From an optimization exercise on the open Yosys and OpenROAD flow, aimed at small area and a short achievable clock period; shortcuts taken in it are not production practice.
Only simulation tests tie the RTL to the original design; equivalence was not proved.
Not every run is shown, and edits may drop behaviour that the tests do not exercise.

**design.v**
```verilog
module tv80s ( 
  m1_n, mreq_n, iorq_n, rd_n, wr_n, rfsh_n, halt_n, busak_n, A, dout, 
  reset_n, clk, wait_n, int_n, nmi_n, busrq_n, di
  );
  parameter Mode = 0;     
  parameter T2Write = 1;  
  parameter IOWait  = 1;  
  input         reset_n; 
  input         clk; 
  input         wait_n; 
  input         int_n; 
  input         nmi_n; 
  input         busrq_n; 
  output        m1_n; 
  output        mreq_n; 
  output        iorq_n; 
  output        rd_n; 
  output        wr_n; 
  output        rfsh_n; 
  output        halt_n; 
  output        busak_n; 
  output [15:0] A;
  input [7:0]   di;
  output [7:0]  dout;
  reg           mreq_n; 
  reg           iorq_n; 
  reg           rd_n; 
  reg           wr_n; 
  wire          cen;
  wire          intcycle_n;
  wire          no_read;
  wire          write;
  wire          iorq;
  reg [7:0]     di_reg;
  wire [6:0]    mcycle;
  wire [6:0]    tstate;
  assign    cen = 1;
  tv80_core #(Mode, IOWait) i_tv80_core
    (
     .cen (cen),
     .m1_n (m1_n),
     .iorq (iorq),
     .no_read (no_read),
     .write (write),
     .rfsh_n (rfsh_n),
     .halt_n (halt_n),
     .wait_n (wait_n),
     .int_n (int_n),
     .nmi_n (nmi_n),
     .reset_n (reset_n),
     .busrq_n (busrq_n),
     .busak_n (busak_n),
     .clk (clk),
     .IntE (),
     .stop (),
     .A (A),
     .dinst (di),
     .di (di_reg),
     .dout (dout),
     .mc (mcycle),
     .ts (tstate),
     .intcycle_n (intcycle_n)
     );  
  always @(posedge clk or negedge reset_n)
    begin
      if (!reset_n)
        begin
          rd_n   <= #1 1'b1;
          wr_n   <= #1 1'b1;
          iorq_n <= #1 1'b1;
          mreq_n <= #1 1'b1;
          di_reg <= #1 0;
        end
      else
        begin
          rd_n <= #1 1'b1;
          wr_n <= #1 1'b1;
          iorq_n <= #1 1'b1;
          mreq_n <= #1 1'b1;
          if (mcycle[0])
            begin
              if (tstate[1] || (tstate[2] && wait_n == 1'b0))
                begin
                  rd_n <= #1 ~ intcycle_n;
                  mreq_n <= #1 ~ intcycle_n;
                  iorq_n <= #1 intcycle_n;
                end
            end  
          else
            begin
              if ((tstate[1] || (tstate[2] && wait_n == 1'b0)) && no_read == 1'b0 && write == 1'b0)
                begin
                  rd_n <= #1 1'b0;
                  iorq_n <= #1 ~ iorq;
                  mreq_n <= #1 iorq;
                end
              if (T2Write == 0)
                begin                          
                  if (tstate[2] && write == 1'b1)
                    begin
                      wr_n <= #1 1'b0;
                      iorq_n <= #1 ~ iorq;
                      mreq_n <= #1 iorq;
                    end
                end
              else
                begin
                  if ((tstate[1] || (tstate[2] && wait_n == 1'b0)) && write == 1'b1)
                    begin
                      wr_n <= #1 1'b0;
                      iorq_n <= #1 ~ iorq;
                      mreq_n <= #1 iorq;
                  end
                end  
            end  
          if (tstate[2] && wait_n == 1'b1)
            di_reg <= #1 di;
        end  
    end  
endmodule  
module tv80_core ( 
  m1_n, iorq, no_read, write, rfsh_n, halt_n, busak_n, A, dout, mc,
  ts, intcycle_n, IntE, stop,
  reset_n, clk, cen, wait_n, int_n, nmi_n, busrq_n, dinst, di
  );
  parameter Mode = 1;    
  parameter IOWait = 1;  
  parameter Flag_C = 0;
  parameter Flag_N = 1;
  parameter Flag_P = 2;
  parameter Flag_X = 3;
  parameter Flag_H = 4;
  parameter Flag_Y = 5;
  parameter Flag_Z = 6;
  parameter Flag_S = 7;
  input     reset_n;            
  input     clk;                
  input     cen;                
  input     wait_n;             
  input     int_n;              
  input     nmi_n;              
  input     busrq_n;            
  output    m1_n;               
  output    iorq;               
  output    no_read;            
  output    write;              
  output    rfsh_n;             
  output    halt_n;             
  output    busak_n;            
  output [15:0] A; 
  input [7:0]   dinst;  
  input [7:0]   di;     
  output [7:0]  dout;     
  output [6:0]  mc;     
  output [6:0]  ts;     
  output        intcycle_n;     
  output        IntE;           
  output        stop;           
  reg    m1_n;          
  reg    iorq; 
  reg    halt_n;                
  reg    busak_n;               
  reg [15:0] A; 
  reg [7:0]  dout;        
  reg [6:0]  mc;        
  reg [6:0]  ts;        
  reg   intcycle_n;     
  reg   IntE;           
  reg   stop;           
  parameter     aNone    = 3'b111;
  parameter     aBC      = 3'b000;
  parameter     aDE      = 3'b001;
  parameter     aXY      = 3'b010;
  parameter     aIOA     = 3'b100;
  parameter     aSP      = 3'b101;
  parameter     aZI      = 3'b110;
  reg [7:0]     ACC, F;
  reg [7:0]     Ap, Fp;
  reg [7:0]     I;
  reg [15:0]    SP, PC;
  reg [7:0]     RegDIH;
  reg [7:0]     RegDIL;
  wire [15:0]   RegBusA;
  wire [15:0]   RegBusB;
  wire [15:0]   RegBusC;
  reg [2:0]     RegAddrA_r;
  reg [2:0]     RegAddrA;
  reg [2:0]     RegAddrB_r;
  reg [2:0]     RegAddrB;
  reg [2:0]     RegAddrC;
  reg           RegWEH;
  reg           RegWEL;
  reg           Alternate;
  reg [15:0]    TmpAddr;         
  reg [7:0]     IR;              
  reg [1:0]     ISet;            
  reg [15:0]    RegBusA_r;
  reg [15:0]    ID16;
  reg [7:0]     Save_Mux;
  reg [6:0]     tstate;
  reg [6:0]     mcycle;
  reg           last_mcycle, last_tstate;
  reg           IntE_FF1;
  reg           IntE_FF2;
  reg           Halt_FF;
  reg           BusReq_s;
  reg           BusAck;
  reg           ClkEn;
  reg           NMI_s;
  reg           INT_s;
  reg [1:0]     IStatus;
  reg [7:0]     DI_Reg;
  reg           T_Res;
  reg [1:0]     XY_State;
  reg [2:0]     Pre_XY_F_M;
  reg           NextIs_XY_Fetch;
  reg           XY_Ind;
  reg           No_BTR;
  reg           BTR_r;
  reg           Auto_Wait;
  reg           Auto_Wait_t1;
  reg           Auto_Wait_t2;
  reg           IncDecZ;
  reg [7:0]     BusB;
  reg [7:0]     BusA;
  wire [7:0]    ALU_Q;
  wire [7:0]    F_Out;
  reg [4:0]     Read_To_Reg_r;
  reg           Arith16_r;
  reg           Z16_r;
  reg [3:0]     ALU_Op_r;
  reg           Save_ALU_r;
  reg           PreserveC_r;
  reg [2:0]     mcycles;
  wire [2:0]    mcycles_d;
  wire [2:0]    tstates;
  reg           IntCycle;
  reg           NMICycle;
  wire          Inc_PC;
  wire          Inc_WZ;
  wire [3:0]    IncDec_16;
  wire [1:0]    Prefix;
  wire          Read_To_Acc;
  wire          Read_To_Reg;
  wire [3:0]     Set_BusB_To;
  wire [3:0]     Set_BusA_To;
  wire [3:0]     ALU_Op;
  wire           Save_ALU;
  wire           PreserveC;
  wire           Arith16;
  wire [2:0]     Set_Addr_To;
  wire           Jump;
  wire           JumpE;
  wire           JumpXY;
  wire           Call;
  wire           RstP;
  wire           LDZ;
  wire           LDW;
  wire           LDSPHL;
  wire           iorq_i;
  wire [2:0]     Special_LD;
  wire           ExchangeDH;
  wire           ExchangeRp;
  wire           ExchangeAF;
  wire           ExchangeRS;
  wire           I_DJNZ;
  wire           I_CPL;
  wire           I_CCF;
  wire           I_SCF;
  wire           I_RETN;
  wire           I_BT;
  wire           I_BC;
  wire           I_BTR;
  wire           I_RLD;
  wire           I_RRD;
  wire           I_INRC;
  wire           SetDI;
  wire           SetEI;
  wire [1:0]     IMode;
  wire           Halt;
  reg [15:0]     PC16;
  reg [15:0]     PC16_B;
  reg [15:0]     SP16, SP16_A, SP16_B;
  reg [15:0]     ID16_B;
  reg            Oldnmi_n;
  tv80_mcode #(Mode, Flag_C, Flag_N, Flag_P, Flag_X, Flag_H, Flag_Y, Flag_Z, Flag_S) i_mcode
    (
     .IR                   (IR),
     .ISet                 (ISet),
     .MCycle               (mcycle),
     .F                    (F),
     .NMICycle             (NMICycle),
     .IntCycle             (IntCycle),
     .MCycles              (mcycles_d),
     .TStates              (tstates),
     .Prefix               (Prefix),
     .Inc_PC               (Inc_PC),
     .Inc_WZ               (Inc_WZ),
     .IncDec_16            (IncDec_16),
     .Read_To_Acc          (Read_To_Acc),
     .Read_To_Reg          (Read_To_Reg),
     .Set_BusB_To          (Set_BusB_To),
     .Set_BusA_To          (Set_BusA_To),
     .ALU_Op               (ALU_Op),
     .Save_ALU             (Save_ALU),
     .PreserveC            (PreserveC),
     .Arith16              (Arith16),
     .Set_Addr_To          (Set_Addr_To),
     .IORQ                 (iorq_i),
     .Jump                 (Jump),
     .JumpE                (JumpE),
     .JumpXY               (JumpXY),
     .Call                 (Call),
     .RstP                 (RstP),
     .LDZ                  (LDZ),
     .LDW                  (LDW),
     .LDSPHL               (LDSPHL),
     .Special_LD           (Special_LD),
     .ExchangeDH           (ExchangeDH),
     .ExchangeRp           (ExchangeRp),
     .ExchangeAF           (ExchangeAF),
     .ExchangeRS           (ExchangeRS),
     .I_DJNZ               (I_DJNZ),
     .I_CPL                (I_CPL),
     .I_CCF                (I_CCF),
     .I_SCF                (I_SCF),
     .I_RETN               (I_RETN),
     .I_BT                 (I_BT),
     .I_BC                 (I_BC),
     .I_BTR                (I_BTR),
     .I_RLD                (I_RLD),
     .I_RRD                (I_RRD),
     .I_INRC               (I_INRC),
     .SetDI                (SetDI),
     .SetEI                (SetEI),
     .IMode                (IMode),
     .Halt                 (Halt),
     .NoRead               (no_read),
     .Write                (write)
     );
  tv80_alu #(Mode, Flag_C, Flag_N, Flag_P, Flag_X, Flag_H, Flag_Y, Flag_Z, Flag_S) i_alu
    (
     .Arith16              (Arith16_r),
     .Z16                  (Z16_r),
     .ALU_Op               (ALU_Op_r),
     .IR                   (IR[5:0]),
     .ISet                 (ISet),
     .BusA                 (BusA),
     .BusB                 (BusB),
     .F_In                 (F),
     .Q                    (ALU_Q),
     .F_Out                (F_Out)
     );
  function [6:0] number_to_bitvec;
    input [2:0] num;
    begin
      case (num)
        1 : number_to_bitvec = 7'b0000001;
        2 : number_to_bitvec = 7'b0000010;
        3 : number_to_bitvec = 7'b0000100;
        4 : number_to_bitvec = 7'b0001000;
        5 : number_to_bitvec = 7'b0010000;
        6 : number_to_bitvec = 7'b0100000;
        7 : number_to_bitvec = 7'b1000000;
        default : number_to_bitvec = 7'bx;
      endcase  
    end
  endfunction  
  function [2:0] mcyc_to_number;
    input [6:0] mcyc;
    begin
      casez (mcyc)
        7'b1zzzzzz : mcyc_to_number = 3'h7;
        7'b01zzzzz : mcyc_to_number = 3'h6;
        7'b001zzzz : mcyc_to_number = 3'h5;
        7'b0001zzz : mcyc_to_number = 3'h4;
        7'b00001zz : mcyc_to_number = 3'h3;
        7'b000001z : mcyc_to_number = 3'h2;
        7'b0000001 : mcyc_to_number = 3'h1;
        default : mcyc_to_number = 3'h1;
      endcase
    end
  endfunction
  always @( mcycle or mcycles or tstate or tstates)
    begin
      case (mcycles)
        1 : last_mcycle = mcycle[0];
        2 : last_mcycle = mcycle[1];
        3 : last_mcycle = mcycle[2];
        4 : last_mcycle = mcycle[3];
        5 : last_mcycle = mcycle[4];
        6 : last_mcycle = mcycle[5];
        7 : last_mcycle = mcycle[6];
        default : last_mcycle = 1'bx;
      endcase  
      case (tstates)
        0 : last_tstate = tstate[0];
        1 : last_tstate = tstate[1];
        2 : last_tstate = tstate[2];
        3 : last_tstate = tstate[3];
        4 : last_tstate = tstate[4];
        5 : last_tstate = tstate[5];
        6 : last_tstate = tstate[6];
        default : last_tstate = 1'bx;
      endcase
    end  
  always @( ALU_Q or BusAck or BusB or DI_Reg
	   or ExchangeRp or IR or Save_ALU_r or Set_Addr_To or XY_Ind
	   or XY_State or cen or last_tstate or mcycle)
    begin
      ClkEn = cen && ~ BusAck;
      if (last_tstate)
        T_Res = 1'b1;
      else T_Res = 1'b0;
      if (XY_State != 2'b00 && XY_Ind == 1'b0 &&
          ((Set_Addr_To == aXY) ||
           (mcycle[0] && IR == 8'b11001011) ||
           (mcycle[0] && IR == 8'b00110110)))
        NextIs_XY_Fetch = 1'b1;
      else 
        NextIs_XY_Fetch = 1'b0;
      if (ExchangeRp)
        Save_Mux = BusB;
      else if (!Save_ALU_r)
        Save_Mux = DI_Reg;
      else
        Save_Mux = ALU_Q;
    end  
  always @ (posedge clk or negedge reset_n)
    begin
      if (reset_n == 1'b0 ) 
        begin
          PC <= #1 0;   
          A <= #1 0;
          TmpAddr <= #1 0;
          IR <= #1 8'b00000000;
          ISet <= #1 2'b00;
          XY_State <= #1 2'b00;
          IStatus <= #1 2'b00;
          mcycles <= #1 3'b000;
          dout <= #1 8'b00000000;
          ACC <= #1 8'hFF;
          F <= #1 8'hFF;
          Ap <= #1 8'hFF;
          Fp <= #1 8'hFF;
          I <= #1 0;
          SP <= #1 16'hFFFF;
          Alternate <= #1 1'b0;
          Read_To_Reg_r <= #1 5'b00000;
          Arith16_r <= #1 1'b0;
          BTR_r <= #1 1'b0;
          Z16_r <= #1 1'b0;
          ALU_Op_r <= #1 4'b0000;
          Save_ALU_r <= #1 1'b0;
          PreserveC_r <= #1 1'b0;
          XY_Ind <= #1 1'b0;
        end 
      else 
        begin
          if (ClkEn == 1'b1 ) 
            begin
              ALU_Op_r <= #1 4'b0000;
              Save_ALU_r <= #1 1'b0;
              Read_To_Reg_r <= #1 5'b00000;
              mcycles <= #1 mcycles_d;
              if (IMode != 2'b11 ) 
                begin
                  IStatus <= #1 IMode;
                end
              Arith16_r <= #1 Arith16;
              PreserveC_r <= #1 PreserveC;
              if (ISet == 2'b10 && ALU_Op[2] == 1'b0 && ALU_Op[0] == 1'b1 && mcycle[2] ) 
                begin
                  Z16_r <= #1 1'b1;
                end 
              else 
                begin
                  Z16_r <= #1 1'b0;
                end
              if (mcycle[0] && (tstate[1] | tstate[2] | tstate[3] )) 
                begin
                  if (tstate[2] && wait_n == 1'b1 ) 
                    begin
                      if (Jump == 1'b0 && Call == 1'b0 && NMICycle == 1'b0 && IntCycle == 1'b0 && ~ (Halt_FF == 1'b1 || Halt == 1'b1) ) 
                        begin
                          PC <= #1 PC16;
                        end
                      if (IntCycle == 1'b1 && IStatus == 2'b01 ) 
                        begin
                          IR <= #1 8'b11111111;
                        end 
                      else if (Halt_FF == 1'b1 || (IntCycle == 1'b1 && IStatus == 2'b10) || NMICycle == 1'b1 ) 
                        begin
                          IR <= #1 8'b00000000;
			  TmpAddr[7:0] <= #1 dinst;  
                        end 
                      else 
                        begin
                          IR <= #1 dinst;
                        end
                      ISet <= #1 2'b00;
                      if (Prefix != 2'b00 ) 
                        begin
                          if (Prefix == 2'b11 ) 
                            begin
                              if (IR[5] == 1'b1 ) 
                                begin
                                  XY_State <= #1 2'b10;
                                end 
                              else 
                                begin
                                  XY_State <= #1 2'b01;
                                end
                            end 
                          else 
                            begin
                              if (Prefix == 2'b10 ) 
                                begin
                                  XY_State <= #1 2'b00;
                                  XY_Ind <= #1 1'b0;
                                end
                              ISet <= #1 Prefix;
                            end
                        end 
                      else 
                        begin
                          XY_State <= #1 2'b00;
                          XY_Ind <= #1 1'b0;
                        end
                    end  
                end 
              else 
                begin
                  if (mcycle[5] ) 
                    begin
                      XY_Ind <= #1 1'b1;
                      if (Prefix == 2'b01 ) 
                        begin
                          ISet <= #1 2'b01;
                        end
                    end
                  if (T_Res == 1'b1 ) 
                    begin
                      BTR_r <= #1 (I_BT || I_BC || I_BTR) && ~ No_BTR;
                      if (Jump == 1'b1 ) 
                        begin
                          A[15:8] <= #1 DI_Reg;
                          A[7:0] <= #1 TmpAddr[7:0];
                          PC[15:8] <= #1 DI_Reg;
                          PC[7:0] <= #1 TmpAddr[7:0];
                        end 
                      else if (JumpXY == 1'b1 ) 
                        begin
                          A <= #1 RegBusC;
                          PC <= #1 RegBusC;
                        end else if (Call == 1'b1 || RstP == 1'b1 ) 
                          begin
                            A <= #1 TmpAddr;
                            PC <= #1 TmpAddr;
                          end 
                        else if (last_mcycle && NMICycle == 1'b1 ) 
                          begin
                            A <= #1 16'b0000000001100110;
                            PC <= #1 16'b0000000001100110;
                          end 
                        else if (mcycle[2] && IntCycle == 1'b1 && IStatus == 2'b10 ) 
                          begin
                            A[15:8] <= #1 I;
                            A[7:0] <= #1 TmpAddr[7:0];
                            PC[15:8] <= #1 I;
                            PC[7:0] <= #1 TmpAddr[7:0];
                          end 
                        else 
                          begin
                            case (Set_Addr_To)
                              aXY :
                                begin
                                  if (XY_State == 2'b00 ) 
                                    begin
                                      A <= #1 RegBusC;
                                    end 
                                  else 
                                    begin
                                      if (NextIs_XY_Fetch == 1'b1 )
                                        begin
                                          A <= #1 PC;
                                        end 
                                      else 
                                        begin
                                          A <= #1 TmpAddr;
                                        end
                                    end  
                                end  
                              aIOA :
                                begin
                                  if (Mode == 3 ) 
                                    begin
                                      A[15:8] <= #1 8'hFF;
                                    end 
                                  else if (Mode == 2 ) 
                                    begin
                                      A[15:8] <= #1 DI_Reg;
                                    end 
                                  else 
                                    begin
                                      A[15:8] <= #1 ACC;
                                    end
                                  A[7:0] <= #1 DI_Reg;
                                end  
                              aSP :
                                begin
                                  A <= #1 SP;
                                end
                              aBC :
                                begin
                                  if (Mode == 3 && iorq_i == 1'b1 ) 
                                    begin
                                      A[15:8] <= #1 8'hFF;
                                      A[7:0] <= #1 RegBusC[7:0];
                                    end 
                                  else 
                                    begin
                                      A <= #1 RegBusC;
                                    end
                                end  
                              aDE :
                                begin
                                  A <= #1 RegBusC;
                                end
                              aZI :
                                begin                                  
                                  if (Inc_WZ == 1'b1 ) 
                                    begin
                                      A <= #1 TmpAddr + 1;
                                    end 
                                  else 
                                    begin
                                      A[15:8] <= #1 DI_Reg;
                                      A[7:0] <= #1 TmpAddr[7:0];
                                    end
                                end  
                              default   :
                                begin                                    
                                  A <= #1 PC;
                                end
                            endcase  
                          end  
                      Save_ALU_r <= #1 Save_ALU;
                      ALU_Op_r <= #1 ALU_Op;
                      if (I_CPL == 1'b1 ) 
                        begin
                          ACC <= #1 ~ ACC;
                          F[Flag_Y] <= #1 ~ ACC[5];
                          F[Flag_H] <= #1 1'b1;
                          F[Flag_X] <= #1 ~ ACC[3];
                          F[Flag_N] <= #1 1'b1;
                        end
                      if (I_CCF == 1'b1 ) 
                        begin
                          F[Flag_C] <= #1 ~ F[Flag_C];
                          F[Flag_Y] <= #1 ACC[5];
                          F[Flag_H] <= #1 F[Flag_C];
                          F[Flag_X] <= #1 ACC[3];
                          F[Flag_N] <= #1 1'b0;
                        end
                      if (I_SCF == 1'b1 ) 
                        begin
                          F[Flag_C] <= #1 1'b1;
                          F[Flag_Y] <= #1 ACC[5];
                          F[Flag_H] <= #1 1'b0;
                          F[Flag_X] <= #1 ACC[3];
                          F[Flag_N] <= #1 1'b0;
                        end
                    end  
                  if (tstate[2] && wait_n == 1'b1 ) 
                    begin
                      if (ISet == 2'b01 && mcycle[6] ) 
                        begin
                          IR <= #1 dinst;
                        end
                      if (JumpE == 1'b1 ) 
                        begin
                          PC <= #1 PC16;
                        end 
                      else if (Inc_PC == 1'b1 ) 
                        begin
                          PC <= #1 PC16;
                        end
                      if (BTR_r == 1'b1 ) 
                        begin
                          PC <= #1 PC16;
                        end
                      if (RstP == 1'b1 ) 
                        begin
                          TmpAddr <= #1 { 10'h0, IR[5:3], 3'h0 };
                        end
                    end
                  if (tstate[3] && mcycle[5] ) 
                    begin
                      TmpAddr <= #1 SP16;
                    end
                  if ((tstate[2] && wait_n == 1'b1) || (tstate[4] && mcycle[0]) ) 
                    begin
                      if (IncDec_16[2:0] == 3'b111 ) 
                        begin
                          SP <= #1 SP16;
                        end
                    end
                  if (LDSPHL == 1'b1 ) 
                    begin
                      SP <= #1 RegBusC;
                    end
                  if (ExchangeAF == 1'b1 ) 
                    begin
                      Ap <= #1 ACC;
                      ACC <= #1 Ap;
                      Fp <= #1 F;
                      F <= #1 Fp;
                    end
                  if (ExchangeRS == 1'b1 ) 
                    begin
                      Alternate <= #1 ~ Alternate;
                    end
                end  
              if (tstate[3] ) 
                begin
                  if (LDZ == 1'b1 ) 
                    begin
                      TmpAddr[7:0] <= #1 DI_Reg;
                    end
                  if (LDW == 1'b1 ) 
                    begin
                      TmpAddr[15:8] <= #1 DI_Reg;
                    end
                  if (Special_LD[2] == 1'b1 ) 
                    begin
                      case (Special_LD[1:0])
                        2'b00 :
                          begin
                            ACC <= #1 I;
                            F[Flag_P] <= #1 IntE_FF2;
			    F[Flag_Z] <= (I == 0);
			    F[Flag_S] <= I[7];
			    F[Flag_H] <= 0;
			    F[Flag_N] <= 0; 
                          end
                        2'b01 :
                          begin
                            ACC <= #1 0;
                            F[Flag_P] <= #1 IntE_FF2;
			    F[Flag_Z] <= (I == 0);
			    F[Flag_S] <= I[7];
			    F[Flag_H] <= 0;
			    F[Flag_N] <= 0; 
                          end
                        2'b10 :
                          I <= #1 ACC;
                        default : ;
                      endcase
                    end
                end  
              if ((I_DJNZ == 1'b0 && Save_ALU_r == 1'b1) || ALU_Op_r == 4'b1001 ) 
                begin
                  if (Mode == 3 ) 
                    begin
                      F[6] <= #1 F_Out[6];
                      F[5] <= #1 F_Out[5];
                      F[7] <= #1 F_Out[7];
                      if (PreserveC_r == 1'b0 ) 
                        begin
                          F[4] <= #1 F_Out[4];
                        end
                    end 
                  else 
                    begin
                      F[7:1] <= #1 F_Out[7:1];
                      if (PreserveC_r == 1'b0 ) 
                        begin
                          F[Flag_C] <= #1 F_Out[0];
                        end
                    end
                end  
              if (T_Res == 1'b1 && I_INRC == 1'b1 ) 
                begin
                  F[Flag_H] <= #1 1'b0;
                  F[Flag_N] <= #1 1'b0;
                  if (DI_Reg[7:0] == 8'b00000000 ) 
                    begin
                      F[Flag_Z] <= #1 1'b1;
                    end 
                  else 
                    begin
                      F[Flag_Z] <= #1 1'b0;
                    end
                  F[Flag_S] <= #1 DI_Reg[7];
                  F[Flag_P] <= #1 ~ (^DI_Reg[7:0]);
                end  
              if (tstate[1] && Auto_Wait_t1 == 1'b0 ) 
                begin
                  dout <= #1 BusB;
                  if (I_RLD == 1'b1 ) 
                    begin
                      dout[3:0] <= #1 BusA[3:0];
                      dout[7:4] <= #1 BusB[3:0];
                    end
                  if (I_RRD == 1'b1 ) 
                    begin
                      dout[3:0] <= #1 BusB[7:4];
                      dout[7:4] <= #1 BusA[3:0];
                    end
                end
              if (T_Res == 1'b1 ) 
                begin
                  Read_To_Reg_r[3:0] <= #1 Set_BusA_To;
                  Read_To_Reg_r[4] <= #1 Read_To_Reg;
                  if (Read_To_Acc == 1'b1 ) 
                    begin
                      Read_To_Reg_r[3:0] <= #1 4'b0111;
                      Read_To_Reg_r[4] <= #1 1'b1;
                    end
                end
              if (tstate[1] && I_BT == 1'b1 ) 
                begin
                  F[Flag_X] <= #1 ALU_Q[3];
                  F[Flag_Y] <= #1 ALU_Q[1];
                  F[Flag_H] <= #1 1'b0;
                  F[Flag_N] <= #1 1'b0;
                end
              if (I_BC == 1'b1 || I_BT == 1'b1 ) 
                begin
                  F[Flag_P] <= #1 IncDecZ;
                end
              if ((tstate[1] && Save_ALU_r == 1'b0 && Auto_Wait_t1 == 1'b0) ||
                  (Save_ALU_r == 1'b1 && ALU_Op_r != 4'b0111) ) 
                begin
                  case (Read_To_Reg_r)
                    5'b10111 :
                      ACC <= #1 Save_Mux;
                    5'b10110 :
                      dout <= #1 Save_Mux;
                    5'b11000 :
                      SP[7:0] <= #1 Save_Mux;
                    5'b11001 :
                      SP[15:8] <= #1 Save_Mux;
                    5'b11011 :
                      F <= #1 Save_Mux;
                    default : ;
                  endcase
                end  
            end  
        end  
    end
  always @ (posedge clk)
    begin
      if (ClkEn == 1'b1 ) 
        begin
          RegAddrA_r <= #1  { Alternate, Set_BusA_To[2:1] };
          if (XY_Ind == 1'b0 && XY_State != 2'b00 && Set_BusA_To[2:1] == 2'b10 ) 
            begin
              RegAddrA_r <= #1 { XY_State[1],  2'b11 };
            end
          RegAddrB_r <= #1 { Alternate, Set_BusB_To[2:1] };
          if (XY_Ind == 1'b0 && XY_State != 2'b00 && Set_BusB_To[2:1] == 2'b10 ) 
            begin
              RegAddrB_r <= #1 { XY_State[1],  2'b11 };
            end
          RegAddrC <= #1 { Alternate,  Set_Addr_To[1:0] };
          if ((JumpXY == 1'b1 || LDSPHL == 1'b1) ) 
            begin
              RegAddrC <= #1 { Alternate, 2'b10 };
            end
          if (((JumpXY == 1'b1 || LDSPHL == 1'b1) && XY_State != 2'b00) || (mcycle[5]) ) 
            begin
              RegAddrC <= #1 { XY_State[1],  2'b11 };
            end
          if (I_DJNZ == 1'b1 && Save_ALU_r == 1'b1 && Mode < 2 ) 
            begin
              IncDecZ <= #1 F_Out[Flag_Z];
            end
          if ((tstate[2] || (tstate[3] && mcycle[0])) && IncDec_16[2:0] == 3'b100 ) 
            begin
              if (ID16 == 0 ) 
                begin
                  IncDecZ <= #1 1'b0;
                end 
              else 
                begin
                  IncDecZ <= #1 1'b1;
                end
            end
          RegBusA_r <= #1 RegBusA;
        end
    end  
  always @( Alternate or ExchangeDH or IncDec_16
	   or RegAddrA_r or RegAddrB_r or XY_State or mcycle or tstate)
    begin
      if ((tstate[2] || (tstate[3] && mcycle[0] && IncDec_16[2] == 1'b1)) && XY_State == 2'b00)
        RegAddrA = { Alternate, IncDec_16[1:0] };
      else if ((tstate[2] || (tstate[3] && mcycle[0] && IncDec_16[2] == 1'b1)) && IncDec_16[1:0] == 2'b10)
        RegAddrA = { XY_State[1], 2'b11 };
      else if (ExchangeDH == 1'b1 && tstate[3])
        RegAddrA = { Alternate, 2'b10 };
      else if (ExchangeDH == 1'b1 && tstate[4])
        RegAddrA = { Alternate, 2'b01 };
      else
        RegAddrA = RegAddrA_r;
      if (ExchangeDH == 1'b1 && tstate[3])
        RegAddrB = { Alternate, 2'b01 };
      else
        RegAddrB = RegAddrB_r;
    end  
  always @( ALU_Op_r or Auto_Wait_t1 or ExchangeDH
	   or IncDec_16 or Read_To_Reg_r or Save_ALU_r or mcycle
	   or tstate or wait_n)
    begin
      RegWEH = 1'b0;
      RegWEL = 1'b0;
      if ((tstate[1] && ~Save_ALU_r && ~Auto_Wait_t1) ||
          (Save_ALU_r && (ALU_Op_r != 4'b0111)) ) 
        begin
          case (Read_To_Reg_r)
            5'b10000 , 5'b10001 , 5'b10010 , 5'b10011 , 5'b10100 , 5'b10101 :
              begin
                RegWEH = ~ Read_To_Reg_r[0];
                RegWEL = Read_To_Reg_r[0];
              end  
            default : ;
          endcase  
        end  
      if (ExchangeDH && (tstate[3] || tstate[4]) ) 
        begin
          RegWEH = 1'b1;
          RegWEL = 1'b1;
        end
      if (IncDec_16[2] && ((tstate[2] && wait_n && ~mcycle[0]) || (tstate[3] && mcycle[0])) ) 
        begin
          case (IncDec_16[1:0])
            2'b00 , 2'b01 , 2'b10 :
              begin
                RegWEH = 1'b1;
                RegWEL = 1'b1;
              end  
            default : ;
          endcase
        end
    end  
  always @( ExchangeDH or ID16 or IncDec_16 or RegBusA_r
	   or RegBusB or Save_Mux or mcycle or tstate)
    begin
      RegDIH = Save_Mux;
      RegDIL = Save_Mux;
      if (ExchangeDH == 1'b1 && tstate[3] ) 
        begin
          RegDIH = RegBusB[15:8];
          RegDIL = RegBusB[7:0];
        end
      else if (ExchangeDH == 1'b1 && tstate[4] ) 
        begin
          RegDIH = RegBusA_r[15:8];
          RegDIL = RegBusA_r[7:0];
        end
      else if (IncDec_16[2] == 1'b1 && ((tstate[2] && ~mcycle[0]) || (tstate[3] && mcycle[0])) ) 
        begin
          RegDIH = ID16[15:8];
          RegDIL = ID16[7:0];
        end
    end
  tv80_reg i_reg
    (
     .clk                  (clk),
     .CEN                  (ClkEn),
     .WEH                  (RegWEH),
     .WEL                  (RegWEL),
     .AddrA                (RegAddrA),
     .AddrB                (RegAddrB),
     .AddrC                (RegAddrC),
     .DIH                  (RegDIH),
     .DIL                  (RegDIL),
     .DOAH                 (RegBusA[15:8]),
     .DOAL                 (RegBusA[7:0]),
     .DOBH                 (RegBusB[15:8]),
     .DOBL                 (RegBusB[7:0]),
     .DOCH                 (RegBusC[15:8]),
     .DOCL                 (RegBusC[7:0])
     );
  always @ (posedge clk)
    begin
      if (ClkEn == 1'b1 ) 
        begin
          case (Set_BusB_To)
            4'b0111 :
              BusB <= #1 ACC;
            4'b0000 , 4'b0001 , 4'b0010 , 4'b0011 , 4'b0100 , 4'b0101 :
              begin
                if (Set_BusB_To[0] == 1'b1 ) 
                  begin
                    BusB <= #1 RegBusB[7:0];
                  end 
                else 
                  begin
                    BusB <= #1 RegBusB[15:8];
                  end
              end
            4'b0110 :
              BusB <= #1 DI_Reg;
            4'b1000 :
              BusB <= #1 SP[7:0];
            4'b1001 :
              BusB <= #1 SP[15:8];
            4'b1010 :
              BusB <= #1 8'b00000001;
            4'b1011 :
              BusB <= #1 F;
            4'b1100 :
              BusB <= #1 PC[7:0];
            4'b1101 :
              BusB <= #1 PC[15:8];
            4'b1110 :
              BusB <= #1 8'b00000000;
            default :
              BusB <= #1 8'h0;
          endcase
          case (Set_BusA_To)
            4'b0111 :
              BusA <= #1 ACC;
            4'b0000 , 4'b0001 , 4'b0010 , 4'b0011 , 4'b0100 , 4'b0101 :
              begin
                if (Set_BusA_To[0] == 1'b1 )
                  begin
                    BusA <= #1 RegBusA[7:0];
                  end 
                else 
                  begin
                    BusA <= #1 RegBusA[15:8];
                  end
              end
            4'b0110 :
              BusA <= #1 DI_Reg;
            4'b1000 :
              BusA <= #1 SP[7:0];
            4'b1001 :
              BusA <= #1 SP[15:8];
            4'b1010 :
              BusA <= #1 8'b00000000;
            default :
              BusA <= #1  8'h0;
          endcase
        end
    end
  assign rfsh_n = 1'b1;
  always @( BusAck or Halt_FF or I_DJNZ or IntCycle
	   or IntE_FF1 or di or iorq_i or mcycle or tstate)
    begin
      mc = mcycle;
      ts = tstate;
      DI_Reg = di;
      halt_n = ~ Halt_FF;
      busak_n = ~ BusAck;
      intcycle_n = ~ IntCycle;
      IntE = IntE_FF1;
      iorq = iorq_i;
      stop = I_DJNZ;
    end
  always @ (posedge clk or negedge reset_n)
    begin : sync_inputs
      if (~reset_n) 
        begin
          BusReq_s <= #1 1'b0;
          INT_s <= #1 1'b0;
          NMI_s <= #1 1'b0;
          Oldnmi_n <= #1 1'b0;
        end 
      else
        begin
          if (cen == 1'b1 ) 
            begin
              BusReq_s <= #1 ~ busrq_n;
              INT_s <= #1 ~ int_n;
              if (NMICycle == 1'b1 ) 
                begin
                  NMI_s <= #1 1'b0;
                end 
              else if (nmi_n == 1'b0 && Oldnmi_n == 1'b1 ) 
                begin
                  NMI_s <= #1 1'b1;
                end
              Oldnmi_n <= #1 nmi_n;
            end
        end
    end
  always @ (posedge clk or negedge reset_n)
    begin
      if (reset_n == 1'b0 ) 
        begin
          mcycle <= #1 7'b0000001;
          tstate <= #1 7'b0000001;
          Pre_XY_F_M <= #1 3'b000;
          Halt_FF <= #1 1'b0;
          BusAck <= #1 1'b0;
          NMICycle <= #1 1'b0;
          IntCycle <= #1 1'b0;
          IntE_FF1 <= #1 1'b0;
          IntE_FF2 <= #1 1'b0;
          No_BTR <= #1 1'b0;
          Auto_Wait_t1 <= #1 1'b0;
          Auto_Wait_t2 <= #1 1'b0;
          m1_n <= #1 1'b1;
        end 
      else
        begin
          if (cen == 1'b1 ) 
            begin
              if (T_Res == 1'b1 ) 
                begin
                  Auto_Wait_t1 <= #1 1'b0;
                end 
              else 
                begin
		  Auto_Wait_t1 <= #1 Auto_Wait || (iorq_i & ~Auto_Wait_t2);
                end
              Auto_Wait_t2 <= #1 Auto_Wait_t1 & !T_Res;
              No_BTR <= #1 (I_BT && (~ IR[4] || ~ F[Flag_P])) ||
                        (I_BC && (~ IR[4] || F[Flag_Z] || ~ F[Flag_P])) ||
                        (I_BTR && (~ IR[4] || F[Flag_Z]));
              if (tstate[2] ) 
                begin
                  if (SetEI == 1'b1 ) 
                    begin
                      if (!NMICycle)
                        IntE_FF1 <= #1 1'b1;
                      IntE_FF2 <= #1 1'b1;
                    end
                  if (I_RETN == 1'b1 ) 
                    begin
                      IntE_FF1 <= #1 IntE_FF2;
                    end
                end
              if (tstate[3] ) 
                begin
                  if (SetDI == 1'b1 ) 
                    begin
                      IntE_FF1 <= #1 1'b0;
                      IntE_FF2 <= #1 1'b0;
                    end
                end
              if (IntCycle == 1'b1 || NMICycle == 1'b1 ) 
                begin
                  Halt_FF <= #1 1'b0;
                end
              if (mcycle[0] && tstate[2] && wait_n == 1'b1 ) 
                begin
                  m1_n <= #1 1'b1;
                end
              if (BusReq_s == 1'b1 && BusAck == 1'b1 ) 
                begin
                end 
              else 
                begin
                  BusAck <= #1 1'b0;
                  if (tstate[2] && wait_n == 1'b0 ) 
                    begin
                    end 
                  else if (T_Res == 1'b1 ) 
                    begin
                      if (Halt == 1'b1 ) 
                        begin
                          Halt_FF <= #1 1'b1;
                        end
                      if (BusReq_s == 1'b1 ) 
                        begin
                          BusAck <= #1 1'b1;
                        end 
                      else 
                        begin
                          tstate <= #1 7'b0000010;
                          if (NextIs_XY_Fetch == 1'b1 ) 
                            begin
                              mcycle <= #1 7'b0100000;
                              Pre_XY_F_M <= #1 mcyc_to_number(mcycle);
                              if (IR == 8'b00110110 && Mode == 0 ) 
                                begin
                                  Pre_XY_F_M <= #1 3'b010;
                                end
                            end 
                          else if ((mcycle[6]) || (mcycle[5] && Mode == 1 && ISet != 2'b01) ) 
                            begin
                              mcycle <= #1 number_to_bitvec(Pre_XY_F_M + 1);
                            end 
                          else if ((last_mcycle) ||
                                   No_BTR == 1'b1 ||
                                   (mcycle[1] && I_DJNZ == 1'b1 && IncDecZ == 1'b1) ) 
                            begin
                              m1_n <= #1 1'b0;
                              mcycle <= #1 7'b0000001;
                              IntCycle <= #1 1'b0;
                              NMICycle <= #1 1'b0;
                              if (NMI_s == 1'b1 && Prefix == 2'b00 ) 
                                begin
                                  NMICycle <= #1 1'b1;
                                  IntE_FF1 <= #1 1'b0;
                                end 
                              else if ((IntE_FF1 == 1'b1 && INT_s == 1'b1) && Prefix == 2'b00 && SetEI == 1'b0 ) 
                                begin
                                  IntCycle <= #1 1'b1;
                                  IntE_FF1 <= #1 1'b0;
                                  IntE_FF2 <= #1 1'b0;
                                end
                            end 
                          else 
                            begin
                              mcycle <= #1 { mcycle[5:0], mcycle[6] };
                            end
                        end
                    end 
                  else 
                    begin    
                      if ( ~(Auto_Wait == 1'b1 && Auto_Wait_t2 == 1'b0) &&
                           ~(IOWait == 1 && iorq_i == 1'b1 && Auto_Wait_t1 == 1'b0) ) 
                        begin
                          tstate <= #1 { tstate[5:0], tstate[6] };
                        end
                    end
                end
              if (tstate[0]) 
                begin
                  m1_n <= #1 1'b0;
                end
            end
        end
    end
  always @( BTR_r or DI_Reg or IncDec_16 or JumpE or PC
	   or RegBusA or RegBusC or SP or tstate)
    begin
      if (JumpE == 1'b1 ) 
        begin
          PC16_B = { {8{DI_Reg[7]}}, DI_Reg };
        end 
      else if (BTR_r == 1'b1 ) 
        begin
          PC16_B = -2;
        end
      else
        begin
          PC16_B = 1;
        end
      if (tstate[3])
        begin
          SP16_A = RegBusC;
          SP16_B = { {8{DI_Reg[7]}}, DI_Reg };
        end
      else
        begin
          SP16_A = SP;
          if (IncDec_16[3] == 1'b1)
            SP16_B = -1;
          else
            SP16_B = 1;
        end
      if (IncDec_16[3])  
        ID16_B = -1;
      else
        ID16_B = 1;
      ID16 = RegBusA + ID16_B;
      PC16 = PC + PC16_B;
      SP16 = SP16_A + SP16_B;
    end  
  always @( IntCycle or NMICycle or mcycle)
    begin
      Auto_Wait = 1'b0;
      if (IntCycle == 1'b1 || NMICycle == 1'b1 ) 
        begin
          if (mcycle[0] ) 
            begin
              Auto_Wait = 1'b1;
            end
        end
    end  
endmodule  
module tv80_mcode 
  ( 
  MCycles, TStates, Prefix, Inc_PC, Inc_WZ, IncDec_16, Read_To_Reg, 
  Read_To_Acc, Set_BusA_To, Set_BusB_To, ALU_Op, Save_ALU, PreserveC, 
  Arith16, Set_Addr_To, IORQ, Jump, JumpE, JumpXY, Call, RstP, LDZ, 
  LDW, LDSPHL, Special_LD, ExchangeDH, ExchangeRp, ExchangeAF, 
  ExchangeRS, I_DJNZ, I_CPL, I_CCF, I_SCF, I_RETN, I_BT, I_BC, I_BTR, 
  I_RLD, I_RRD, I_INRC, SetDI, SetEI, IMode, Halt, NoRead, Write, 
  IR, ISet, MCycle, F, NMICycle, IntCycle
  );
  parameter             Mode   = 0;
  parameter             Flag_C = 0;
  parameter             Flag_N = 1;
  parameter             Flag_P = 2;
  parameter             Flag_X = 3;
  parameter             Flag_H = 4;
  parameter             Flag_Y = 5;
  parameter             Flag_Z = 6;
  parameter             Flag_S = 7;
  input [7:0]           IR;
  input [1:0]           ISet                    ;
  input [6:0]           MCycle                  ;
  input [7:0]           F                       ;
  input                 NMICycle                ;
  input                 IntCycle                ;
  output [2:0]          MCycles                 ;
  output [2:0]          TStates                 ;
  output [1:0]          Prefix                  ;  
  output                Inc_PC                  ;
  output                Inc_WZ                  ;
  output [3:0]          IncDec_16               ;  
  output                Read_To_Reg             ;
  output                Read_To_Acc             ;
  output [3:0]          Set_BusA_To     ;  
  output [3:0]          Set_BusB_To     ;  
  output [3:0]          ALU_Op                  ;
  output                Save_ALU                ;
  output                PreserveC               ;
  output                Arith16                 ;
  output [2:0]          Set_Addr_To             ;  
  output                IORQ                    ;
  output                Jump                    ;
  output                JumpE                   ;
  output                JumpXY                  ;
  output                Call                    ;
  output                RstP                    ;
  output                LDZ                     ;
  output                LDW                     ;
  output                LDSPHL                  ;
  output [2:0]          Special_LD              ;  
  output                ExchangeDH              ;
  output                ExchangeRp              ;
  output                ExchangeAF              ;
  output                ExchangeRS              ;
  output                I_DJNZ                  ;
  output                I_CPL                   ;
  output                I_CCF                   ;
  output                I_SCF                   ;
  output                I_RETN                  ;
  output                I_BT                    ;
  output                I_BC                    ;
  output                I_BTR                   ;
  output                I_RLD                   ;
  output                I_RRD                   ;
  output                I_INRC                  ;
  output                SetDI                   ;
  output                SetEI                   ;
  output [1:0]          IMode                   ;
  output                Halt                    ;
  output                NoRead                  ;
  output                Write   ;                
  reg [2:0]             MCycles                 ;
  reg [2:0]             TStates                 ;
  reg [1:0]             Prefix                  ;  
  reg                   Inc_PC                  ;
  reg                   Inc_WZ                  ;
  reg [3:0]             IncDec_16               ;  
  reg                   Read_To_Reg             ;
  reg                   Read_To_Acc             ;
  reg [3:0]             Set_BusA_To     ;  
  reg [3:0]             Set_BusB_To     ;  
  reg [3:0]             ALU_Op                  ;
  reg                   Save_ALU                ;
  reg                   PreserveC               ;
  reg                   Arith16                 ;
  reg [2:0]             Set_Addr_To             ;  
  reg                   IORQ                    ;
  reg                   Jump                    ;
  reg                   JumpE                   ;
  reg                   JumpXY                  ;
  reg                   Call                    ;
  reg                   RstP                    ;
  reg                   LDZ                     ;
  reg                   LDW                     ;
  reg                   LDSPHL                  ;
  reg [2:0]             Special_LD              ;  
  reg                   ExchangeDH              ;
  reg                   ExchangeRp              ;
  reg                   ExchangeAF              ;
  reg                   ExchangeRS              ;
  reg                   I_DJNZ                  ;
  reg                   I_CPL                   ;
  reg                   I_CCF                   ;
  reg                   I_SCF                   ;
  reg                   I_RETN                  ;
  reg                   I_BT                    ;
  reg                   I_BC                    ;
  reg                   I_BTR                   ;
  reg                   I_RLD                   ;
  reg                   I_RRD                   ;
  reg                   I_INRC                  ;
  reg                   SetDI                   ;
  reg                   SetEI                   ;
  reg [1:0]             IMode                   ;
  reg                   Halt                    ;
  reg                   NoRead                  ;
  reg                   Write   ;                
  parameter             aNone   = 3'b111;
  parameter             aBC     = 3'b000;
  parameter             aDE     = 3'b001;
  parameter             aXY     = 3'b010;
  parameter             aIOA    = 3'b100;
  parameter             aSP     = 3'b101;
  parameter             aZI     = 3'b110;
  function is_cc_true;
    input [7:0] FF;
    input [2:0] cc;
    begin
      if (Mode == 3 ) 
        begin
          case (cc)
            3'b000  : is_cc_true = FF[7] == 1'b0;  
            3'b001  : is_cc_true = FF[7] == 1'b1;  
            3'b010  : is_cc_true = FF[4] == 1'b0;  
            3'b011  : is_cc_true = FF[4] == 1'b1;  
            3'b100  : is_cc_true = 0;
            3'b101  : is_cc_true = 0;
            3'b110  : is_cc_true = 0;
            3'b111  : is_cc_true = 0;
          endcase
        end 
      else 
        begin
          case (cc)
            3'b000  : is_cc_true = FF[6] == 1'b0;  
            3'b001  : is_cc_true = FF[6] == 1'b1;  
            3'b010  : is_cc_true = FF[0] == 1'b0;  
            3'b011  : is_cc_true = FF[0] == 1'b1;  
            3'b100  : is_cc_true = FF[2] == 1'b0;  
            3'b101  : is_cc_true = FF[2] == 1'b1;  
            3'b110  : is_cc_true = FF[7] == 1'b0;  
            3'b111  : is_cc_true = FF[7] == 1'b1;  
          endcase
        end
    end
  endfunction  
  reg [2:0] DDD;
  reg [2:0] SSS;
  reg [1:0] DPAIR;
  always @ ( F or IR or ISet or IntCycle or MCycle
            or NMICycle)
    begin
      DDD = IR[5:3];
      SSS = IR[2:0];
      DPAIR = IR[5:4];
      MCycles = 3'b001;
      if (MCycle[0] ) 
        begin
          TStates = 3'b100;
        end 
      else 
        begin
          TStates = 3'b011;
        end
      Prefix = 2'b00;
      Inc_PC = 1'b0;
      Inc_WZ = 1'b0;
      IncDec_16 = 4'b0000;
      Read_To_Acc = 1'b0;
      Read_To_Reg = 1'b0;
      Set_BusB_To = 4'b0000;
      Set_BusA_To = 4'b0000;
      ALU_Op = { 1'b0, IR[5:3] };
      Save_ALU = 1'b0;
      PreserveC = 1'b0;
      Arith16 = 1'b0;
      IORQ = 1'b0;
      Set_Addr_To = aNone;
      Jump = 1'b0;
      JumpE = 1'b0;
      JumpXY = 1'b0;
      Call = 1'b0;
      RstP = 1'b0;
      LDZ = 1'b0;
      LDW = 1'b0;
      LDSPHL = 1'b0;
      Special_LD = 3'b000;
      ExchangeDH = 1'b0;
      ExchangeRp = 1'b0;
      ExchangeAF = 1'b0;
      ExchangeRS = 1'b0;
      I_DJNZ = 1'b0;
      I_CPL = 1'b0;
      I_CCF = 1'b0;
      I_SCF = 1'b0;
      I_RETN = 1'b0;
      I_BT = 1'b0;
      I_BC = 1'b0;
      I_BTR = 1'b0;
      I_RLD = 1'b0;
      I_RRD = 1'b0;
      I_INRC = 1'b0;
      SetDI = 1'b0;
      SetEI = 1'b0;
      IMode = 2'b11;
      Halt = 1'b0;
      NoRead = 1'b0;
      Write = 1'b0;
      case (ISet)
        2'b00  :
          begin
            casez (IR)
              8'b01zzzzzz :
                begin
                  if (IR[5:0] == 6'b110110)
                    Halt = 1'b1;
                  else if (IR[2:0] == 3'b110)
                    begin
                      MCycles = 3'b010;
                      if (MCycle[0])
                        Set_Addr_To = aXY;
                      if (MCycle[1])
                        begin
                          Set_BusA_To[2:0] = DDD;
                          Read_To_Reg = 1'b1;
                        end
                    end  
                  else if (IR[5:3] == 3'b110)
                    begin
                      MCycles = 3'b010;
                      if (MCycle[0])
                        begin
                          Set_Addr_To = aXY;
                          Set_BusB_To[2:0] = SSS;
                          Set_BusB_To[3] = 1'b0;
                        end
                      if (MCycle[1])
                        Write = 1'b1;
                    end  
                  else
                    begin
                      Set_BusB_To[2:0] = SSS;
                      ExchangeRp = 1'b1;
                      Set_BusA_To[2:0] = DDD;
                      Read_To_Reg = 1'b1;
                    end  
                end  
              8'b00zzz110 :
                begin
                  if (IR[5:3] == 3'b110)
                    begin
                      MCycles = 3'b011;
                      if (MCycle[1])
                        begin
                          Inc_PC = 1'b1;
                          Set_Addr_To = aXY;
                          Set_BusB_To[2:0] = SSS;
                          Set_BusB_To[3] = 1'b0;
                        end
                      if (MCycle[2])
                        Write = 1'b1;
                    end  
                  else
                    begin
                      MCycles = 3'b010;
                      if (MCycle[1])
                        begin
                          Inc_PC = 1'b1;
                          Set_BusA_To[2:0] = DDD;
                          Read_To_Reg = 1'b1;
                        end
                    end
                end
              8'b00001010  :
                begin
                  MCycles = 3'b010;
                  if (MCycle[0])
                    Set_Addr_To = aBC;
                  if (MCycle[1])
                    Read_To_Acc = 1'b1;
                end  
              8'b00011010  :
                begin
                  MCycles = 3'b010;
                  if (MCycle[0])
                    Set_Addr_To = aDE;
                  if (MCycle[1])
                    Read_To_Acc = 1'b1;
                end  
              8'b00111010  :
                begin
                  if (Mode == 3 ) 
                    begin
                      MCycles = 3'b010;
                      if (MCycle[0])
                        Set_Addr_To = aXY;
                      if (MCycle[1])
                        begin
                          Read_To_Acc = 1'b1;
                          IncDec_16 = 4'b1110;
                        end
                    end 
                  else 
                    begin
                      MCycles = 3'b100;
                      if (MCycle[1])
                        begin
                          Inc_PC = 1'b1;
                          LDZ = 1'b1;
                        end
                      if (MCycle[2])
                        begin
                          Set_Addr_To = aZI;
                          Inc_PC = 1'b1;
                        end
                      if (MCycle[3])
                        begin
                          Read_To_Acc = 1'b1;
                        end
                    end  
                end  
              8'b00000010  :
                begin
                  MCycles = 3'b010;
                  if (MCycle[0])
                    begin
                      Set_Addr_To = aBC;
                      Set_BusB_To = 4'b0111;
                    end
                  if (MCycle[1])
                    begin
                      Write = 1'b1;
                    end
                end  
              8'b00010010  :
                begin
                  MCycles = 3'b010;
                  case (1'b1)  
                    MCycle[0] :
                      begin
                        Set_Addr_To = aDE;
                        Set_BusB_To = 4'b0111;
                      end
                    MCycle[1] :
                      Write = 1'b1;
                    default :;
                  endcase  
                end  
              8'b00110010  :
                begin
                  if (Mode == 3 ) 
                    begin
                      MCycles = 3'b010;
                      case (1'b1)  
                        MCycle[0] :
                          begin
                            Set_Addr_To = aXY;
                            Set_BusB_To = 4'b0111;
                          end
                        MCycle[1] :
                          begin
                            Write = 1'b1;
                            IncDec_16 = 4'b1110;
                          end
                        default :;
                      endcase  
                    end 
                  else 
                    begin
                      MCycles = 3'b100;
                      case (1'b1)  
                        MCycle[1] :
                          begin
                            Inc_PC = 1'b1;
                            LDZ = 1'b1;
                          end
                        MCycle[2] :
                          begin
                            Set_Addr_To = aZI;
                            Inc_PC = 1'b1;
                            Set_BusB_To = 4'b0111;
                          end
                        MCycle[3] :
                          begin
                            Write = 1'b1;
                          end
                        default :;
                      endcase
                    end  
                end  
              8'b00000001,8'b00010001,8'b00100001,8'b00110001  :
                begin
                  MCycles = 3'b011;
                  case (1'b1)  
                    MCycle[1] :
                      begin
                        Inc_PC = 1'b1;
                        Read_To_Reg = 1'b1;
                        if (DPAIR == 2'b11 ) 
                          begin
                            Set_BusA_To[3:0] = 4'b1000;
                          end 
                        else 
                          begin
                            Set_BusA_To[2:1] = DPAIR;
                            Set_BusA_To[0] = 1'b1;
                          end
                      end  
                    MCycle[2] :
                      begin
                        Inc_PC = 1'b1;
                        Read_To_Reg = 1'b1;
                        if (DPAIR == 2'b11 ) 
                          begin
                            Set_BusA_To[3:0] = 4'b1001;
                          end 
                        else 
                          begin
                            Set_BusA_To[2:1] = DPAIR;
                            Set_BusA_To[0] = 1'b0;
                          end
                      end  
                    default :;
                  endcase  
                end  
              8'b00101010  :
                begin
                  if (Mode == 3 ) 
                    begin
                      MCycles = 3'b010;
                      case (1'b1)  
                        MCycle[0] :
                          Set_Addr_To = aXY;
                        MCycle[1] :
                          begin
                            Read_To_Acc = 1'b1;
                            IncDec_16 = 4'b0110;
                          end
                        default :;
                      endcase
                    end 
                  else 
                    begin
                      MCycles = 3'b101;
                      case (1'b1)  
                        MCycle[1] :
                          begin
                            Inc_PC = 1'b1;
                            LDZ = 1'b1;
                          end
                        MCycle[2] :
                          begin
                            Set_Addr_To = aZI;
                            Inc_PC = 1'b1;
                            LDW = 1'b1;
                          end
                        MCycle[3] :
                          begin
                            Set_BusA_To[2:0] = 3'b101;  
                            Read_To_Reg = 1'b1;
                            Inc_WZ = 1'b1;
                            Set_Addr_To = aZI;
                          end
                        MCycle[4] :
                          begin
                            Set_BusA_To[2:0] = 3'b100;  
                            Read_To_Reg = 1'b1;
                          end
                        default :;
                      endcase
                    end  
                end  
              8'b00100010  :
                begin
                  if (Mode == 3 ) 
                    begin
                      MCycles = 3'b010;
                      case (1'b1)  
                        MCycle[0] :
                          begin
                            Set_Addr_To = aXY;
                            Set_BusB_To = 4'b0111;
                          end
                        MCycle[1] :
                          begin
                            Write = 1'b1;
                            IncDec_16 = 4'b0110;
                          end
                        default :;
                      endcase
                    end 
                  else 
                    begin
                      MCycles = 3'b101;
                      case (1'b1)  
                        MCycle[1] :
                          begin
                            Inc_PC = 1'b1;
                            LDZ = 1'b1;
                          end
                        MCycle[2] :
                          begin
                            Set_Addr_To = aZI;
                            Inc_PC = 1'b1;
                            LDW = 1'b1;
                            Set_BusB_To = 4'b0101;  
                          end
                        MCycle[3] :
                          begin
                            Inc_WZ = 1'b1;
                            Set_Addr_To = aZI;
                            Write = 1'b1;
                            Set_BusB_To = 4'b0100;  
                          end
                        MCycle[4] :                          
                          Write = 1'b1;
                        default :;
                      endcase
                    end  
                end  
              8'b11111001  :
                begin
                  TStates = 3'b110;
                  LDSPHL = 1'b1;
                end
              8'b11zz0101 :
                begin
                  MCycles = 3'b011;
                  case (1'b1)  
                    MCycle[0] :
                      begin
                        TStates = 3'b101;
                        IncDec_16 = 4'b1111;
                        Set_Addr_To = aSP;
                        if (DPAIR == 2'b11 ) 
                          begin
                            Set_BusB_To = 4'b0111;
                          end 
                        else
                          begin
                            Set_BusB_To[2:1] = DPAIR;
                            Set_BusB_To[0] = 1'b0;
                            Set_BusB_To[3] = 1'b0;
                          end
                      end  
                    MCycle[1] :
                      begin
                        IncDec_16 = 4'b1111;
                        Set_Addr_To = aSP;
                        if (DPAIR == 2'b11 ) 
                          begin
                            Set_BusB_To = 4'b1011;
                          end 
                        else 
                          begin
                            Set_BusB_To[2:1] = DPAIR;
                            Set_BusB_To[0] = 1'b1;
                            Set_BusB_To[3] = 1'b0;
                          end
                        Write = 1'b1;
                      end  
                    MCycle[2] :
                      Write = 1'b1;
                    default :;
                  endcase  
                end  
              8'b11zz0001 :
                begin
                  MCycles = 3'b011;
                  case (1'b1)  
                    MCycle[0] :
                      Set_Addr_To = aSP;
                    MCycle[1] :
                      begin
                        IncDec_16 = 4'b0111;
                        Set_Addr_To = aSP;
                        Read_To_Reg = 1'b1;
                        if (DPAIR == 2'b11 ) 
                          begin
                            Set_BusA_To[3:0] = 4'b1011;
                          end 
                        else 
                          begin
                            Set_BusA_To[2:1] = DPAIR;
                            Set_BusA_To[0] = 1'b1;
                          end
                      end  
                    MCycle[2] :
                      begin
                        IncDec_16 = 4'b0111;
                        Read_To_Reg = 1'b1;
                        if (DPAIR == 2'b11 ) 
                          begin
                            Set_BusA_To[3:0] = 4'b0111;
                          end 
                        else 
                          begin
                            Set_BusA_To[2:1] = DPAIR;
                            Set_BusA_To[0] = 1'b0;
                          end
                      end  
                    default :;
                  endcase  
                end  
              8'b11101011  :
                begin
                  if (Mode != 3 ) 
                    begin
                      ExchangeDH = 1'b1;
                    end
                end
              8'b00001000  :
                begin
                  if (Mode == 3 ) 
                    begin
                      MCycles = 3'b101;
                      case (1'b1)  
                        MCycle[1] :
                          begin
                            Inc_PC = 1'b1;
                            LDZ = 1'b1;
                          end
                        MCycle[2] :
                          begin
                            Set_Addr_To = aZI;
                            Inc_PC = 1'b1;
                            LDW = 1'b1;
                            Set_BusB_To = 4'b1000;
                          end
                        MCycle[3] :
                          begin
                            Inc_WZ = 1'b1;
                            Set_Addr_To = aZI;
                            Write = 1'b1;
                            Set_BusB_To = 4'b1001;
                          end
                        MCycle[4] :
                          Write = 1'b1;
                        default :;
                      endcase
                    end 
                  else if (Mode < 2 ) 
                    begin
                      ExchangeAF = 1'b1;
                    end
                end  
              8'b11011001  :
                begin
                  if (Mode == 3 ) 
                    begin
                      MCycles = 3'b011;
                      case (1'b1)  
                        MCycle[0] :
                          Set_Addr_To = aSP;
                        MCycle[1] :
                          begin
                            IncDec_16 = 4'b0111;
                            Set_Addr_To = aSP;
                            LDZ = 1'b1;
                          end
                        MCycle[2] :
                          begin
                            Jump = 1'b1;
                            IncDec_16 = 4'b0111;
                            I_RETN = 1'b1;
                            SetEI = 1'b1;
                          end
                        default :;
                      endcase
                    end 
                  else if (Mode < 2 ) 
                    begin
                      ExchangeRS = 1'b1;
                    end
                end  
              8'b11100011  :
                begin
                  if (Mode != 3 ) 
                    begin
                      MCycles = 3'b101;
                      case (1'b1)  
                        MCycle[0] :
                          Set_Addr_To = aSP;
                        MCycle[1] :
                          begin
                            Read_To_Reg = 1'b1;
                            Set_BusA_To = 4'b0101;
                            Set_BusB_To = 4'b0101;
                            Set_Addr_To = aSP;
                          end
                        MCycle[2] :
                          begin
                            IncDec_16 = 4'b0111;
                            Set_Addr_To = aSP;
                            TStates = 3'b100;
                            Write = 1'b1;
                          end
                        MCycle[3] :
                          begin
                            Read_To_Reg = 1'b1;
                            Set_BusA_To = 4'b0100;
                            Set_BusB_To = 4'b0100;
                            Set_Addr_To = aSP;
                          end
                        MCycle[4] :
                          begin
                            IncDec_16 = 4'b1111;
                            TStates = 3'b101;
                            Write = 1'b1;
                          end
                        default :;
                      endcase
                    end  
                end  
              8'b10zzzzzz :
                begin
                  if (IR[2:0] == 3'b110)
                    begin
                      MCycles = 3'b010;
                      case (1'b1)  
                        MCycle[0] :
                          Set_Addr_To = aXY;
                        MCycle[1] :
                          begin
                            Read_To_Reg = 1'b1;
                            Save_ALU = 1'b1;
                            Set_BusB_To[2:0] = SSS;
                            Set_BusA_To[2:0] = 3'b111;
                          end
                        default :;
                      endcase  
                    end  
                  else
                    begin
                      Set_BusB_To[2:0] = SSS;
                      Set_BusA_To[2:0] = 3'b111;
                      Read_To_Reg = 1'b1;
                      Save_ALU = 1'b1;
                    end  
                end  
              8'b11zzz110 :
                begin
                  MCycles = 3'b010;
                  if (MCycle[1] ) 
                    begin
                      Inc_PC = 1'b1;
                      Read_To_Reg = 1'b1;
                      Save_ALU = 1'b1;
                      Set_BusB_To[2:0] = SSS;
                      Set_BusA_To[2:0] = 3'b111;
                    end
                end
              8'b00zzz100 :
                begin
                  if (IR[5:3] == 3'b110)
                    begin
                      MCycles = 3'b011;
                      case (1'b1)  
                        MCycle[0] :
                          Set_Addr_To = aXY;
                        MCycle[1] :
                          begin
                            TStates = 3'b100;
                            Set_Addr_To = aXY;
                            Read_To_Reg = 1'b1;
                            Save_ALU = 1'b1;
                            PreserveC = 1'b1;
                            ALU_Op = 4'b0000;
                            Set_BusB_To = 4'b1010;
                            Set_BusA_To[2:0] = DDD;
                          end  
                        MCycle[2] :
                          Write = 1'b1;
                        default :;
                      endcase  
                    end  
                  else
                    begin
                      Set_BusB_To = 4'b1010;
                      Set_BusA_To[2:0] = DDD;
                      Read_To_Reg = 1'b1;
                      Save_ALU = 1'b1;
                      PreserveC = 1'b1;
                      ALU_Op = 4'b0000;
                    end
                end
              8'b00zzz101 :
                begin               
                  if (IR[5:3] == 3'b110)
                    begin
                      MCycles = 3'b011;
                      case (1'b1)  
                        MCycle[0] :
                          Set_Addr_To = aXY;
                        MCycle[1] :
                          begin
                            TStates = 3'b100;
                            Set_Addr_To = aXY;
                            ALU_Op = 4'b0010;
                            Read_To_Reg = 1'b1;
                            Save_ALU = 1'b1;
                            PreserveC = 1'b1;
                            Set_BusB_To = 4'b1010;
                            Set_BusA_To[2:0] = DDD;
                          end  
                        MCycle[2] :
                          Write = 1'b1;
                        default :;
                      endcase  
                    end
                  else
                    begin
                      Set_BusB_To = 4'b1010;
                      Set_BusA_To[2:0] = DDD;
                      Read_To_Reg = 1'b1;
                      Save_ALU = 1'b1;
                      PreserveC = 1'b1;
                      ALU_Op = 4'b0010;
                    end
                end
              8'b00100111  :
                begin
                  Set_BusA_To[2:0] = 3'b111;
                  Read_To_Reg = 1'b1;
                  ALU_Op = 4'b1100;
                  Save_ALU = 1'b1;
                end
              8'b00101111  :
                I_CPL = 1'b1;
              8'b00111111  :
                I_CCF = 1'b1;
              8'b00110111  :
                I_SCF = 1'b1;
              8'b00000000  :
                begin
                  if (NMICycle == 1'b1 ) 
                    begin
                      MCycles = 3'b011;
                      case (1'b1)  
                        MCycle[0] :
                          begin
                            TStates = 3'b101;
                            IncDec_16 = 4'b1111;
                            Set_Addr_To = aSP;
                            Set_BusB_To = 4'b1101;
                          end
                        MCycle[1] :
                          begin
                            TStates = 3'b100;
                            Write = 1'b1;
                            IncDec_16 = 4'b1111;
                            Set_Addr_To = aSP;
                            Set_BusB_To = 4'b1100;
                          end
                        MCycle[2] :
                          begin
                            TStates = 3'b100;
                            Write = 1'b1;
                          end
                        default :;
                      endcase  
                    end 
                  else if (IntCycle == 1'b1 ) 
                    begin
                      MCycles = 3'b101;
                      case (1'b1)  
                        MCycle[0] :
                          begin
                            LDZ = 1'b1;
                            TStates = 3'b101;
                            IncDec_16 = 4'b1111;
                            Set_Addr_To = aSP;
                            Set_BusB_To = 4'b1101;
                          end
                        MCycle[1] :
                          begin
                            TStates = 3'b100;
                            Write = 1'b1;
                            IncDec_16 = 4'b1111;
                            Set_Addr_To = aSP;
                            Set_BusB_To = 4'b1100;
                          end
                        MCycle[2] :
                          begin
                            TStates = 3'b100;
                            Write = 1'b1;
                          end
                        MCycle[3] :
                          begin
                            Inc_PC = 1'b1;
                            LDZ = 1'b1;
                          end
                        MCycle[4] :
                          Jump = 1'b1;
                        default :;
                      endcase
                    end
                end  
              8'b11110011  :
                SetDI = 1'b1;
              8'b11111011  :
                SetEI = 1'b1;
              8'b00zz1001  :
                begin
                  MCycles = 3'b011;
                  case (1'b1)  
                    MCycle[1] :
                      begin
                        NoRead = 1'b1;
                        ALU_Op = 4'b0000;
                        Read_To_Reg = 1'b1;
                        Save_ALU = 1'b1;
                        Set_BusA_To[2:0] = 3'b101;
                        case (IR[5:4])
                          0,1,2  :
                            begin
                              Set_BusB_To[2:1] = IR[5:4];
                              Set_BusB_To[0] = 1'b1;
                            end
                          default :
                            Set_BusB_To = 4'b1000;
                        endcase  
                        TStates = 3'b100;
                        Arith16 = 1'b1;
                      end  
                    MCycle[2] :
                      begin
                        NoRead = 1'b1;
                        Read_To_Reg = 1'b1;
                        Save_ALU = 1'b1;
                        ALU_Op = 4'b0001;
                        Set_BusA_To[2:0] = 3'b100;
                        case (IR[5:4])
                          0,1,2  :
                            Set_BusB_To[2:1] = IR[5:4];
                          default :
                            Set_BusB_To = 4'b1001;
                        endcase
                        Arith16 = 1'b1;
                      end  
                    default :;
                  endcase  
                end  
              8'b00zz0011 :
                begin
                  TStates = 3'b110;
                  IncDec_16[3:2] = 2'b01;
                  IncDec_16[1:0] = DPAIR;
                end
              8'b00zz1011 :
                begin
                  TStates = 3'b110;
                  IncDec_16[3:2] = 2'b11;
                  IncDec_16[1:0] = DPAIR;
                end
              8'b00000111,
                  8'b00010111,
                  8'b00001111,
                  8'b00011111 :
                    begin
                      Set_BusA_To[2:0] = 3'b111;
                      ALU_Op = 4'b1000;
                      Read_To_Reg = 1'b1;
                      Save_ALU = 1'b1;
                    end  
              8'b11000011  :
                begin
                  MCycles = 3'b011;
                  if (MCycle[1])
                    begin
                      Inc_PC = 1'b1;
                      LDZ = 1'b1;
                    end
                  if (MCycle[2])
                    begin
                      Inc_PC = 1'b1;
                      Jump = 1'b1;
                    end
                end  
              8'b11zzz010  :
                begin
                  if (IR[5] == 1'b1 && Mode == 3 ) 
                    begin
                      case (IR[4:3])
                        2'b00  :
                          begin
                            MCycles = 3'b010;
                            case (1'b1)  
                              MCycle[0] :
                                begin
                                  Set_Addr_To = aBC;
                                  Set_BusB_To   = 4'b0111;
                                end
                              MCycle[1] :
                                begin
                                  Write = 1'b1;
                                  IORQ = 1'b1;
                                end
                              default :;
                            endcase  
                          end  
                        2'b01  :
                          begin
                            MCycles = 3'b100;
                            case (1'b1)  
                              MCycle[1] :
                                begin
                                  Inc_PC = 1'b1;
                                  LDZ = 1'b1;
                                end
                              MCycle[2] :
                                begin
                                  Set_Addr_To = aZI;
                                  Inc_PC = 1'b1;
                                  Set_BusB_To = 4'b0111;
                                end
                              MCycle[3] :
                                Write = 1'b1;
                              default :;
                            endcase  
                          end  
                        2'b10  :
                          begin
                            MCycles = 3'b010;
                            case (1'b1)  
                              MCycle[0] :
                                Set_Addr_To = aBC;
                              MCycle[1] :
                                begin
                                  Read_To_Acc = 1'b1;
                                  IORQ = 1'b1;
                                end
                              default :;
                            endcase  
                          end  
                        2'b11  :
                          begin
                            MCycles = 3'b100;
                            case (1'b1)  
                              MCycle[1] :
                                begin
                                  Inc_PC = 1'b1;
                                  LDZ = 1'b1;
                                end
                              MCycle[2] :
                                begin
                                  Set_Addr_To = aZI;
                                  Inc_PC = 1'b1;
                                end
                              MCycle[3] :
                                Read_To_Acc = 1'b1;
                              default :;
                            endcase  
                          end
                      endcase
                    end 
                  else 
                    begin
                      MCycles = 3'b011;
                      case (1'b1)  
                        MCycle[1] :
                          begin
                            Inc_PC = 1'b1;
                            LDZ = 1'b1;
                          end
                        MCycle[2] :
                          begin
                            Inc_PC = 1'b1;
                            if (is_cc_true(F, IR[5:3]) ) 
                              begin
                                Jump = 1'b1;
                              end
                          end
                        default :;
                      endcase
                    end  
                end  
              8'b00011000  :
                begin
                  if (Mode != 2 ) 
                    begin
                      MCycles = 3'b011;
                      case (1'b1)  
                        MCycle[1] :
                          Inc_PC = 1'b1;
                        MCycle[2] :
                          begin
                            NoRead = 1'b1;
                            JumpE = 1'b1;
                            TStates = 3'b101;
                          end
                        default :;
                      endcase
                    end  
                end  
              8'b001zz000  :
                begin
                  if (Mode != 2 ) 
                    begin
                      MCycles = 3'd3;
                      case (1'b1)  
                        MCycle[1] :
                          begin
                            Inc_PC = 1'b1;
                            case (IR[4:3])
                              0 : MCycles = (F[Flag_Z]) ? 3'd2 : 3'd3;
                              1 : MCycles = (!F[Flag_Z]) ? 3'd2 : 3'd3;
                              2 : MCycles = (F[Flag_C]) ? 3'd2 : 3'd3;
                              3 : MCycles = (!F[Flag_C]) ? 3'd2 : 3'd3;
                            endcase
                          end
                        MCycle[2] :
                          begin
                            NoRead = 1'b1;
                            JumpE = 1'b1;
                            TStates = 3'd5;
                          end
                        default :;
                      endcase
                    end  
                end  
              8'b11101001  :
                JumpXY = 1'b1;
              8'b00010000  :
                begin
                  if (Mode == 3 ) 
                    begin
                      I_DJNZ = 1'b1;
                    end 
                  else if (Mode < 2 ) 
                    begin
                      MCycles = 3'b011;
                      case (1'b1)  
                        MCycle[0] :
                          begin
                            TStates = 3'b101;
                            I_DJNZ = 1'b1;
                            Set_BusB_To = 4'b1010;
                            Set_BusA_To[2:0] = 3'b000;
                            Read_To_Reg = 1'b1;
                            Save_ALU = 1'b1;
                            ALU_Op = 4'b0010;
                          end
                        MCycle[1] :
                          begin
                            I_DJNZ = 1'b1;
                            Inc_PC = 1'b1;
                          end
                        MCycle[2] :
                          begin
                            NoRead = 1'b1;
                            JumpE = 1'b1;
                            TStates = 3'b101;
                          end
                        default :;
                      endcase
                    end  
                end  
              8'b11001101  :
                begin
                  MCycles = 3'b101;
                  case (1'b1)  
                    MCycle[1] :
                      begin
                        Inc_PC = 1'b1;
                        LDZ = 1'b1;
                      end
                    MCycle[2] :
                      begin
                        IncDec_16 = 4'b1111;
                        Inc_PC = 1'b1;
                        TStates = 3'b100;
                        Set_Addr_To = aSP;
                        LDW = 1'b1;
                        Set_BusB_To = 4'b1101;
                      end
                    MCycle[3] :
                      begin
                        Write = 1'b1;
                        IncDec_16 = 4'b1111;
                        Set_Addr_To = aSP;
                        Set_BusB_To = 4'b1100;
                      end
                    MCycle[4] :
                      begin
                        Write = 1'b1;
                        Call = 1'b1;
                      end
                    default :;
                  endcase  
                end  
              8'b11zzz100  :
                begin
                  if (IR[5] == 1'b0 || Mode != 3 ) 
                    begin
                      MCycles = 3'b101;
                      case (1'b1)  
                        MCycle[1] :
                          begin
                            Inc_PC = 1'b1;
                            LDZ = 1'b1;
                          end
                        MCycle[2] :
                          begin
                            Inc_PC = 1'b1;
                            LDW = 1'b1;
                            if (is_cc_true(F, IR[5:3]) ) 
                              begin
                                IncDec_16 = 4'b1111;
                                Set_Addr_To = aSP;
                                TStates = 3'b100;
                                Set_BusB_To = 4'b1101;
                              end 
                            else 
                              begin
                                MCycles = 3'b011;
                              end  
                          end  
                        MCycle[3] :
                          begin
                            Write = 1'b1;
                            IncDec_16 = 4'b1111;
                            Set_Addr_To = aSP;
                            Set_BusB_To = 4'b1100;
                          end
                        MCycle[4] :
                          begin
                            Write = 1'b1;
                            Call = 1'b1;
                          end
                        default :;
                      endcase
                    end  
                end  
              8'b11001001  :
                begin
                  MCycles = 3'b011;
                  case (1'b1)  
                    MCycle[0] :
                      begin
                        TStates = 3'b101;
                        Set_Addr_To = aSP;
                      end
                    MCycle[1] :
                      begin
                        IncDec_16 = 4'b0111;
                        Set_Addr_To = aSP;
                        LDZ = 1'b1;
                      end
                    MCycle[2] :
                      begin
                        Jump = 1'b1;
                        IncDec_16 = 4'b0111;
                      end
                    default :;
                  endcase  
                end  
              8'b11000000,8'b11001000,8'b11010000,8'b11011000,8'b11100000,8'b11101000,8'b11110000,8'b11111000  :
                begin                  
                  if (IR[5] == 1'b1 && Mode == 3 ) 
                    begin
                      case (IR[4:3])
                        2'b00  :
                          begin
                            MCycles = 3'b011;
                            case (1'b1)  
                              MCycle[1] :
                                begin
                                  Inc_PC = 1'b1;
                                  Set_Addr_To = aIOA;
                                  Set_BusB_To   = 4'b0111;
                                end
                              MCycle[2] :
                                Write = 1'b1;
                              default :;
                            endcase  
                          end  
                        2'b01  :
                          begin
                            MCycles = 3'b011;
                            case (1'b1)  
                              MCycle[1] :
                                begin
                                  ALU_Op = 4'b0000;
                                  Inc_PC = 1'b1;
                                  Read_To_Reg = 1'b1;
                                  Save_ALU = 1'b1;
                                  Set_BusA_To = 4'b1000;
                                  Set_BusB_To = 4'b0110;
                                end
                              MCycle[2] :
                                begin
                                  NoRead = 1'b1;
                                  Read_To_Reg = 1'b1;
                                  Save_ALU = 1'b1;
                                  ALU_Op = 4'b0001;
                                  Set_BusA_To = 4'b1001;
                                  Set_BusB_To = 4'b1110;         
                                end
                              default :;
                            endcase  
                          end  
                        2'b10  :
                          begin
                            MCycles = 3'b011;
                            case (1'b1)  
                              MCycle[1] :
                                begin
                                  Inc_PC = 1'b1;
                                  Set_Addr_To = aIOA;
                                end
                              MCycle[2] :
                                Read_To_Acc = 1'b1;
                              default :;
                            endcase  
                          end  
                        2'b11  :
                          begin
                            MCycles = 3'b101;
                            case (1'b1)  
                              MCycle[1] :
                                begin
                                  Inc_PC = 1'b1;
                                  LDZ = 1'b1;
                                end
                              MCycle[2] :
                                begin
                                  Set_Addr_To = aZI;
                                  Inc_PC = 1'b1;
                                  LDW = 1'b1;
                                end
                              MCycle[3] :
                                begin
                                  Set_BusA_To[2:0] = 3'b101;  
                                  Read_To_Reg = 1'b1;
                                  Inc_WZ = 1'b1;
                                  Set_Addr_To = aZI;
                                end
                              MCycle[4] :
                                begin
                                  Set_BusA_To[2:0] = 3'b100;  
                                  Read_To_Reg = 1'b1;
                                end
                              default :;
                            endcase  
                          end  
                      endcase  
                    end 
                  else 
                    begin
                      MCycles = 3'b011;
                      case (1'b1)  
                        MCycle[0] :
                          begin
                            if (is_cc_true(F, IR[5:3]) )                              
                              begin
                                Set_Addr_To = aSP;
                              end 
                            else 
                              begin
                                MCycles = 3'b001;
                              end
                            TStates = 3'b101;
                          end  
                        MCycle[1] :
                          begin
                            IncDec_16 = 4'b0111;
                            Set_Addr_To = aSP;
                            LDZ = 1'b1;
                          end
                        MCycle[2] :
                          begin
                            Jump = 1'b1;
                            IncDec_16 = 4'b0111;
                          end
                        default :;
                      endcase
                    end  
                end  
              8'b11000111,8'b11001111,8'b11010111,8'b11011111,8'b11100111,8'b11101111,8'b11110111,8'b11111111  :
                begin
                  MCycles = 3'b011;
                  case (1'b1)  
                    MCycle[0] :
                      begin
                        TStates = 3'b101;
                        IncDec_16 = 4'b1111;
                        Set_Addr_To = aSP;
                        Set_BusB_To = 4'b1101;
                      end
                    MCycle[1] :
                      begin
                        Write = 1'b1;
                        IncDec_16 = 4'b1111;
                        Set_Addr_To = aSP;
                        Set_BusB_To = 4'b1100;
                      end
                    MCycle[2] :
                      begin
                        Write = 1'b1;
                        RstP = 1'b1;
                      end
                    default :;
                  endcase  
                end  
              8'b11011011  :
                begin
                  if (Mode != 3 ) 
                    begin
                      MCycles = 3'b011;
                      case (1'b1)  
                        MCycle[1] :
                          begin
                            Inc_PC = 1'b1;
                            Set_Addr_To = aIOA;
                          end
                        MCycle[2] :
                          begin
                            Read_To_Acc = 1'b1;
                            IORQ = 1'b1;
                          end
                        default :;
                      endcase
                    end  
                end  
              8'b11010011  :
                begin
                  if (Mode != 3 ) 
                    begin
                      MCycles = 3'b011;
                      case (1'b1)  
                        MCycle[1] :
                          begin
                            Inc_PC = 1'b1;
                            Set_Addr_To = aIOA;
                            Set_BusB_To = 4'b0111;
                          end
                        MCycle[2] :
                          begin
                            Write = 1'b1;
                            IORQ = 1'b1;
                          end
                        default :;
                      endcase
                    end  
                end  
              8'b11001011  :
                begin
                  if (Mode != 2 ) 
                    begin
                      Prefix = 2'b01;
                    end
                end              
              8'b11101101  :
                begin
                  if (Mode < 2 ) 
                    begin
                      Prefix = 2'b10;
                    end
                end
              8'b11011101,8'b11111101  :
                begin
                  if (Mode < 2 ) 
                    begin
                      Prefix = 2'b11;
                    end
                end
            endcase  
          end  
        2'b01  :
          begin
            Set_BusA_To[2:0] = IR[2:0];
            Set_BusB_To[2:0] = IR[2:0];
            casez (IR)
              8'b00000000,8'b00000001,8'b00000010,8'b00000011,8'b00000100,8'b00000101,8'b00000111,
              8'b00010000,8'b00010001,8'b00010010,8'b00010011,8'b00010100,8'b00010101,8'b00010111,
              8'b00001000,8'b00001001,8'b00001010,8'b00001011,8'b00001100,8'b00001101,8'b00001111,
              8'b00011000,8'b00011001,8'b00011010,8'b00011011,8'b00011100,8'b00011101,8'b00011111,
              8'b00100000,8'b00100001,8'b00100010,8'b00100011,8'b00100100,8'b00100101,8'b00100111,
              8'b00101000,8'b00101001,8'b00101010,8'b00101011,8'b00101100,8'b00101101,8'b00101111,
              8'b00110000,8'b00110001,8'b00110010,8'b00110011,8'b00110100,8'b00110101,8'b00110111,
              8'b00111000,8'b00111001,8'b00111010,8'b00111011,8'b00111100,8'b00111101,8'b00111111 :
                begin
                  if (MCycle[0] ) begin
                    ALU_Op = 4'b1000;
                    Read_To_Reg = 1'b1;
                    Save_ALU = 1'b1;
                  end
                end  
              8'b00zzz110  :
                begin
                  MCycles = 3'b011;
                  case (1'b1)  
                    MCycle[0], MCycle[6] :
                      Set_Addr_To = aXY;
                    MCycle[1] :
                      begin
                        ALU_Op = 4'b1000;
                        Read_To_Reg = 1'b1;
                        Save_ALU = 1'b1;
                        Set_Addr_To = aXY;
                        TStates = 3'b100;
                      end
                    MCycle[2] :
                      Write = 1'b1;
                    default :;
                  endcase  
                end  
              8'b01000000,8'b01000001,8'b01000010,8'b01000011,8'b01000100,8'b01000101,8'b01000111,
                  8'b01001000,8'b01001001,8'b01001010,8'b01001011,8'b01001100,8'b01001101,8'b01001111,
                  8'b01010000,8'b01010001,8'b01010010,8'b01010011,8'b01010100,8'b01010101,8'b01010111,
                  8'b01011000,8'b01011001,8'b01011010,8'b01011011,8'b01011100,8'b01011101,8'b01011111,
                  8'b01100000,8'b01100001,8'b01100010,8'b01100011,8'b01100100,8'b01100101,8'b01100111,
                  8'b01101000,8'b01101001,8'b01101010,8'b01101011,8'b01101100,8'b01101101,8'b01101111,
                  8'b01110000,8'b01110001,8'b01110010,8'b01110011,8'b01110100,8'b01110101,8'b01110111,
                  8'b01111000,8'b01111001,8'b01111010,8'b01111011,8'b01111100,8'b01111101,8'b01111111 :
                    begin
                      if (MCycle[0] )
                        begin
                          Set_BusB_To[2:0] = IR[2:0];
                          ALU_Op = 4'b1001;
                        end
                    end  
              8'b01000110,8'b01001110,8'b01010110,8'b01011110,8'b01100110,8'b01101110,8'b01110110,8'b01111110  :
                begin
                  MCycles = 3'b010;
                  case (1'b1)  
                    MCycle[0], MCycle[6] :
                      Set_Addr_To = aXY;
                    MCycle[1] :
                      begin
                        ALU_Op = 4'b1001;
                        TStates = 3'b100;
                      end
                    default :;
                  endcase  
                end  
              8'b11000000,8'b11000001,8'b11000010,8'b11000011,8'b11000100,8'b11000101,8'b11000111,
                  8'b11001000,8'b11001001,8'b11001010,8'b11001011,8'b11001100,8'b11001101,8'b11001111,
                  8'b11010000,8'b11010001,8'b11010010,8'b11010011,8'b11010100,8'b11010101,8'b11010111,
                  8'b11011000,8'b11011001,8'b11011010,8'b11011011,8'b11011100,8'b11011101,8'b11011111,
                  8'b11100000,8'b11100001,8'b11100010,8'b11100011,8'b11100100,8'b11100101,8'b11100111,
                  8'b11101000,8'b11101001,8'b11101010,8'b11101011,8'b11101100,8'b11101101,8'b11101111,
                  8'b11110000,8'b11110001,8'b11110010,8'b11110011,8'b11110100,8'b11110101,8'b11110111,
                  8'b11111000,8'b11111001,8'b11111010,8'b11111011,8'b11111100,8'b11111101,8'b11111111 :
                    begin
                      if (MCycle[0] ) 
                        begin
                          ALU_Op = 4'b1010;
                          Read_To_Reg = 1'b1;
                          Save_ALU = 1'b1;
                        end
                    end  
              8'b11000110,8'b11001110,8'b11010110,8'b11011110,8'b11100110,8'b11101110,8'b11110110,8'b11111110  :
                begin
                  MCycles = 3'b011;
                  case (1'b1)  
                    MCycle[0], MCycle[6] :
                      Set_Addr_To = aXY;
                    MCycle[1] :
                      begin
                        ALU_Op = 4'b1010;
                        Read_To_Reg = 1'b1;
                        Save_ALU = 1'b1;
                        Set_Addr_To = aXY;
                        TStates = 3'b100;
                      end
                    MCycle[2] :
                      Write = 1'b1;
                    default :;
                  endcase  
                end  
              8'b10000000,8'b10000001,8'b10000010,8'b10000011,8'b10000100,8'b10000101,8'b10000111,
                  8'b10001000,8'b10001001,8'b10001010,8'b10001011,8'b10001100,8'b10001101,8'b10001111,
                  8'b10010000,8'b10010001,8'b10010010,8'b10010011,8'b10010100,8'b10010101,8'b10010111,
                  8'b10011000,8'b10011001,8'b10011010,8'b10011011,8'b10011100,8'b10011101,8'b10011111,
                  8'b10100000,8'b10100001,8'b10100010,8'b10100011,8'b10100100,8'b10100101,8'b10100111,
                  8'b10101000,8'b10101001,8'b10101010,8'b10101011,8'b10101100,8'b10101101,8'b10101111,
                  8'b10110000,8'b10110001,8'b10110010,8'b10110011,8'b10110100,8'b10110101,8'b10110111,
                  8'b10111000,8'b10111001,8'b10111010,8'b10111011,8'b10111100,8'b10111101,8'b10111111 :
                    begin
                      if (MCycle[0] ) 
                        begin
                          ALU_Op = 4'b1011;
                          Read_To_Reg = 1'b1;
                          Save_ALU = 1'b1;
                        end
                    end  
              8'b10000110,8'b10001110,8'b10010110,8'b10011110,8'b10100110,8'b10101110,8'b10110110,8'b10111110  :
                begin
                  MCycles = 3'b011;
                  case (1'b1)  
                    MCycle[0], MCycle[6] :
                      Set_Addr_To = aXY;
                    MCycle[1] :
                      begin
                        ALU_Op = 4'b1011;
                        Read_To_Reg = 1'b1;
                        Save_ALU = 1'b1;
                        Set_Addr_To = aXY;
                        TStates = 3'b100;
                      end
                    MCycle[2] :
                      Write = 1'b1;
                    default :;
                  endcase  
                end  
            endcase  
          end  
        default :
          begin : default_ed_block
            casez (IR)
              8'b01010111  :
                begin
                  Special_LD = 3'b100;
                  TStates = 3'b101;
                end
              8'b01011111  :
                begin
                  Special_LD = 3'b101;
                  TStates = 3'b101;
                end
              8'b01000111  :
                begin
                  Special_LD = 3'b110;
                  TStates = 3'b101;
                end
              8'b01001111  :
                begin
                  Special_LD = 3'b111;
                  TStates = 3'b101;
                end
              8'b01001011,8'b01011011,8'b01101011,8'b01111011  :
                begin
                  MCycles = 3'b101;
                  case (1'b1)  
                    MCycle[1] :
                      begin
                        Inc_PC = 1'b1;
                        LDZ = 1'b1;
                      end
                    MCycle[2] :
                      begin
                        Set_Addr_To = aZI;
                        Inc_PC = 1'b1;
                        LDW = 1'b1;
                      end
                    MCycle[3] :
                      begin
                        Read_To_Reg = 1'b1;
                        if (IR[5:4] == 2'b11 ) 
                          begin
                            Set_BusA_To = 4'b1000;
                          end 
                        else 
                          begin
                            Set_BusA_To[2:1] = IR[5:4];
                            Set_BusA_To[0] = 1'b1;
                          end
                        Inc_WZ = 1'b1;
                        Set_Addr_To = aZI;
                      end  
                    MCycle[4] :
                      begin
                        Read_To_Reg = 1'b1;
                        if (IR[5:4] == 2'b11 ) 
                          begin
                            Set_BusA_To = 4'b1001;
                          end 
                        else 
                          begin
                            Set_BusA_To[2:1] = IR[5:4];
                            Set_BusA_To[0] = 1'b0;
                          end
                      end  
                    default :;
                  endcase  
                end  
              8'b01000011,8'b01010011,8'b01100011,8'b01110011  :
                begin
                  MCycles = 3'b101;
                  case (1'b1)  
                    MCycle[1] :
                      begin
                        Inc_PC = 1'b1;
                        LDZ = 1'b1;
                      end
                    MCycle[2] :
                      begin
                        Set_Addr_To = aZI;
                        Inc_PC = 1'b1;
                        LDW = 1'b1;
                        if (IR[5:4] == 2'b11 ) 
                          begin
                            Set_BusB_To = 4'b1000;
                          end 
                        else 
                          begin
                            Set_BusB_To[2:1] = IR[5:4];
                            Set_BusB_To[0] = 1'b1;
                            Set_BusB_To[3] = 1'b0;
                          end
                      end  
                    MCycle[3] :
                      begin
                        Inc_WZ = 1'b1;
                        Set_Addr_To = aZI;
                        Write = 1'b1;
                        if (IR[5:4] == 2'b11 ) 
                          begin
                            Set_BusB_To = 4'b1001;
                          end 
                        else 
                          begin
                            Set_BusB_To[2:1] = IR[5:4];
                            Set_BusB_To[0] = 1'b0;
                            Set_BusB_To[3] = 1'b0;
                          end
                      end  
                    MCycle[4] :
                      begin
                        Write = 1'b1;
                      end
                    default :;
                  endcase  
                end  
              8'b10100000 , 8'b10101000 , 8'b10110000 , 8'b10111000  :
                begin
                  MCycles = 3'b100;
                  case (1'b1)  
                    MCycle[0] :
                      begin
                        Set_Addr_To = aXY;
                        IncDec_16 = 4'b1100;  
                      end
                    MCycle[1] :
                      begin
                        Set_BusB_To = 4'b0110;
                        Set_BusA_To[2:0] = 3'b111;
                        ALU_Op = 4'b0000;
                        Set_Addr_To = aDE;
                        if (IR[3] == 1'b0 ) 
                          begin
                            IncDec_16 = 4'b0110;  
                          end 
                        else 
                          begin
                            IncDec_16 = 4'b1110;
                          end
                      end  
                    MCycle[2] :
                      begin
                        I_BT = 1'b1;
                        TStates = 3'b101;
                        Write = 1'b1;
                        if (IR[3] == 1'b0 ) 
                          begin
                            IncDec_16 = 4'b0101;  
                          end 
                        else 
                          begin
                            IncDec_16 = 4'b1101;
                          end
                      end  
                    MCycle[3] :
                      begin
                        NoRead = 1'b1;
                        TStates = 3'b101;
                      end
                    default :;
                  endcase  
                end  
              8'b10100001 , 8'b10101001 , 8'b10110001 , 8'b10111001  :
                begin
                  MCycles = 3'b100;
                  case (1'b1)  
                    MCycle[0] :
                      begin
                        Set_Addr_To = aXY;
                        IncDec_16 = 4'b1100;  
                      end
                    MCycle[1] :
                      begin
                        Set_BusB_To = 4'b0110;
                        Set_BusA_To[2:0] = 3'b111;
                        ALU_Op = 4'b0111;
                        Save_ALU = 1'b1;
                        PreserveC = 1'b1;
                        if (IR[3] == 1'b0 ) 
                          begin
                            IncDec_16 = 4'b0110;
                          end 
                        else 
                          begin
                            IncDec_16 = 4'b1110;
                          end
                      end  
                    MCycle[2] :
                      begin
                        NoRead = 1'b1;
                        I_BC = 1'b1;
                        TStates = 3'b101;
                      end
                    MCycle[3] :
                      begin
                        NoRead = 1'b1;
                        TStates = 3'b101;
                      end
                    default :;
                  endcase  
                end  
              8'b01000100,8'b01001100,8'b01010100,8'b01011100,8'b01100100,8'b01101100,8'b01110100,8'b01111100  :
                begin
                  ALU_Op = 4'b0010;
                  Set_BusB_To = 4'b0111;
                  Set_BusA_To = 4'b1010;
                  Read_To_Acc = 1'b1;
                  Save_ALU = 1'b1;
                end
              8'b01000110,8'b01001110,8'b01100110,8'b01101110  :
                begin
                  IMode = 2'b00;
                end
              8'b01010110,8'b01110110  :
                IMode = 2'b01;
              8'b01011110,8'b01110111  :
                IMode = 2'b10;
              8'b01001010,8'b01011010,8'b01101010,8'b01111010  :
                begin
                  MCycles = 3'b011;
                  case (1'b1)  
                    MCycle[1] :
                      begin
                        NoRead = 1'b1;
                        ALU_Op = 4'b0001;
                        Read_To_Reg = 1'b1;
                        Save_ALU = 1'b1;
                        Set_BusA_To[2:0] = 3'b101;
                        case (IR[5:4])
                          0,1,2  :
                            begin
                              Set_BusB_To[2:1] = IR[5:4];
                              Set_BusB_To[0] = 1'b1;
                            end
                          default :
                            Set_BusB_To = 4'b1000;
                        endcase
                        TStates = 3'b100;
                      end  
                    MCycle[2] :
                      begin
                        NoRead = 1'b1;
                        Read_To_Reg = 1'b1;
                        Save_ALU = 1'b1;
                        ALU_Op = 4'b0001;
                        Set_BusA_To[2:0] = 3'b100;
                        case (IR[5:4])
                          0,1,2  :
                            begin
                              Set_BusB_To[2:1] = IR[5:4];
                              Set_BusB_To[0] = 1'b0;
                            end
                          default :
                            Set_BusB_To = 4'b1001;
                        endcase  
                      end  
                    default :;
                  endcase  
                end  
              8'b01000010,8'b01010010,8'b01100010,8'b01110010  :
                begin
                  MCycles = 3'b011;
                  case (1'b1)  
                    MCycle[1] :
                      begin
                        NoRead = 1'b1;
                        ALU_Op = 4'b0011;
                        Read_To_Reg = 1'b1;
                        Save_ALU = 1'b1;
                        Set_BusA_To[2:0] = 3'b101;
                        case (IR[5:4])
                          0,1,2  :
                            begin
                              Set_BusB_To[2:1] = IR[5:4];
                              Set_BusB_To[0] = 1'b1;
                            end
                          default :
                            Set_BusB_To = 4'b1000;
                        endcase
                        TStates = 3'b100;
                      end  
                    MCycle[2] :
                      begin
                        NoRead = 1'b1;
                        ALU_Op = 4'b0011;
                        Read_To_Reg = 1'b1;
                        Save_ALU = 1'b1;
                        Set_BusA_To[2:0] = 3'b100;
                        case (IR[5:4])
                          0,1,2  :
                            Set_BusB_To[2:1] = IR[5:4];
                          default :
                            Set_BusB_To = 4'b1001;
                        endcase
                      end  
                    default :;
                  endcase  
                end  
              8'b01101111  :
                begin
                  MCycles = 3'b100;
                  case (1'b1)  
                    MCycle[1] :
                      begin
                        NoRead = 1'b1;
                        Set_Addr_To = aXY;
                      end
                    MCycle[2] :
                      begin
                        Read_To_Reg = 1'b1;
                        Set_BusB_To[2:0] = 3'b110;
                        Set_BusA_To[2:0] = 3'b111;
                        ALU_Op = 4'b1101;
                        TStates = 3'b100;
                        Set_Addr_To = aXY;
                        Save_ALU = 1'b1;
                      end
                    MCycle[3] :
                      begin
                        I_RLD = 1'b1;
                        Write = 1'b1;
                      end
                    default :;
                  endcase  
                end  
              8'b01100111  :
                begin
                  MCycles = 3'b100;
                  case (1'b1)  
                    MCycle[1] :
                      Set_Addr_To = aXY;
                    MCycle[2] :
                      begin
                        Read_To_Reg = 1'b1;
                        Set_BusB_To[2:0] = 3'b110;
                        Set_BusA_To[2:0] = 3'b111;
                        ALU_Op = 4'b1110;
                        TStates = 3'b100;
                        Set_Addr_To = aXY;
                        Save_ALU = 1'b1;
                      end
                    MCycle[3] :
                      begin
                        I_RRD = 1'b1;
                        Write = 1'b1;
                      end
                    default :;
                  endcase  
                end  
              8'b01000101,8'b01001101,8'b01010101,8'b01011101,8'b01100101,8'b01101101,8'b01110101,8'b01111101  :
                begin
                  MCycles = 3'b011;
                  case (1'b1)  
                    MCycle[0] :
                      Set_Addr_To = aSP;
                    MCycle[1] :
                      begin
                        IncDec_16 = 4'b0111;
                        Set_Addr_To = aSP;
                        LDZ = 1'b1;
                      end
                    MCycle[2] :
                      begin
                        Jump = 1'b1;
                        IncDec_16 = 4'b0111;
                        I_RETN = 1'b1;
                      end
                    default :;
                  endcase  
                end  
              8'b01000000,8'b01001000,8'b01010000,8'b01011000,8'b01100000,8'b01101000,8'b01110000,8'b01111000  :
                begin
                  MCycles = 3'b010;
                  case (1'b1)  
                    MCycle[0] :
                      Set_Addr_To = aBC;
                    MCycle[1] :
                      begin
                        IORQ = 1'b1;
                        if (IR[5:3] != 3'b110 ) 
                          begin
                            Read_To_Reg = 1'b1;
                            Set_BusA_To[2:0] = IR[5:3];
                          end
                        I_INRC = 1'b1;
                      end
                    default :;
                  endcase  
                end  
              8'b01000001,8'b01001001,8'b01010001,8'b01011001,8'b01100001,8'b01101001,8'b01110001,8'b01111001  :
                begin
                  MCycles = 3'b010;
                  case (1'b1)  
                    MCycle[0] :
                      begin
                        Set_Addr_To = aBC;
                        Set_BusB_To[2:0]        = IR[5:3];
                        if (IR[5:3] == 3'b110 ) 
                          begin
                            Set_BusB_To[3] = 1'b1;
                          end
                      end
                    MCycle[1] :
                      begin
                        Write = 1'b1;
                        IORQ = 1'b1;
                      end
                    default :;
                  endcase  
                end  
              8'b10100010 , 8'b10101010 , 8'b10110010 , 8'b10111010  :
                begin
                  MCycles = 3'b100;
                  case (1'b1)  
                    MCycle[0] :
                      begin
                        Set_Addr_To = aBC;
                        Set_BusB_To = 4'b1010;
                        Set_BusA_To = 4'b0000;
                        Read_To_Reg = 1'b1;
                        Save_ALU = 1'b1;
                        ALU_Op = 4'b0010;
                      end
                    MCycle[1] :
                      begin
                        IORQ = 1'b1;
                        Set_BusB_To = 4'b0110;
                        Set_Addr_To = aXY;
                      end
                    MCycle[2] :
                      begin
                        if (IR[3] == 1'b0 ) 
                          begin
			    IncDec_16 = 4'b0110;
                          end 
                        else 
                          begin
			    IncDec_16 = 4'b1110;
                          end
                        TStates = 3'b100;
                        Write = 1'b1;
                        I_BTR = 1'b1;
                      end  
                    MCycle[3] :
                      begin
                        NoRead = 1'b1;
                        TStates = 3'b101;
                      end
                    default :;
                  endcase  
                end  
              8'b10100011 , 8'b10101011 , 8'b10110011 , 8'b10111011  :
                begin
                  MCycles = 3'b100;
                  case (1'b1)  
                    MCycle[0] :
                      begin
                        TStates = 3'b101;
                        Set_Addr_To = aXY;
                        Set_BusB_To = 4'b1010;
                        Set_BusA_To = 4'b0000;
                        Read_To_Reg = 1'b1;
                        Save_ALU = 1'b1;
                        ALU_Op = 4'b0010;
                      end
                    MCycle[1] :
                      begin
                        Set_BusB_To = 4'b0110;
                        Set_Addr_To = aBC;
                        if (IR[3] == 1'b0 ) 
                          begin
                            IncDec_16 = 4'b0110;
                          end 
                        else 
                          begin
                            IncDec_16 = 4'b1110;
                          end
                      end
                    MCycle[2] :
                      begin
                        if (IR[3] == 1'b0 ) 
                          begin
                            IncDec_16 = 4'b0010;
                          end 
                        else 
                          begin
                            IncDec_16 = 4'b1010;
                          end
                        IORQ = 1'b1;
                        Write = 1'b1;
                        I_BTR = 1'b1;
                      end  
                    MCycle[3] :
                      begin
                        NoRead = 1'b1;
                        TStates = 3'b101;
                      end
                    default :;
                  endcase  
                end  
              default : ;
            endcase  
          end  
      endcase  
      if (Mode == 1 ) 
        begin
          if (MCycle[0] ) 
            begin
            end 
          else 
            begin
              TStates = 3'b011;
            end
        end
      if (Mode == 3 ) 
        begin
          if (MCycle[0] ) 
            begin
            end 
          else 
            begin
              TStates = 3'b100;
            end
        end
      if (Mode < 2 ) 
        begin
          if (MCycle[5] ) 
            begin
              Inc_PC = 1'b1;
              if (Mode == 1 ) 
                begin
                  Set_Addr_To = aXY;
                  TStates = 3'b100;
                  Set_BusB_To[2:0] = SSS;
                  Set_BusB_To[3] = 1'b0;
                end
              if (IR == 8'b00110110 || IR == 8'b11001011 ) 
                begin
                  Set_Addr_To = aNone;
                end
            end
          if (MCycle[6] ) 
            begin
              if (Mode == 0 ) 
                begin
                  TStates = 3'b101;
                end
              if (ISet != 2'b01 ) 
                begin
                  Set_Addr_To = aXY;
                end
              Set_BusB_To[2:0] = SSS;
              Set_BusB_To[3] = 1'b0;
              if (IR == 8'b00110110 || ISet == 2'b01 ) 
                begin
                  Inc_PC = 1'b1;
                end 
              else 
                begin
                  NoRead = 1'b1;
                end
            end
        end  
    end  
endmodule  
module tv80_alu ( 
  Q, F_Out, 
  Arith16, Z16, ALU_Op, IR, ISet, BusA, BusB, F_In
  );
  parameter		Mode   = 0;
  parameter		Flag_C = 0;
  parameter		Flag_N = 1;
  parameter		Flag_P = 2;
  parameter		Flag_X = 3;
  parameter		Flag_H = 4;
  parameter		Flag_Y = 5;
  parameter		Flag_Z = 6;
  parameter		Flag_S = 7;
  input 		Arith16;
  input 		Z16;
  input [3:0]           ALU_Op ;
  input [5:0]           IR;
  input [1:0]           ISet;
  input [7:0]           BusA;
  input [7:0]           BusB;
  input [7:0]           F_In;
  output [7:0]          Q;
  output [7:0]          F_Out;
  reg [7:0]             Q;
  reg [7:0]             F_Out;
  function [4:0] AddSub4;
    input [3:0] A;
    input [3:0] B;
    input Sub;
    input Carry_In;
    begin
      AddSub4 = { 1'b0, A } + { 1'b0, (Sub)?~B:B } + {4'h0,Carry_In};
    end
  endfunction  
  function [3:0] AddSub3;
    input [2:0] A;
    input [2:0] B;
    input Sub;
    input Carry_In;
    begin
      AddSub3 = { 1'b0, A } + { 1'b0, (Sub)?~B:B } + {3'h0,Carry_In};
    end
  endfunction  
  function [1:0] AddSub1;
    input A;
    input B;
    input Sub;
    input Carry_In;
    begin
      AddSub1 = { 1'b0, A } + { 1'b0, (Sub)?~B:B } + {1'h0,Carry_In};
    end
  endfunction  
  reg UseCarry;
  reg Carry7_v;
  reg OverFlow_v;
  reg HalfCarry_v;
  reg Carry_v;
  reg [7:0] Q_v;
  reg [7:0] BitMask;
  always @( ALU_Op or BusA or BusB or F_In or IR)
    begin
      case (IR[5:3])
        3'b000 : BitMask = 8'b00000001;
        3'b001 : BitMask = 8'b00000010;
        3'b010 : BitMask = 8'b00000100; 
        3'b011 : BitMask = 8'b00001000; 
        3'b100 : BitMask = 8'b00010000; 
        3'b101 : BitMask = 8'b00100000; 
        3'b110 : BitMask = 8'b01000000; 
        default: BitMask = 8'b10000000; 
      endcase  
      UseCarry = ~ ALU_Op[2] && ALU_Op[0];
      { HalfCarry_v, Q_v[3:0] } = AddSub4(BusA[3:0], BusB[3:0], ALU_Op[1], ALU_Op[1] ^ (UseCarry && F_In[Flag_C]) );
      { Carry7_v, Q_v[6:4]  } = AddSub3(BusA[6:4], BusB[6:4], ALU_Op[1], HalfCarry_v);
      { Carry_v, Q_v[7] } = AddSub1(BusA[7], BusB[7], ALU_Op[1], Carry7_v);
      OverFlow_v = Carry_v ^ Carry7_v;
    end  
  reg [7:0] Q_t;
  reg [8:0] DAA_Q;
  always @ ( ALU_Op or Arith16 or BitMask or BusA or BusB
	    or Carry_v or F_In or HalfCarry_v or IR or ISet
	    or OverFlow_v or Q_v or Z16)
    begin
      Q_t = 8'hxx;
      DAA_Q = {9{1'bx}};
      F_Out = F_In;
      case (ALU_Op)
	4'b0000, 4'b0001,  4'b0010, 4'b0011, 4'b0100, 4'b0101, 4'b0110, 4'b0111 :
          begin
	    F_Out[Flag_N] = 1'b0;
	    F_Out[Flag_C] = 1'b0;
	    case (ALU_Op[2:0])
	      3'b000, 3'b001 :  
                begin
		  Q_t = Q_v;
		  F_Out[Flag_C] = Carry_v;
		  F_Out[Flag_H] = HalfCarry_v;
		  F_Out[Flag_P] = OverFlow_v;
                end
	      3'b010, 3'b011, 3'b111 :  
                begin
		  Q_t = Q_v;
		  F_Out[Flag_N] = 1'b1;
		  F_Out[Flag_C] = ~ Carry_v;
		  F_Out[Flag_H] = ~ HalfCarry_v;
		  F_Out[Flag_P] = OverFlow_v;
                end
	      3'b100 :  
                begin
		  Q_t[7:0] = BusA & BusB;
		  F_Out[Flag_H] = 1'b1;
                end
	      3'b101 :  
                begin
		  Q_t[7:0] = BusA ^ BusB;
		  F_Out[Flag_H] = 1'b0;
                end
	      default :  
                begin
		  Q_t[7:0] = BusA | BusB;
		  F_Out[Flag_H] = 1'b0;
                end
	    endcase  
	    if (ALU_Op[2:0] == 3'b111 ) 
              begin  
		F_Out[Flag_X] = BusB[3];
		F_Out[Flag_Y] = BusB[5];
	      end 
            else 
              begin
		F_Out[Flag_X] = Q_t[3];
		F_Out[Flag_Y] = Q_t[5];
	      end
	    if (Q_t[7:0] == 8'b00000000 ) 
              begin
		F_Out[Flag_Z] = 1'b1;
		if (Z16 == 1'b1 ) 
                  begin
		    F_Out[Flag_Z] = F_In[Flag_Z];	 
		  end
	      end 
            else 
              begin
		F_Out[Flag_Z] = 1'b0;
	      end  
	    F_Out[Flag_S] = Q_t[7];
	    case (ALU_Op[2:0])
	      3'b000, 3'b001, 3'b010, 3'b011, 3'b111 :  
                ;
	      default :
	        F_Out[Flag_P] = ~(^Q_t);                    
	    endcase  
	    if (Arith16 == 1'b1 ) 
              begin
		F_Out[Flag_S] = F_In[Flag_S];
		F_Out[Flag_Z] = F_In[Flag_Z];
		F_Out[Flag_P] = F_In[Flag_P];
	      end
          end  
	4'b1100 :
          begin
	    F_Out[Flag_H] = F_In[Flag_H];
	    F_Out[Flag_C] = F_In[Flag_C];
	    DAA_Q[7:0] = BusA;
	    DAA_Q[8] = 1'b0;
	    if (F_In[Flag_N] == 1'b0 ) 
              begin
		if (DAA_Q[3:0] > 9 || F_In[Flag_H] == 1'b1 ) 
                  begin
		    if ((DAA_Q[3:0] > 9) ) 
                      begin
			F_Out[Flag_H] = 1'b1;
		      end 
                    else 
                      begin
			F_Out[Flag_H] = 1'b0;
		      end
		    DAA_Q = DAA_Q + 6;
		  end  
		if (DAA_Q[8:4] > 9 || F_In[Flag_C] == 1'b1 ) 
                  begin
		    DAA_Q = DAA_Q + 96;  
		  end
	      end 
            else 
              begin
		if (DAA_Q[3:0] > 9 || F_In[Flag_H] == 1'b1 ) 
                  begin
		    if (DAA_Q[3:0] > 5 ) 
                      begin
			F_Out[Flag_H] = 1'b0;
		      end
		    DAA_Q[7:0] = DAA_Q[7:0] - 6;
		  end
		if (BusA > 153 || F_In[Flag_C] == 1'b1 ) 
                  begin
		    DAA_Q = DAA_Q - 352;  
		  end
	      end  
	    F_Out[Flag_X] = DAA_Q[3];
	    F_Out[Flag_Y] = DAA_Q[5];
	    F_Out[Flag_C] = F_In[Flag_C] || DAA_Q[8];
	    Q_t = DAA_Q[7:0];
	    if (DAA_Q[7:0] == 8'b00000000 ) 
              begin
		F_Out[Flag_Z] = 1'b1;
	      end 
            else 
              begin
		F_Out[Flag_Z] = 1'b0;
	      end
	    F_Out[Flag_S] = DAA_Q[7];
	    F_Out[Flag_P] = ~ (^DAA_Q);
          end  
	4'b1101, 4'b1110 :
          begin
	    Q_t[7:4] = BusA[7:4];
	    if (ALU_Op[0] == 1'b1 ) 
              begin
		Q_t[3:0] = BusB[7:4];
	      end 
            else 
              begin
		Q_t[3:0] = BusB[3:0];
	      end
	    F_Out[Flag_H] = 1'b0;
	    F_Out[Flag_N] = 1'b0;
	    F_Out[Flag_X] = Q_t[3];
	    F_Out[Flag_Y] = Q_t[5];
	    if (Q_t[7:0] == 8'b00000000 ) 
              begin
		F_Out[Flag_Z] = 1'b1;
	      end 
            else 
              begin
		F_Out[Flag_Z] = 1'b0;
	      end
	    F_Out[Flag_S] = Q_t[7];
            F_Out[Flag_P] = ~(^Q_t);
          end  
	4'b1001 :
          begin
	    Q_t[7:0] = BusB & BitMask;
	    F_Out[Flag_S] = Q_t[7];
	    if (Q_t[7:0] == 8'b00000000 ) 
              begin
		F_Out[Flag_Z] = 1'b1;
		F_Out[Flag_P] = 1'b1;
	      end 
            else 
              begin
		F_Out[Flag_Z] = 1'b0;
		F_Out[Flag_P] = 1'b0;
	      end
	    F_Out[Flag_H] = 1'b1;
	    F_Out[Flag_N] = 1'b0;
	    F_Out[Flag_X] = 1'b0;
	    F_Out[Flag_Y] = 1'b0;
	    if (IR[2:0] != 3'b110 ) 
              begin
		F_Out[Flag_X] = BusB[3];
		F_Out[Flag_Y] = BusB[5];
	      end
          end  
	4'b1010 :
	  Q_t[7:0] = BusB | BitMask;
	4'b1011 :
	  Q_t[7:0] = BusB & ~ BitMask;
	4'b1000 :
          begin
	    case (IR[5:3])
	      3'b000 :  
                begin
		  Q_t[7:1] = BusA[6:0];
		  Q_t[0] = BusA[7];
		  F_Out[Flag_C] = BusA[7];
                end
	      3'b010 :  
                begin
		  Q_t[7:1] = BusA[6:0];
		  Q_t[0] = F_In[Flag_C];
		  F_Out[Flag_C] = BusA[7];
                end
	      3'b001 :  
                begin
		  Q_t[6:0] = BusA[7:1];
		  Q_t[7] = BusA[0];
		  F_Out[Flag_C] = BusA[0];
                end
	      3'b011 :  
                begin                        
		  Q_t[6:0] = BusA[7:1];
		  Q_t[7] = F_In[Flag_C];
		  F_Out[Flag_C] = BusA[0];
                end
	      3'b100 :  
                begin
		  Q_t[7:1] = BusA[6:0];
		  Q_t[0] = 1'b0;
		  F_Out[Flag_C] = BusA[7];
                end
	      3'b110 :  
                begin
		  if (Mode == 3 ) 
                    begin
		      Q_t[7:4] = BusA[3:0];
		      Q_t[3:0] = BusA[7:4];
		      F_Out[Flag_C] = 1'b0;                            
		    end 
                  else 
                    begin
		      Q_t[7:1] = BusA[6:0];
		      Q_t[0] = 1'b1;
		      F_Out[Flag_C] = BusA[7];
		    end  
                end  
	      3'b101 :  
                begin
		  Q_t[6:0] = BusA[7:1];
		  Q_t[7] = BusA[7];
		  F_Out[Flag_C] = BusA[0];
                end
	      default :  
                begin
		  Q_t[6:0] = BusA[7:1];
		  Q_t[7] = 1'b0;
		  F_Out[Flag_C] = BusA[0];
                end
	    endcase  
	    F_Out[Flag_H] = 1'b0;
	    F_Out[Flag_N] = 1'b0;
	    F_Out[Flag_X] = Q_t[3];
	    F_Out[Flag_Y] = Q_t[5];
	    F_Out[Flag_S] = Q_t[7];
	    if (Q_t[7:0] == 8'b00000000 ) 
              begin
		F_Out[Flag_Z] = 1'b1;
	      end 
            else 
              begin
		F_Out[Flag_Z] = 1'b0;
	      end
            F_Out[Flag_P] = ~(^Q_t);
	    if (ISet == 2'b00 ) 
              begin
		F_Out[Flag_P] = F_In[Flag_P];
		F_Out[Flag_S] = F_In[Flag_S];
		F_Out[Flag_Z] = F_In[Flag_Z];
	      end
          end  
	default :
	  ;
      endcase  
      Q = Q_t;
    end  
endmodule  
module tv80_reg ( 
  DOBH, DOAL, DOCL, DOBL, DOCH, DOAH, 
  AddrC, AddrA, AddrB, DIH, DIL, clk, CEN, WEH, WEL
  );
    input  [2:0] AddrC;
    output [7:0] DOBH;
    input  [2:0] AddrA;
    input  [2:0] AddrB;
    input  [7:0] DIH;
    output [7:0] DOAL;
    output [7:0] DOCL;
    input  [7:0] DIL;
    output [7:0] DOBL;
    output [7:0] DOCH;
    output [7:0] DOAH;
    input  clk, CEN, WEH, WEL;
  reg [7:0] RegsH [0:7];
  reg [7:0] RegsL [0:7];
  always @(posedge clk)
    begin
      if (CEN)
        begin
          if (WEH) RegsH[AddrA] <= DIH;
          if (WEL) RegsL[AddrA] <= DIL;
        end
    end
  assign DOAH = RegsH[AddrA];
  assign DOAL = RegsL[AddrA];
  assign DOBH = RegsH[AddrB];
  assign DOBL = RegsL[AddrB];
  assign DOCH = RegsH[AddrC];
  assign DOCL = RegsL[AddrC];
  wire [7:0] B = RegsH[0];
  wire [7:0] C = RegsL[0];
  wire [7:0] D = RegsH[1];
  wire [7:0] E = RegsL[1];
  wire [7:0] H = RegsH[2];
  wire [7:0] L = RegsL[2];
  wire [15:0] IX = { RegsH[3], RegsL[3] };
  wire [15:0] IY = { RegsH[7], RegsL[7] };
endmodule
```
**run.sh**
```bash
#!/bin/bash
# synth_recipe.tcl (not shown) runs the flow's synth.tcl, then flattens the netlist and writes it again
# the make line also repeats each setting of config.mk as NAME=value (left out here)
make -C /OpenROAD-flow-scripts/flow DESIGN_CONFIG=/design/flow/config.mk WORK_HOME=/design/flow/orfs CLKGATE_MAP_FILE= SYNTH_SCRIPT=/design/flow/synth_recipe.tcl finish
```
**config.mk**
```make
export PLATFORM = sky130hd
export DESIGN_NAME = tv80s
export DESIGN_NICKNAME = tv80s
export VERILOG_FILES = /design/flow/design.v
export SDC_FILE = /design/flow/constraint.sdc
export NUM_CORES = 4
export LEC_CHECK = 0
export CAP_MARGIN = 20
export CORE_MARGIN = 2
export CORE_UTILIZATION = 40
export SLEW_MARGIN = 20
```
**constraint.sdc**
```tcl
create_clock -name core_clock -period 10.5 [get_ports {clk}]
set_input_delay 2.1000 -clock core_clock [delete_from_list [all_inputs] [get_ports {clk}]]
set_output_delay 2.1000 -clock core_clock [all_outputs]
set_load 0.01 [all_outputs]
```
==> run_1/final_routing.png <==
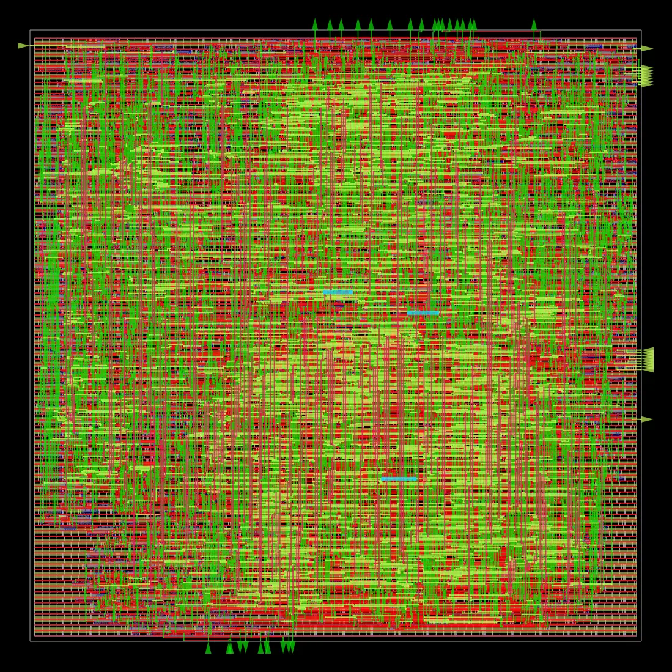
Routed WL per cell: 36.46 microns
WL met1: 80.07 mm

==> run_1/cell_classes.png <==
Bar = 100 microns.
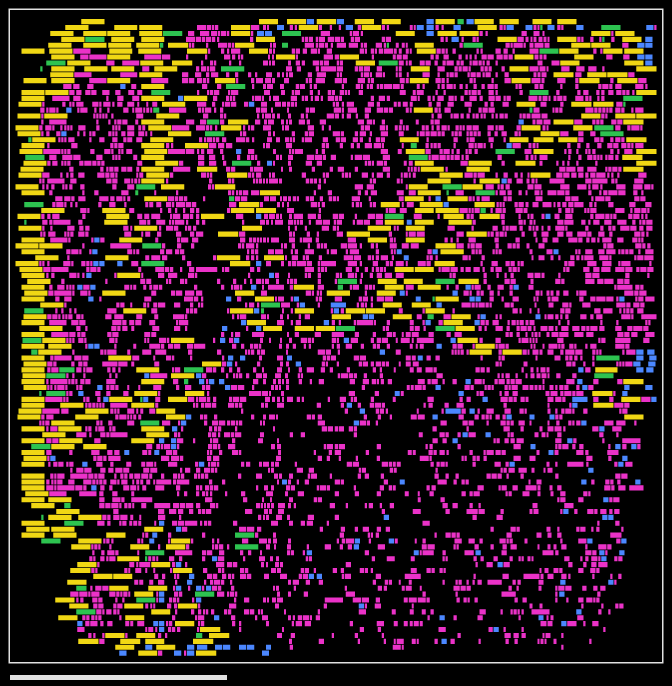
Key: yellow = flops [cells 358]; green = clock drivers and dummy loads [cells 81]; blue = other buffers and delay cells [cells 225]; magenta = all other logic [cells 3787]

==> run summary, run 1 <==
WP data required=10.84 ns; Ports=46; busiest grt layer=met2; fill count=8695; fin worst setup slack=0.8016 ns; most frequent CP cell=a21oi_1; post-synthesis sequential area ratio=0.2809; NumNets Final=4540; drt initial violations=7012; met3 routed WL=27.95 mm; Tightest Pin Transition=1.167 ns; Hold Buf Count CTS=0; Syn. warnings=5; worst hold path type=reg2reg; status=complete, no violations; core area=0.08689 sq mm; DR DRC count=0; fin area=0.03866 sq mm; commonest non-fill, non-tap cells in the layout=nand2_1 (579), nor2_1 (408), o21ai_0 (378); die area=0.09029 sq mm; unrepaired setup endpoints after global routing=false; antenna-violating nets left=0; final non-filler cell total=5612; vias per std cell=7.196; Setup crit start kind=flip-flop; Hold Slack=0.4778 ns; Final setup viols=0; adder-cell share of the synthesized area=0.04085; Clock Skew=0.03817 ns; share of Yosys cell area claimed by the top area cell type=0.1452; slowest stage delay, CP=0.89 ns; final setup TNS=0 ns; dominant cell type by area after synthesis=edfxtp_1; Slew HR=0.2176; clk buf depth=3; Tcrit/Tclk final=0.9237; placement-stage worst setup slack=1.244 ns; Die X=300.5 microns; H-tree depth=2; crit path max-delay cell type=ha_1; Initial Utilization=0.4047; delay-heaviest family, CP=compound AO/OA/AOI/OAI gates; mean post-synth cell area=7.793 sq um; TritonCTS Buffers=44; Clock Latency Late Sink=0.66 ns; largest net degree at the start of global routing=110; max-cap check violation count=0; initial antenna violation count=9; CP Buf/Inv Count=2; number of global-route vias before repair=37270; post-layout minimum cycle time=9.698 ns; grt ovf=0; Post-Syn Nets=4636; Cells after DPL=5525; die height=300.5 microns; CP max FO=18; combinational family with the most area after synthesis=compound AO/OA/AOI/OAI gates; postcts setup bufs=0; top post-synthesis cells by area=edfxtp_1 (15%), dfrtp_1 (9.5%), nand2_1 (6.2%); share of cells above drive strength 1=0.1202; post-DP HPWL=155.7 mm; Rows=108; metal2 WL=83.05 mm; Cells after Synth=4512; mux contribution to synthesized area=0.07562
==> run_1/wire_density.png <==
30 x 30 tiles, from dark purple (low) to yellow (high), scaled to the fullest tile. Values are wire area over tile area, all layers added.
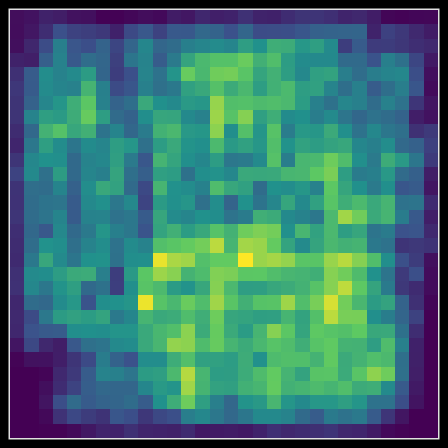
41% of the tiles are over half the peak. The mean over all tiles is 0.40. 3.8% of the tiles are nearly empty. The densest ninth of the die: middle. The fullest tile reaches 0.92. The emptiest ninth of the die: bottom left.
drt total wl: 204.6 mm
total vias in the final route: 40380
Total Routing Usage GR: 0.4417

==> run_1/metal_stack.png <==
Bar = 100 microns. Only two layers are drawn.
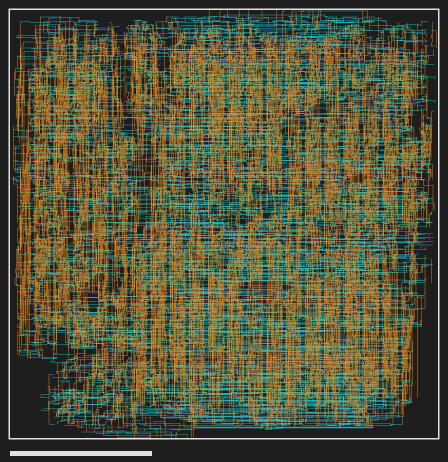
Key: cyan = met1 [wire length 80.1 mm]; orange = met2 [wire length 83.0 mm]

==> run 1: worst reg2reg max path: stages, from the launching register on <==
cell       delay (ns)
dfrtp_1          0.50
inv_1            0.19
ha_1             0.89
nor3b_4          0.67
o21ai_2          0.11
a21oi_1          0.58
and4b_1          0.34
a41oi_2          0.39
a21bo_2          0.31
a211oi_4         0.26
mux2i_1          0.56
or2_1            0.65
nor2_1           0.09
nor2_1           0.13
o22ai_1          0.07
nor3_1           0.41
ha_1             0.37
a21o_1           0.18
a21o_1           0.17
a21oi_1          0.19
inv_1            0.08
a2111oi_2        0.52
a2111oi_2        0.22
o41ai_4          0.57
a211oi_2         0.14
or3_1            0.36
a21oi_1          0.20
o21ai_1          0.23
==> run 1: path summary, 6_finish.rpt <==
check | slack (ns) | cells past startpoint | from | to
max reg2reg | 0.80 | 27 | i_tv80_core.IR[7]$_DFFE_PN0P_ | i_tv80_core.i_reg.RegsH[2][7]$_DFFE_PP_
max | 0.80 | 27 | i_tv80_core.IR[7]$_DFFE_PN0P_ | i_tv80_core.i_reg.RegsH[2][7]$_DFFE_PP_
min | 0.48 | 2 | i_tv80_core.A[0]$_DFFE_PN0P_ | i_tv80_core.A[0]$_DFFE_PN0P_
min reg2reg | 0.48 | 2 | i_tv80_core.A[0]$_DFFE_PN0P_ | i_tv80_core.A[0]$_DFFE_PN0P_
min in group asynchronous | 1.46 | 1 | reset_n | i_tv80_core.NMICycle$_DFFE_PN0P_
max in group asynchronous | 7.73 | 2 | reset_n | i_tv80_core.IR[3]$_DFFE_PN0P_
==> run 1: cell type report <==
class                           instances  area (sq um)  share of cell area
Tap cell                             1155          1445             0.03738
Clock inverter                         30         332.8            0.008609
Timing Repair Buffer                  225          1841             0.04761
Inverter                              136         510.5             0.01321
Clock buffer                           51          1137             0.02942
Antenna cell                            6         15.01           0.0003884
Sequential cell                       358          9894              0.2559
Multi-Input combinational cell       3651         23480              0.6074
==> run_1/met1.png <==
Supply wires on this layer in grey.
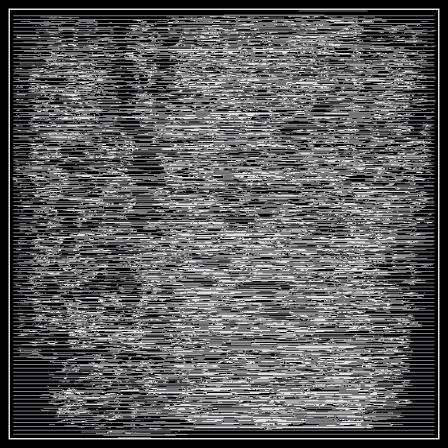

==> inputs of run 2 (changes only) <==
--- a/design.v
+++ b/design.v
@@ -284,59 +284,380 @@
   reg [15:0]     ID16_B;
   reg            Oldnmi_n;
+  wire [2:0] MCycles_nA;
+  wire [2:0] MCycles_nB;
+  reg  [2:0] MCycles_qA;
+  reg  [2:0] MCycles_qB;
+  wire [2:0] TStates_nA;
+  wire [2:0] TStates_nB;
+  reg  [2:0] TStates_qA;
+  reg  [2:0] TStates_qB;
+  wire [1:0] Prefix_nA;
+  reg  [1:0] Prefix_qA;
+  wire Inc_PC_nA;
+  reg  Inc_PC_qA;
+  wire Inc_WZ_nA;
+  reg  Inc_WZ_qA;
+  wire [3:0] IncDec_16_nA;
+  wire [3:0] IncDec_16_nB;
+  reg  [3:0] IncDec_16_qA;
+  reg  [3:0] IncDec_16_qB;
+  wire Read_To_Acc_nA;
+  reg  Read_To_Acc_qA;
+  wire Read_To_Reg_nA;
+  reg  Read_To_Reg_qA;
+  wire [3:0] Set_BusB_To_nA;
+  wire [3:0] Set_BusB_To_nB;
+  reg  [3:0] Set_BusB_To_qA;
+  reg  [3:0] Set_BusB_To_qB;
+  wire [3:0] Set_BusA_To_nA;
+  reg  [3:0] Set_BusA_To_qA;
+  wire [3:0] ALU_Op_nA;
+  reg  [3:0] ALU_Op_qA;
+  wire Save_ALU_nA;
+  reg  Save_ALU_qA;
+  wire PreserveC_nA;
+  reg  PreserveC_qA;
+  wire Arith16_nA;
+  reg  Arith16_qA;
+  wire [2:0] Set_Addr_To_nA;
+  wire [2:0] Set_Addr_To_nB;
+  reg  [2:0] Set_Addr_To_qA;
+  reg  [2:0] Set_Addr_To_qB;
+  wire IORQ_nA;
+  reg  IORQ_qA;
+  wire Jump_nA;
+  wire Jump_nB;
+  reg  Jump_qA;
+  reg  Jump_qB;
+  wire JumpE_nA;
+  reg  JumpE_qA;
+  wire JumpXY_nA;
+  reg  JumpXY_qA;
+  wire Call_nA;
+  reg  Call_qA;
+  wire RstP_nA;
+  reg  RstP_qA;
+  wire LDZ_nA;
+  reg  LDZ_qA;
+  wire LDW_nA;
+  reg  LDW_qA;
+  wire LDSPHL_nA;
+  reg  LDSPHL_qA;
+  wire [2:0] Special_LD_nA;
+  reg  [2:0] Special_LD_qA;
+  wire ExchangeDH_nA;
+  reg  ExchangeDH_qA;
+  wire ExchangeRp_nA;
+  reg  ExchangeRp_qA;
+  wire ExchangeAF_nA;
+  reg  ExchangeAF_qA;
+  wire ExchangeRS_nA;
+  reg  ExchangeRS_qA;
+  wire I_DJNZ_nA;
+  reg  I_DJNZ_qA;
+  wire I_CPL_nA;
+  reg  I_CPL_qA;
+  wire I_CCF_nA;
+  reg  I_CCF_qA;
+  wire I_SCF_nA;
+  reg  I_SCF_qA;
+  wire I_RETN_nA;
+  reg  I_RETN_qA;
+  wire I_BT_nA;
+  reg  I_BT_qA;
+  wire I_BC_nA;
+  reg  I_BC_qA;
+  wire I_BTR_nA;
+  reg  I_BTR_qA;
+  wire I_RLD_nA;
+  reg  I_RLD_qA;
+  wire I_RRD_nA;
+  reg  I_RRD_qA;
+  wire I_INRC_nA;
+  reg  I_INRC_qA;
+  wire SetDI_nA;
+  reg  SetDI_qA;
+  wire SetEI_nA;
+  reg  SetEI_qA;
+  wire [1:0] IMode_nA;
+  reg  [1:0] IMode_qA;
+  wire Halt_nA;
+  reg  Halt_qA;
+  wire NoRead_nA;
+  reg  NoRead_qA;
+  wire Write_nA;
+  reg  Write_qA;
   tv80_mcode #(Mode, Flag_C, Flag_N, Flag_P, Flag_X, Flag_H, Flag_Y, Flag_Z, Flag_S) i_mcode
     (
-     .IR                   (IR),
-     .ISet                 (ISet),
-     .MCycle               (mcycle),
-     .F                    (F),
-     .NMICycle             (NMICycle),
-     .IntCycle             (IntCycle),
-     .MCycles              (mcycles_d),
-     .TStates              (tstates),
-     .Prefix               (Prefix),
-     .Inc_PC               (Inc_PC),
-     .Inc_WZ               (Inc_WZ),
-     .IncDec_16            (IncDec_16),
-     .Read_To_Acc          (Read_To_Acc),
-     .Read_To_Reg          (Read_To_Reg),
-     .Set_BusB_To          (Set_BusB_To),
-     .Set_BusA_To          (Set_BusA_To),
-     .ALU_Op               (ALU_Op),
-     .Save_ALU             (Save_ALU),
-     .PreserveC            (PreserveC),
-     .Arith16              (Arith16),
-     .Set_Addr_To          (Set_Addr_To),
-     .IORQ                 (iorq_i),
-     .Jump                 (Jump),
-     .JumpE                (JumpE),
-     .JumpXY               (JumpXY),
-     .Call                 (Call),
-     .RstP                 (RstP),
-     .LDZ                  (LDZ),
-     .LDW                  (LDW),
-     .LDSPHL               (LDSPHL),
-     .Special_LD           (Special_LD),
-     .ExchangeDH           (ExchangeDH),
-     .ExchangeRp           (ExchangeRp),
-     .ExchangeAF           (ExchangeAF),
-     .ExchangeRS           (ExchangeRS),
-     .I_DJNZ               (I_DJNZ),
-     .I_CPL                (I_CPL),
-     .I_CCF                (I_CCF),
-     .I_SCF                (I_SCF),
-     .I_RETN               (I_RETN),
-     .I_BT                 (I_BT),
-     .I_BC                 (I_BC),
-     .I_BTR                (I_BTR),
-     .I_RLD                (I_RLD),
-     .I_RRD                (I_RRD),
-     .I_INRC               (I_INRC),
-     .SetDI                (SetDI),
-     .SetEI                (SetEI),
-     .IMode                (IMode),
-     .Halt                 (Halt),
-     .NoRead               (no_read),
-     .Write                (write)
+     .IR                   (IR_d),
+     .ISet                 (ISet_d),
+     .MCycle               (mcycle_d),
+     .CC                   (1'b0),
+     .CC2                  (1'b0),
+     .NMICycle             (NMICycle_d),
+     .IntCycle             (IntCycle_d),
+     .MCycles              (MCycles_nA),
+     .TStates              (TStates_nA),
+     .Prefix               (Prefix_nA),
+     .Inc_PC               (Inc_PC_nA),
+     .Inc_WZ               (Inc_WZ_nA),
+     .IncDec_16            (IncDec_16_nA),
+     .Read_To_Acc          (Read_To_Acc_nA),
+     .Read_To_Reg          (Read_To_Reg_nA),
+     .Set_BusB_To          (Set_BusB_To_nA),
+     .Set_BusA_To          (Set_BusA_To_nA),
+     .ALU_Op               (ALU_Op_nA),
+     .Save_ALU             (Save_ALU_nA),
+     .PreserveC            (PreserveC_nA),
+     .Arith16              (Arith16_nA),
+     .Set_Addr_To          (Set_Addr_To_nA),
+     .IORQ                 (IORQ_nA),
+     .Jump                 (Jump_nA),
+     .JumpE                (JumpE_nA),
+     .JumpXY               (JumpXY_nA),
+     .Call                 (Call_nA),
+     .RstP                 (RstP_nA),
+     .LDZ                  (LDZ_nA),
+     .LDW                  (LDW_nA),
+     .LDSPHL               (LDSPHL_nA),
+     .Special_LD           (Special_LD_nA),
+     .ExchangeDH           (ExchangeDH_nA),
+     .ExchangeRp           (ExchangeRp_nA),
+     .ExchangeAF           (ExchangeAF_nA),
+     .ExchangeRS           (ExchangeRS_nA),
+     .I_DJNZ               (I_DJNZ_nA),
+     .I_CPL                (I_CPL_nA),
+     .I_CCF                (I_CCF_nA),
+     .I_SCF                (I_SCF_nA),
+     .I_RETN               (I_RETN_nA),
+     .I_BT                 (I_BT_nA),
+     .I_BC                 (I_BC_nA),
+     .I_BTR                (I_BTR_nA),
+     .I_RLD                (I_RLD_nA),
+     .I_RRD                (I_RRD_nA),
+     .I_INRC               (I_INRC_nA),
+     .SetDI                (SetDI_nA),
+     .SetEI                (SetEI_nA),
+     .IMode                (IMode_nA),
+     .Halt                 (Halt_nA),
+     .NoRead               (NoRead_nA),
+     .Write                (Write_nA)
+     );
+  tv80_mcode #(Mode, Flag_C, Flag_N, Flag_P, Flag_X, Flag_H, Flag_Y, Flag_Z, Flag_S) i_mcode_cc
+    (
+     .IR                   (IR_d),
+     .ISet                 (ISet_d),
+     .MCycle               (mcycle_d),
+     .CC                   (1'b1),
+     .CC2                  (1'b1),
+     .NMICycle             (NMICycle_d),
+     .IntCycle             (IntCycle_d),
+     .MCycles              (MCycles_nB),
+     .TStates              (TStates_nB),
+     .Prefix               (),
+     .Inc_PC               (),
+     .Inc_WZ               (),
+     .IncDec_16            (IncDec_16_nB),
+     .Read_To_Acc          (),
+     .Read_To_Reg          (),
+     .Set_BusB_To          (Set_BusB_To_nB),
+     .Set_BusA_To          (),
+     .ALU_Op               (),
+     .Save_ALU             (),
+     .PreserveC            (),
+     .Arith16              (),
+     .Set_Addr_To          (Set_Addr_To_nB),
+     .IORQ                 (),
+     .Jump                 (Jump_nB),
+     .JumpE                (),
+     .JumpXY               (),
+     .Call                 (),
+     .RstP                 (),
+     .LDZ                  (),
+     .LDW                  (),
+     .LDSPHL               (),
+     .Special_LD           (),
+     .ExchangeDH           (),
+     .ExchangeRp           (),
+     .ExchangeAF           (),
+     .ExchangeRS           (),
+     .I_DJNZ               (),
+     .I_CPL                (),
+     .I_CCF                (),
+     .I_SCF                (),
+     .I_RETN               (),
+     .I_BT                 (),
+     .I_BC                 (),
+     .I_BTR                (),
+     .I_RLD                (),
+     .I_RRD                (),
+     .I_INRC               (),
+     .SetDI                (),
+     .SetEI                (),
+     .IMode                (),
+     .Halt                 (),
+     .NoRead               (),
+     .Write                ()
      );
+  always @(posedge clk or negedge reset_n)
+    begin
+      if (reset_n == 1'b0)
+        begin
+          MCycles_qA <= #1 3'd1;
+          MCycles_qB <= #1 3'd1;
+          TStates_qA <= #1 3'd4;
+          TStates_qB <= #1 3'd4;
+          Prefix_qA <= #1 2'd0;
+          Inc_PC_qA <= #1 1'd0;
+          Inc_WZ_qA <= #1 1'd0;
+          IncDec_16_qA <= #1 4'd0;
+          IncDec_16_qB <= #1 4'd0;
+          Read_To_Acc_qA <= #1 1'd0;
+          Read_To_Reg_qA <= #1 1'd0;
+          Set_BusB_To_qA <= #1 4'd0;
+          Set_BusB_To_qB <= #1 4'd0;
+          Set_BusA_To_qA <= #1 4'd0;
+          ALU_Op_qA <= #1 4'd0;
+          Save_ALU_qA <= #1 1'd0;
+          PreserveC_qA <= #1 1'd0;
+          Arith16_qA <= #1 1'd0;
+          Set_Addr_To_qA <= #1 3'd7;
+          Set_Addr_To_qB <= #1 3'd7;
+          IORQ_qA <= #1 1'd0;
+          Jump_qA <= #1 1'd0;
+          Jump_qB <= #1 1'd0;
+          JumpE_qA <= #1 1'd0;
+          JumpXY_qA <= #1 1'd0;
+          Call_qA <= #1 1'd0;
+          RstP_qA <= #1 1'd0;
+          LDZ_qA <= #1 1'd0;
+          LDW_qA <= #1 1'd0;
+          LDSPHL_qA <= #1 1'd0;
+          Special_LD_qA <= #1 3'd0;
+          ExchangeDH_qA <= #1 1'd0;
+          ExchangeRp_qA <= #1 1'd0;
+          ExchangeAF_qA <= #1 1'd0;
+          ExchangeRS_qA <= #1 1'd0;
+          I_DJNZ_qA <= #1 1'd0;
+          I_CPL_qA <= #1 1'd0;
+          I_CCF_qA <= #1 1'd0;
+          I_SCF_qA <= #1 1'd0;
+          I_RETN_qA <= #1 1'd0;
+          I_BT_qA <= #1 1'd0;
+          I_BC_qA <= #1 1'd0;
+          I_BTR_qA <= #1 1'd0;
+          I_RLD_qA <= #1 1'd0;
+          I_RRD_qA <= #1 1'd0;
+          I_INRC_qA <= #1 1'd0;
+          SetDI_qA <= #1 1'd0;
+          SetEI_qA <= #1 1'd0;
+          IMode_qA <= #1 2'd3;
+          Halt_qA <= #1 1'd0;
+          NoRead_qA <= #1 1'd0;
+          Write_qA <= #1 1'd0;
+        end
+      else
+        begin
+          MCycles_qA <= #1 MCycles_nA;
+          MCycles_qB <= #1 MCycles_nB;
+          TStates_qA <= #1 TStates_nA;
+          TStates_qB <= #1 TStates_nB;
+          Prefix_qA <= #1 Prefix_nA;
+          Inc_PC_qA <= #1 Inc_PC_nA;
+          Inc_WZ_qA <= #1 Inc_WZ_nA;
+          IncDec_16_qA <= #1 IncDec_16_nA;
+          IncDec_16_qB <= #1 IncDec_16_nB;
+          Read_To_Acc_qA <= #1 Read_To_Acc_nA;
+          Read_To_Reg_qA <= #1 Read_To_Reg_nA;
+          Set_BusB_To_qA <= #1 Set_BusB_To_nA;
+          Set_BusB_To_qB <= #1 Set_BusB_To_nB;
+          Set_BusA_To_qA <= #1 Set_BusA_To_nA;
+          ALU_Op_qA <= #1 ALU_Op_nA;
+          Save_ALU_qA <= #1 Save_ALU_nA;
+          PreserveC_qA <= #1 PreserveC_nA;
+          Arith16_qA <= #1 Arith16_nA;
+          Set_Addr_To_qA <= #1 Set_Addr_To_nA;
+          Set_Addr_To_qB <= #1 Set_Addr_To_nB;
+          IORQ_qA <= #1 IORQ_nA;
+          Jump_qA <= #1 Jump_nA;
+          Jump_qB <= #1 Jump_nB;
+          JumpE_qA <= #1 JumpE_nA;
+          JumpXY_qA <= #1 JumpXY_nA;
+          Call_qA <= #1 Call_nA;
+          RstP_qA <= #1 RstP_nA;
+          LDZ_qA <= #1 LDZ_nA;
+          LDW_qA <= #1 LDW_nA;
+          LDSPHL_qA <= #1 LDSPHL_nA;
+          Special_LD_qA <= #1 Special_LD_nA;
+          ExchangeDH_qA <= #1 ExchangeDH_nA;
+          ExchangeRp_qA <= #1 ExchangeRp_nA;
+          ExchangeAF_qA <= #1 ExchangeAF_nA;
+          ExchangeRS_qA <= #1 ExchangeRS_nA;
+          I_DJNZ_qA <= #1 I_DJNZ_nA;
+          I_CPL_qA <= #1 I_CPL_nA;
+          I_CCF_qA <= #1 I_CCF_nA;
+          I_SCF_qA <= #1 I_SCF_nA;
+          I_RETN_qA <= #1 I_RETN_nA;
+          I_BT_qA <= #1 I_BT_nA;
+          I_BC_qA <= #1 I_BC_nA;
+          I_BTR_qA <= #1 I_BTR_nA;
+          I_RLD_qA <= #1 I_RLD_nA;
+          I_RRD_qA <= #1 I_RRD_nA;
+          I_INRC_qA <= #1 I_INRC_nA;
+          SetDI_qA <= #1 SetDI_nA;
+          SetEI_qA <= #1 SetEI_nA;
+          IMode_qA <= #1 IMode_nA;
+          Halt_qA <= #1 Halt_nA;
+          NoRead_qA <= #1 NoRead_nA;
+          Write_qA <= #1 Write_nA;
+        end
+    end
+  wire cc_true = is_cc_true(F, { IR[7] & IR[5], IR[4:3] });
+  assign mcycles_d = cc_true ? MCycles_qB : MCycles_qA;
+  assign tstates = cc_true ? TStates_qB : TStates_qA;
+  assign Prefix = Prefix_qA;
+  assign Inc_PC = Inc_PC_qA;
+  assign Inc_WZ = Inc_WZ_qA;
+  assign IncDec_16 = cc_true ? IncDec_16_qB : IncDec_16_qA;
+  assign Read_To_Acc = Read_To_Acc_qA;
+  assign Read_To_Reg = Read_To_Reg_qA;
+  assign Set_BusB_To = cc_true ? Set_BusB_To_qB : Set_BusB_To_qA;
+  assign Set_BusA_To = Set_BusA_To_qA;
+  assign ALU_Op = ALU_Op_qA;
+  assign Save_ALU = Save_ALU_qA;
+  assign PreserveC = PreserveC_qA;
+  assign Arith16 = Arith16_qA;
+  assign Set_Addr_To = cc_true ? Set_Addr_To_qB : Set_Addr_To_qA;
+  assign iorq_i = IORQ_qA;
+  assign Jump = cc_true ? Jump_qB : Jump_qA;
+  assign JumpE = JumpE_qA;
+  assign JumpXY = JumpXY_qA;
+  assign Call = Call_qA;
+  assign RstP = RstP_qA;
+  assign LDZ = LDZ_qA;
+  assign LDW = LDW_qA;
+  assign LDSPHL = LDSPHL_qA;
+  assign Special_LD = Special_LD_qA;
+  assign ExchangeDH = ExchangeDH_qA;
+  assign ExchangeRp = ExchangeRp_qA;
+  assign ExchangeAF = ExchangeAF_qA;
+  assign ExchangeRS = ExchangeRS_qA;
+  assign I_DJNZ = I_DJNZ_qA;
+  assign I_CPL = I_CPL_qA;
+  assign I_CCF = I_CCF_qA;
+  assign I_SCF = I_SCF_qA;
+  assign I_RETN = I_RETN_qA;
+  assign I_BT = I_BT_qA;
+  assign I_BC = I_BC_qA;
+  assign I_BTR = I_BTR_qA;
+  assign I_RLD = I_RLD_qA;
+  assign I_RRD = I_RRD_qA;
+  assign I_INRC = I_INRC_qA;
+  assign SetDI = SetDI_qA;
+  assign SetEI = SetEI_qA;
+  assign IMode = IMode_qA;
+  assign Halt = Halt_qA;
+  assign no_read = NoRead_qA;
+  assign write = Write_qA;
   tv80_alu #(Mode, Flag_C, Flag_N, Flag_P, Flag_X, Flag_H, Flag_Y, Flag_Z, Flag_S) i_alu
     (
@@ -352,4 +673,20 @@
      .F_Out                (F_Out)
      );
+  function is_cc_true;
+    input [7:0] FF;
+    input [2:0] cc;
+    begin
+      case (cc)
+        3'b000  : is_cc_true = FF[6] == 1'b0;  
+        3'b001  : is_cc_true = FF[6] == 1'b1;  
+        3'b010  : is_cc_true = FF[0] == 1'b0;  
+        3'b011  : is_cc_true = FF[0] == 1'b1;  
+        3'b100  : is_cc_true = FF[2] == 1'b0;  
+        3'b101  : is_cc_true = FF[2] == 1'b1;  
+        3'b110  : is_cc_true = FF[7] == 1'b0;  
+        3'b111  : is_cc_true = FF[7] == 1'b1;  
+      endcase
+    end
+  endfunction  
   function [6:0] number_to_bitvec;
     input [2:0] num;
@@ -434,6 +771,4 @@
           A <= #1 0;
           TmpAddr <= #1 0;
-          IR <= #1 8'b00000000;
-          ISet <= #1 2'b00;
           XY_State <= #1 2'b00;
           IStatus <= #1 2'b00;
@@ -488,16 +823,9 @@
                       if (IntCycle == 1'b1 && IStatus == 2'b01 ) 
                         begin
-                          IR <= #1 8'b11111111;
                         end 
                       else if (Halt_FF == 1'b1 || (IntCycle == 1'b1 && IStatus == 2'b10) || NMICycle == 1'b1 ) 
                         begin
-                          IR <= #1 8'b00000000;
 			  TmpAddr[7:0] <= #1 dinst;  
                         end 
-                      else 
-                        begin
-                          IR <= #1 dinst;
-                        end
-                      ISet <= #1 2'b00;
                       if (Prefix != 2'b00 ) 
                         begin
@@ -520,5 +848,4 @@
                                   XY_Ind <= #1 1'b0;
                                 end
-                              ISet <= #1 Prefix;
                             end
                         end 
@@ -535,8 +862,4 @@
                     begin
                       XY_Ind <= #1 1'b1;
-                      if (Prefix == 2'b01 ) 
-                        begin
-                          ISet <= #1 2'b01;
-                        end
                     end
                   if (T_Res == 1'b1 ) 
@@ -675,8 +998,4 @@
                   if (tstate[2] && wait_n == 1'b1 ) 
                     begin
-                      if (ISet == 2'b01 && mcycle[6] ) 
-                        begin
-                          IR <= #1 dinst;
-                        end
                       if (JumpE == 1'b1 ) 
                         begin
@@ -1093,11 +1412,8 @@
       if (reset_n == 1'b0 ) 
         begin
-          mcycle <= #1 7'b0000001;
           tstate <= #1 7'b0000001;
           Pre_XY_F_M <= #1 3'b000;
           Halt_FF <= #1 1'b0;
           BusAck <= #1 1'b0;
-          NMICycle <= #1 1'b0;
-          IntCycle <= #1 1'b0;
           IntE_FF1 <= #1 1'b0;
           IntE_FF2 <= #1 1'b0;
@@ -1176,5 +1492,4 @@
                           if (NextIs_XY_Fetch == 1'b1 ) 
                             begin
-                              mcycle <= #1 7'b0100000;
                               Pre_XY_F_M <= #1 mcyc_to_number(mcycle);
                               if (IR == 8'b00110110 && Mode == 0 ) 
@@ -1185,5 +1500,4 @@
                           else if ((mcycle[6]) || (mcycle[5] && Mode == 1 && ISet != 2'b01) ) 
                             begin
-                              mcycle <= #1 number_to_bitvec(Pre_XY_F_M + 1);
                             end 
                           else if ((last_mcycle) ||
@@ -1192,15 +1506,10 @@
                             begin
                               m1_n <= #1 1'b0;
-                              mcycle <= #1 7'b0000001;
-                              IntCycle <= #1 1'b0;
-                              NMICycle <= #1 1'b0;
                               if (NMI_s == 1'b1 && Prefix == 2'b00 ) 
                                 begin
-                                  NMICycle <= #1 1'b1;
                                   IntE_FF1 <= #1 1'b0;
                                 end 
                               else if ((IntE_FF1 == 1'b1 && INT_s == 1'b1) && Prefix == 2'b00 && SetEI == 1'b0 ) 
                                 begin
-                                  IntCycle <= #1 1'b1;
                                   IntE_FF1 <= #1 1'b0;
                                   IntE_FF2 <= #1 1'b0;
@@ -1209,5 +1518,4 @@
                           else 
                             begin
-                              mcycle <= #1 { mcycle[5:0], mcycle[6] };
                             end
                         end
@@ -1229,4 +1537,83 @@
         end
     end
+  reg [7:0]     IR_d;
+  reg [1:0]     ISet_d;
+  reg [6:0]     mcycle_d;
+  reg           NMICycle_d;
+  reg           IntCycle_d;
+  always @(*)
+    begin
+      IR_d = IR;
+      ISet_d = ISet;
+      if (ClkEn == 1'b1)
+        begin
+          if (mcycle[0] && (tstate[1] | tstate[2] | tstate[3]))
+            begin
+              if (tstate[2] && wait_n == 1'b1)
+                begin
+                  if (IntCycle == 1'b1 && IStatus == 2'b01)
+                    IR_d = 8'b11111111;
+                  else if (Halt_FF == 1'b1 || (IntCycle == 1'b1 && IStatus == 2'b10) || NMICycle == 1'b1)
+                    IR_d = 8'b00000000;
+                  else
+                    IR_d = dinst;
+                  ISet_d = 2'b00;
+                  if (Prefix != 2'b00 && Prefix != 2'b11)
+                    ISet_d = Prefix;
+                end
+            end
+          else
+            begin
+              if (mcycle[5] && Prefix == 2'b01)
+                ISet_d = 2'b01;
+              if (tstate[2] && wait_n == 1'b1 && ISet == 2'b01 && mcycle[6])
+                IR_d = dinst;
+            end
+        end
+      mcycle_d = mcycle;
+      NMICycle_d = NMICycle;
+      IntCycle_d = IntCycle;
+      if (cen == 1'b1 && !(BusReq_s == 1'b1 && BusAck == 1'b1) &&
+          !(tstate[2] && wait_n == 1'b0) && T_Res == 1'b1 && BusReq_s == 1'b0)
+        begin
+          if (NextIs_XY_Fetch == 1'b1)
+            mcycle_d = 7'b0100000;
+          else if ((mcycle[6]) || (mcycle[5] && Mode == 1 && ISet != 2'b01))
+            mcycle_d = number_to_bitvec(Pre_XY_F_M + 1);
+          else if ((last_mcycle) ||
+                   No_BTR == 1'b1 ||
+                   (mcycle[1] && I_DJNZ == 1'b1 && IncDecZ == 1'b1))
+            begin
+              mcycle_d = 7'b0000001;
+              IntCycle_d = 1'b0;
+              NMICycle_d = 1'b0;
+              if (NMI_s == 1'b1 && Prefix == 2'b00)
+                NMICycle_d = 1'b1;
+              else if ((IntE_FF1 == 1'b1 && INT_s == 1'b1) && Prefix == 2'b00 && SetEI == 1'b0)
+                IntCycle_d = 1'b1;
+            end
+          else
+            mcycle_d = { mcycle[5:0], mcycle[6] };
+        end
+    end
+  always @(posedge clk or negedge reset_n)
+    begin
+      if (reset_n == 1'b0)
+        begin
+          IR <= #1 8'b00000000;
+          ISet <= #1 2'b00;
+          mcycle <= #1 7'b0000001;
+          NMICycle <= #1 1'b0;
+          IntCycle <= #1 1'b0;
+        end
+      else
+        begin
+          IR <= #1 IR_d;
+          ISet <= #1 ISet_d;
+          mcycle <= #1 mcycle_d;
+          NMICycle <= #1 NMICycle_d;
+          IntCycle <= #1 IntCycle_d;
+        end
+    end
   always @( BTR_r or DI_Reg or IncDec_16 or JumpE or PC
 	   or RegBusA or RegBusC or SP or tstate)
@@ -1285,5 +1672,5 @@
   ExchangeRS, I_DJNZ, I_CPL, I_CCF, I_SCF, I_RETN, I_BT, I_BC, I_BTR, 
   I_RLD, I_RRD, I_INRC, SetDI, SetEI, IMode, Halt, NoRead, Write, 
-  IR, ISet, MCycle, F, NMICycle, IntCycle
+  IR, ISet, MCycle, CC, CC2, NMICycle, IntCycle
   );
   parameter             Mode   = 0;
@@ -1299,5 +1686,6 @@
   input [1:0]           ISet                    ;
   input [6:0]           MCycle                  ;
-  input [7:0]           F                       ;
+  input                 CC                      ;  
+  input                 CC2                     ;  
   input                 NMICycle                ;
   input                 IntCycle                ;
@@ -1436,5 +1824,5 @@
   reg [2:0] SSS;
   reg [1:0] DPAIR;
-  always @ ( F or IR or ISet or IntCycle or MCycle
+  always @ ( CC or CC2 or IR or ISet or IntCycle or MCycle
             or NMICycle)
     begin
@@ -2355,5 +2743,5 @@
                           begin
                             Inc_PC = 1'b1;
-                            if (is_cc_true(F, IR[5:3]) ) 
+                            if (CC ) 
                               begin
                                 Jump = 1'b1;
@@ -2391,10 +2779,5 @@
                           begin
                             Inc_PC = 1'b1;
-                            case (IR[4:3])
-                              0 : MCycles = (F[Flag_Z]) ? 3'd2 : 3'd3;
-                              1 : MCycles = (!F[Flag_Z]) ? 3'd2 : 3'd3;
-                              2 : MCycles = (F[Flag_C]) ? 3'd2 : 3'd3;
-                              3 : MCycles = (!F[Flag_C]) ? 3'd2 : 3'd3;
-                            endcase
+                            MCycles = CC2 ? 3'd3 : 3'd2;
                           end
                         MCycle[2] :
@@ -2493,5 +2876,5 @@
                             Inc_PC = 1'b1;
                             LDW = 1'b1;
-                            if (is_cc_true(F, IR[5:3]) ) 
+                            if (CC ) 
                               begin
                                 IncDec_16 = 4'b1111;
@@ -2641,5 +3024,5 @@
                         MCycle[0] :
                           begin
-                            if (is_cc_true(F, IR[5:3]) )                              
+                            if (CC )                              
                               begin
                                 Set_Addr_To = aSP;
==> run_2/met1.png <==
Supply wires on this layer in grey.
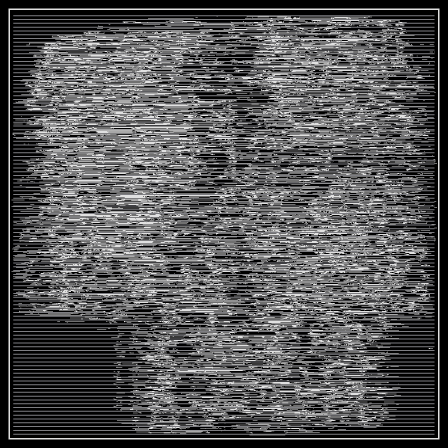
The wires run mostly horizontal. 4225 nets have wire on it. The layer holds 39% of the routed length. The longest straight run is 98.0 microns. The layer carries 74.1 mm of wire.

==> run_2/metal_stack.png <==
Bar = 100 microns. Only two layers are drawn.
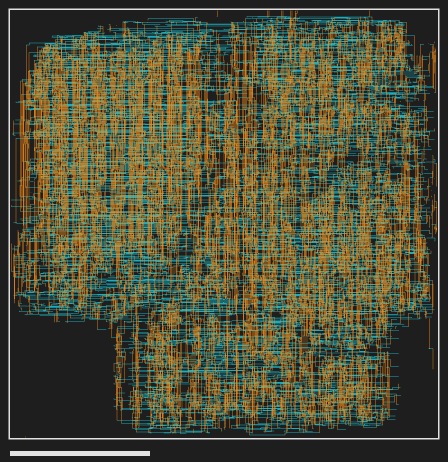
Key: cyan = met1 [wire length 74.1 mm]; orange = met2 [wire length 76.5 mm]
Routed WL per cell: 33.69 microns
Total Routing Usage GR: 0.3896

==> run summary, run 2 <==
status=complete, no violations; die area=0.09365 sq mm (+3.7%); unrepaired setup endpoints after global routing=false; top post-synthesis cells by area=dfrtp_1 (14%), edfxtp_1 (14%), nand2_1 (5.5%); drt initial violations=6105 (-13%); Cells after Synth=4438 (-1.6%); post-layout minimum cycle time=8.380 ns (-1.319 ns); dominant cell type by area after synthesis=dfrtp_1; Die X=306.0 microns (+1.8%); fill count=8993 (+3.4%); final non-filler cell total=5573 (-0.69%); Cells after DPL=5468 (-1.0%); top cells by count, synth=nand2_1 (535), nor2_1 (437), o21ai_0 (377); initial antenna violation count=6 (-3); core area=0.09015 sq mm (+3.8%); Post-Syn Nets=4557 (-1.7%); fin worst setup slack=2.120 ns (+1.319 ns); final setup TNS=0 ns (unchanged); Hold Buf Count CTS=0 (unchanged); DR DRC count=0 (unchanged); placement-stage worst setup slack=2.122 ns (+0.8781 ns); Final setup viols=0 (unchanged); final core utilization=0.4461; CP Buf/Inv Count=3 (+1); quantity of I/O buffers inserted on ports=44; Hold Slack=0.4530 ns (-0.02474 ns); clk buf depth=3 (unchanged); NumNets Final=4467 (-1.6%); CTS root buf=clkbuf_16; CP max FO=22 (+4); Slew HR=0.1769 (-0.04061); Placed Area=0.03835 sq mm; share of Yosys cell area claimed by the top area cell type=0.1420 (-0.003220); top flop regs=i_tv80_core.i_reg.RegsH: 64 flops, i_tv80_core.i_reg.RegsL: 64 flops; largest net degree at the start of global routing=141 (+28%); max frequency=0.1193 GHz; sequential standard cell area=0.01205 sq mm (+22%); worst hold path type=reg2reg; antenna-violating nets left=0 (unchanged); share of cells above drive strength 1=0.1168 (-0.003421); Setup crit start kind=flip-flop; max-cap check violation count=0 (unchanged); vias per std cell=7.078 (-1.6%); total vias in the final route=39450 (-2.3%); WP data arrival=8.72 ns; Tightest Pin Transition=1.230 ns (+0.06273 ns); Initial Utilization=0.4047 (about the same); grt ovf=0 (unchanged); crit path max-delay cell type=o21ai_0; slowest stage delay, CP=0.72 ns (-0.17 ns); Cell variety after synth=105; postcts setup bufs=0 (unchanged); Rows=110 (+1.9%); Synth Register Bits=444; post-DP HPWL=138.4 mm (-11%); delay-heaviest family, CP=compound AO/OA/AOI/OAI gates; commonest non-fill, non-tap cells in the layout=nand2_1 (534), nor2_1 (432), o21ai_0 (377); drt total wl=187.7 mm (-8.3%); mapped cell area=0.03649 sq mm; Tcrit/Tclk final=0.7981 (-0.1256); Syn. warnings=5 (unchanged); mean post-synth cell area=8.222 sq um (+5.5%); die height=306.0 microns (+1.8%); H-tree depth=2 (unchanged); Ports=46 (unchanged); drt pass-1 iters=9; Clock Latency Late Sink=0.69 ns (+0.03 ns); ys async rst share=0.6171; post-synthesis sequential area ratio=0.3301 (+0.04918); area growth from synthesis to layout=10.23%; number of global-route vias before repair=36450 (-2.2%); WP data required=10.84 ns (about the same); fin area=0.04022 sq mm (+4.0%); multi-input logic area=0.02283 sq mm (-2.8%)
==> run_2/final_clocks.png <==
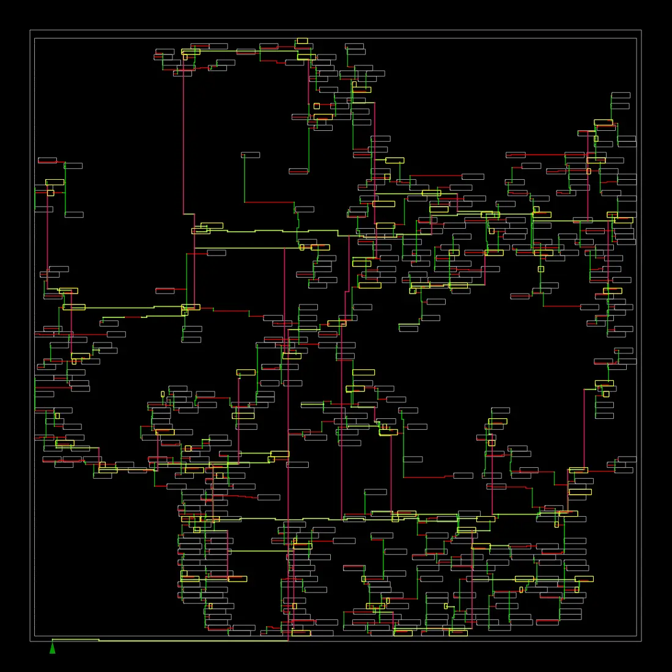
clkbuf count: 61
Sink Count: 444
TritonCTS Buffers: 53
Clock Skew: 0.05208 ns

## run 2: changes by cell type after synthesis, sizes merged, moves of 21 or more
cell	change
dfrtp	+74
nand2	-45
nand3	-39
mux2i	+30
nor3	+30
a221oi	+29
inv	-27
nand4	-26
a22oi	-21
nor2	+21
## run 2: cell type report
| cell class | count | area share |
|---|---|---|
| Antenna cell | 4 | 0.0002489 |
| Clock buffer | 61 | 0.03553 |
| Clock inverter | 39 | 0.01042 |
| Inverter | 106 | 0.009893 |
| Multi-Input combinational cell | 3546 | 0.5675 |
| Sequential cell | 444 | 0.2996 |
| Tap cell | 1176 | 0.03658 |
| Timing Repair Buffer | 197 | 0.04019 |
## run 2: cells by family after synthesis
| family | count (synthesis) | synth area share |
|---|---|---|
| other cells | 1 | 0.0001028 |
| simple gates | 1490 | 0.1831 |
| xor+xnor | 88 | 0.02150 |
| flops | 444 | 0.3301 |
| buf+inv | 448 | 0.04705 |
| fa+ha+maj | 105 | 0.03765 |
| compound gates | 1595 | 0.2881 |
| mux | 267 | 0.09241 |
## run 2: final timing paths
check                                                         from                                       to  depth (start not counted)  slack (ns)
worst max-delay path                   i_tv80_core.IR[4]$_DFF_PN0_  i_tv80_core.i_reg.RegsH[7][4]$_DFFE_PP_                         26        2.12
worst min-delay path            i_tv80_core.ALU_Op_qA[3]$_DFF_PN0_      i_tv80_core.ALU_Op_r[3]$_DFFE_PN0N_                          2        0.45
worst max register to register         i_tv80_core.IR[4]$_DFF_PN0_  i_tv80_core.i_reg.RegsH[7][4]$_DFFE_PP_                         26        2.12
worst min register to register  i_tv80_core.ALU_Op_qA[3]$_DFF_PN0_      i_tv80_core.ALU_Op_r[3]$_DFFE_PN0N_                          2        0.45
max in group asynchronous                                  reset_n        i_tv80_core.tstate[3]$_DFFE_PN0P_                          2        7.76
min in group asynchronous                                  reset_n           i_tv80_core.PC[13]$_DFFE_PN0P_                          1        1.37
## run 2: per-layer routing
metal,share of wire,up-vias,global-route usage
li1,-,16630,-
met4,0.078,8,0.2462
met5,0.00046,-,0
met1,0.39,19070,0.5272
met2,0.41,3003,0.5568
met3,0.12,732,0.09359
==> run_2/wire_density.png <==
31 x 31 tiles, from dark purple (low) to yellow (high), scaled to the fullest tile. Values are wire area over tile area, all layers added.
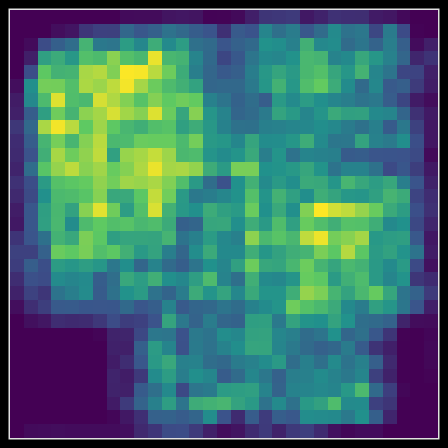

==> inputs of run 3 (changes only) <==
--- a/design.v
+++ b/design.v
@@ -186,4 +186,5 @@
   reg [2:0]     RegAddrA_r;
   reg [2:0]     RegAddrA;
+  reg [2:0]     RegAddrA_A, RegAddrA_B;
   reg [2:0]     RegAddrB_r;
   reg [2:0]     RegAddrB;
@@ -237,4 +238,14 @@
   reg           IntCycle;
   reg           NMICycle;
+  reg [7:0]     IR_d;
+  reg [1:0]     ISet_d;
+  reg [6:0]     mcycle_d;
+  reg           NMICycle_d;
+  reg           IntCycle_d;
+  reg [7:0]     IR_d1;
+  reg [1:0]     ISet_d1;
+  reg [6:0]     mcycle_d1;
+  reg           NMICycle_d1;
+  reg           IntCycle_d1;
   wire          Inc_PC;
   wire          Inc_WZ;
@@ -390,11 +401,11 @@
   tv80_mcode #(Mode, Flag_C, Flag_N, Flag_P, Flag_X, Flag_H, Flag_Y, Flag_Z, Flag_S) i_mcode
     (
-     .IR                   (IR_d),
-     .ISet                 (ISet_d),
-     .MCycle               (mcycle_d),
+     .IR                   (IR_d1),
+     .ISet                 (ISet_d1),
+     .MCycle               (mcycle_d1),
      .CC                   (1'b0),
      .CC2                  (1'b0),
-     .NMICycle             (NMICycle_d),
-     .IntCycle             (IntCycle_d),
+     .NMICycle             (NMICycle_d1),
+     .IntCycle             (IntCycle_d1),
      .MCycles              (MCycles_nA),
      .TStates              (TStates_nA),
@@ -446,11 +457,11 @@
   tv80_mcode #(Mode, Flag_C, Flag_N, Flag_P, Flag_X, Flag_H, Flag_Y, Flag_Z, Flag_S) i_mcode_cc
     (
-     .IR                   (IR_d),
-     .ISet                 (ISet_d),
-     .MCycle               (mcycle_d),
+     .IR                   (IR_d1),
+     .ISet                 (ISet_d1),
+     .MCycle               (mcycle_d1),
      .CC                   (1'b1),
      .CC2                  (1'b1),
-     .NMICycle             (NMICycle_d),
-     .IntCycle             (IntCycle_d),
+     .NMICycle             (NMICycle_d1),
+     .IntCycle             (IntCycle_d1),
      .MCycles              (MCycles_nB),
      .TStates              (TStates_nB),
@@ -557,5 +568,5 @@
           Write_qA <= #1 1'd0;
         end
-      else
+      else if (!(tstate[2] && wait_n == 1'b0))
         begin
           MCycles_qA <= #1 MCycles_nA;
@@ -613,5 +624,22 @@
         end
     end
-  wire cc_true = is_cc_true(F, { IR[7] & IR[5], IR[4:3] });
+  reg [7:0] cc_sel;
+  always @(posedge clk or negedge reset_n)
+    begin
+      if (reset_n == 1'b0)
+        cc_sel <= #1 8'b00000001;
+      else
+        case ({ IR_d[7] & IR_d[5], IR_d[4:3] })
+          3'd0 : cc_sel <= #1 8'b00000001;
+          3'd1 : cc_sel <= #1 8'b00000010;
+          3'd2 : cc_sel <= #1 8'b00000100;
+          3'd3 : cc_sel <= #1 8'b00001000;
+          3'd4 : cc_sel <= #1 8'b00010000;
+          3'd5 : cc_sel <= #1 8'b00100000;
+          3'd6 : cc_sel <= #1 8'b01000000;
+          default : cc_sel <= #1 8'b10000000;
+        endcase
+    end
+  wire cc_true = |(cc_sel & { F[7], ~F[7], F[2], ~F[2], F[0], ~F[0], F[6], ~F[6] });
   assign mcycles_d = cc_true ? MCycles_qB : MCycles_qA;
   assign tstates = cc_true ? TStates_qB : TStates_qA;
@@ -1199,5 +1227,5 @@
           if ((tstate[2] || (tstate[3] && mcycle[0])) && IncDec_16[2:0] == 3'b100 ) 
             begin
-              if (ID16 == 0 ) 
+              if (RegBusA == (IncDec_16[3] ? 16'h0001 : 16'hFFFF)) 
                 begin
                   IncDecZ <= #1 1'b0;
@@ -1211,17 +1239,27 @@
         end
     end  
-  always @( Alternate or ExchangeDH or IncDec_16
-	   or RegAddrA_r or RegAddrB_r or XY_State or mcycle or tstate)
+  always @(*)
     begin
-      if ((tstate[2] || (tstate[3] && mcycle[0] && IncDec_16[2] == 1'b1)) && XY_State == 2'b00)
-        RegAddrA = { Alternate, IncDec_16[1:0] };
-      else if ((tstate[2] || (tstate[3] && mcycle[0] && IncDec_16[2] == 1'b1)) && IncDec_16[1:0] == 2'b10)
-        RegAddrA = { XY_State[1], 2'b11 };
+      if ((tstate[2] || (tstate[3] && mcycle[0] && IncDec_16_qA[2] == 1'b1)) && XY_State == 2'b00)
+        RegAddrA_A = { Alternate, IncDec_16_qA[1:0] };
+      else if ((tstate[2] || (tstate[3] && mcycle[0] && IncDec_16_qA[2] == 1'b1)) && IncDec_16_qA[1:0] == 2'b10)
+        RegAddrA_A = { XY_State[1], 2'b11 };
+      else if (ExchangeDH == 1'b1 && tstate[3])
+        RegAddrA_A = { Alternate, 2'b10 };
+      else if (ExchangeDH == 1'b1 && tstate[4])
+        RegAddrA_A = { Alternate, 2'b01 };
+      else
+        RegAddrA_A = RegAddrA_r;
+      if ((tstate[2] || (tstate[3] && mcycle[0] && IncDec_16_qB[2] == 1'b1)) && XY_State == 2'b00)
+        RegAddrA_B = { Alternate, IncDec_16_qB[1:0] };
+      else if ((tstate[2] || (tstate[3] && mcycle[0] && IncDec_16_qB[2] == 1'b1)) && IncDec_16_qB[1:0] == 2'b10)
+        RegAddrA_B = { XY_State[1], 2'b11 };
       else if (ExchangeDH == 1'b1 && tstate[3])
-        RegAddrA = { Alternate, 2'b10 };
+        RegAddrA_B = { Alternate, 2'b10 };
       else if (ExchangeDH == 1'b1 && tstate[4])
-        RegAddrA = { Alternate, 2'b01 };
+        RegAddrA_B = { Alternate, 2'b01 };
       else
-        RegAddrA = RegAddrA_r;
+        RegAddrA_B = RegAddrA_r;
+      RegAddrA = cc_true ? RegAddrA_B : RegAddrA_A;
       if (ExchangeDH == 1'b1 && tstate[3])
         RegAddrB = { Alternate, 2'b01 };
@@ -1537,9 +1575,4 @@
         end
     end
-  reg [7:0]     IR_d;
-  reg [1:0]     ISet_d;
-  reg [6:0]     mcycle_d;
-  reg           NMICycle_d;
-  reg           IntCycle_d;
   always @(*)
     begin
@@ -1597,4 +1630,59 @@
         end
     end
+  always @(*)
+    begin
+      IR_d1 = IR;
+      ISet_d1 = ISet;
+      if (ClkEn == 1'b1)
+        begin
+          if (mcycle[0] && (tstate[1] | tstate[2] | tstate[3]))
+            begin
+              if (tstate[2] && 1'b1)
+                begin
+                  if (IntCycle == 1'b1 && IStatus == 2'b01)
+                    IR_d1 = 8'b11111111;
+                  else if (Halt_FF == 1'b1 || (IntCycle == 1'b1 && IStatus == 2'b10) || NMICycle == 1'b1)
+                    IR_d1 = 8'b00000000;
+                  else
+                    IR_d1 = dinst;
+                  ISet_d1 = 2'b00;
+                  if (Prefix != 2'b00 && Prefix != 2'b11)
+                    ISet_d1 = Prefix;
+                end
+            end
+          else
+            begin
+              if (mcycle[5] && Prefix == 2'b01)
+                ISet_d1 = 2'b01;
+              if (tstate[2] && 1'b1 && ISet == 2'b01 && mcycle[6])
+                IR_d1 = dinst;
+            end
+        end
+      mcycle_d1 = mcycle;
+      NMICycle_d1 = NMICycle;
+      IntCycle_d1 = IntCycle;
+      if (cen == 1'b1 && !(BusReq_s == 1'b1 && BusAck == 1'b1) &&
+          T_Res == 1'b1 && BusReq_s == 1'b0)
+        begin
+          if (NextIs_XY_Fetch == 1'b1)
+            mcycle_d1 = 7'b0100000;
+          else if ((mcycle[6]) || (mcycle[5] && Mode == 1 && ISet != 2'b01))
+            mcycle_d1 = number_to_bitvec(Pre_XY_F_M + 1);
+          else if ((last_mcycle) ||
+                   No_BTR == 1'b1 ||
+                   (mcycle[1] && I_DJNZ == 1'b1 && IncDecZ == 1'b1))
+            begin
+              mcycle_d1 = 7'b0000001;
+              IntCycle_d1 = 1'b0;
+              NMICycle_d1 = 1'b0;
+              if (NMI_s == 1'b1 && Prefix == 2'b00)
+                NMICycle_d1 = 1'b1;
+              else if ((IntE_FF1 == 1'b1 && INT_s == 1'b1) && Prefix == 2'b00 && SetEI == 1'b0)
+                IntCycle_d1 = 1'b1;
+            end
+          else
+            mcycle_d1 = { mcycle[5:0], mcycle[6] };
+        end
+    end
   always @(posedge clk or negedge reset_n)
     begin
--- a/config.mk
+++ b/config.mk
@@ -9,3 +9,4 @@
 export CORE_MARGIN = 2
 export CORE_UTILIZATION = 40
+export SETUP_SLACK_MARGIN = 3.0
 export SLEW_MARGIN = 20
==> run_3/wire_density.png <==
31 x 31 tiles, from dark purple (low) to yellow (high), scaled to the fullest tile. Values are wire area over tile area, all layers added.
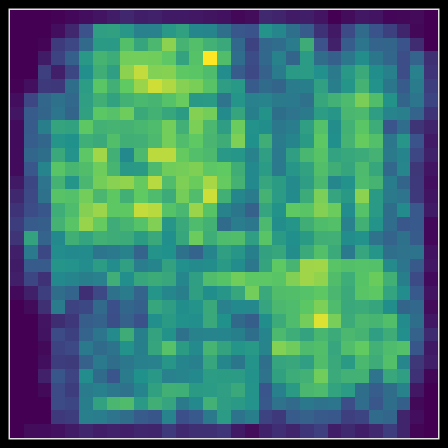
46% of the tiles are over half the peak. The fullest tile reaches 0.87. 4.8% of the tiles are nearly empty.

==> run_3/final_clocks.png <==
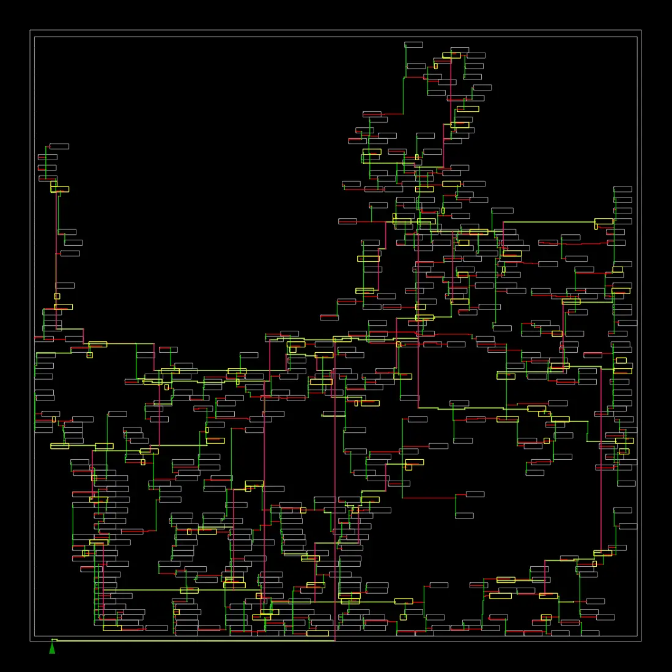
TritonCTS Buffers: 54
FFs & Latches: 452

==> run_3/final_routing.png <==
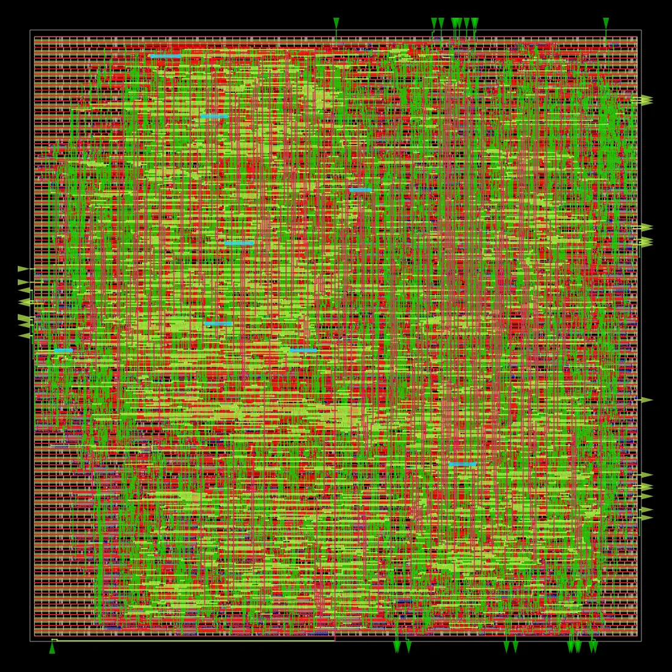
metal2 WL: 87.08 mm
Total Routing Usage GR: 0.4160

==> run summary, run 3 <==
fill count=9381 (+4.3%); Slew HR=0.1526 (-0.02432); Final setup viols=0 (unchanged); share of Yosys cell area claimed by the top area cell type=0.1422 (+0.0002744); final setup TNS=0 ns (unchanged); Die X=310.8 microns (+1.6%); die height=310.8 microns (+1.6%); DR DRC count=0 (unchanged); hold path startpoint=i_tv80_core.Pre_XY_F_M[2]$_DFFE_PN0P_; CP Buf/Inv Count=3 (unchanged); Initial Utilization=0.4034 (-0.001352); delay-heaviest family, CP=simple AND/OR/NAND/NOR gates; Critical path origin=di[1]; core area=0.09333 sq mm (+3.5%); post-DP HPWL=153.3 mm (+11%); CP max FO=14 (-36%); mean post-synth cell area=8.084 sq um (-1.7%); number of global-route vias before repair=39040 (+7.1%); ys async rst share=0.6239 (+0.006777); post-synthesis sequential area ratio=0.3253 (-0.004831); H-tree depth=2 (unchanged); area growth from synthesis to layout=10.96%; unrepaired setup endpoints after global routing=false; final non-filler cell total=5884 (+5.6%); Clock Latency Late Sink=0.66 ns (-0.03 ns); slowest stage delay, CP=1.06 ns (+0.34 ns); quantity of I/O buffers inserted on ports=44 (unchanged); Rows=112 (+1.8%); max-cap check violation count=0 (unchanged); Setup crit start kind=primary input; max frequency=0.1398 GHz (+17%); Hold Buf Count CTS=0 (unchanged); status=complete, no violations; multi-input logic area=0.02370 sq mm (+3.8%); NumNets Final=4705 (+5.3%); final core utilization=0.4476 (+0.001459); post-layout minimum cycle time=7.154 ns (-1.226 ns); worst hold path type=reg2reg; Sink Count=452 (+1.8%)
-- run 3: cell count changes after synthesis, sizes merged, moves of 11 or more --
cell / previous run / this run
nor2: 440 / 495
o22ai: 83 / 113
buf: 80 / 103
nand4: 23 / 45
a21oi: 369 / 390
o21ai: 395 / 374
o311ai: 16 / 37
nand2: 535 / 555
a31oi: 62 / 78
o41ai: 9 / 25
a221oi: 64 / 79
o22a: 15 / 30
mux4: 48 / 35
mux2: 70 / 59
-- run 3: area by class of cell --
class / count / share of cell area
inverter: 111 / 0.01000
clock buffer: 68 / 0.03552
sequential: 452 / 0.2933
timing repair buffer: 241 / 0.04636
antenna: 1 / 0.00005990
tap: 1254 / 0.03756
clock inverter: 32 / 0.009794
multi-input combinational: 3725 / 0.5674
-- run 3: metrics by stage --
stage | hold slack (ns) | instance area (sq um)
2_1_floorplan | 0.4426 | 37650
3_3_place_gp | 0.4630 | 39870
3_5_place_dp | 0.4696 | 39880
4_1_cts | 0.4801 | 41770
5_1_grt | 0.4960 | 41770
6_report | 0.4752 | 41780
-- run 3: worst paths after layout --
kind / end / slack (ns)
max reg2reg: i_tv80_core.i_reg.RegsH[2][4]$_DFFE_PP_ / 3.38
min reg2reg: i_tv80_core.Pre_XY_F_M[2]$_DFFE_PN0P_ / 0.48
min in group asynchronous: i_tv80_core.cc_sel[4]$_DFF_PN0_ / 1.48
max: i_tv80_core.TStates_qA[0]$_DFFE_PN0N_ / 3.35
max in group asynchronous: i_tv80_core.PC[0]$_DFFE_PN0P_ / 7.11
min: i_tv80_core.Pre_XY_F_M[2]$_DFFE_PN0P_ / 0.48
-- run 3: kinds of logic after synthesis --
| family | share of synthesized area |
|---|---|
| buf+inv | 0.05032 |
| simple gates | 0.1859 |
| mux | 0.07953 |
| fa+ha+maj | 0.03709 |
| other cells | 0.00009961 |
| xor+xnor | 0.02164 |
| flops | 0.3253 |
| compound gates | 0.3002 |
-- run 3: layer usage --
metal  part of all wire  global-route usage
met5            0.00044                   0
met4              0.075              0.2543
met2               0.42              0.6113
met3               0.13              0.1150
met1               0.38              0.5423
==> inputs of run 4 (changes only) <==
--- a/config.mk
+++ b/config.mk
@@ -9,4 +9,3 @@
 export CORE_MARGIN = 2
 export CORE_UTILIZATION = 40
-export SETUP_SLACK_MARGIN = 3.0
 export SLEW_MARGIN = 20
==> run_4/metal_stack.png <==
Bar = 100 microns. Only two layers are drawn.
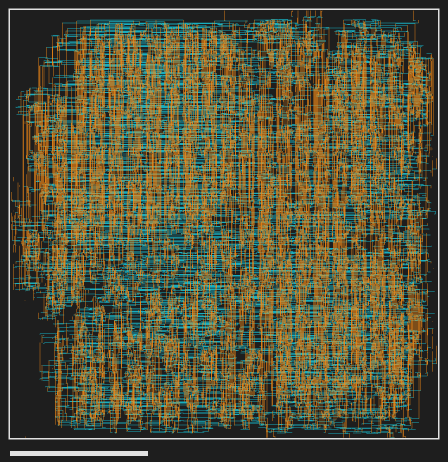
Key: cyan = met1 [wire length 80.0 mm]; orange = met2 [wire length 87.1 mm]
Routed WL per cell: 35.50 microns
total vias in the final route: 42180

==> run_4/met1.png <==
Supply wires on this layer in grey.
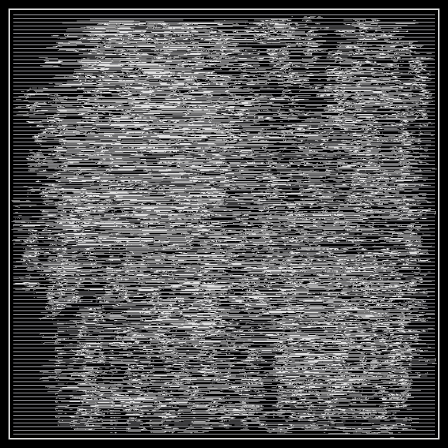
4460 nets have wire on it. The longest straight run is 104 microns. The wires run mostly horizontal.

==> run_4/cell_classes.png <==
Bar = 100 microns.
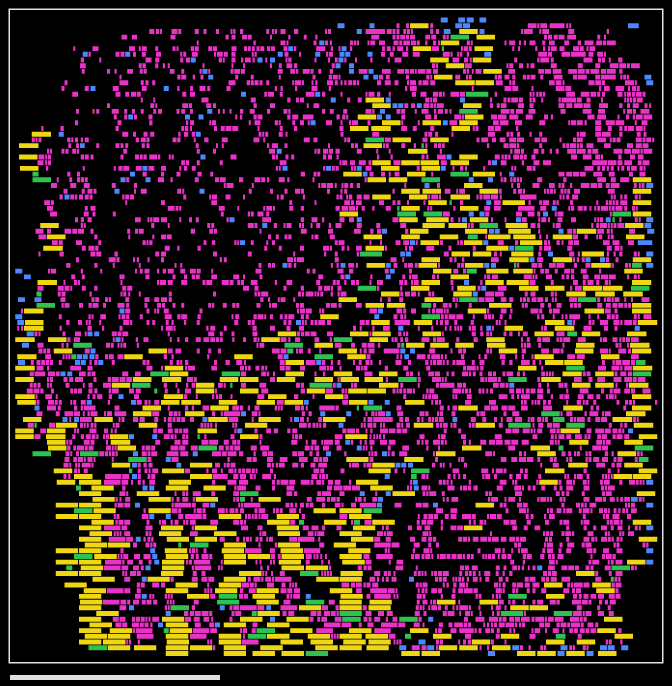
Key: green = clock drivers and dummy loads [cells 100]; magenta = all other logic [cells 3836]; yellow = flops [cells 452]; blue = other buffers and delay cells [cells 241]
sequential share of cell area: 0.2933
fin area: 0.04178 sq mm
Rows: 112
final core utilization: 0.4476
core area: 0.09333 sq mm

==> run summary, run 4 <==
clkbuf count=68 (unchanged); Tapcells=1254 (unchanged); share of Yosys cell area claimed by the top area cell type=0.1422 (unchanged); WP depth=14; Clock Latency Late Sink=0.66 ns (about the same); CP Buf/Inv Count=3 (unchanged); DR DRC count=0 (unchanged); Fin. Hold Viols=0; post-synthesis sequential area ratio=0.3253 (unchanged); Die X=310.8 microns (unchanged); ys async rst share=0.6239 (unchanged); clock network share of area=0.04532 (unchanged); multi-input logic area=0.02370 sq mm (unchanged); fill count=9381 (unchanged); Inverters=111 (unchanged); max frequency=0.1398 GHz (unchanged); crit path max-delay cell type=nor4_1; quantity of I/O buffers inserted on ports=44 (unchanged); CTS tree=done; Cell variety after synth=101; Tcrit/Tclk final=0.6813; FFs & Latches=452 (unchanged); initial antenna violation count=13; diode count=1 (unchanged); worst hold path type=reg2reg; R2R cell count=21; CTS root buf=clkbuf_16; post-DP HPWL=153.3 mm (unchanged); H-tree depth=2 (unchanged); slowest stage delay, CP=1.06 ns (about the same); TritonCTS Buffers=54 (unchanged); CP max FO=14 (unchanged); die height=310.8 microns (unchanged); most numerous cell in the Yosys netlist=nand2_1; top post-synthesis cells by area=dfrtp_1 (14%), edfxtp_1 (14%), nand2_1 (5.5%); crit path kind=in2reg; area growth from synthesis to layout=10.96% (unchanged); Biggest Area Class=multi-input combinational cells; Sink Count=452 (unchanged); Clock Skew=0.03659 ns; Initial Utilization=0.4034 (unchanged); drt pass-1 iters=7; buffer share of cell area=0.04636 (unchanged); share of cells above drive strength 1=0.1147; mean post-synth cell area=8.084 sq um (unchanged); Clk pin slew, worst setup/hold paths=0.05 ns; unrepaired setup endpoints after global routing=false; final setup TNS=0 ns (unchanged); commonest non-fill, non-tap cells in the layout=nand2_1 (552), nor2_1 (480), a21oi_1 (390); Hold Buf Count CTS=0 (unchanged); Resized Gates After CTS=0; sequential standard cell area=0.01225 sq mm; mapped cell area=0.03765 sq mm; clk buf depth=3; count of pins over their slew limit=0; Total Routing Usage GR=0.4160 (unchanged); top cells by count, synth=nand2_1 (555), nor2_1 (489), a21oi_1 (390); Final setup viols=0 (unchanged); Syn. warnings=5; Slew HR=0.1526 (unchanged); status=complete, no violations; multi-input gates=3725 (unchanged); Setup crit start kind=primary input; fraction of area in multi-input gates=0.5674 (unchanged); vias per std cell=7.169; drt total wl=208.9 mm; first-pass GRT wire length=294.3 mm; delay-heaviest family, CP=simple AND/OR/NAND/NOR gates; max-cap check violation count=0 (unchanged); post-layout minimum cycle time=7.154 ns (unchanged); NumNets Final=4705 (unchanged); grt ovf=0; nonclk buf count=241 (unchanged); number of global-route vias before repair=39040 (unchanged); placement-stage worst setup slack=3.000 ns
run 4: per-stage QoR:
step,cells,instance area [sq um],utilization,hold WS [ns]
6_report,5884,41780,0.4476,0.4752
2_1_floorplan,4657,37650,-,0.4426
4_1_cts,5883,41770,0.4475,0.4801
3_3_place_gp,5783,39870,0.4272,0.4630
5_1_grt,5883,41770,0.4476,0.4960
3_5_place_dp,5783,39880,0.4273,0.4696
run 4: final timing paths:
kind | startpoint | endpoint | slack, ns
min reg2reg | i_tv80_core.Pre_XY_F_M[2]$_DFFE_PN0P_ | i_tv80_core.Pre_XY_F_M[2]$_DFFE_PN0P_ | 0.48
min in group asynchronous | reset_n | i_tv80_core.cc_sel[4]$_DFF_PN0_ | 1.48
max reg2reg | i_tv80_core.F[0]$_DFFE_PN1N_ | i_tv80_core.i_reg.RegsH[2][4]$_DFFE_PP_ | 3.38
max | di[1] | i_tv80_core.TStates_qA[0]$_DFFE_PN0N_ | 3.35
max in group asynchronous | reset_n | i_tv80_core.PC[0]$_DFFE_PN0P_ | 7.11
min | i_tv80_core.Pre_XY_F_M[2]$_DFFE_PN0P_ | i_tv80_core.Pre_XY_F_M[2]$_DFFE_PN0P_ | 0.48
run 4: kinds of logic after synthesis:
logic type                 count (synthesis)  share of synthesized area
adders and majority gates                107                    0.03709
DFF                                      452                     0.3253
xor gates and xnor gates                  93                    0.02164
other                                      1                 0.00009961
buffers and inverters                    480                    0.05032
AOI/OAI and AO/OA                       1704                     0.3002
and+or+nand+nor                         1572                     0.1859
muxes                                    248                    0.07953
run 4: per-layer routing:
metal / GRT usage / vias to the layer above / share of wire
met5: 0 / - / 0.00044
met4: 0.2543 / 16 / 0.075
met3: 0.1150 / 814 / 0.13
met2: 0.6113 / 3214 / 0.42
met1: 0.5423 / 20530 / 0.38
li1: - / 17610 / -
run 4: worst register-to-register path, cell delays in order (launching register included):
cell	delay [ns]
dfstp_2	0.71
mux2i_1	0.27
nand4_1	0.27
buf_4	0.36
mux2_2	0.37
o311a_1	0.29
buf_4	0.21
nand2_1	0.54
o22a_1	0.25
o221ai_1	0.10
nor3_1	0.72
ha_1	0.41
nor2b_1	0.16
o21ai_0	0.15
nand2b_1	0.13
a211oi_1	0.49
o21ai_0	0.20
a21oi_1	0.26
xnor2_1	0.15
o211ai_1	0.10
o211ai_1	0.24
o21ai_0	0.37
## Run 5: large edit since run 4, in outline
design.v: 4331 -> 4313 lines; modules unchanged: 3
  tv80_core: edited, 1633 -> 1613 lines
  tv80_mcode: edited, 2181 -> 2183 lines
==> run_5/metal_stack.png <==
Bar = 100 microns. Only two layers are drawn.
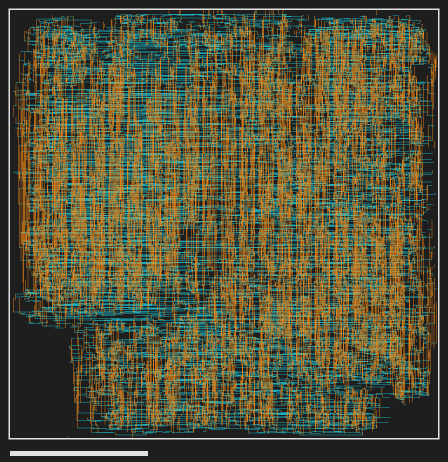
Key: orange = met2 [wire length 85.1 mm]; cyan = met1 [wire length 80.5 mm]

==> run_5/met1.png <==
Supply wires on this layer in grey.
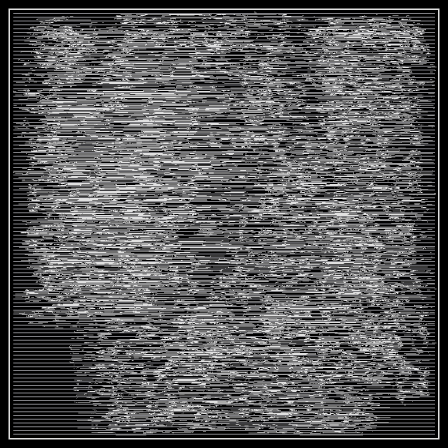
The layer carries 80.5 mm of wire. 4292 nets have wire on it.
drt total wl: 204.6 mm
total vias in the final route: 40510
met1 usage: 0.5489

==> run_5/cell_classes.png <==
Bar = 100 microns.
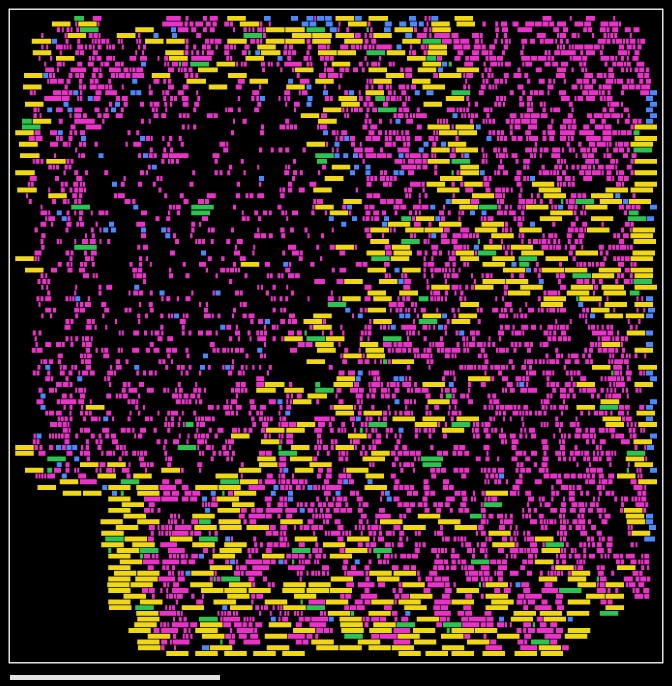
Key: yellow = flops [cells 452]; magenta = all other logic [cells 3717]; blue = other buffers and delay cells [cells 214]; green = clock drivers and dummy loads [cells 104]

==> run summary, run 5 <==
vias per std cell=7.054 (-1.6%); hold path startpoint=i_tv80_core.A[4]$_DFFE_PN0P_; delay-heaviest family, CP=compound AO/OA/AOI/OAI gates; post-synthesis sequential area ratio=0.3340 (+0.008700); Routed WL per cell=35.63 microns (+0.37%); final setup TNS=0 ns (unchanged); CP max FO=14 (unchanged); post-DP HPWL=151.4 mm (-1.3%); hold worst-path end=i_tv80_core.A[4]$_DFFE_PN0P_; mean post-synth cell area=8.288 sq um (+2.5%); Die X=310.0 microns (-0.26%); status=complete, no violations; Total Routing Usage GR=0.4162 (about the same); Worst R2R Setup Slack=3.33 ns (-0.05 ns); grt ovf=0 (unchanged); Slew HR=0.1977 (+0.04506); top sig layer=met5; Tcrit/Tclk final=0.6828 (+0.001489); met3 routed WL=22.63 mm (-13%); metal2 WL=85.10 mm (-2.3%); Clk pin slew, worst setup/hold paths=0.06 ns (about the same); Cell variety after synth=117 (+16%); max-cap check violation count=0 (unchanged); fin area=0.04131 sq mm (-1.1%); initial antenna violation count=8 (-5); Setup crit start kind=flip-flop; share of Yosys cell area claimed by the top area cell type=0.1876 (+0.04540); Hold Buf Count CTS=0 (unchanged); first-pass GRT wire length=286.6 mm (-2.6%); Rows=112 (unchanged); r2r endpoint=i_tv80_core.IncDec_16_qA[0]$_DFFE_PN0N_; unrepaired setup endpoints after global routing=false; Resized Gates After CTS=0 (unchanged); top post-synthesis cells by area=edfxtp_1 (19%), dfrtp_1 (13%), nand2_1 (5.5%); TritonCTS Buffers=55 (+1.9%); mapped cell area=0.03745 sq mm (-0.54%); ys async rst share=0.4823 (-0.1416); die height=310.0 microns (-0.26%); Syn. warnings=5 (unchanged); WL met1=80.52 mm (+0.65%); R2R cell count=12 (-43%); Placed Area=0.03946 sq mm (-1.0%); area growth from synthesis to layout=10.32%; slowest stage delay, CP=0.98 ns (-0.08 ns); Clock Latency Late Sink=0.70 ns (+0.04 ns); share of cells above drive strength 1=0.1059 (-0.008850); Hold Slack=0.4744 ns (-0.0007930 ns); CTS tree=done; Fin. Hold Viols=0 (unchanged); NumNets Final=4544 (-3.4%); most numerous cell in the Yosys netlist=nand2_1; Initial Utilization=0.4024 (-0.0009499); quantity of I/O buffers inserted on ports=44 (unchanged); Sink Count=452 (unchanged)
==> run 5: changes by cell type in the layout (fill, tap and decap cells not counted), moves of 27 or more <==
cell and change:
edfxtp_1 +64, nor2_1 -52, dfstp_2 -48, a22oi_1 +39, o22ai_1 -35, o311ai_0 -27
==> run 5: tightest hold or removal path, delay by kind of cell (launching register included) <==
| kind | cells | cell delay (ns) |
|---|---|---|
| flip-flops | 1 | 0.34 |
| AO/OA/AOI/OAI | 1 | 0.06 |
| AND/OR/NAND/NOR | 1 | 0.04 |
==> run 5: kinds of logic (layout without fill, tap and decap cells) <==
family,after synthesis,in the layout,synth area share
AO/OA/AOI/OAI,1618,1618,0.2897
XOR/XNOR,98,98,0.02292
adder cells (fa/ha/maj),90,90,0.03147
buffers and inverters,455,424,0.04915
flip-flops,452,452,0.3340
multiplexers,221,221,0.07692
other,1,3,0.0001001
AND/OR/NAND/NOR,1583,1583,0.1958
==> run 5: per-stage QoR <==
stage / setup WS, ns / instances
final: 3.330 / 5743
after global routing: 3.525 / 5741
after CTS: 3.724 / 5741
after detailed placement: 3.314 / 5637
after global placement: 3.332 / 5637
after floorplan: 4.607 / 4518
==> run 5: how the worst max path moves through the flow <==
stage / startpoint / cells after the start / slack, ns / end
after floorplan: i_tv80_core.ALU_Op_r[1]$_DFFE_PN0N_ / 27 / 4.61 / i_tv80_core.F[2]$_DFFE_PP_
after global placement: di[1] / 12 / 3.33 / i_tv80_core.TStates_qB[1]$_DFFE_PN0N_
after detailed placement: di[6] / 12 / 3.31 / i_tv80_core.IncDec_16_qB[2]$_DFFE_PN0N_
after CTS: i_tv80_core.IR[5]$_DFF_PN0_ / 12 / 3.72 / i_tv80_core.IncDec_16_qA[0]$_DFFE_PN0N_
after global routing: i_tv80_core.F[2]$_DFFE_PP_ / 13 / 3.53 / i_tv80_core.IncDec_16_qA[0]$_DFFE_PN0N_
final: i_tv80_core.IR[5]$_DFF_PN0_ / 12 / 3.33 / i_tv80_core.IncDec_16_qA[0]$_DFFE_PN0N_
==> run 5: layout make-up <==
| cell class | instances | area [sq um] |
|---|---|---|
| antenna | 2 | 5.005 |
| clock buffer | 76 | 1555 |
| clock inverter | 28 | 274.0 |
| fill | 9356 | 51740 |
| inverter | 106 | 397.9 |
| multi-input combinational | 3611 | 23280 |
| sequential | 452 | 12510 |
| tap | 1254 | 1569 |
| timing repair buffer | 214 | 1722 |
==> run_5/wire_density.png <==
31 x 31 tiles, from dark purple (low) to yellow (high), scaled to the fullest tile. Values are wire area over tile area, all layers added.
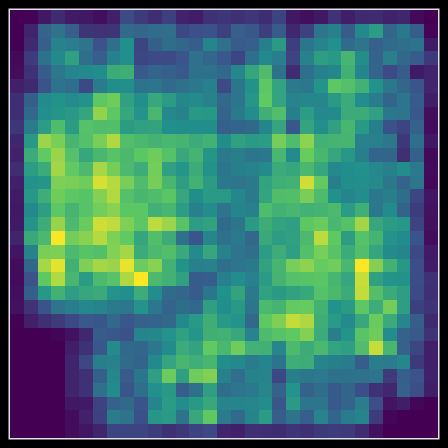

==> inputs of run 6 (changes only) <==
--- a/config.mk
+++ b/config.mk
@@ -9,3 +9,4 @@
 export CORE_MARGIN = 2
 export CORE_UTILIZATION = 40
+export SETUP_SLACK_MARGIN = 4.2
 export SLEW_MARGIN = 20
==> run_6/wire_density.png <==
31 x 31 tiles, from dark purple (low) to yellow (high), scaled to the fullest tile. Values are wire area over tile area, all layers added.
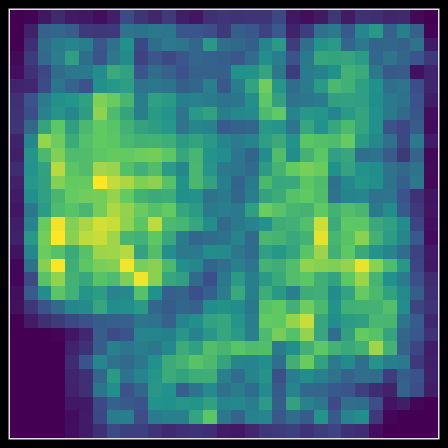
The mean over all tiles is 0.38. 40% of the tiles are over half the peak. 5.3% of the tiles are nearly empty.

==> run_6/met1.png <==
Supply wires on this layer in grey.
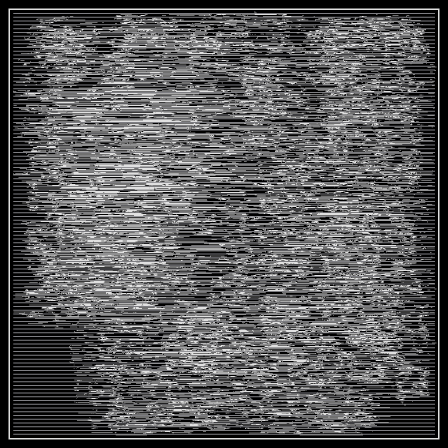
The layer carries 80.4 mm of wire. The longest straight run is 122 microns. The layer holds 39% of the routed length. 4317 nets have wire on it.
drt total wl: 204.6 mm
met1 usage: 0.5483
total vias in the final route: 40690

==> run_6/final_routing.png <==
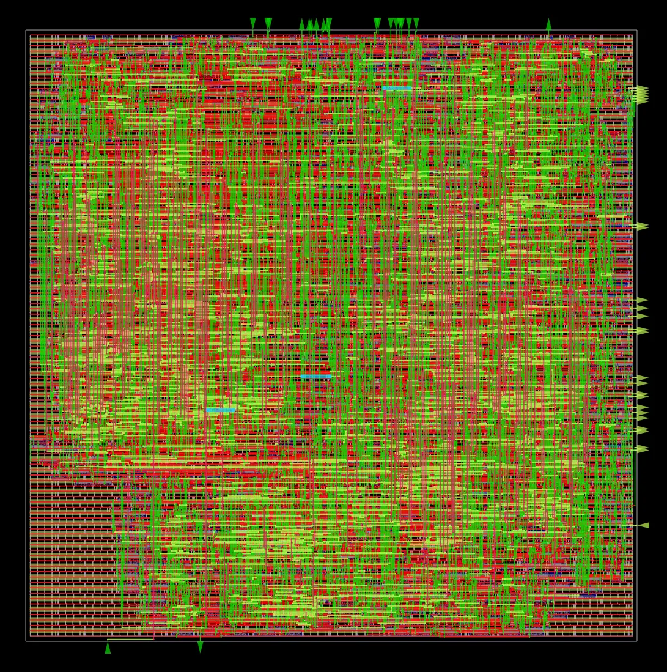
WL met1: 80.42 mm
met3 routed WL: 22.81 mm
metal2 WL: 85.27 mm

==> run summary, run 6 <==
share of cells above drive strength 1=0.1121 (+0.006213); Clk pin slew, worst setup/hold paths=0.06 ns (about the same); hold path startpoint=i_tv80_core.A[4]$_DFFE_PN0P_; post-layout minimum cycle time=6.395 ns; ys async rst share=0.4823 (unchanged); WP data arrival=6.99 ns; die height=310.0 microns (unchanged); Total Routing Usage GR=0.4163 (about the same); Tightest Pin Transition=1.188 ns; Critical path origin=i_tv80_core.IR[5]$_DFF_PN0_; Ports=46; xor/xnor cell area share of the yosys netlist=0.02292 (unchanged); top sig layer=met5; post-synthesis sequential area ratio=0.3340 (unchanged); Rows=112 (unchanged); mux contribution to synthesized area=0.07692 (unchanged); CTS tree=done; mean post-synth cell area=8.288 sq um (unchanged); fill count=9356 (unchanged); Routed WL per cell=35.56 microns (-0.22%); TritonCTS Buffers=55 (unchanged); vias per std cell=7.071 (+0.23%); Syn. warnings=5 (unchanged); unrepaired setup endpoints after global routing=true; quantity of I/O buffers inserted on ports=44 (unchanged); EDFF count, synth=234; NumNets Final=4554 (+0.22%); Die X=310.0 microns (unchanged); adder-cell share of the synthesized area=0.03147 (unchanged); Fin. Hold Viols=0 (unchanged); post-DP HPWL=151.4 mm (unchanged); area growth from synthesis to layout=10.79%; grt ovf=0 (unchanged); Slew HR=0.1856 (-0.01209); top post-synthesis cells by area=edfxtp_1 (19%), dfrtp_1 (13%), nand2_1 (5.5%); H-tree depth=2; Setup crit start kind=flip-flop; combinational family with the most area after synthesis=compound AO/OA/AOI/OAI gates; Hold Buf Count CTS=0 (unchanged); Sink Count=452 (unchanged); first-pass GRT wire length=286.6 mm (about the same); post-synthesis share of cell area spent on and, or, nand and nor gates=0.1958 (unchanged); status=complete, no violations; Clock Latency Late Sink=0.69 ns (about the same); CP max FO=14 (unchanged); share of Yosys cell area claimed by the top area cell type=0.1876 (unchanged); Cell variety after synth=117 (unchanged); initial antenna violation count=6 (-2); Initial Utilization=0.4024 (unchanged); most numerous cell in the Yosys netlist=nand2_1; max-cap check violation count=0 (unchanged); Tcrit/Tclk final=0.6091 (-0.07374); final setup TNS=0 ns (unchanged); post-synthesis compound-gate area fraction=0.2897 (unchanged)
## run 6: per-stage QoR
step	area [sq um]	hold WS, ns	instances	worst slack, ns
6_report	41490	0.4743	5755	4.105
5_1_grt	41480	0.5035	5751	4.054
3_3_place_gp	39450	0.4595	5637	3.332
2_1_floorplan	37450	0.4244	4518	4.607
3_5_place_dp	39460	0.4627	5637	3.314
4_1_cts	41330	0.4804	5741	4.226
## run 6: cells by family after synthesis
logic type,after synthesis
compound gates,1618
xor+xnor,98
fa+ha+maj,90
buf+inv,455
flops,452
mux,221
other cells,1
simple gates,1583
## run 6: cell type report
cell class	count	area (sq um)	share of cell area
diodes	4	10.01	0.0002413
clock buffers	76	1555	0.03749
clock inverters	28	274.0	0.006605
inverters	106	397.9	0.009591
multi-input cells	3611	23360	0.5631
flip-flops and latches	452	12510	0.3015
well taps	1254	1569	0.03782
repair buffers	224	1809	0.04361
## run 6: critical path, cell delays in order (launching register included)
cell and delay, ns:
dfrtp_1 0.86, nand3b_1 0.26, or4_1 0.74, a21boi_0 0.72, o21a_1 0.73, buf_4 0.38
a211oi_1 0.14, o31ai_2 0.69, nand2_2 0.54, a211oi_1 0.64, nor3_1 0.19, and3_1 0.22
nor3_1 0.15
## run 6: path summary, 6_finish.rpt
path | endpoint | slack, ns | depth (start not counted)
max | i_tv80_core.IncDec_16_qA[0]$_DFFE_PN0N_ | 4.10 | 12
min | i_tv80_core.A[4]$_DFFE_PN0P_ | 0.47 | 2
max reg2reg | i_tv80_core.IncDec_16_qA[0]$_DFFE_PN0N_ | 4.10 | 12
min reg2reg | i_tv80_core.A[4]$_DFFE_PN0P_ | 0.47 | 2
max in group asynchronous | i_tv80_core.Set_BusB_To_qA[2]$_DFFE_PN0N_ | 7.14 | 3
min in group asynchronous | i_tv80_core.A[12]$_DFFE_PN0P_ | 1.29 | 1
## run 6: timing repair
item	4_1_cts	5_1_grt
setup endpoints to repair	37	63
gates resized for setup	10	17
buffers inserted	0	9
pin swaps	0	4
==> run_6/final_clocks.png <==
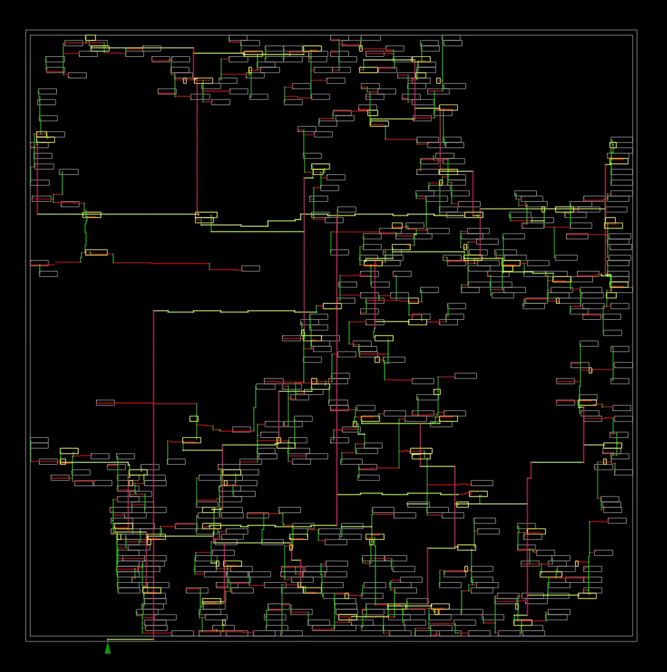

==> inputs of run 7 (changes only) <==
--- a/design.v
+++ b/design.v
@@ -296,11 +296,7 @@
   reg            Oldnmi_n;
   wire [2:0] MCycles_nA;
-  wire [2:0] MCycles_nB;
   reg  [2:0] MCycles_qA;
-  reg  [2:0] MCycles_qB;
   wire [2:0] TStates_nA;
-  wire [2:0] TStates_nB;
   reg  [2:0] TStates_qA;
-  reg  [2:0] TStates_qB;
   wire [1:0] Prefix_nA;
   reg  [1:0] Prefix_qA;
@@ -310,7 +306,5 @@
   reg  Inc_WZ_qA;
   wire [3:0] IncDec_16_nA;
-  wire [3:0] IncDec_16_nB;
   reg  [3:0] IncDec_16_qA;
-  reg  [3:0] IncDec_16_qB;
   wire Read_To_Acc_nA;
   reg  Read_To_Acc_qA;
@@ -318,7 +312,5 @@
   reg  Read_To_Reg_qA;
   wire [3:0] Set_BusB_To_nA;
-  wire [3:0] Set_BusB_To_nB;
   reg  [3:0] Set_BusB_To_qA;
-  reg  [3:0] Set_BusB_To_qB;
   wire [3:0] Set_BusA_To_nA;
   reg  [3:0] Set_BusA_To_qA;
@@ -332,13 +324,9 @@
   reg  Arith16_qA;
   wire [2:0] Set_Addr_To_nA;
-  wire [2:0] Set_Addr_To_nB;
   reg  [2:0] Set_Addr_To_qA;
-  reg  [2:0] Set_Addr_To_qB;
   wire IORQ_nA;
   reg  IORQ_qA;
   wire Jump_nA;
-  wire Jump_nB;
   reg  Jump_qA;
-  reg  Jump_qB;
   wire JumpE_nA;
   reg  JumpE_qA;
@@ -391,4 +379,6 @@
   wire SetEI_nA;
   reg  SetEI_qA;
+  wire [3:0] CCUse_nA;
+  reg  [3:0] CCUse_qA;
   wire [1:0] IMode_nA;
   reg  [1:0] IMode_qA;
@@ -453,61 +443,6 @@
      .Halt                 (Halt_nA),
      .NoRead               (NoRead_nA),
-     .Write                (Write_nA)
-     );
-  tv80_mcode #(Mode, Flag_C, Flag_N, Flag_P, Flag_X, Flag_H, Flag_Y, Flag_Z, Flag_S) i_mcode_cc
-    (
-     .IR                   (IR_d1),
-     .ISet                 (ISet_d1),
-     .MCycle               (mcycle_d1),
-     .CC                   (1'b1),
-     .CC2                  (1'b1),
-     .NMICycle             (NMICycle_d1),
-     .IntCycle             (IntCycle_d1),
-     .MCycles              (MCycles_nB),
-     .TStates              (TStates_nB),
-     .Prefix               (),
-     .Inc_PC               (),
-     .Inc_WZ               (),
-     .IncDec_16            (IncDec_16_nB),
-     .Read_To_Acc          (),
-     .Read_To_Reg          (),
-     .Set_BusB_To          (Set_BusB_To_nB),
-     .Set_BusA_To          (),
-     .ALU_Op               (),
-     .Save_ALU             (),
-     .PreserveC            (),
-     .Arith16              (),
-     .Set_Addr_To          (Set_Addr_To_nB),
-     .IORQ                 (),
-     .Jump                 (Jump_nB),
-     .JumpE                (),
-     .JumpXY               (),
-     .Call                 (),
-     .RstP                 (),
-     .LDZ                  (),
-     .LDW                  (),
-     .LDSPHL               (),
-     .Special_LD           (),
-     .ExchangeDH           (),
-     .ExchangeRp           (),
-     .ExchangeAF           (),
-     .ExchangeRS           (),
-     .I_DJNZ               (),
-     .I_CPL                (),
-     .I_CCF                (),
-     .I_SCF                (),
-     .I_RETN               (),
-     .I_BT                 (),
-     .I_BC                 (),
-     .I_BTR                (),
-     .I_RLD                (),
-     .I_RRD                (),
-     .I_INRC               (),
-     .SetDI                (),
-     .SetEI                (),
-     .IMode                (),
-     .Halt                 (),
-     .NoRead               (),
-     .Write                ()
+     .Write                (Write_nA),
+     .CCUse                (CCUse_nA)
      );
   always @(posedge clk or negedge reset_n)
@@ -516,16 +451,12 @@
         begin
           MCycles_qA <= #1 3'd1;
-          MCycles_qB <= #1 3'd1;
           TStates_qA <= #1 3'd4;
-          TStates_qB <= #1 3'd4;
           Prefix_qA <= #1 2'd0;
           Inc_PC_qA <= #1 1'd0;
           Inc_WZ_qA <= #1 1'd0;
           IncDec_16_qA <= #1 4'd0;
-          IncDec_16_qB <= #1 4'd0;
           Read_To_Acc_qA <= #1 1'd0;
           Read_To_Reg_qA <= #1 1'd0;
           Set_BusB_To_qA <= #1 4'd0;
-          Set_BusB_To_qB <= #1 4'd0;
           Set_BusA_To_qA <= #1 4'd0;
           ALU_Op_qA <= #1 4'd0;
@@ -534,8 +465,6 @@
           Arith16_qA <= #1 1'd0;
           Set_Addr_To_qA <= #1 3'd7;
-          Set_Addr_To_qB <= #1 3'd7;
           IORQ_qA <= #1 1'd0;
           Jump_qA <= #1 1'd0;
-          Jump_qB <= #1 1'd0;
           JumpE_qA <= #1 1'd0;
           JumpXY_qA <= #1 1'd0;
@@ -567,20 +496,17 @@
           NoRead_qA <= #1 1'd0;
           Write_qA <= #1 1'd0;
+          CCUse_qA <= #1 4'd0;
         end
       else if (!(tstate[2] && wait_n == 1'b0))
         begin
           MCycles_qA <= #1 MCycles_nA;
-          MCycles_qB <= #1 MCycles_nB;
           TStates_qA <= #1 TStates_nA;
-          TStates_qB <= #1 TStates_nB;
           Prefix_qA <= #1 Prefix_nA;
           Inc_PC_qA <= #1 Inc_PC_nA;
           Inc_WZ_qA <= #1 Inc_WZ_nA;
           IncDec_16_qA <= #1 IncDec_16_nA;
-          IncDec_16_qB <= #1 IncDec_16_nB;
           Read_To_Acc_qA <= #1 Read_To_Acc_nA;
           Read_To_Reg_qA <= #1 Read_To_Reg_nA;
           Set_BusB_To_qA <= #1 Set_BusB_To_nA;
-          Set_BusB_To_qB <= #1 Set_BusB_To_nB;
           Set_BusA_To_qA <= #1 Set_BusA_To_nA;
           ALU_Op_qA <= #1 ALU_Op_nA;
@@ -589,8 +515,6 @@
           Arith16_qA <= #1 Arith16_nA;
           Set_Addr_To_qA <= #1 Set_Addr_To_nA;
-          Set_Addr_To_qB <= #1 Set_Addr_To_nB;
           IORQ_qA <= #1 IORQ_nA;
           Jump_qA <= #1 Jump_nA;
-          Jump_qB <= #1 Jump_nB;
           JumpE_qA <= #1 JumpE_nA;
           JumpXY_qA <= #1 JumpXY_nA;
@@ -622,4 +546,5 @@
           NoRead_qA <= #1 NoRead_nA;
           Write_qA <= #1 Write_nA;
+          CCUse_qA <= #1 CCUse_nA;
         end
     end
@@ -642,13 +567,19 @@
     end
   wire cc_true = |(cc_sel & { F[7], ~F[7], F[2], ~F[2], F[0], ~F[0], F[6], ~F[6] });
-  assign mcycles_d = cc_true ? MCycles_qB : MCycles_qA;
-  assign tstates = cc_true ? TStates_qB : TStates_qA;
+  wire cc_jp   = CCUse_qA[0] & cc_true;    
+  wire cc_jr   = CCUse_qA[1] & cc_true;    
+  wire cc_call = CCUse_qA[2] & cc_true;    
+  wire cc_ret  = CCUse_qA[3] & cc_true;    
+  assign Jump        = Jump_qA | cc_jp;
+  assign mcycles_d   = cc_call ? 3'b101 : (cc_jr | cc_ret) ? 3'b011 : MCycles_qA;
+  assign IncDec_16   = cc_call ? 4'b1111 : IncDec_16_qA;
+  assign Set_Addr_To = (cc_call | cc_ret) ? aSP : Set_Addr_To_qA;
+  assign tstates     = cc_call ? 3'b100 : TStates_qA;
+  assign Set_BusB_To = cc_call ? 4'b1101 : Set_BusB_To_qA;
   assign Prefix = Prefix_qA;
   assign Inc_PC = Inc_PC_qA;
   assign Inc_WZ = Inc_WZ_qA;
-  assign IncDec_16 = cc_true ? IncDec_16_qB : IncDec_16_qA;
   assign Read_To_Acc = Read_To_Acc_qA;
   assign Read_To_Reg = Read_To_Reg_qA;
-  assign Set_BusB_To = cc_true ? Set_BusB_To_qB : Set_BusB_To_qA;
   assign Set_BusA_To = Set_BusA_To_qA;
   assign ALU_Op = ALU_Op_qA;
@@ -656,7 +587,5 @@
   assign PreserveC = PreserveC_qA;
   assign Arith16 = Arith16_qA;
-  assign Set_Addr_To = cc_true ? Set_Addr_To_qB : Set_Addr_To_qA;
   assign iorq_i = IORQ_qA;
-  assign Jump = cc_true ? Jump_qB : Jump_qA;
   assign JumpE = JumpE_qA;
   assign JumpXY = JumpXY_qA;
@@ -1739,5 +1668,5 @@
   LDW, LDSPHL, Special_LD, ExchangeDH, ExchangeRp, ExchangeAF, 
   ExchangeRS, I_DJNZ, I_CPL, I_CCF, I_SCF, I_RETN, I_BT, I_BC, I_BTR, 
-  I_RLD, I_RRD, I_INRC, SetDI, SetEI, IMode, Halt, NoRead, Write, 
+  I_RLD, I_RRD, I_INRC, SetDI, SetEI, IMode, Halt, NoRead, Write, CCUse,
   IR, ISet, MCycle, CC, CC2, NMICycle, IntCycle
   );
@@ -1804,4 +1733,5 @@
   output                NoRead                  ;
   output                Write   ;                
+  output [3:0]          CCUse                   ;  
   reg [2:0]             MCycles                 ;
   reg [2:0]             TStates                 ;
@@ -1850,4 +1780,5 @@
   reg                   NoRead                  ;
   reg                   Write   ;                
+  reg [3:0]             CCUse                   ;
   parameter             aNone   = 3'b111;
   parameter             aBC     = 3'b000;
@@ -1953,4 +1884,5 @@
       NoRead = 1'b0;
       Write = 1'b0;
+      CCUse = 4'b0000;
       case (ISet)
         2'b00  :
@@ -2813,4 +2745,5 @@
                           begin
                             Inc_PC = 1'b1;
+                            CCUse[0] = 1'b1;
                             if (CC ) 
                               begin
@@ -2849,4 +2782,5 @@
                           begin
                             Inc_PC = 1'b1;
+                            CCUse[1] = 1'b1;
                             MCycles = CC2 ? 3'd3 : 3'd2;
                           end
@@ -2946,4 +2880,5 @@
                             Inc_PC = 1'b1;
                             LDW = 1'b1;
+                            CCUse[2] = 1'b1;
                             if (CC ) 
                               begin
@@ -3094,4 +3029,5 @@
                         3'd0 :
                           begin
+                            CCUse[3] = 1'b1;
                             if (CC )                              
                               begin
--- a/config.mk
+++ b/config.mk
@@ -9,4 +9,4 @@
 export CORE_MARGIN = 2
 export CORE_UTILIZATION = 40
-export SETUP_SLACK_MARGIN = 4.2
+export SETUP_SLACK_MARGIN = 4.8
 export SLEW_MARGIN = 20
==> run_7/final_clocks.png <==
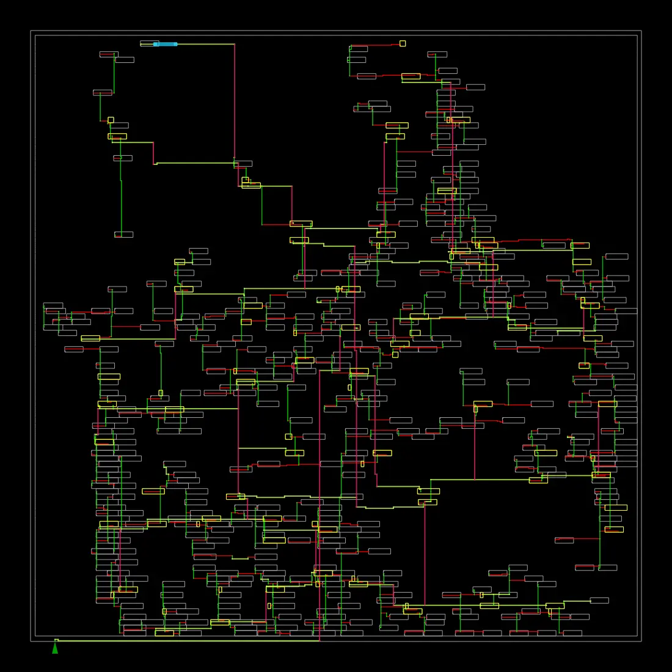
Sink Count: 438
TritonCTS Buffers: 51
Clock Skew: 0.03579 ns
FFs & Latches: 438

==> run_7/met1.png <==
Supply wires on this layer in grey.
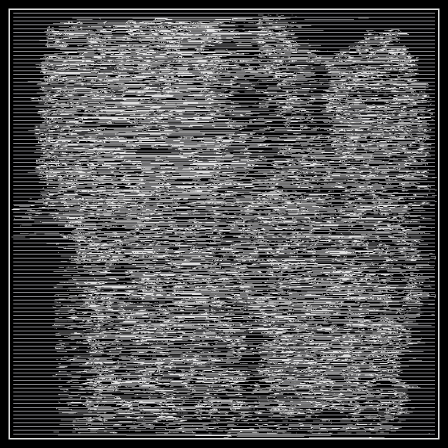
The layer holds 39% of the routed length. The wires run mostly horizontal. The layer carries 74.9 mm of wire. 4199 nets have wire on it. The longest straight run is 99.8 microns.

==> run summary, run 7 <==
Total Routing Usage GR=0.3976 (-0.01866); quantity of I/O buffers inserted on ports=44 (unchanged); R2R cell count=12 (unchanged); share of Yosys cell area claimed by the top area cell type=0.1948 (+0.007153); Setup crit start kind=primary input; max-cap check violation count=0 (unchanged); Resized Gates After CTS=48 (+38); diode count=0 (-4); top sig layer=met5; metal2 WL=79.40 mm (-6.9%); Clock Latency Late Sink=0.67 ns (-0.02 ns); CP Buf/Inv Count=3 (+2); ys async rst share=0.4658 (-0.01655); post-DP HPWL=138.7 mm (-8.4%); NumNets Final=4442 (-2.5%); Tcrit/Tclk final=0.5537 (-0.05535); first-pass GRT wire length=271.5 mm (-5.3%); Cells after DPL=5428 (-3.7%); CTS tree=done; initial antenna violation count=6 (unchanged); die height=304.3 microns (-1.8%); CP max FO=23 (+9); crit path max-delay cell type=nor3_1; fin worst setup slack=4.686 ns (+0.5812 ns); Routed WL per cell=34.69 microns (-2.4%); met1 usage=0.5337 (-0.01462); final setup TNS=0 ns (unchanged); WP depth=12 (unchanged); most numerous cell in the Yosys netlist=nand2_1; Cell variety after synth=110 (-6.0%); WP data arrival=6.35 ns (-0.64 ns); Synth Register Bits=438; delay-heaviest family, CP=simple AND/OR/NAND/NOR gates; post-layout minimum cycle time=5.814 ns (-0.5812 ns); Slew HR=0.1388 (-0.04682); Hold Path Depth=2 (unchanged); Rows=110 (-1.8%); final non-filler cell total=5556 (-3.5%); crit path cell chain=clkdlybuf4s50_1 -> and2_1 -> a32o_2 -> o221ai_4 -> buf_12 -> nor2_1 -> buf_4 -> a22oi_1 -> nor3_1 -> nor2_2 -> or4_1 -> o31ai_1; Initial Utilization=0.4020 (-0.0004647); share of cells above drive strength 1=0.1153 (+0.003222); status=complete, no violations; EDFF count, synth=234 (unchanged); postcts setup bufs=18 (+18); Hold Buf Count CTS=0 (unchanged); Placed Area=0.03786 sq mm (-4.0%); H-tree depth=2 (unchanged); drt total wl=192.7 mm (-5.8%); Fin. Hold Viols=0 (unchanged); mapped cell area=0.03607 sq mm; Clk pin slew, worst setup/hold paths=0.06 ns (about the same); mean post-synth cell area=8.196 sq um (-1.1%); WL met1=74.94 mm (-6.8%); fill count=8961 (-4.2%); Syn. warnings=5 (unchanged); post-synthesis sequential area ratio=0.3368 (+0.002846); total vias in the final route=39870 (-2.0%); Die X=304.3 microns (-1.8%); slowest stage delay, CP=0.83 ns (-0.03 ns); area growth from synthesis to layout=12.28%; top post-synthesis cells by area=edfxtp_1 (19%), dfrtp_1 (13%), nand2_1 (6.1%); Tightest Pin Transition=1.290 ns (+0.1028 ns); Ports=46 (unchanged); placement-stage worst setup slack=3.242 ns (-0.07218 ns)
==> run_7/metal_stack.png <==
Bar = 100 microns. Only two layers are drawn.
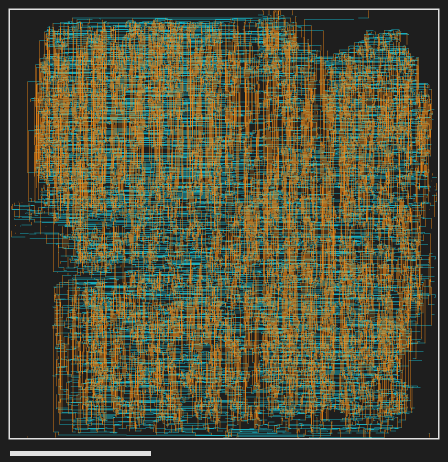
Key: orange = met2 [wire length 79.4 mm]; cyan = met1 [wire length 74.9 mm]

==> run 7: changes by cell type in the layout (fill, tap and decap cells not counted), moves of 16 or more <==
cell / change
a22oi_1: -41
a221oi_1: -38
nand2_1: +36
mux2i_1: -33
a211oi_1: +29
nand3_1: -28
nand4_1: +27
buf_4: -16
==> run 7: worst register-to-register path, delay by kind of cell (launching register included) <==
family | cells | cell delay (ns)
compound gates | 6 | 2.40
simple gates | 4 | 1.44
mux | 2 | 1.06
flops | 1 | 0.72
==> run 7: stage by stage <==
| stage | utilization | hold slack [ns] |
|---|---|---|
| finish | 0.4513 | 0.4703 |
| global placement | 0.4219 | 0.4522 |
| floorplan | - | 0.4244 |
| CTS | 0.4467 | 0.4721 |
| global route | 0.4513 | 0.5115 |
| detailed placement | 0.4219 | 0.4588 |
==> run 7: layout make-up <==
class,instances,area (sq um),area share
tap,1176,1471,0.03633
sequential,438,12160,0.3001
clock inverter,28,375.4,0.009268
inverter,89,337.8,0.008341
multi-input combinational,3533,22740,0.5614
clock buffer,67,1398,0.03451
timing repair buffer,225,2026,0.05002
==> run 7: logic make-up (layout without fill, tap and decap cells) <==
| group | Yosys count | count (layout) | share of synthesized area |
|---|---|---|---|
| AO/OA/AOI/OAI | 1547 | 1548 | 0.2844 |
| XOR/XNOR | 98 | 98 | 0.02379 |
| adder cells (fa/ha/maj) | 91 | 91 | 0.03295 |
| buffers and inverters | 431 | 409 | 0.04707 |
| flip-flops | 438 | 438 | 0.3368 |
| multiplexers | 177 | 177 | 0.06750 |
| other | 1 | 1 | 0.0001040 |
| AND/OR/NAND/NOR | 1618 | 1618 | 0.2074 |
==> run 7: final timing paths <==
check                                                          to                         start  slack, ns
max                         i_tv80_core.ExchangeDH_qA$_DFFE_PN0N_                         di[3]       4.69
min                                  i_tv80_core.A[7]$_DFFE_PN0P_  i_tv80_core.A[7]$_DFFE_PN0P_       0.47
max reg2reg                i_tv80_core.Read_To_Reg_qA$_DFFE_PN0N_    i_tv80_core.F[6]$_DFFE_PP_       4.76
min reg2reg                          i_tv80_core.A[7]$_DFFE_PN0P_  i_tv80_core.A[7]$_DFFE_PN0P_       0.47
max in group asynchronous       i_tv80_core.JumpXY_qA$_DFFE_PN0N_                       reset_n       6.27
min in group asynchronous           i_tv80_core.PC[1]$_DFFE_PN0P_                       reset_n       1.34
==> run_7/cell_classes.png <==
Bar = 100 microns.
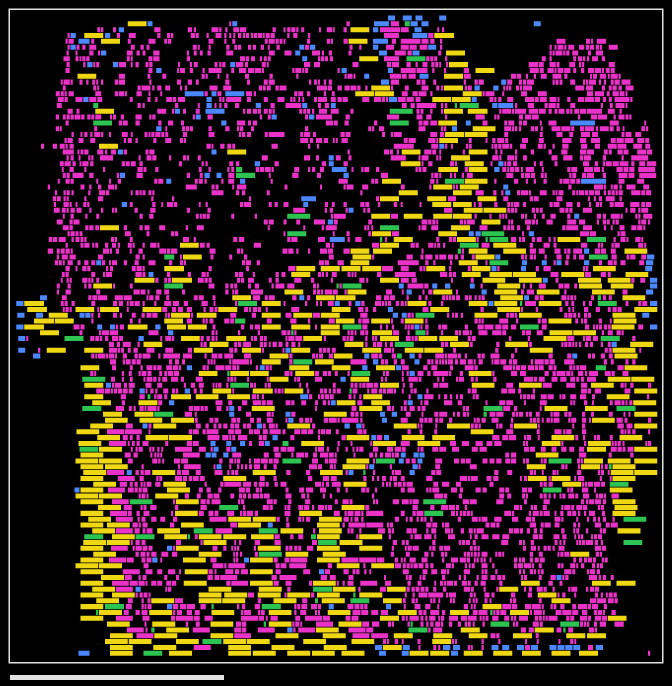

==> inputs of run 8 (changes only) <==
--- a/config.mk
+++ b/config.mk
@@ -9,4 +9,5 @@
 export CORE_MARGIN = 2
 export CORE_UTILIZATION = 40
+export CTS_BUF_LIST = sky130_fd_sc_hd__clkbuf_4 sky130_fd_sc_hd__clkbuf_8
 export SETUP_SLACK_MARGIN = 4.8
 export SLEW_MARGIN = 20
==> run_8/cell_classes.png <==
Bar = 100 microns.
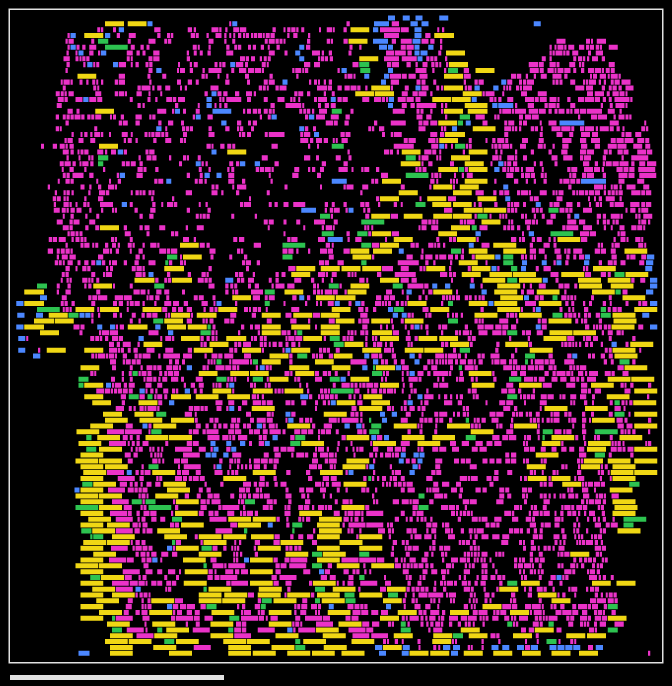
Key: magenta = all other logic [cells 3622]; blue = other buffers and delay cells [cells 230]; yellow = flops [cells 438]; green = clock drivers and dummy loads [cells 151]

==> run_8/final_routing.png <==
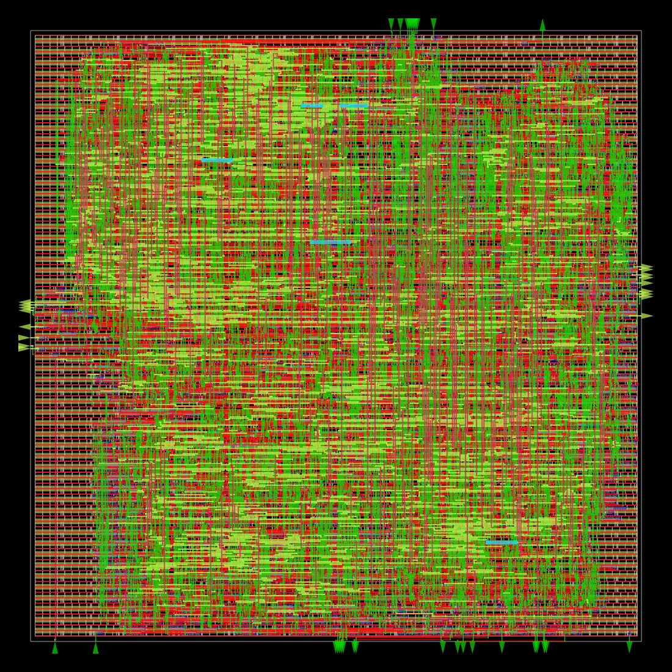
top sig layer: met5
Routed WL per cell: 34.24 microns

==> run summary, run 8 <==
status=complete, no violations; Tcrit/Tclk final=0.5491 (-0.004655); H-tree depth=3 (+1); R2R Path Start=i_tv80_core.tstate[3]$_DFFE_PN0P_; r2r endpoint=i_tv80_core.Set_Addr_To_qA[0]$_DFFE_PN1N_; slowest stage delay, CP=0.82 ns (about the same); Hold Slack=0.4672 ns (-0.003054 ns); Die X=304.3 microns (unchanged); Total Routing Usage GR=0.4003 (+0.002707); post-DP HPWL=138.7 mm (unchanged); Hold Buf Count CTS=0 (unchanged); Synth Register Bits=438 (unchanged); share of Yosys cell area claimed by the top area cell type=0.1948 (unchanged); R2R cell count=15 (+3); first-pass GRT wire length=272.8 mm (+0.50%); CTS tree=done; quantity of I/O buffers inserted on ports=44 (unchanged); Ports=46 (unchanged); initial antenna violation count=9 (+3); Clk pin slew, worst setup/hold paths=0.06 ns (about the same); Syn. warnings=5 (unchanged); Rows=110 (unchanged); final core utilization=0.4525 (+0.001129); Sink Count=438 (unchanged); post-synthesis sequential area ratio=0.3368 (unchanged); Slew HR=0.2023 (+0.06357); Cells after DPL=5428 (unchanged); area growth from synthesis to layout=12.56%; Setup crit start kind=primary input; share of cells above drive strength 1=0.1293 (+0.01395); drt total wl=192.4 mm (-0.16%); fin worst setup slack=4.735 ns (+0.04888 ns); WL met1=75.20 mm (+0.35%); delay-heaviest family, CP=compound AO/OA/AOI/OAI gates; EDFF count, synth=234 (unchanged); total vias in the final route=40000 (+0.33%); WP data arrival=6.40 ns (+0.05 ns); top post-synthesis cells by area=edfxtp_1 (19%), dfrtp_1 (13%), nand2_1 (6.1%); final non-filler cell total=5620 (+1.2%); met1 usage=0.5332 (-0.0005554); post-layout minimum cycle time=5.765 ns (-0.04888 ns); Tightest Pin Transition=1.187 ns (-0.1031 ns); final setup TNS=0 ns (unchanged)
==> run_8/final_clocks.png <==
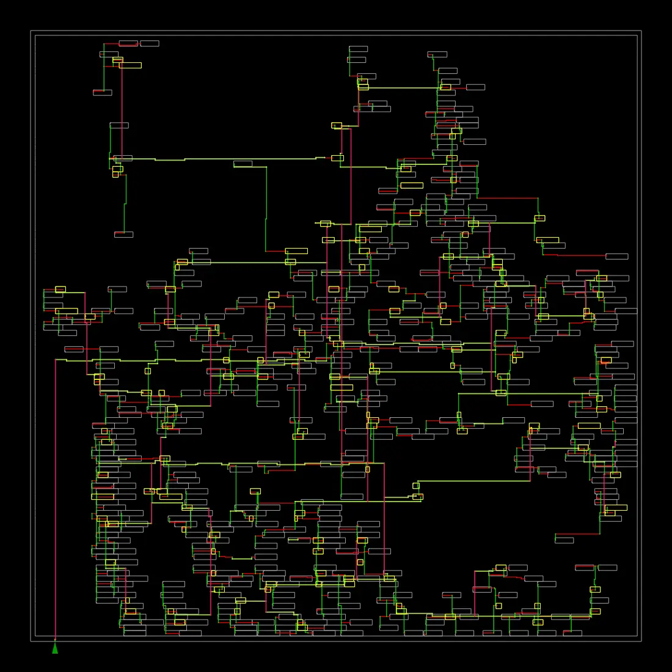
TritonCTS Buffers: 82
Clock Skew: 0.06018 ns
Clock Latency Late Sink: 0.77 ns
clkbuf count: 118

==> run 8: cell types whose count changed in the layout (fill, tap and decap cells not counted), moves of 4 or more <==
cell / change
clkbuf_4: +26
clkbuf_1: -11
bufinv_16: +5
buf_4: +10
clkinv_2: +4
clkbuf_8: +88
clkbuf_16: -54
==> run 8: area by class of cell <==
type,instances,area (sq um),share of cell area
sequential,438,12160,0.2994
clock buffer,118,1461,0.03599
timing repair buffer,230,2002,0.04931
clock inverter,33,478.0,0.01177
multi-input combinational,3533,22690,0.5588
antenna,3,7.507,0.0001849
tap,1176,1471,0.03624
inverter,89,337.8,0.008320
==> run 8: worst min path at each step <==
stage                                  from                            end  slack, ns  cells past startpoint
2_1_floorplan    i_tv80_core.F[0]$_DFFE_PP_    i_tv80_core.Fp[0]$_DFFE_PP_       0.42                      0
3_3_place_gp   i_tv80_core.A[7]$_DFFE_PN0P_   i_tv80_core.A[7]$_DFFE_PN0P_       0.45                      2
3_5_place_dp   i_tv80_core.No_BTR$_DFF_PN0_  i_tv80_core.BTR_r$_DFFE_PN0P_       0.46                      1
4_1_cts        i_tv80_core.A[5]$_DFFE_PN0P_   i_tv80_core.A[5]$_DFFE_PN0P_       0.47                      2
5_1_grt        i_tv80_core.A[8]$_DFFE_PN0P_   i_tv80_core.A[8]$_DFFE_PN0P_       0.51                      1
6_report       i_tv80_core.A[7]$_DFFE_PN0P_   i_tv80_core.A[7]$_DFFE_PN0P_       0.47                      2
==> run 8: tightest hold or removal path, stage by stage, from the launching register on <==
cell     delay, ns
dfrtp_1       0.34
nand2_1       0.05
nand2_1       0.05
==> run 8: cell families after synthesis <==
| group | after synthesis | synth area share |
|---|---|---|
| AO/OA/AOI/OAI | 1547 | 0.2844 |
| XOR/XNOR | 98 | 0.02379 |
| multiplexers | 177 | 0.06750 |
| flip-flops | 438 | 0.3368 |
| AND/OR/NAND/NOR | 1618 | 0.2074 |
| adder cells (fa/ha/maj) | 91 | 0.03295 |
| other | 1 | 0.0001040 |
| buffers and inverters | 431 | 0.04707 |
==> run 8: timing repair <==
item / 4_1_cts / 5_1_grt
buffers inserted: 14 / 19
cloned: 2 / 2
pin swaps: 4 / 8
resized for setup: 33 / 60
endpoints found under the setup margin: 157 / 152
==> run_8/metal_stack.png <==
Bar = 100 microns. Only two layers are drawn.
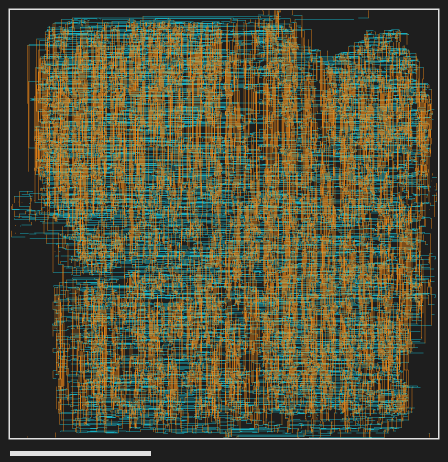

==> inputs of run 9 (changes only) <==
--- a/design.v
+++ b/design.v
@@ -1490,5 +1490,4 @@
       IR_d = IR;
       ISet_d = ISet;
-      if (ClkEn == 1'b1)
         begin
           if (mcycle[0] && (tstate[1] | tstate[2] | tstate[3]))
@@ -1545,5 +1544,4 @@
       IR_d1 = IR;
       ISet_d1 = ISet;
-      if (ClkEn == 1'b1)
         begin
           if (mcycle[0] && (tstate[1] | tstate[2] | tstate[3]))
@@ -1615,6 +1613,5 @@
         end
     end
-  always @( BTR_r or DI_Reg or IncDec_16 or JumpE or PC
-	   or RegBusA or RegBusC or SP or tstate)
+  always @(*)
     begin
       if (JumpE == 1'b1 ) 
@@ -1638,5 +1635,5 @@
         begin
           SP16_A = SP;
-          if (IncDec_16[3] == 1'b1)
+          if (IncDec_16_qA[3] == 1'b1 || CCUse_qA[2] == 1'b1)
             SP16_B = -1;
           else
==> flow/run.sh (new file) <==
#!/bin/bash
set -uo pipefail
bash standard.sh MATCH_CELL_FOOTPRINT=0 SETUP_SLACK_MARGIN=5.6 "BUFFER_PORTS_ARGS=-buffer_cell sky130_fd_sc_hd__buf_2" finish > make.log 2>&1
status=$?
tail -20 make.log
exit $status
==> standard.sh (new file) <==
#!/bin/bash
# synth_recipe.tcl (not shown) runs the flow's synth.tcl, then flattens the netlist and writes it again
# the make line also repeats each setting of config.mk as NAME=value (left out here)
make -C /OpenROAD-flow-scripts/flow DESIGN_CONFIG=/design/flow/config.mk WORK_HOME=/design/flow/orfs CLKGATE_MAP_FILE= SYNTH_SCRIPT=/design/flow/synth_recipe.tcl "${@:-finish}"
--- a/config.mk
+++ b/config.mk
@@ -9,5 +9,4 @@
 export CORE_MARGIN = 2
 export CORE_UTILIZATION = 40
-export CTS_BUF_LIST = sky130_fd_sc_hd__clkbuf_4 sky130_fd_sc_hd__clkbuf_8
-export SETUP_SLACK_MARGIN = 4.8
+export SETUP_SLACK_MARGIN = 5.0
 export SLEW_MARGIN = 20
removed: run.sh
==> run_9/metal_stack.png <==
Bar = 100 microns. Only two layers are drawn.
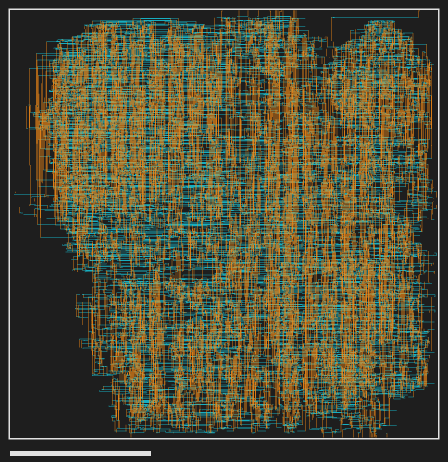
Key: orange = met2 [wire length 76.0 mm]; cyan = met1 [wire length 69.0 mm]

==> run_9/final_routing.png <==
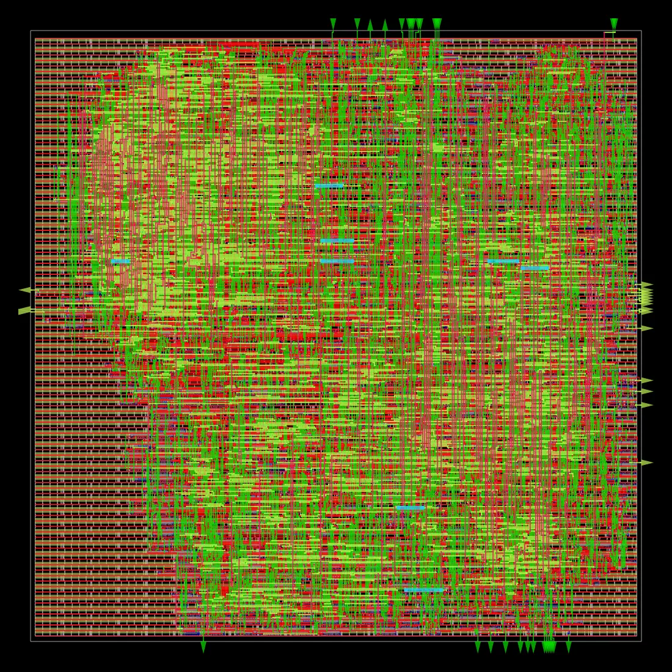
WL met1: 69.01 mm
met3 routed WL: 23.68 mm
Routed WL per cell: 33.59 microns
metal2 WL: 76.04 mm
total vias in the final route: 39370

==> run_9/cell_classes.png <==
Bar = 100 microns.
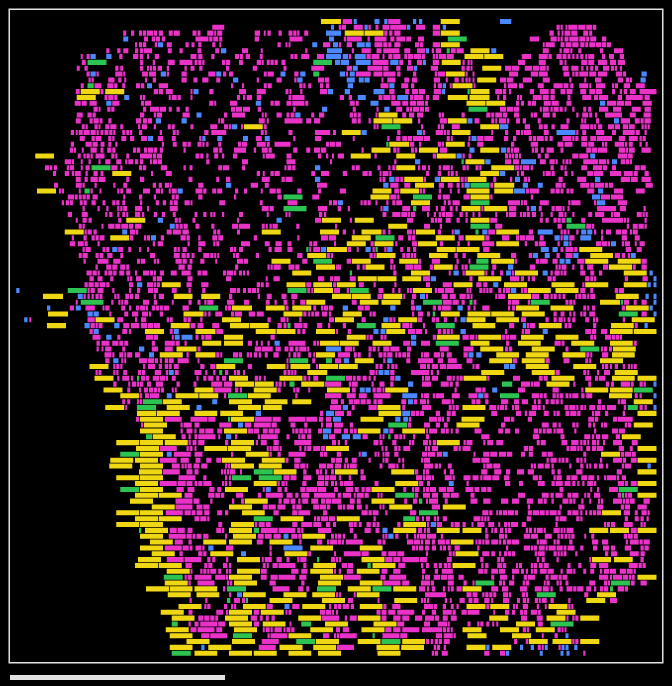
Key: blue = other buffers and delay cells [cells 254]; magenta = all other logic [cells 3504]; green = clock drivers and dummy loads [cells 98]; yellow = flops [cells 438]
sequential share of cell area: 0.2992
final core utilization: 0.4592

==> run summary, run 9 <==
status=complete, no violations; Die X=303.2 microns (-0.37%); Hold Path Depth=1 (-1); post-synthesis sequential area ratio=0.3394 (+0.002566); Hold Slack=0.4659 ns (-0.001298 ns); Synth Register Bits=438 (unchanged); met1 usage=0.5119 (-0.02128); post-DP HPWL=131.9 mm (-4.9%); share of cells above drive strength 1=0.1570 (+0.02771); share of Yosys cell area claimed by the top area cell type=0.1963 (+0.001484); max frequency=0.1958 GHz; most frequent CP cell=a21o_1; commonest non-fill, non-tap cells in the layout=nand2_1 (508), nor2_1 (377), a21oi_1 (357); final non-filler cell total=5464 (-2.8%); Ports=46 (unchanged); drt total wl=183.5 mm (-4.6%); initial antenna violation count=13 (+4); area growth from synthesis to layout=13.53%; final setup TNS=0 ns (unchanged); vias per std cell=7.205; hold worst-path end=i_tv80_core.BTR_r$_DFFE_PN0P_; Tightest Pin Transition=1.187 ns (-0.00003472 ns); R2R cell count=24 (+9); CTS tree=done; Tcrit/Tclk final=0.4864 (-0.06267); GR Util met3=0.1019; H-tree depth=2 (-1); R2R Path Start=i_tv80_core.F[0]$_DFFE_PP_; delay-heaviest family, CP=adder cells; Clock Skew=0.04121 ns (-0.01897 ns); EDFF count, synth=234 (unchanged); WP data arrival=5.56 ns (-0.84 ns); Clock Latency Late Sink=0.66 ns (-0.11 ns); Cells after Synth=4278; fin worst setup slack=5.393 ns (+0.6581 ns); commonest non-fill, non-tap cell in the layout=nand2_1; ys async rst share=0.4658; Cells after DPL=5297 (-2.4%); Total Routing Usage GR=0.3882 (-0.01207); Clk pin slew, worst setup/hold paths=0.07 ns (about the same); first-pass GRT wire length=260.8 mm (-4.4%); Slew HR=0.2041 (+0.001801); post-layout minimum cycle time=5.107 ns (-0.6581 ns); Setup crit start kind=flip-flop; top post-synthesis cells by area=edfxtp_1 (20%), dfrtp_1 (13%), nand2_1 (5.5%); GRT met2 Usage=0.5651; Syn. warnings=5 (unchanged); TritonCTS Buffers=53 (-35%); Rows=109 (-0.91%); r2r endpoint=i_tv80_core.F[2]$_DFFE_PP_; Hold Buf Count CTS=0 (unchanged); grt ovf=0; Sink Count=438 (unchanged); quantity of I/O buffers inserted on ports=44 (unchanged); unrepaired setup endpoints after global routing=true; slowest stage delay, CP=0.46 ns (-0.36 ns); hold path startpoint=i_tv80_core.No_BTR$_DFF_PN0_
[run 9: cell count changes in the layout (fill, tap and decap cells not counted), sizes merged, moves of 19 or more]
| cell | change |
|---|---|
| nand4 | -19 |
| clkbuf | -52 |
| nor2 | -35 |
| o21ai | -71 |
| nand2 | -65 |
| clkdlybuf4s50 | -42 |
| buf | +67 |
| or3 | +20 |
[run 9: layer usage]
| layer | share of wire | wire [microns] | up-vias |
|---|---|---|---|
| met5 | 0.00056 | 103 | - |
| li1 | - | - | 16350 |
| met3 | 0.13 | 23680 | 858 |
| met4 | 0.080 | 14700 | 16 |
| met2 | 0.41 | 76040 | 3220 |
| met1 | 0.38 | 69010 | 18920 |
[run 9: repair_timing]
| action | in CTS | in global routing |
|---|---|---|
| setup buffers | 32 | 27 |
| resized for setup | 109 | 123 |
| gates cloned | 4 | 0 |
| pin swaps | 27 | 28 |
| endpoints found under the setup margin | 170 | 158 |
[run 9: worst max path at each step]
stage / startpoint / endpoint / slack (ns) / cells after the start
6_report: i_tv80_core.F[0]$_DFFE_PP_ / i_tv80_core.F[2]$_DFFE_PP_ / 5.39 / 24
5_1_grt: i_tv80_core.F[0]$_DFFE_PP_ / i_tv80_core.F[2]$_DFFE_PP_ / 5.16 / 24
4_1_cts: i_tv80_core.F[0]$_DFFE_PP_ / i_tv80_core.F[2]$_DFFE_PP_ / 5.31 / 24
3_5_place_dp: di[0] / i_tv80_core.JumpXY_qA$_DFFE_PN0N_ / 4.21 / 12
3_3_place_gp: di[6] / i_tv80_core.LDSPHL_qA$_DFFE_PN0N_ / 4.19 / 12
2_1_floorplan: i_tv80_core.ALU_Op_r[1]$_DFFE_PN0N_ / i_tv80_core.F[2]$_DFFE_PP_ / 5.38 / 26
[run 9: logic make-up (layout without fill, tap and decap cells)]
group	Yosys count	count (layout)	share of synthesized area
compound gates	1522	1522	0.2851
xor+xnor	101	101	0.02471
buf+inv	424	439	0.04767
flops	438	438	0.3394
fa+ha+maj	90	90	0.03292
simple gates	1494	1495	0.1929
mux	208	208	0.07727
other cells	1	6	0.0001048
[run 9: layout make-up]
type	instances	area, sq um	area share
multi-input combinational	3417	22910	0.5636
tap	1165	1458	0.03587
sequential	438	12160	0.2992
clock buffer	64	1398	0.03439
inverter	87	326.6	0.008035
antenna	5	12.51	0.0003079
timing repair buffer	254	2042	0.05024
clock inverter	34	336.6	0.008282
==> run_9/wire_density.png <==
30 x 30 tiles, from dark purple (low) to yellow (high), scaled to the fullest tile. Values are wire area over tile area, all layers added.
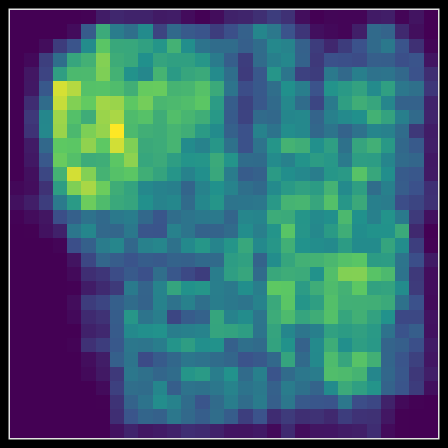

==> inputs of run 10 (changes only) <==
--- a/config.mk
+++ b/config.mk
@@ -9,4 +9,6 @@
 export CORE_MARGIN = 2
 export CORE_UTILIZATION = 40
+export CTS_CLUSTER_DIAMETER = 80
+export CTS_CLUSTER_SIZE = 20
 export SETUP_SLACK_MARGIN = 5.0
 export SLEW_MARGIN = 20
==> run_10/wire_density.png <==
30 x 30 tiles, from dark purple (low) to yellow (high), scaled to the fullest tile. Values are wire area over tile area, all layers added.
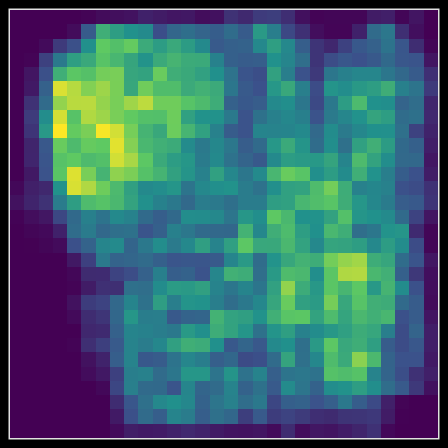
The emptiest ninth of the die: bottom left. 13% of the tiles are nearly empty. The mean over all tiles is 0.36. 31% of the tiles are over half the peak. The fullest tile reaches 0.98.
Routed WL per cell: 33.73 microns
drt total wl: 183.8 mm
total vias in the final route: 39330
Total Routing Usage GR: 0.3875

==> run_10/met1.png <==
Supply wires on this layer in grey.
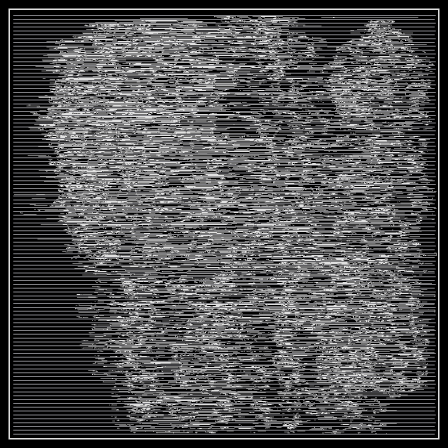
The wires run mostly horizontal. The layer holds 37% of the routed length. The layer carries 68.6 mm of wire.
met1 usage: 0.5127

==> run summary, run 10 <==
Critical path origin=i_tv80_core.F[0]$_DFFE_PP_; Die X=303.2 microns (unchanged); R2R cell count=24 (unchanged); fin area=0.04045 sq mm; commonest non-fill, non-tap cell in the layout=nand2_1; Ports=46 (unchanged); GR Util met3=0.1012 (-0.0007139); share of Yosys cell area claimed by the top area cell type=0.1963 (unchanged); post-layout minimum cycle time=5.096 ns (-0.01097 ns); gpl congestion=1.091; Rows=109 (unchanged); Slew HR=0.1706 (-0.03357); top post-synthesis cells by area=edfxtp_1 (20%), dfrtp_1 (13%), nand2_1 (5.5%); Fin. Hold Viols=0; top flop regs=i_tv80_core.i_reg.RegsH: 64 flops, i_tv80_core.i_reg.RegsL: 64 flops; vias per std cell=7.218 (+0.18%); Syn. warnings=5 (unchanged); die height=303.2 microns; Hold Path Depth=1 (unchanged); WP data arrival=5.53 ns (-0.03 ns); top sig layer=met5; r2r endpoint=i_tv80_core.F[2]$_DFFE_PP_; drt initial violations=7091; dominant cell type by area after synthesis=edfxtp_1; area growth from synthesis to layout=12.99%; CP endpoint=i_tv80_core.F[2]$_DFFE_PP_; Setup crit start kind=flip-flop; GRT met2 Usage=0.5629 (-0.002224); ys async rst share=0.4658 (unchanged); post-DP HPWL=131.9 mm (unchanged); H-tree depth=2 (unchanged); share of cells above drive strength 1=0.1607 (+0.003709); Synth Flop Type=edfxtp_1; Initial Utilization=0.4045; most numerous cell in the Yosys netlist=nand2_1; TritonCTS Buffers=37 (-30%); Cells after Synth=4278 (unchanged); Clk pin slew, worst setup/hold paths=0.09 ns (+0.02 ns); Tightest Pin Transition=1.237 ns (+0.05009 ns); Clock Latency Late Sink=0.62 ns (-0.04 ns); final core utilization=0.4570 (-0.002163); count of pins over their slew limit=0; Clock Skew=0.04279 ns (+0.001579 ns); Hold Slack=0.4747 ns (+0.008813 ns); fin worst setup slack=5.404 ns (+0.01097 ns); Tcrit/Tclk final=0.4854 (-0.001045); Sink Count=438 (unchanged); EDFF count, synth=234 (unchanged); NumNets Final=4357; post-synthesis sequential area ratio=0.3394 (unchanged); final non-filler cell total=5449 (-0.27%); Hold Buf Count CTS=0 (unchanged); status=complete, no violations; worst hold path type=reg2reg; Cells after DPL=5297 (unchanged); commonest non-fill, non-tap cells in the layout=nand2_1 (501), nor2_1 (377), a21oi_1 (354); sequential standard cell area=0.01216 sq mm (about the same); postcts setup bufs=31 (-3.1%); CTS tree=done; Resized Gates After CTS=110 (+0.92%); initial antenna violation count=13 (unchanged); grt ovf=0 (unchanged); max-cap check violation count=0; largest net degree at the start of global routing=73; multi-input logic area=0.02301 sq mm (+0.47%); unrepaired setup endpoints after global routing=true; final setup TNS=0 ns (unchanged); top cells by count, synth=nand2_1 (521), nor2_1 (396), a21oi_1 (371); first-pass GRT wire length=260.0 mm (-0.28%); max frequency=0.1962 GHz (+0.22%); Synth Register Bits=438 (unchanged); R2R Path Start=i_tv80_core.F[0]$_DFFE_PP_; quantity of I/O buffers inserted on ports=44 (unchanged); drt pass-1 iters=10
==> run_10/final_routing.png <==
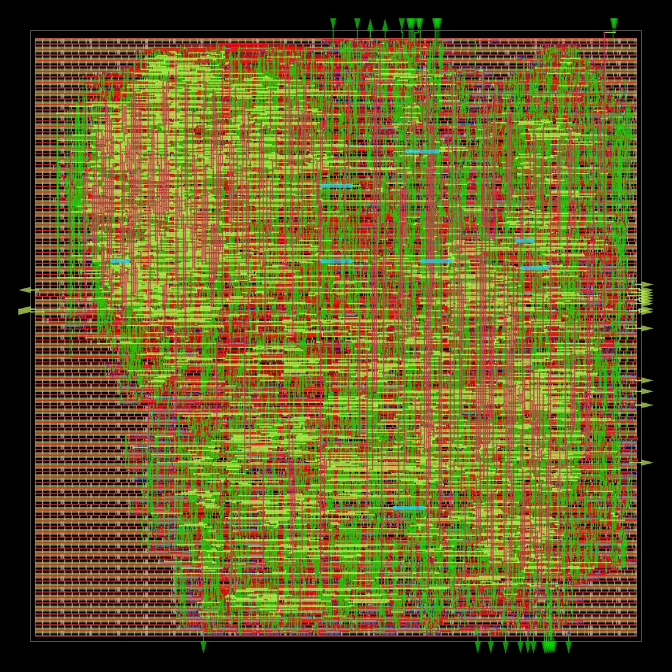
WL met1: 68.56 mm
met3 routed WL: 24.31 mm
metal2 WL: 76.00 mm

-- run 10: cell counts after synthesis --
No cell type changed its count.
-- run 10: cell families (layout without fill, tap and decap cells) --
group           count (synthesis)  after routing  synth area share
compound gates               1522           1522            0.2851
simple gates                 1494           1495            0.1929
flops                         438            438            0.3394
buf+inv                       424            427           0.04767
mux                           208            208           0.07727
xor+xnor                      101            101           0.02471
fa+ha+maj                      90             90           0.03292
other cells                     1              3         0.0001048
-- run 10: worst max-delay path, cell delays in order (launching register included) --
cell and delay, ns:
edfxtp_1 0.44, buf_8 0.16, nand2_4 0.07, nor2_4 0.04, xor2_2 0.15, fa_2 0.37, fa_2 0.36, a21o_1 0.16
a21o_1 0.20, fa_2 0.38, a21o_1 0.16, a21o_1 0.17, fa_1 0.46, a22oi_2 0.20, ha_1 0.28, xnor2_2 0.15
xnor2_1 0.13, nor2_1 0.07, a211oi_2 0.20, a21oi_1 0.07, nor2_1 0.13, a211oi_2 0.07, o31ai_2 0.26, nand4_1 0.12
o211ai_1 0.12
-- run 10: final cells by class --
cell class                      instances  share of cell area
Antenna cell                            2           0.0001237
Clock buffer                           47             0.02512
Tap cell                             1165             0.03604
Timing Repair Buffer                  272             0.05472
Sequential cell                       438              0.3006
Clock inverter                         21            0.006341
Multi-Input combinational cell       3417              0.5690
Inverter                               87            0.008073
-- run 10: how the worst min path moves through the flow --
stage                                 startpoint                       endpoint
global route        i_tv80_core.A[8]$_DFFE_PN0P_   i_tv80_core.A[8]$_DFFE_PN0P_
global placement    i_tv80_core.A[2]$_DFFE_PN0P_   i_tv80_core.A[2]$_DFFE_PN0P_
detailed placement  i_tv80_core.No_BTR$_DFF_PN0_  i_tv80_core.BTR_r$_DFFE_PN0P_
finish              i_tv80_core.A[8]$_DFFE_PN0P_   i_tv80_core.A[8]$_DFFE_PN0P_
floorplan             i_tv80_core.F[2]$_DFFE_PP_    i_tv80_core.Fp[2]$_DFFE_PP_
CTS                 i_tv80_core.A[8]$_DFFE_PN0P_   i_tv80_core.A[8]$_DFFE_PN0P_
==> run_10/cell_classes.png <==
Bar = 100 microns.
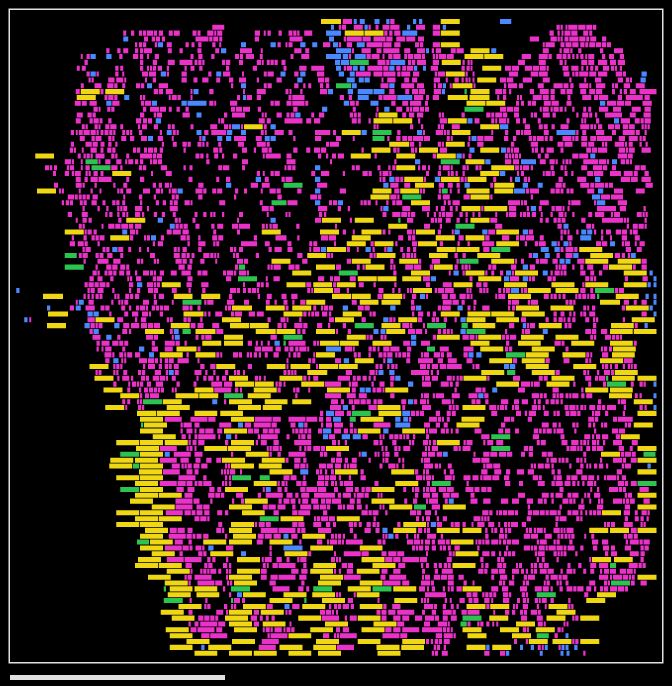

==> inputs of run 11 (changes only) <==
--- a/config.mk
+++ b/config.mk
@@ -9,6 +9,6 @@
 export CORE_MARGIN = 2
 export CORE_UTILIZATION = 40
-export CTS_CLUSTER_DIAMETER = 80
-export CTS_CLUSTER_SIZE = 20
+export CTS_CLUSTER_DIAMETER = 100
+export CTS_CLUSTER_SIZE = 16
 export SETUP_SLACK_MARGIN = 5.0
 export SLEW_MARGIN = 20
==> run_11/cell_classes.png <==
Bar = 100 microns.
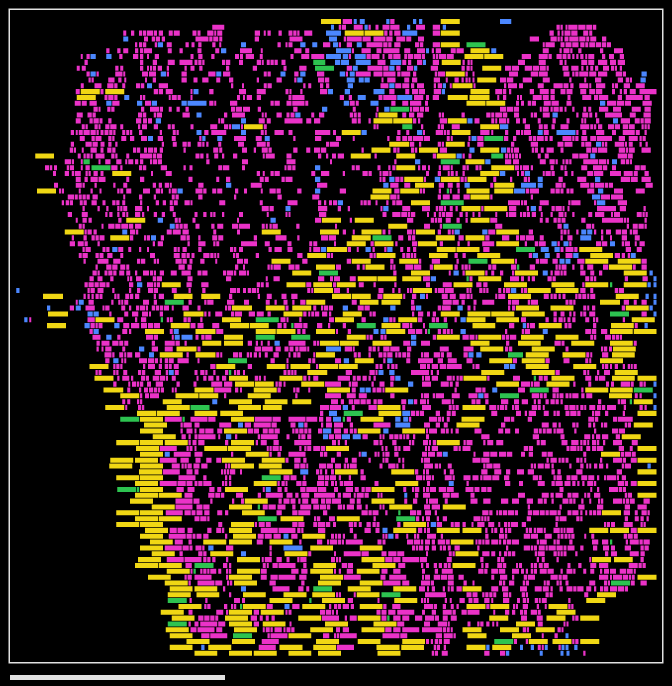
Key: blue = other buffers and delay cells [cells 262]; yellow = flops [cells 438]; green = clock drivers and dummy loads [cells 63]; magenta = all other logic [cells 3504]
fin area: 0.04015 sq mm
core area: 0.08851 sq mm
Rows: 109
sequential share of cell area: 0.3030
final core utilization: 0.4536

==> run_11/wire_density.png <==
30 x 30 tiles, from dark purple (low) to yellow (high), scaled to the fullest tile. Values are wire area over tile area, all layers added.
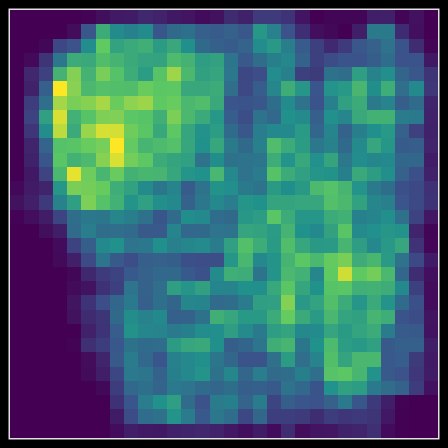
13% of the tiles are nearly empty. 32% of the tiles are over half the peak. The mean over all tiles is 0.36.
Routed WL per cell: 33.70 microns
drt total wl: 183.1 mm
Total Routing Usage GR: 0.3860
total vias in the final route: 39050

==> run summary, run 11 <==
CTS root buf=clkbuf_16; fraction of area in multi-input gates=0.5717 (+0.002687); Hold Path Depth=1 (unchanged); max-cap check violation count=0 (unchanged); final setup TNS=0 ns (unchanged); buffer share of cell area=0.05314 (-0.001580); H-tree depth=2 (unchanged); Cells after Synth=4278 (unchanged); count of pins over their slew limit=0 (unchanged); Clock Skew=0.05822 ns (+0.01543 ns); Die X=303.2 microns (unchanged); Sink Count=438 (unchanged); dominant cell type by area after synthesis=edfxtp_1; drt pass-1 iters=10 (unchanged); top post-synthesis cells by area=edfxtp_1 (20%), dfrtp_1 (13%), nand2_1 (5.5%); Clk pin slew, worst setup/hold paths=0.09 ns (about the same); post-synthesis sequential area ratio=0.3394 (unchanged); quantity of I/O buffers inserted on ports=44 (unchanged); top cells by count, synth=nand2_1 (521), nor2_1 (396), a21oi_1 (371); Slew HR=0.2152 (+0.04467); Ports=46 (unchanged); grt ovf=0 (unchanged); multi-input logic area=0.02295 sq mm (-0.28%); unrepaired setup endpoints after global routing=true; worst hold path type=reg2reg; Synth Flop Type=edfxtp_1; Clock Latency Late Sink=0.62 ns (about the same); EDFF count, synth=234 (unchanged); Biggest Area Class=multi-input combinational cells; top sig layer=met5; FFs & Latches=438 (unchanged); Syn. warnings=5 (unchanged); GR Util met3=0.09767 (-0.003498); R2R Path Start=i_tv80_core.F[0]$_DFFE_PP_; Inverters=87 (unchanged); Initial Utilization=0.4045 (unchanged); sequential standard cell area=0.01216 sq mm (about the same); WL met1=68.81 mm (+0.37%); die height=303.2 microns (unchanged); TritonCTS Buffers=35 (-5.4%); most numerous cell in the Yosys netlist=nand2_1; hold worst-path end=i_tv80_core.BTR_r$_DFFE_PN0P_; clkbuf count=56 (+19%); status=complete, no violations; area growth from synthesis to layout=12.14%; metal2 WL=76.25 mm (+0.33%); largest net degree at the start of global routing=73 (unchanged); fin worst setup slack=5.389 ns (-0.01459 ns); first-pass GRT wire length=259.1 mm (-0.35%); Tapcells=1165 (unchanged); ys async rst share=0.4658 (unchanged); Setup crit start kind=flip-flop; clock network share of area=0.02768 (-0.003782); met3 routed WL=23.59 mm (-2.9%); Synth Register Bits=438 (unchanged); Fin. Hold Viols=0 (unchanged); r2r endpoint=i_tv80_core.F[2]$_DFFE_PP_; WP data arrival=5.51 ns (-0.02 ns); NumNets Final=4345 (-0.28%); commonest non-fill, non-tap cell in the layout=nand2_1; hold path startpoint=i_tv80_core.No_BTR$_DFF_PN0_; multi-input gates=3417 (unchanged)
==> run_11/met1.png <==
Supply wires on this layer in grey.
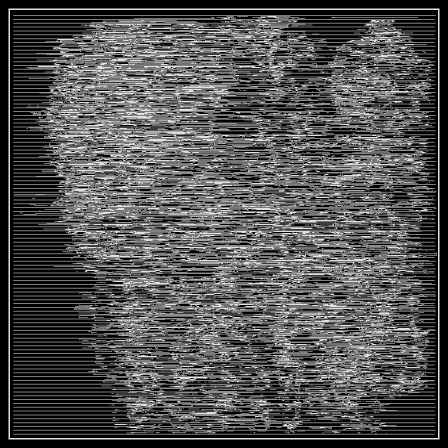
The layer carries 68.8 mm of wire. The longest straight run is 80.5 microns.
met1 usage: 0.5132

## run 11: cell counts after synthesis
Identical to the previous run, type by type.
## run 11: repair_timing
item / in CTS / in global routing
hold endpoints to repair: 0 / 0
gates resized for setup: 107 / 144
setup buffers: 30 / 35
pin swaps: 25 / 35
endpoints found under the setup margin: 171 / 157
cloned: 2 / 3
## run 11: logic make-up after synthesis
kind of cell             after synthesis  synth area share
XOR/XNOR                             101           0.02471
flip-flops                           438            0.3394
adder cells (fa/ha/maj)               90           0.03292
AND/OR/NAND/NOR                     1494            0.1929
other                                  1         0.0001048
buffers and inverters                424           0.04767
AO/OA/AOI/OAI                       1522            0.2851
multiplexers                         208           0.07727
## run 11: per-stage QoR
step                      instances  hold slack, ns
after floorplan                4278          0.4206
after global placement         5296          0.4556
after CTS                      5392          0.4200
after global routing           5432          0.4732
final                          5434          0.4275
after detailed placement       5297          0.4553
## run 11: worst max-delay path by stage
stage / from / to / slack (ns) / cells past startpoint
floorplan: i_tv80_core.ALU_Op_r[1]$_DFFE_PN0N_ / i_tv80_core.F[2]$_DFFE_PP_ / 5.38 / 26
global placement: di[6] / i_tv80_core.LDSPHL_qA$_DFFE_PN0N_ / 4.19 / 12
detailed placement: di[0] / i_tv80_core.JumpXY_qA$_DFFE_PN0N_ / 4.21 / 12
CTS: i_tv80_core.F[0]$_DFFE_PP_ / i_tv80_core.F[2]$_DFFE_PP_ / 5.29 / 24
global route: i_tv80_core.F[0]$_DFFE_PP_ / i_tv80_core.F[2]$_DFFE_PP_ / 5.16 / 24
finish: i_tv80_core.F[0]$_DFFE_PP_ / i_tv80_core.F[2]$_DFFE_PP_ / 5.39 / 24
## run 11: worst max-delay path: stages, from the launching register on
cell,delay (ns)
edfxtp_1,0.43
buf_8,0.16
nand2_4,0.07
nor2_4,0.04
xor2_2,0.15
fa_2,0.37
fa_2,0.36
a21o_1,0.17
a21o_1,0.18
fa_2,0.36
a21o_1,0.16
a21o_1,0.17
fa_1,0.46
a22oi_2,0.20
ha_1,0.28
xnor2_2,0.15
xnor2_1,0.16
nor2_1,0.07
a211oi_2,0.20
a21oi_1,0.07
nor2_1,0.14
a211oi_2,0.07
o31ai_2,0.27
nand4_1,0.12
o211ai_1,0.11
==> run_11/final_routing.png <==
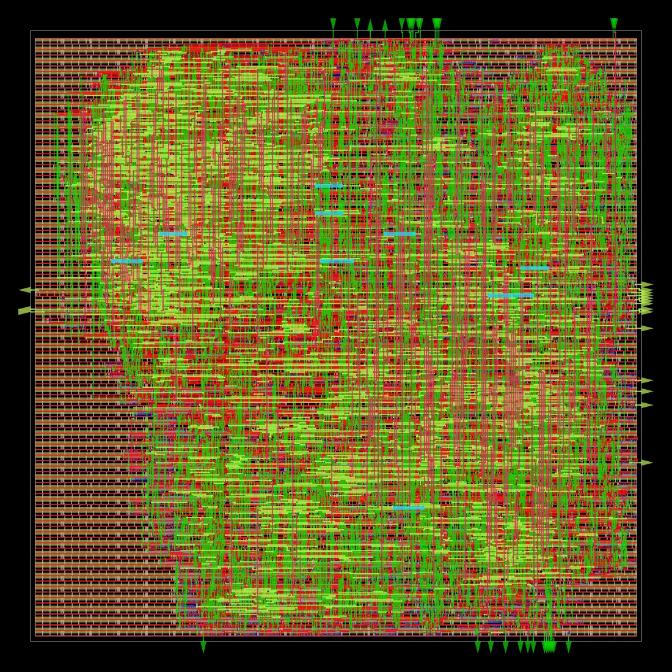

==> inputs of run 12 (changes only) <==
==> flow/run.sh (replaced) <==
#!/bin/bash
# The standard layout (standard.sh: the standard flow's synthesis, floorplan, placement,
# CTS, routing), with two changes to how the resizer may work:
#  - MATCH_CELL_FOOTPRINT=0 lets repair_timing swap a cell for any
#    equivalent cell of another footprint when it upsizes;
#  - the ports are buffered with buf_2 cells instead of delay buffers.
# make's full output goes to make.log here; ORFS keeps each step's log
# under orfs/logs/.
set -uo pipefail
bash standard.sh MATCH_CELL_FOOTPRINT=0 "BUFFER_PORTS_ARGS=-buffer_cell sky130_fd_sc_hd__buf_2" finish > make.log 2>&1
status=$?
tail -20 make.log
exit $status
--- a/config.mk
+++ b/config.mk
@@ -9,6 +9,4 @@
 export CORE_MARGIN = 2
 export CORE_UTILIZATION = 40
-export CTS_CLUSTER_DIAMETER = 100
-export CTS_CLUSTER_SIZE = 16
 export SETUP_SLACK_MARGIN = 5.0
 export SLEW_MARGIN = 20
==> run_12/final_routing.png <==
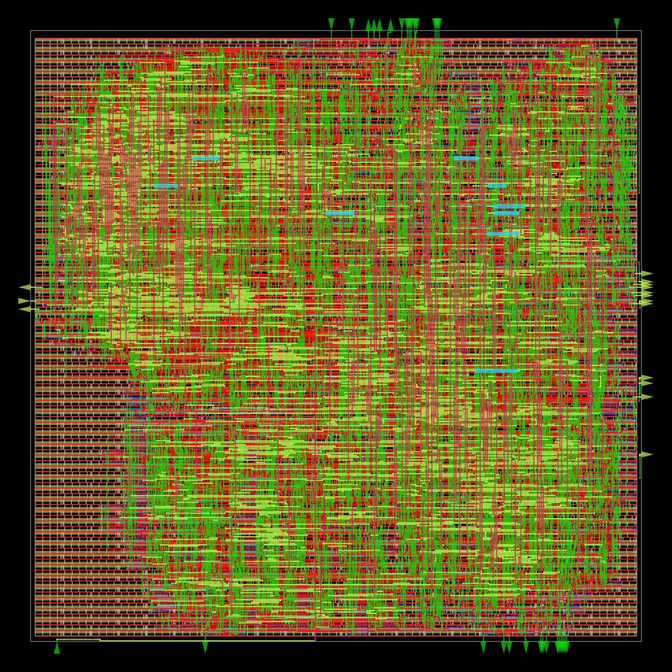
total vias in the final route: 38680
Routed WL per cell: 34.38 microns
met3 routed WL: 21.88 mm
metal2 WL: 78.04 mm
WL met1: 72.11 mm

==> run_12/final_clocks.png <==
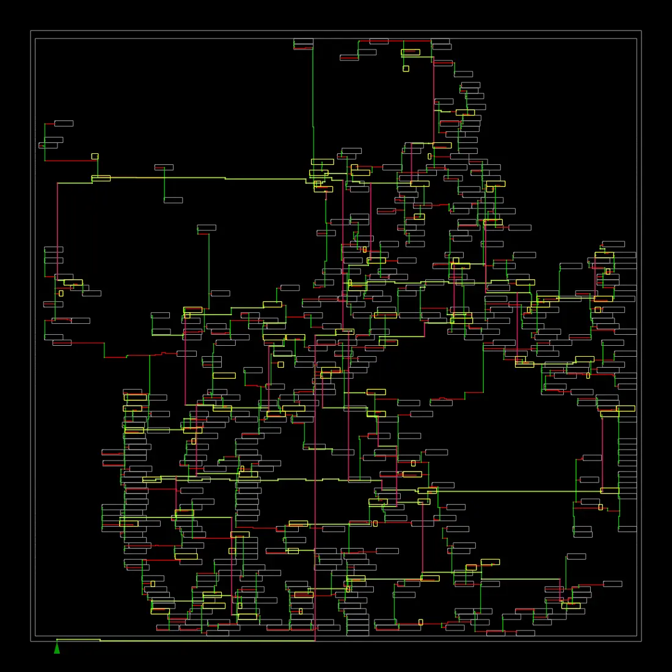
Clock Skew: 0.05152 ns

==> run summary, run 12 <==
crit path kind=reg2reg; Clk pin slew, worst setup/hold paths=0.06 ns (-0.03 ns); mean post-synth cell area=8.368 sq um; R2R cell count=14; max frequency=0.1819 GHz; R2R Path Start=i_tv80_core.IR[3]$_DFF_PN0_; hold worst-path end=i_tv80_core.A[1]$_DFFE_PN0P_; crit path cell chain=buf_4 -> nand3b_1 -> or4_1 -> a211oi_4 -> nor4b_2 -> nand2b_1 -> o32a_1 -> nor2_2 -> buf_4 -> nand3_1 -> o311a_1 -> or3_1 -> o31ai_1 -> o311ai_1; Slew HR=0.1945 (-0.02077); GRT met2 Usage=0.5820; Fin. Hold Viols=0 (unchanged); endpoint class of the critical path=flip-flop; crit path max-delay cell type=or4_1; ys async rst share=0.4658 (unchanged); initial antenna violation count=14; die height=303.2 microns (unchanged); placement-stage worst setup slack=4.318 ns; final setup TNS=0 ns (unchanged); Worst R2R Setup Slack=5.00 ns; top post-synthesis cells by area=edfxtp_1 (20%), dfrtp_1 (13%), nand2_1 (5.5%); final non-filler cell total=5409 (-0.46%); Cells after Synth=4278 (unchanged); WP data required=11.06 ns; largest net degree at the start of global routing=87 (+19%); quantity of I/O buffers inserted on ports=44 (unchanged); top sig layer=met5; EDFF count, synth=234 (unchanged); Rows=109 (unchanged); fin worst setup slack=5.002 ns (-0.3868 ns); busiest grt layer=met2; number of global-route vias before repair=35790; top cells by count, synth=nand2_1 (521), nor2_1 (396), a21oi_1 (371); top flop regs=i_tv80_core.i_reg.RegsH: 64 flops, i_tv80_core.i_reg.RegsL: 64 flops; NumNets Final=4300 (-1.0%); Setup crit start kind=flip-flop; Post-Syn Nets=4382; met1 usage=0.5203 (+0.007088); share of cells above drive strength 1=0.1274; status=complete, no violations; post-synthesis sequential area ratio=0.3394 (unchanged); die area=0.09191 sq mm; CTS tree=done; Tcrit/Tclk final=0.5236; hold path startpoint=i_tv80_core.A[1]$_DFFE_PN0P_; Placed Area=0.03731 sq mm; drt pass-1 iters=7 (-3); Clock Latency Late Sink=0.68 ns (+0.06 ns); Initial Utilization=0.4045 (unchanged); vias per std cell=7.151; r2r endpoint=i_tv80_core.Set_Addr_To_qA[0]$_DFFE_PN1N_; Synth Register Bits=438 (unchanged); slowest stage delay, CP=0.86 ns (+0.40 ns); area growth from synthesis to layout=10.65%; Tightest Pin Transition=1.208 ns; Cells after DPL=5293 (-0.076%); drt initial violations=6503; first-pass GRT wire length=263.1 mm (+1.5%); Die X=303.2 microns (unchanged); Final setup viols=0; clk buf depth=3; commonest non-fill, non-tap cells in the layout=nand2_1 (519), nor2_1 (385), a21oi_1 (366); commonest non-fill, non-tap cell in the layout=nand2_1; H-tree depth=2 (unchanged); Sink Count=438 (unchanged); Hold Slack=0.4710 ns (+0.04354 ns); grt ovf=0 (unchanged); DR DRC count=0; gpl congestion=1.068; worst hold path type=reg2reg; WP data arrival=6.06 ns (+0.55 ns); Hold Buf Count CTS=0; Synth Flop Type=edfxtp_1; post-DP HPWL=135.0 mm; fin area=0.03961 sq mm (-1.3%); Ports=46 (unchanged); CTS root buf=clkbuf_16; post-layout minimum cycle time=5.498 ns; most numerous cell in the Yosys netlist=nand2_1; Syn. warnings=5 (unchanged); final core utilization=0.4475 (-0.006050); mapped cell area=0.03580 sq mm; count of pins over their slew limit=0 (unchanged); TritonCTS Buffers=52 (+49%); max-cap check violation count=0 (unchanged); antenna-violating nets left=0; most frequent CP cell=buf_4; dominant cell type by area after synthesis=edfxtp_1; share of Yosys cell area claimed by the top area cell type=0.1963; core area=0.08851 sq mm (unchanged); Cell variety after synth=112; GR Util met3=0.1022 (+0.004498); CP max FO=24; unrepaired setup endpoints after global routing=true; Hold Path Depth=2 (+1)
==> run_12/metal_stack.png <==
Bar = 100 microns. Only two layers are drawn.
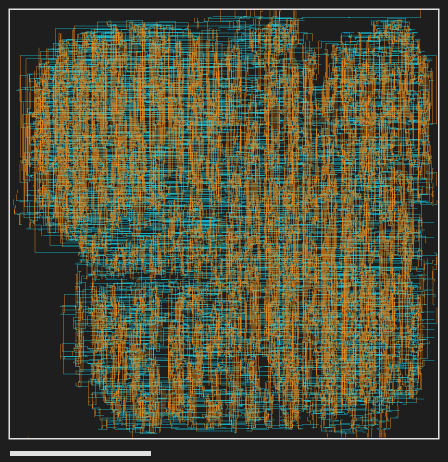
Key: orange = met2 [wire length 78.0 mm]; cyan = met1 [wire length 72.1 mm]
Total Routing Usage GR: 0.3945
drt total wl: 185.9 mm

[run 12: changes by cell type in the layout (fill, tap and decap cells not counted), sizes merged]
cell / delta
buf: -57
clkinvlp: +5
clkbuf: +7
diode: +3
bufinv: +8
clkinv: +10
and2: -1
[run 12: critical path, delay by kind of cell, from the launching register on]
family          cells  cell delay, ns
buf+inv             2            0.55
simple gates        7            2.50
flops               1            0.35
compound gates      5            1.96
[run 12: logic make-up (layout without fill, tap and decap cells)]
family	after synthesis	in the layout	share of synthesized area
buf+inv	424	385	0.04767
fa+ha+maj	90	90	0.03292
other cells	1	6	0.0001048
simple gates	1494	1494	0.1929
flops	438	438	0.3394
compound gates	1522	1522	0.2851
mux	208	208	0.07727
xor+xnor	101	101	0.02471
[run 12: worst max path at each step]
stage | startpoint | end | slack, ns | cells past startpoint
5_1_grt | i_tv80_core.RegAddrC[0]$_SDFFCE_PP1N_ | i_tv80_core.TmpAddr[14]$_DFFE_PN0N_ | 4.89 | 18
2_1_floorplan | i_tv80_core.ALU_Op_r[1]$_DFFE_PN0N_ | i_tv80_core.F[2]$_DFFE_PP_ | 5.03 | 26
3_3_place_gp | di[6] | i_tv80_core.ALU_Op_qA[2]$_DFFE_PN0N_ | 4.33 | 11
3_5_place_dp | di[6] | i_tv80_core.Halt_qA$_DFFE_PN0N_ | 4.32 | 13
4_1_cts | i_tv80_core.RegAddrC[0]$_SDFFCE_PP1N_ | i_tv80_core.TmpAddr[14]$_DFFE_PN0N_ | 4.90 | 18
6_report | i_tv80_core.IR[3]$_DFF_PN0_ | i_tv80_core.Set_Addr_To_qA[0]$_DFFE_PN1N_ | 5.00 | 14
[run 12: layout make-up]
type	instances	area, sq um
inverter	87	326.6
multi-input combinational	3416	22320
sequential	438	12160
timing repair buffer	201	1445
fill	8777	48900
tap	1165	1458
antenna	5	12.51
clock inverter	30	442.9
clock buffer	67	1450
[run 12: repair_timing]
item / CTS / global route
pin swaps: 2 / 14
buffers inserted: 4 / 10
gates resized for setup: 11 / 43
setup endpoints to repair: 25 / 104

port drivers added, routing unchanged:
How much do the figures lean on ideal ports? The routed layouts below were timed once more, with nothing changed but the port constraints.
Step 1: set_driving_cell puts a clkbuf_16 on clk and a buf_2 on each other input, an assumption about the parent block.
Step 2 moves the port delays by t, midway between the first and last clock arrival at a register: inputs arrive t later, outputs are due t later. That takes back most of the time a late clock gives input paths.
Three values: ideal ports, drivers, drivers and shift; two values: the first two.
run	shift t [ns]	slack for setup (ns)	hold WS [ns]	slew at the worst register clock pin (ns)	worst slew at a driven data input, ns
run 1	0.718	0.802 / 0.802 / 0.802	0.478 / 0.478 / 0.478	0.07 / 0.07	0.06
run 2	0.732	2.120 / 2.120 / 1.777	0.453 / 0.453 / 0.453	0.07 / 0.07	0.06
run 3	0.709	3.346 / 3.383 / 2.678	0.475 / 0.475 / 0.475	0.08 / 0.08	0.05
run 4	0.709	3.346 / 3.383 / 2.678	0.475 / 0.475 / 0.475	0.08 / 0.08	0.05
run 5	0.738	3.330 / 3.330 / 3.012	0.474 / 0.474 / 0.474	0.08 / 0.08	0.05
run 6	0.746	4.105 / 4.105 / 3.488	0.474 / 0.474 / 0.474	0.08 / 0.08	0.05
run 7	0.722	4.686 / 4.730 / 4.008	0.470 / 0.470 / 0.470	0.08 / 0.08	0.05
run 8	0.806	4.735 / 4.776 / 3.970	0.467 / 0.467 / 0.467	0.08 / 0.08	0.05
run 9	0.712	5.393 / 5.393 / 4.825	0.466 / 0.466 / 0.466	0.07 / 0.07	0.08
run 10	0.672	5.404 / 5.404 / 4.966	0.475 / 0.475 / 0.475	0.09 / 0.09	0.08
run 11	0.668	5.389 / 5.389 / 4.929	0.428 / 0.428 / 0.428	0.09 / 0.09	0.08
run 12	0.722	5.002 / 5.002 / 4.366	0.471 / 0.471 / 0.471	0.07 / 0.07	0.07
After both steps setup and hold are still met in every run listed. For run 8, which loses most, drivers alone change the setup slack by +0.041 ns; drivers and shift together by -0.765 ns.
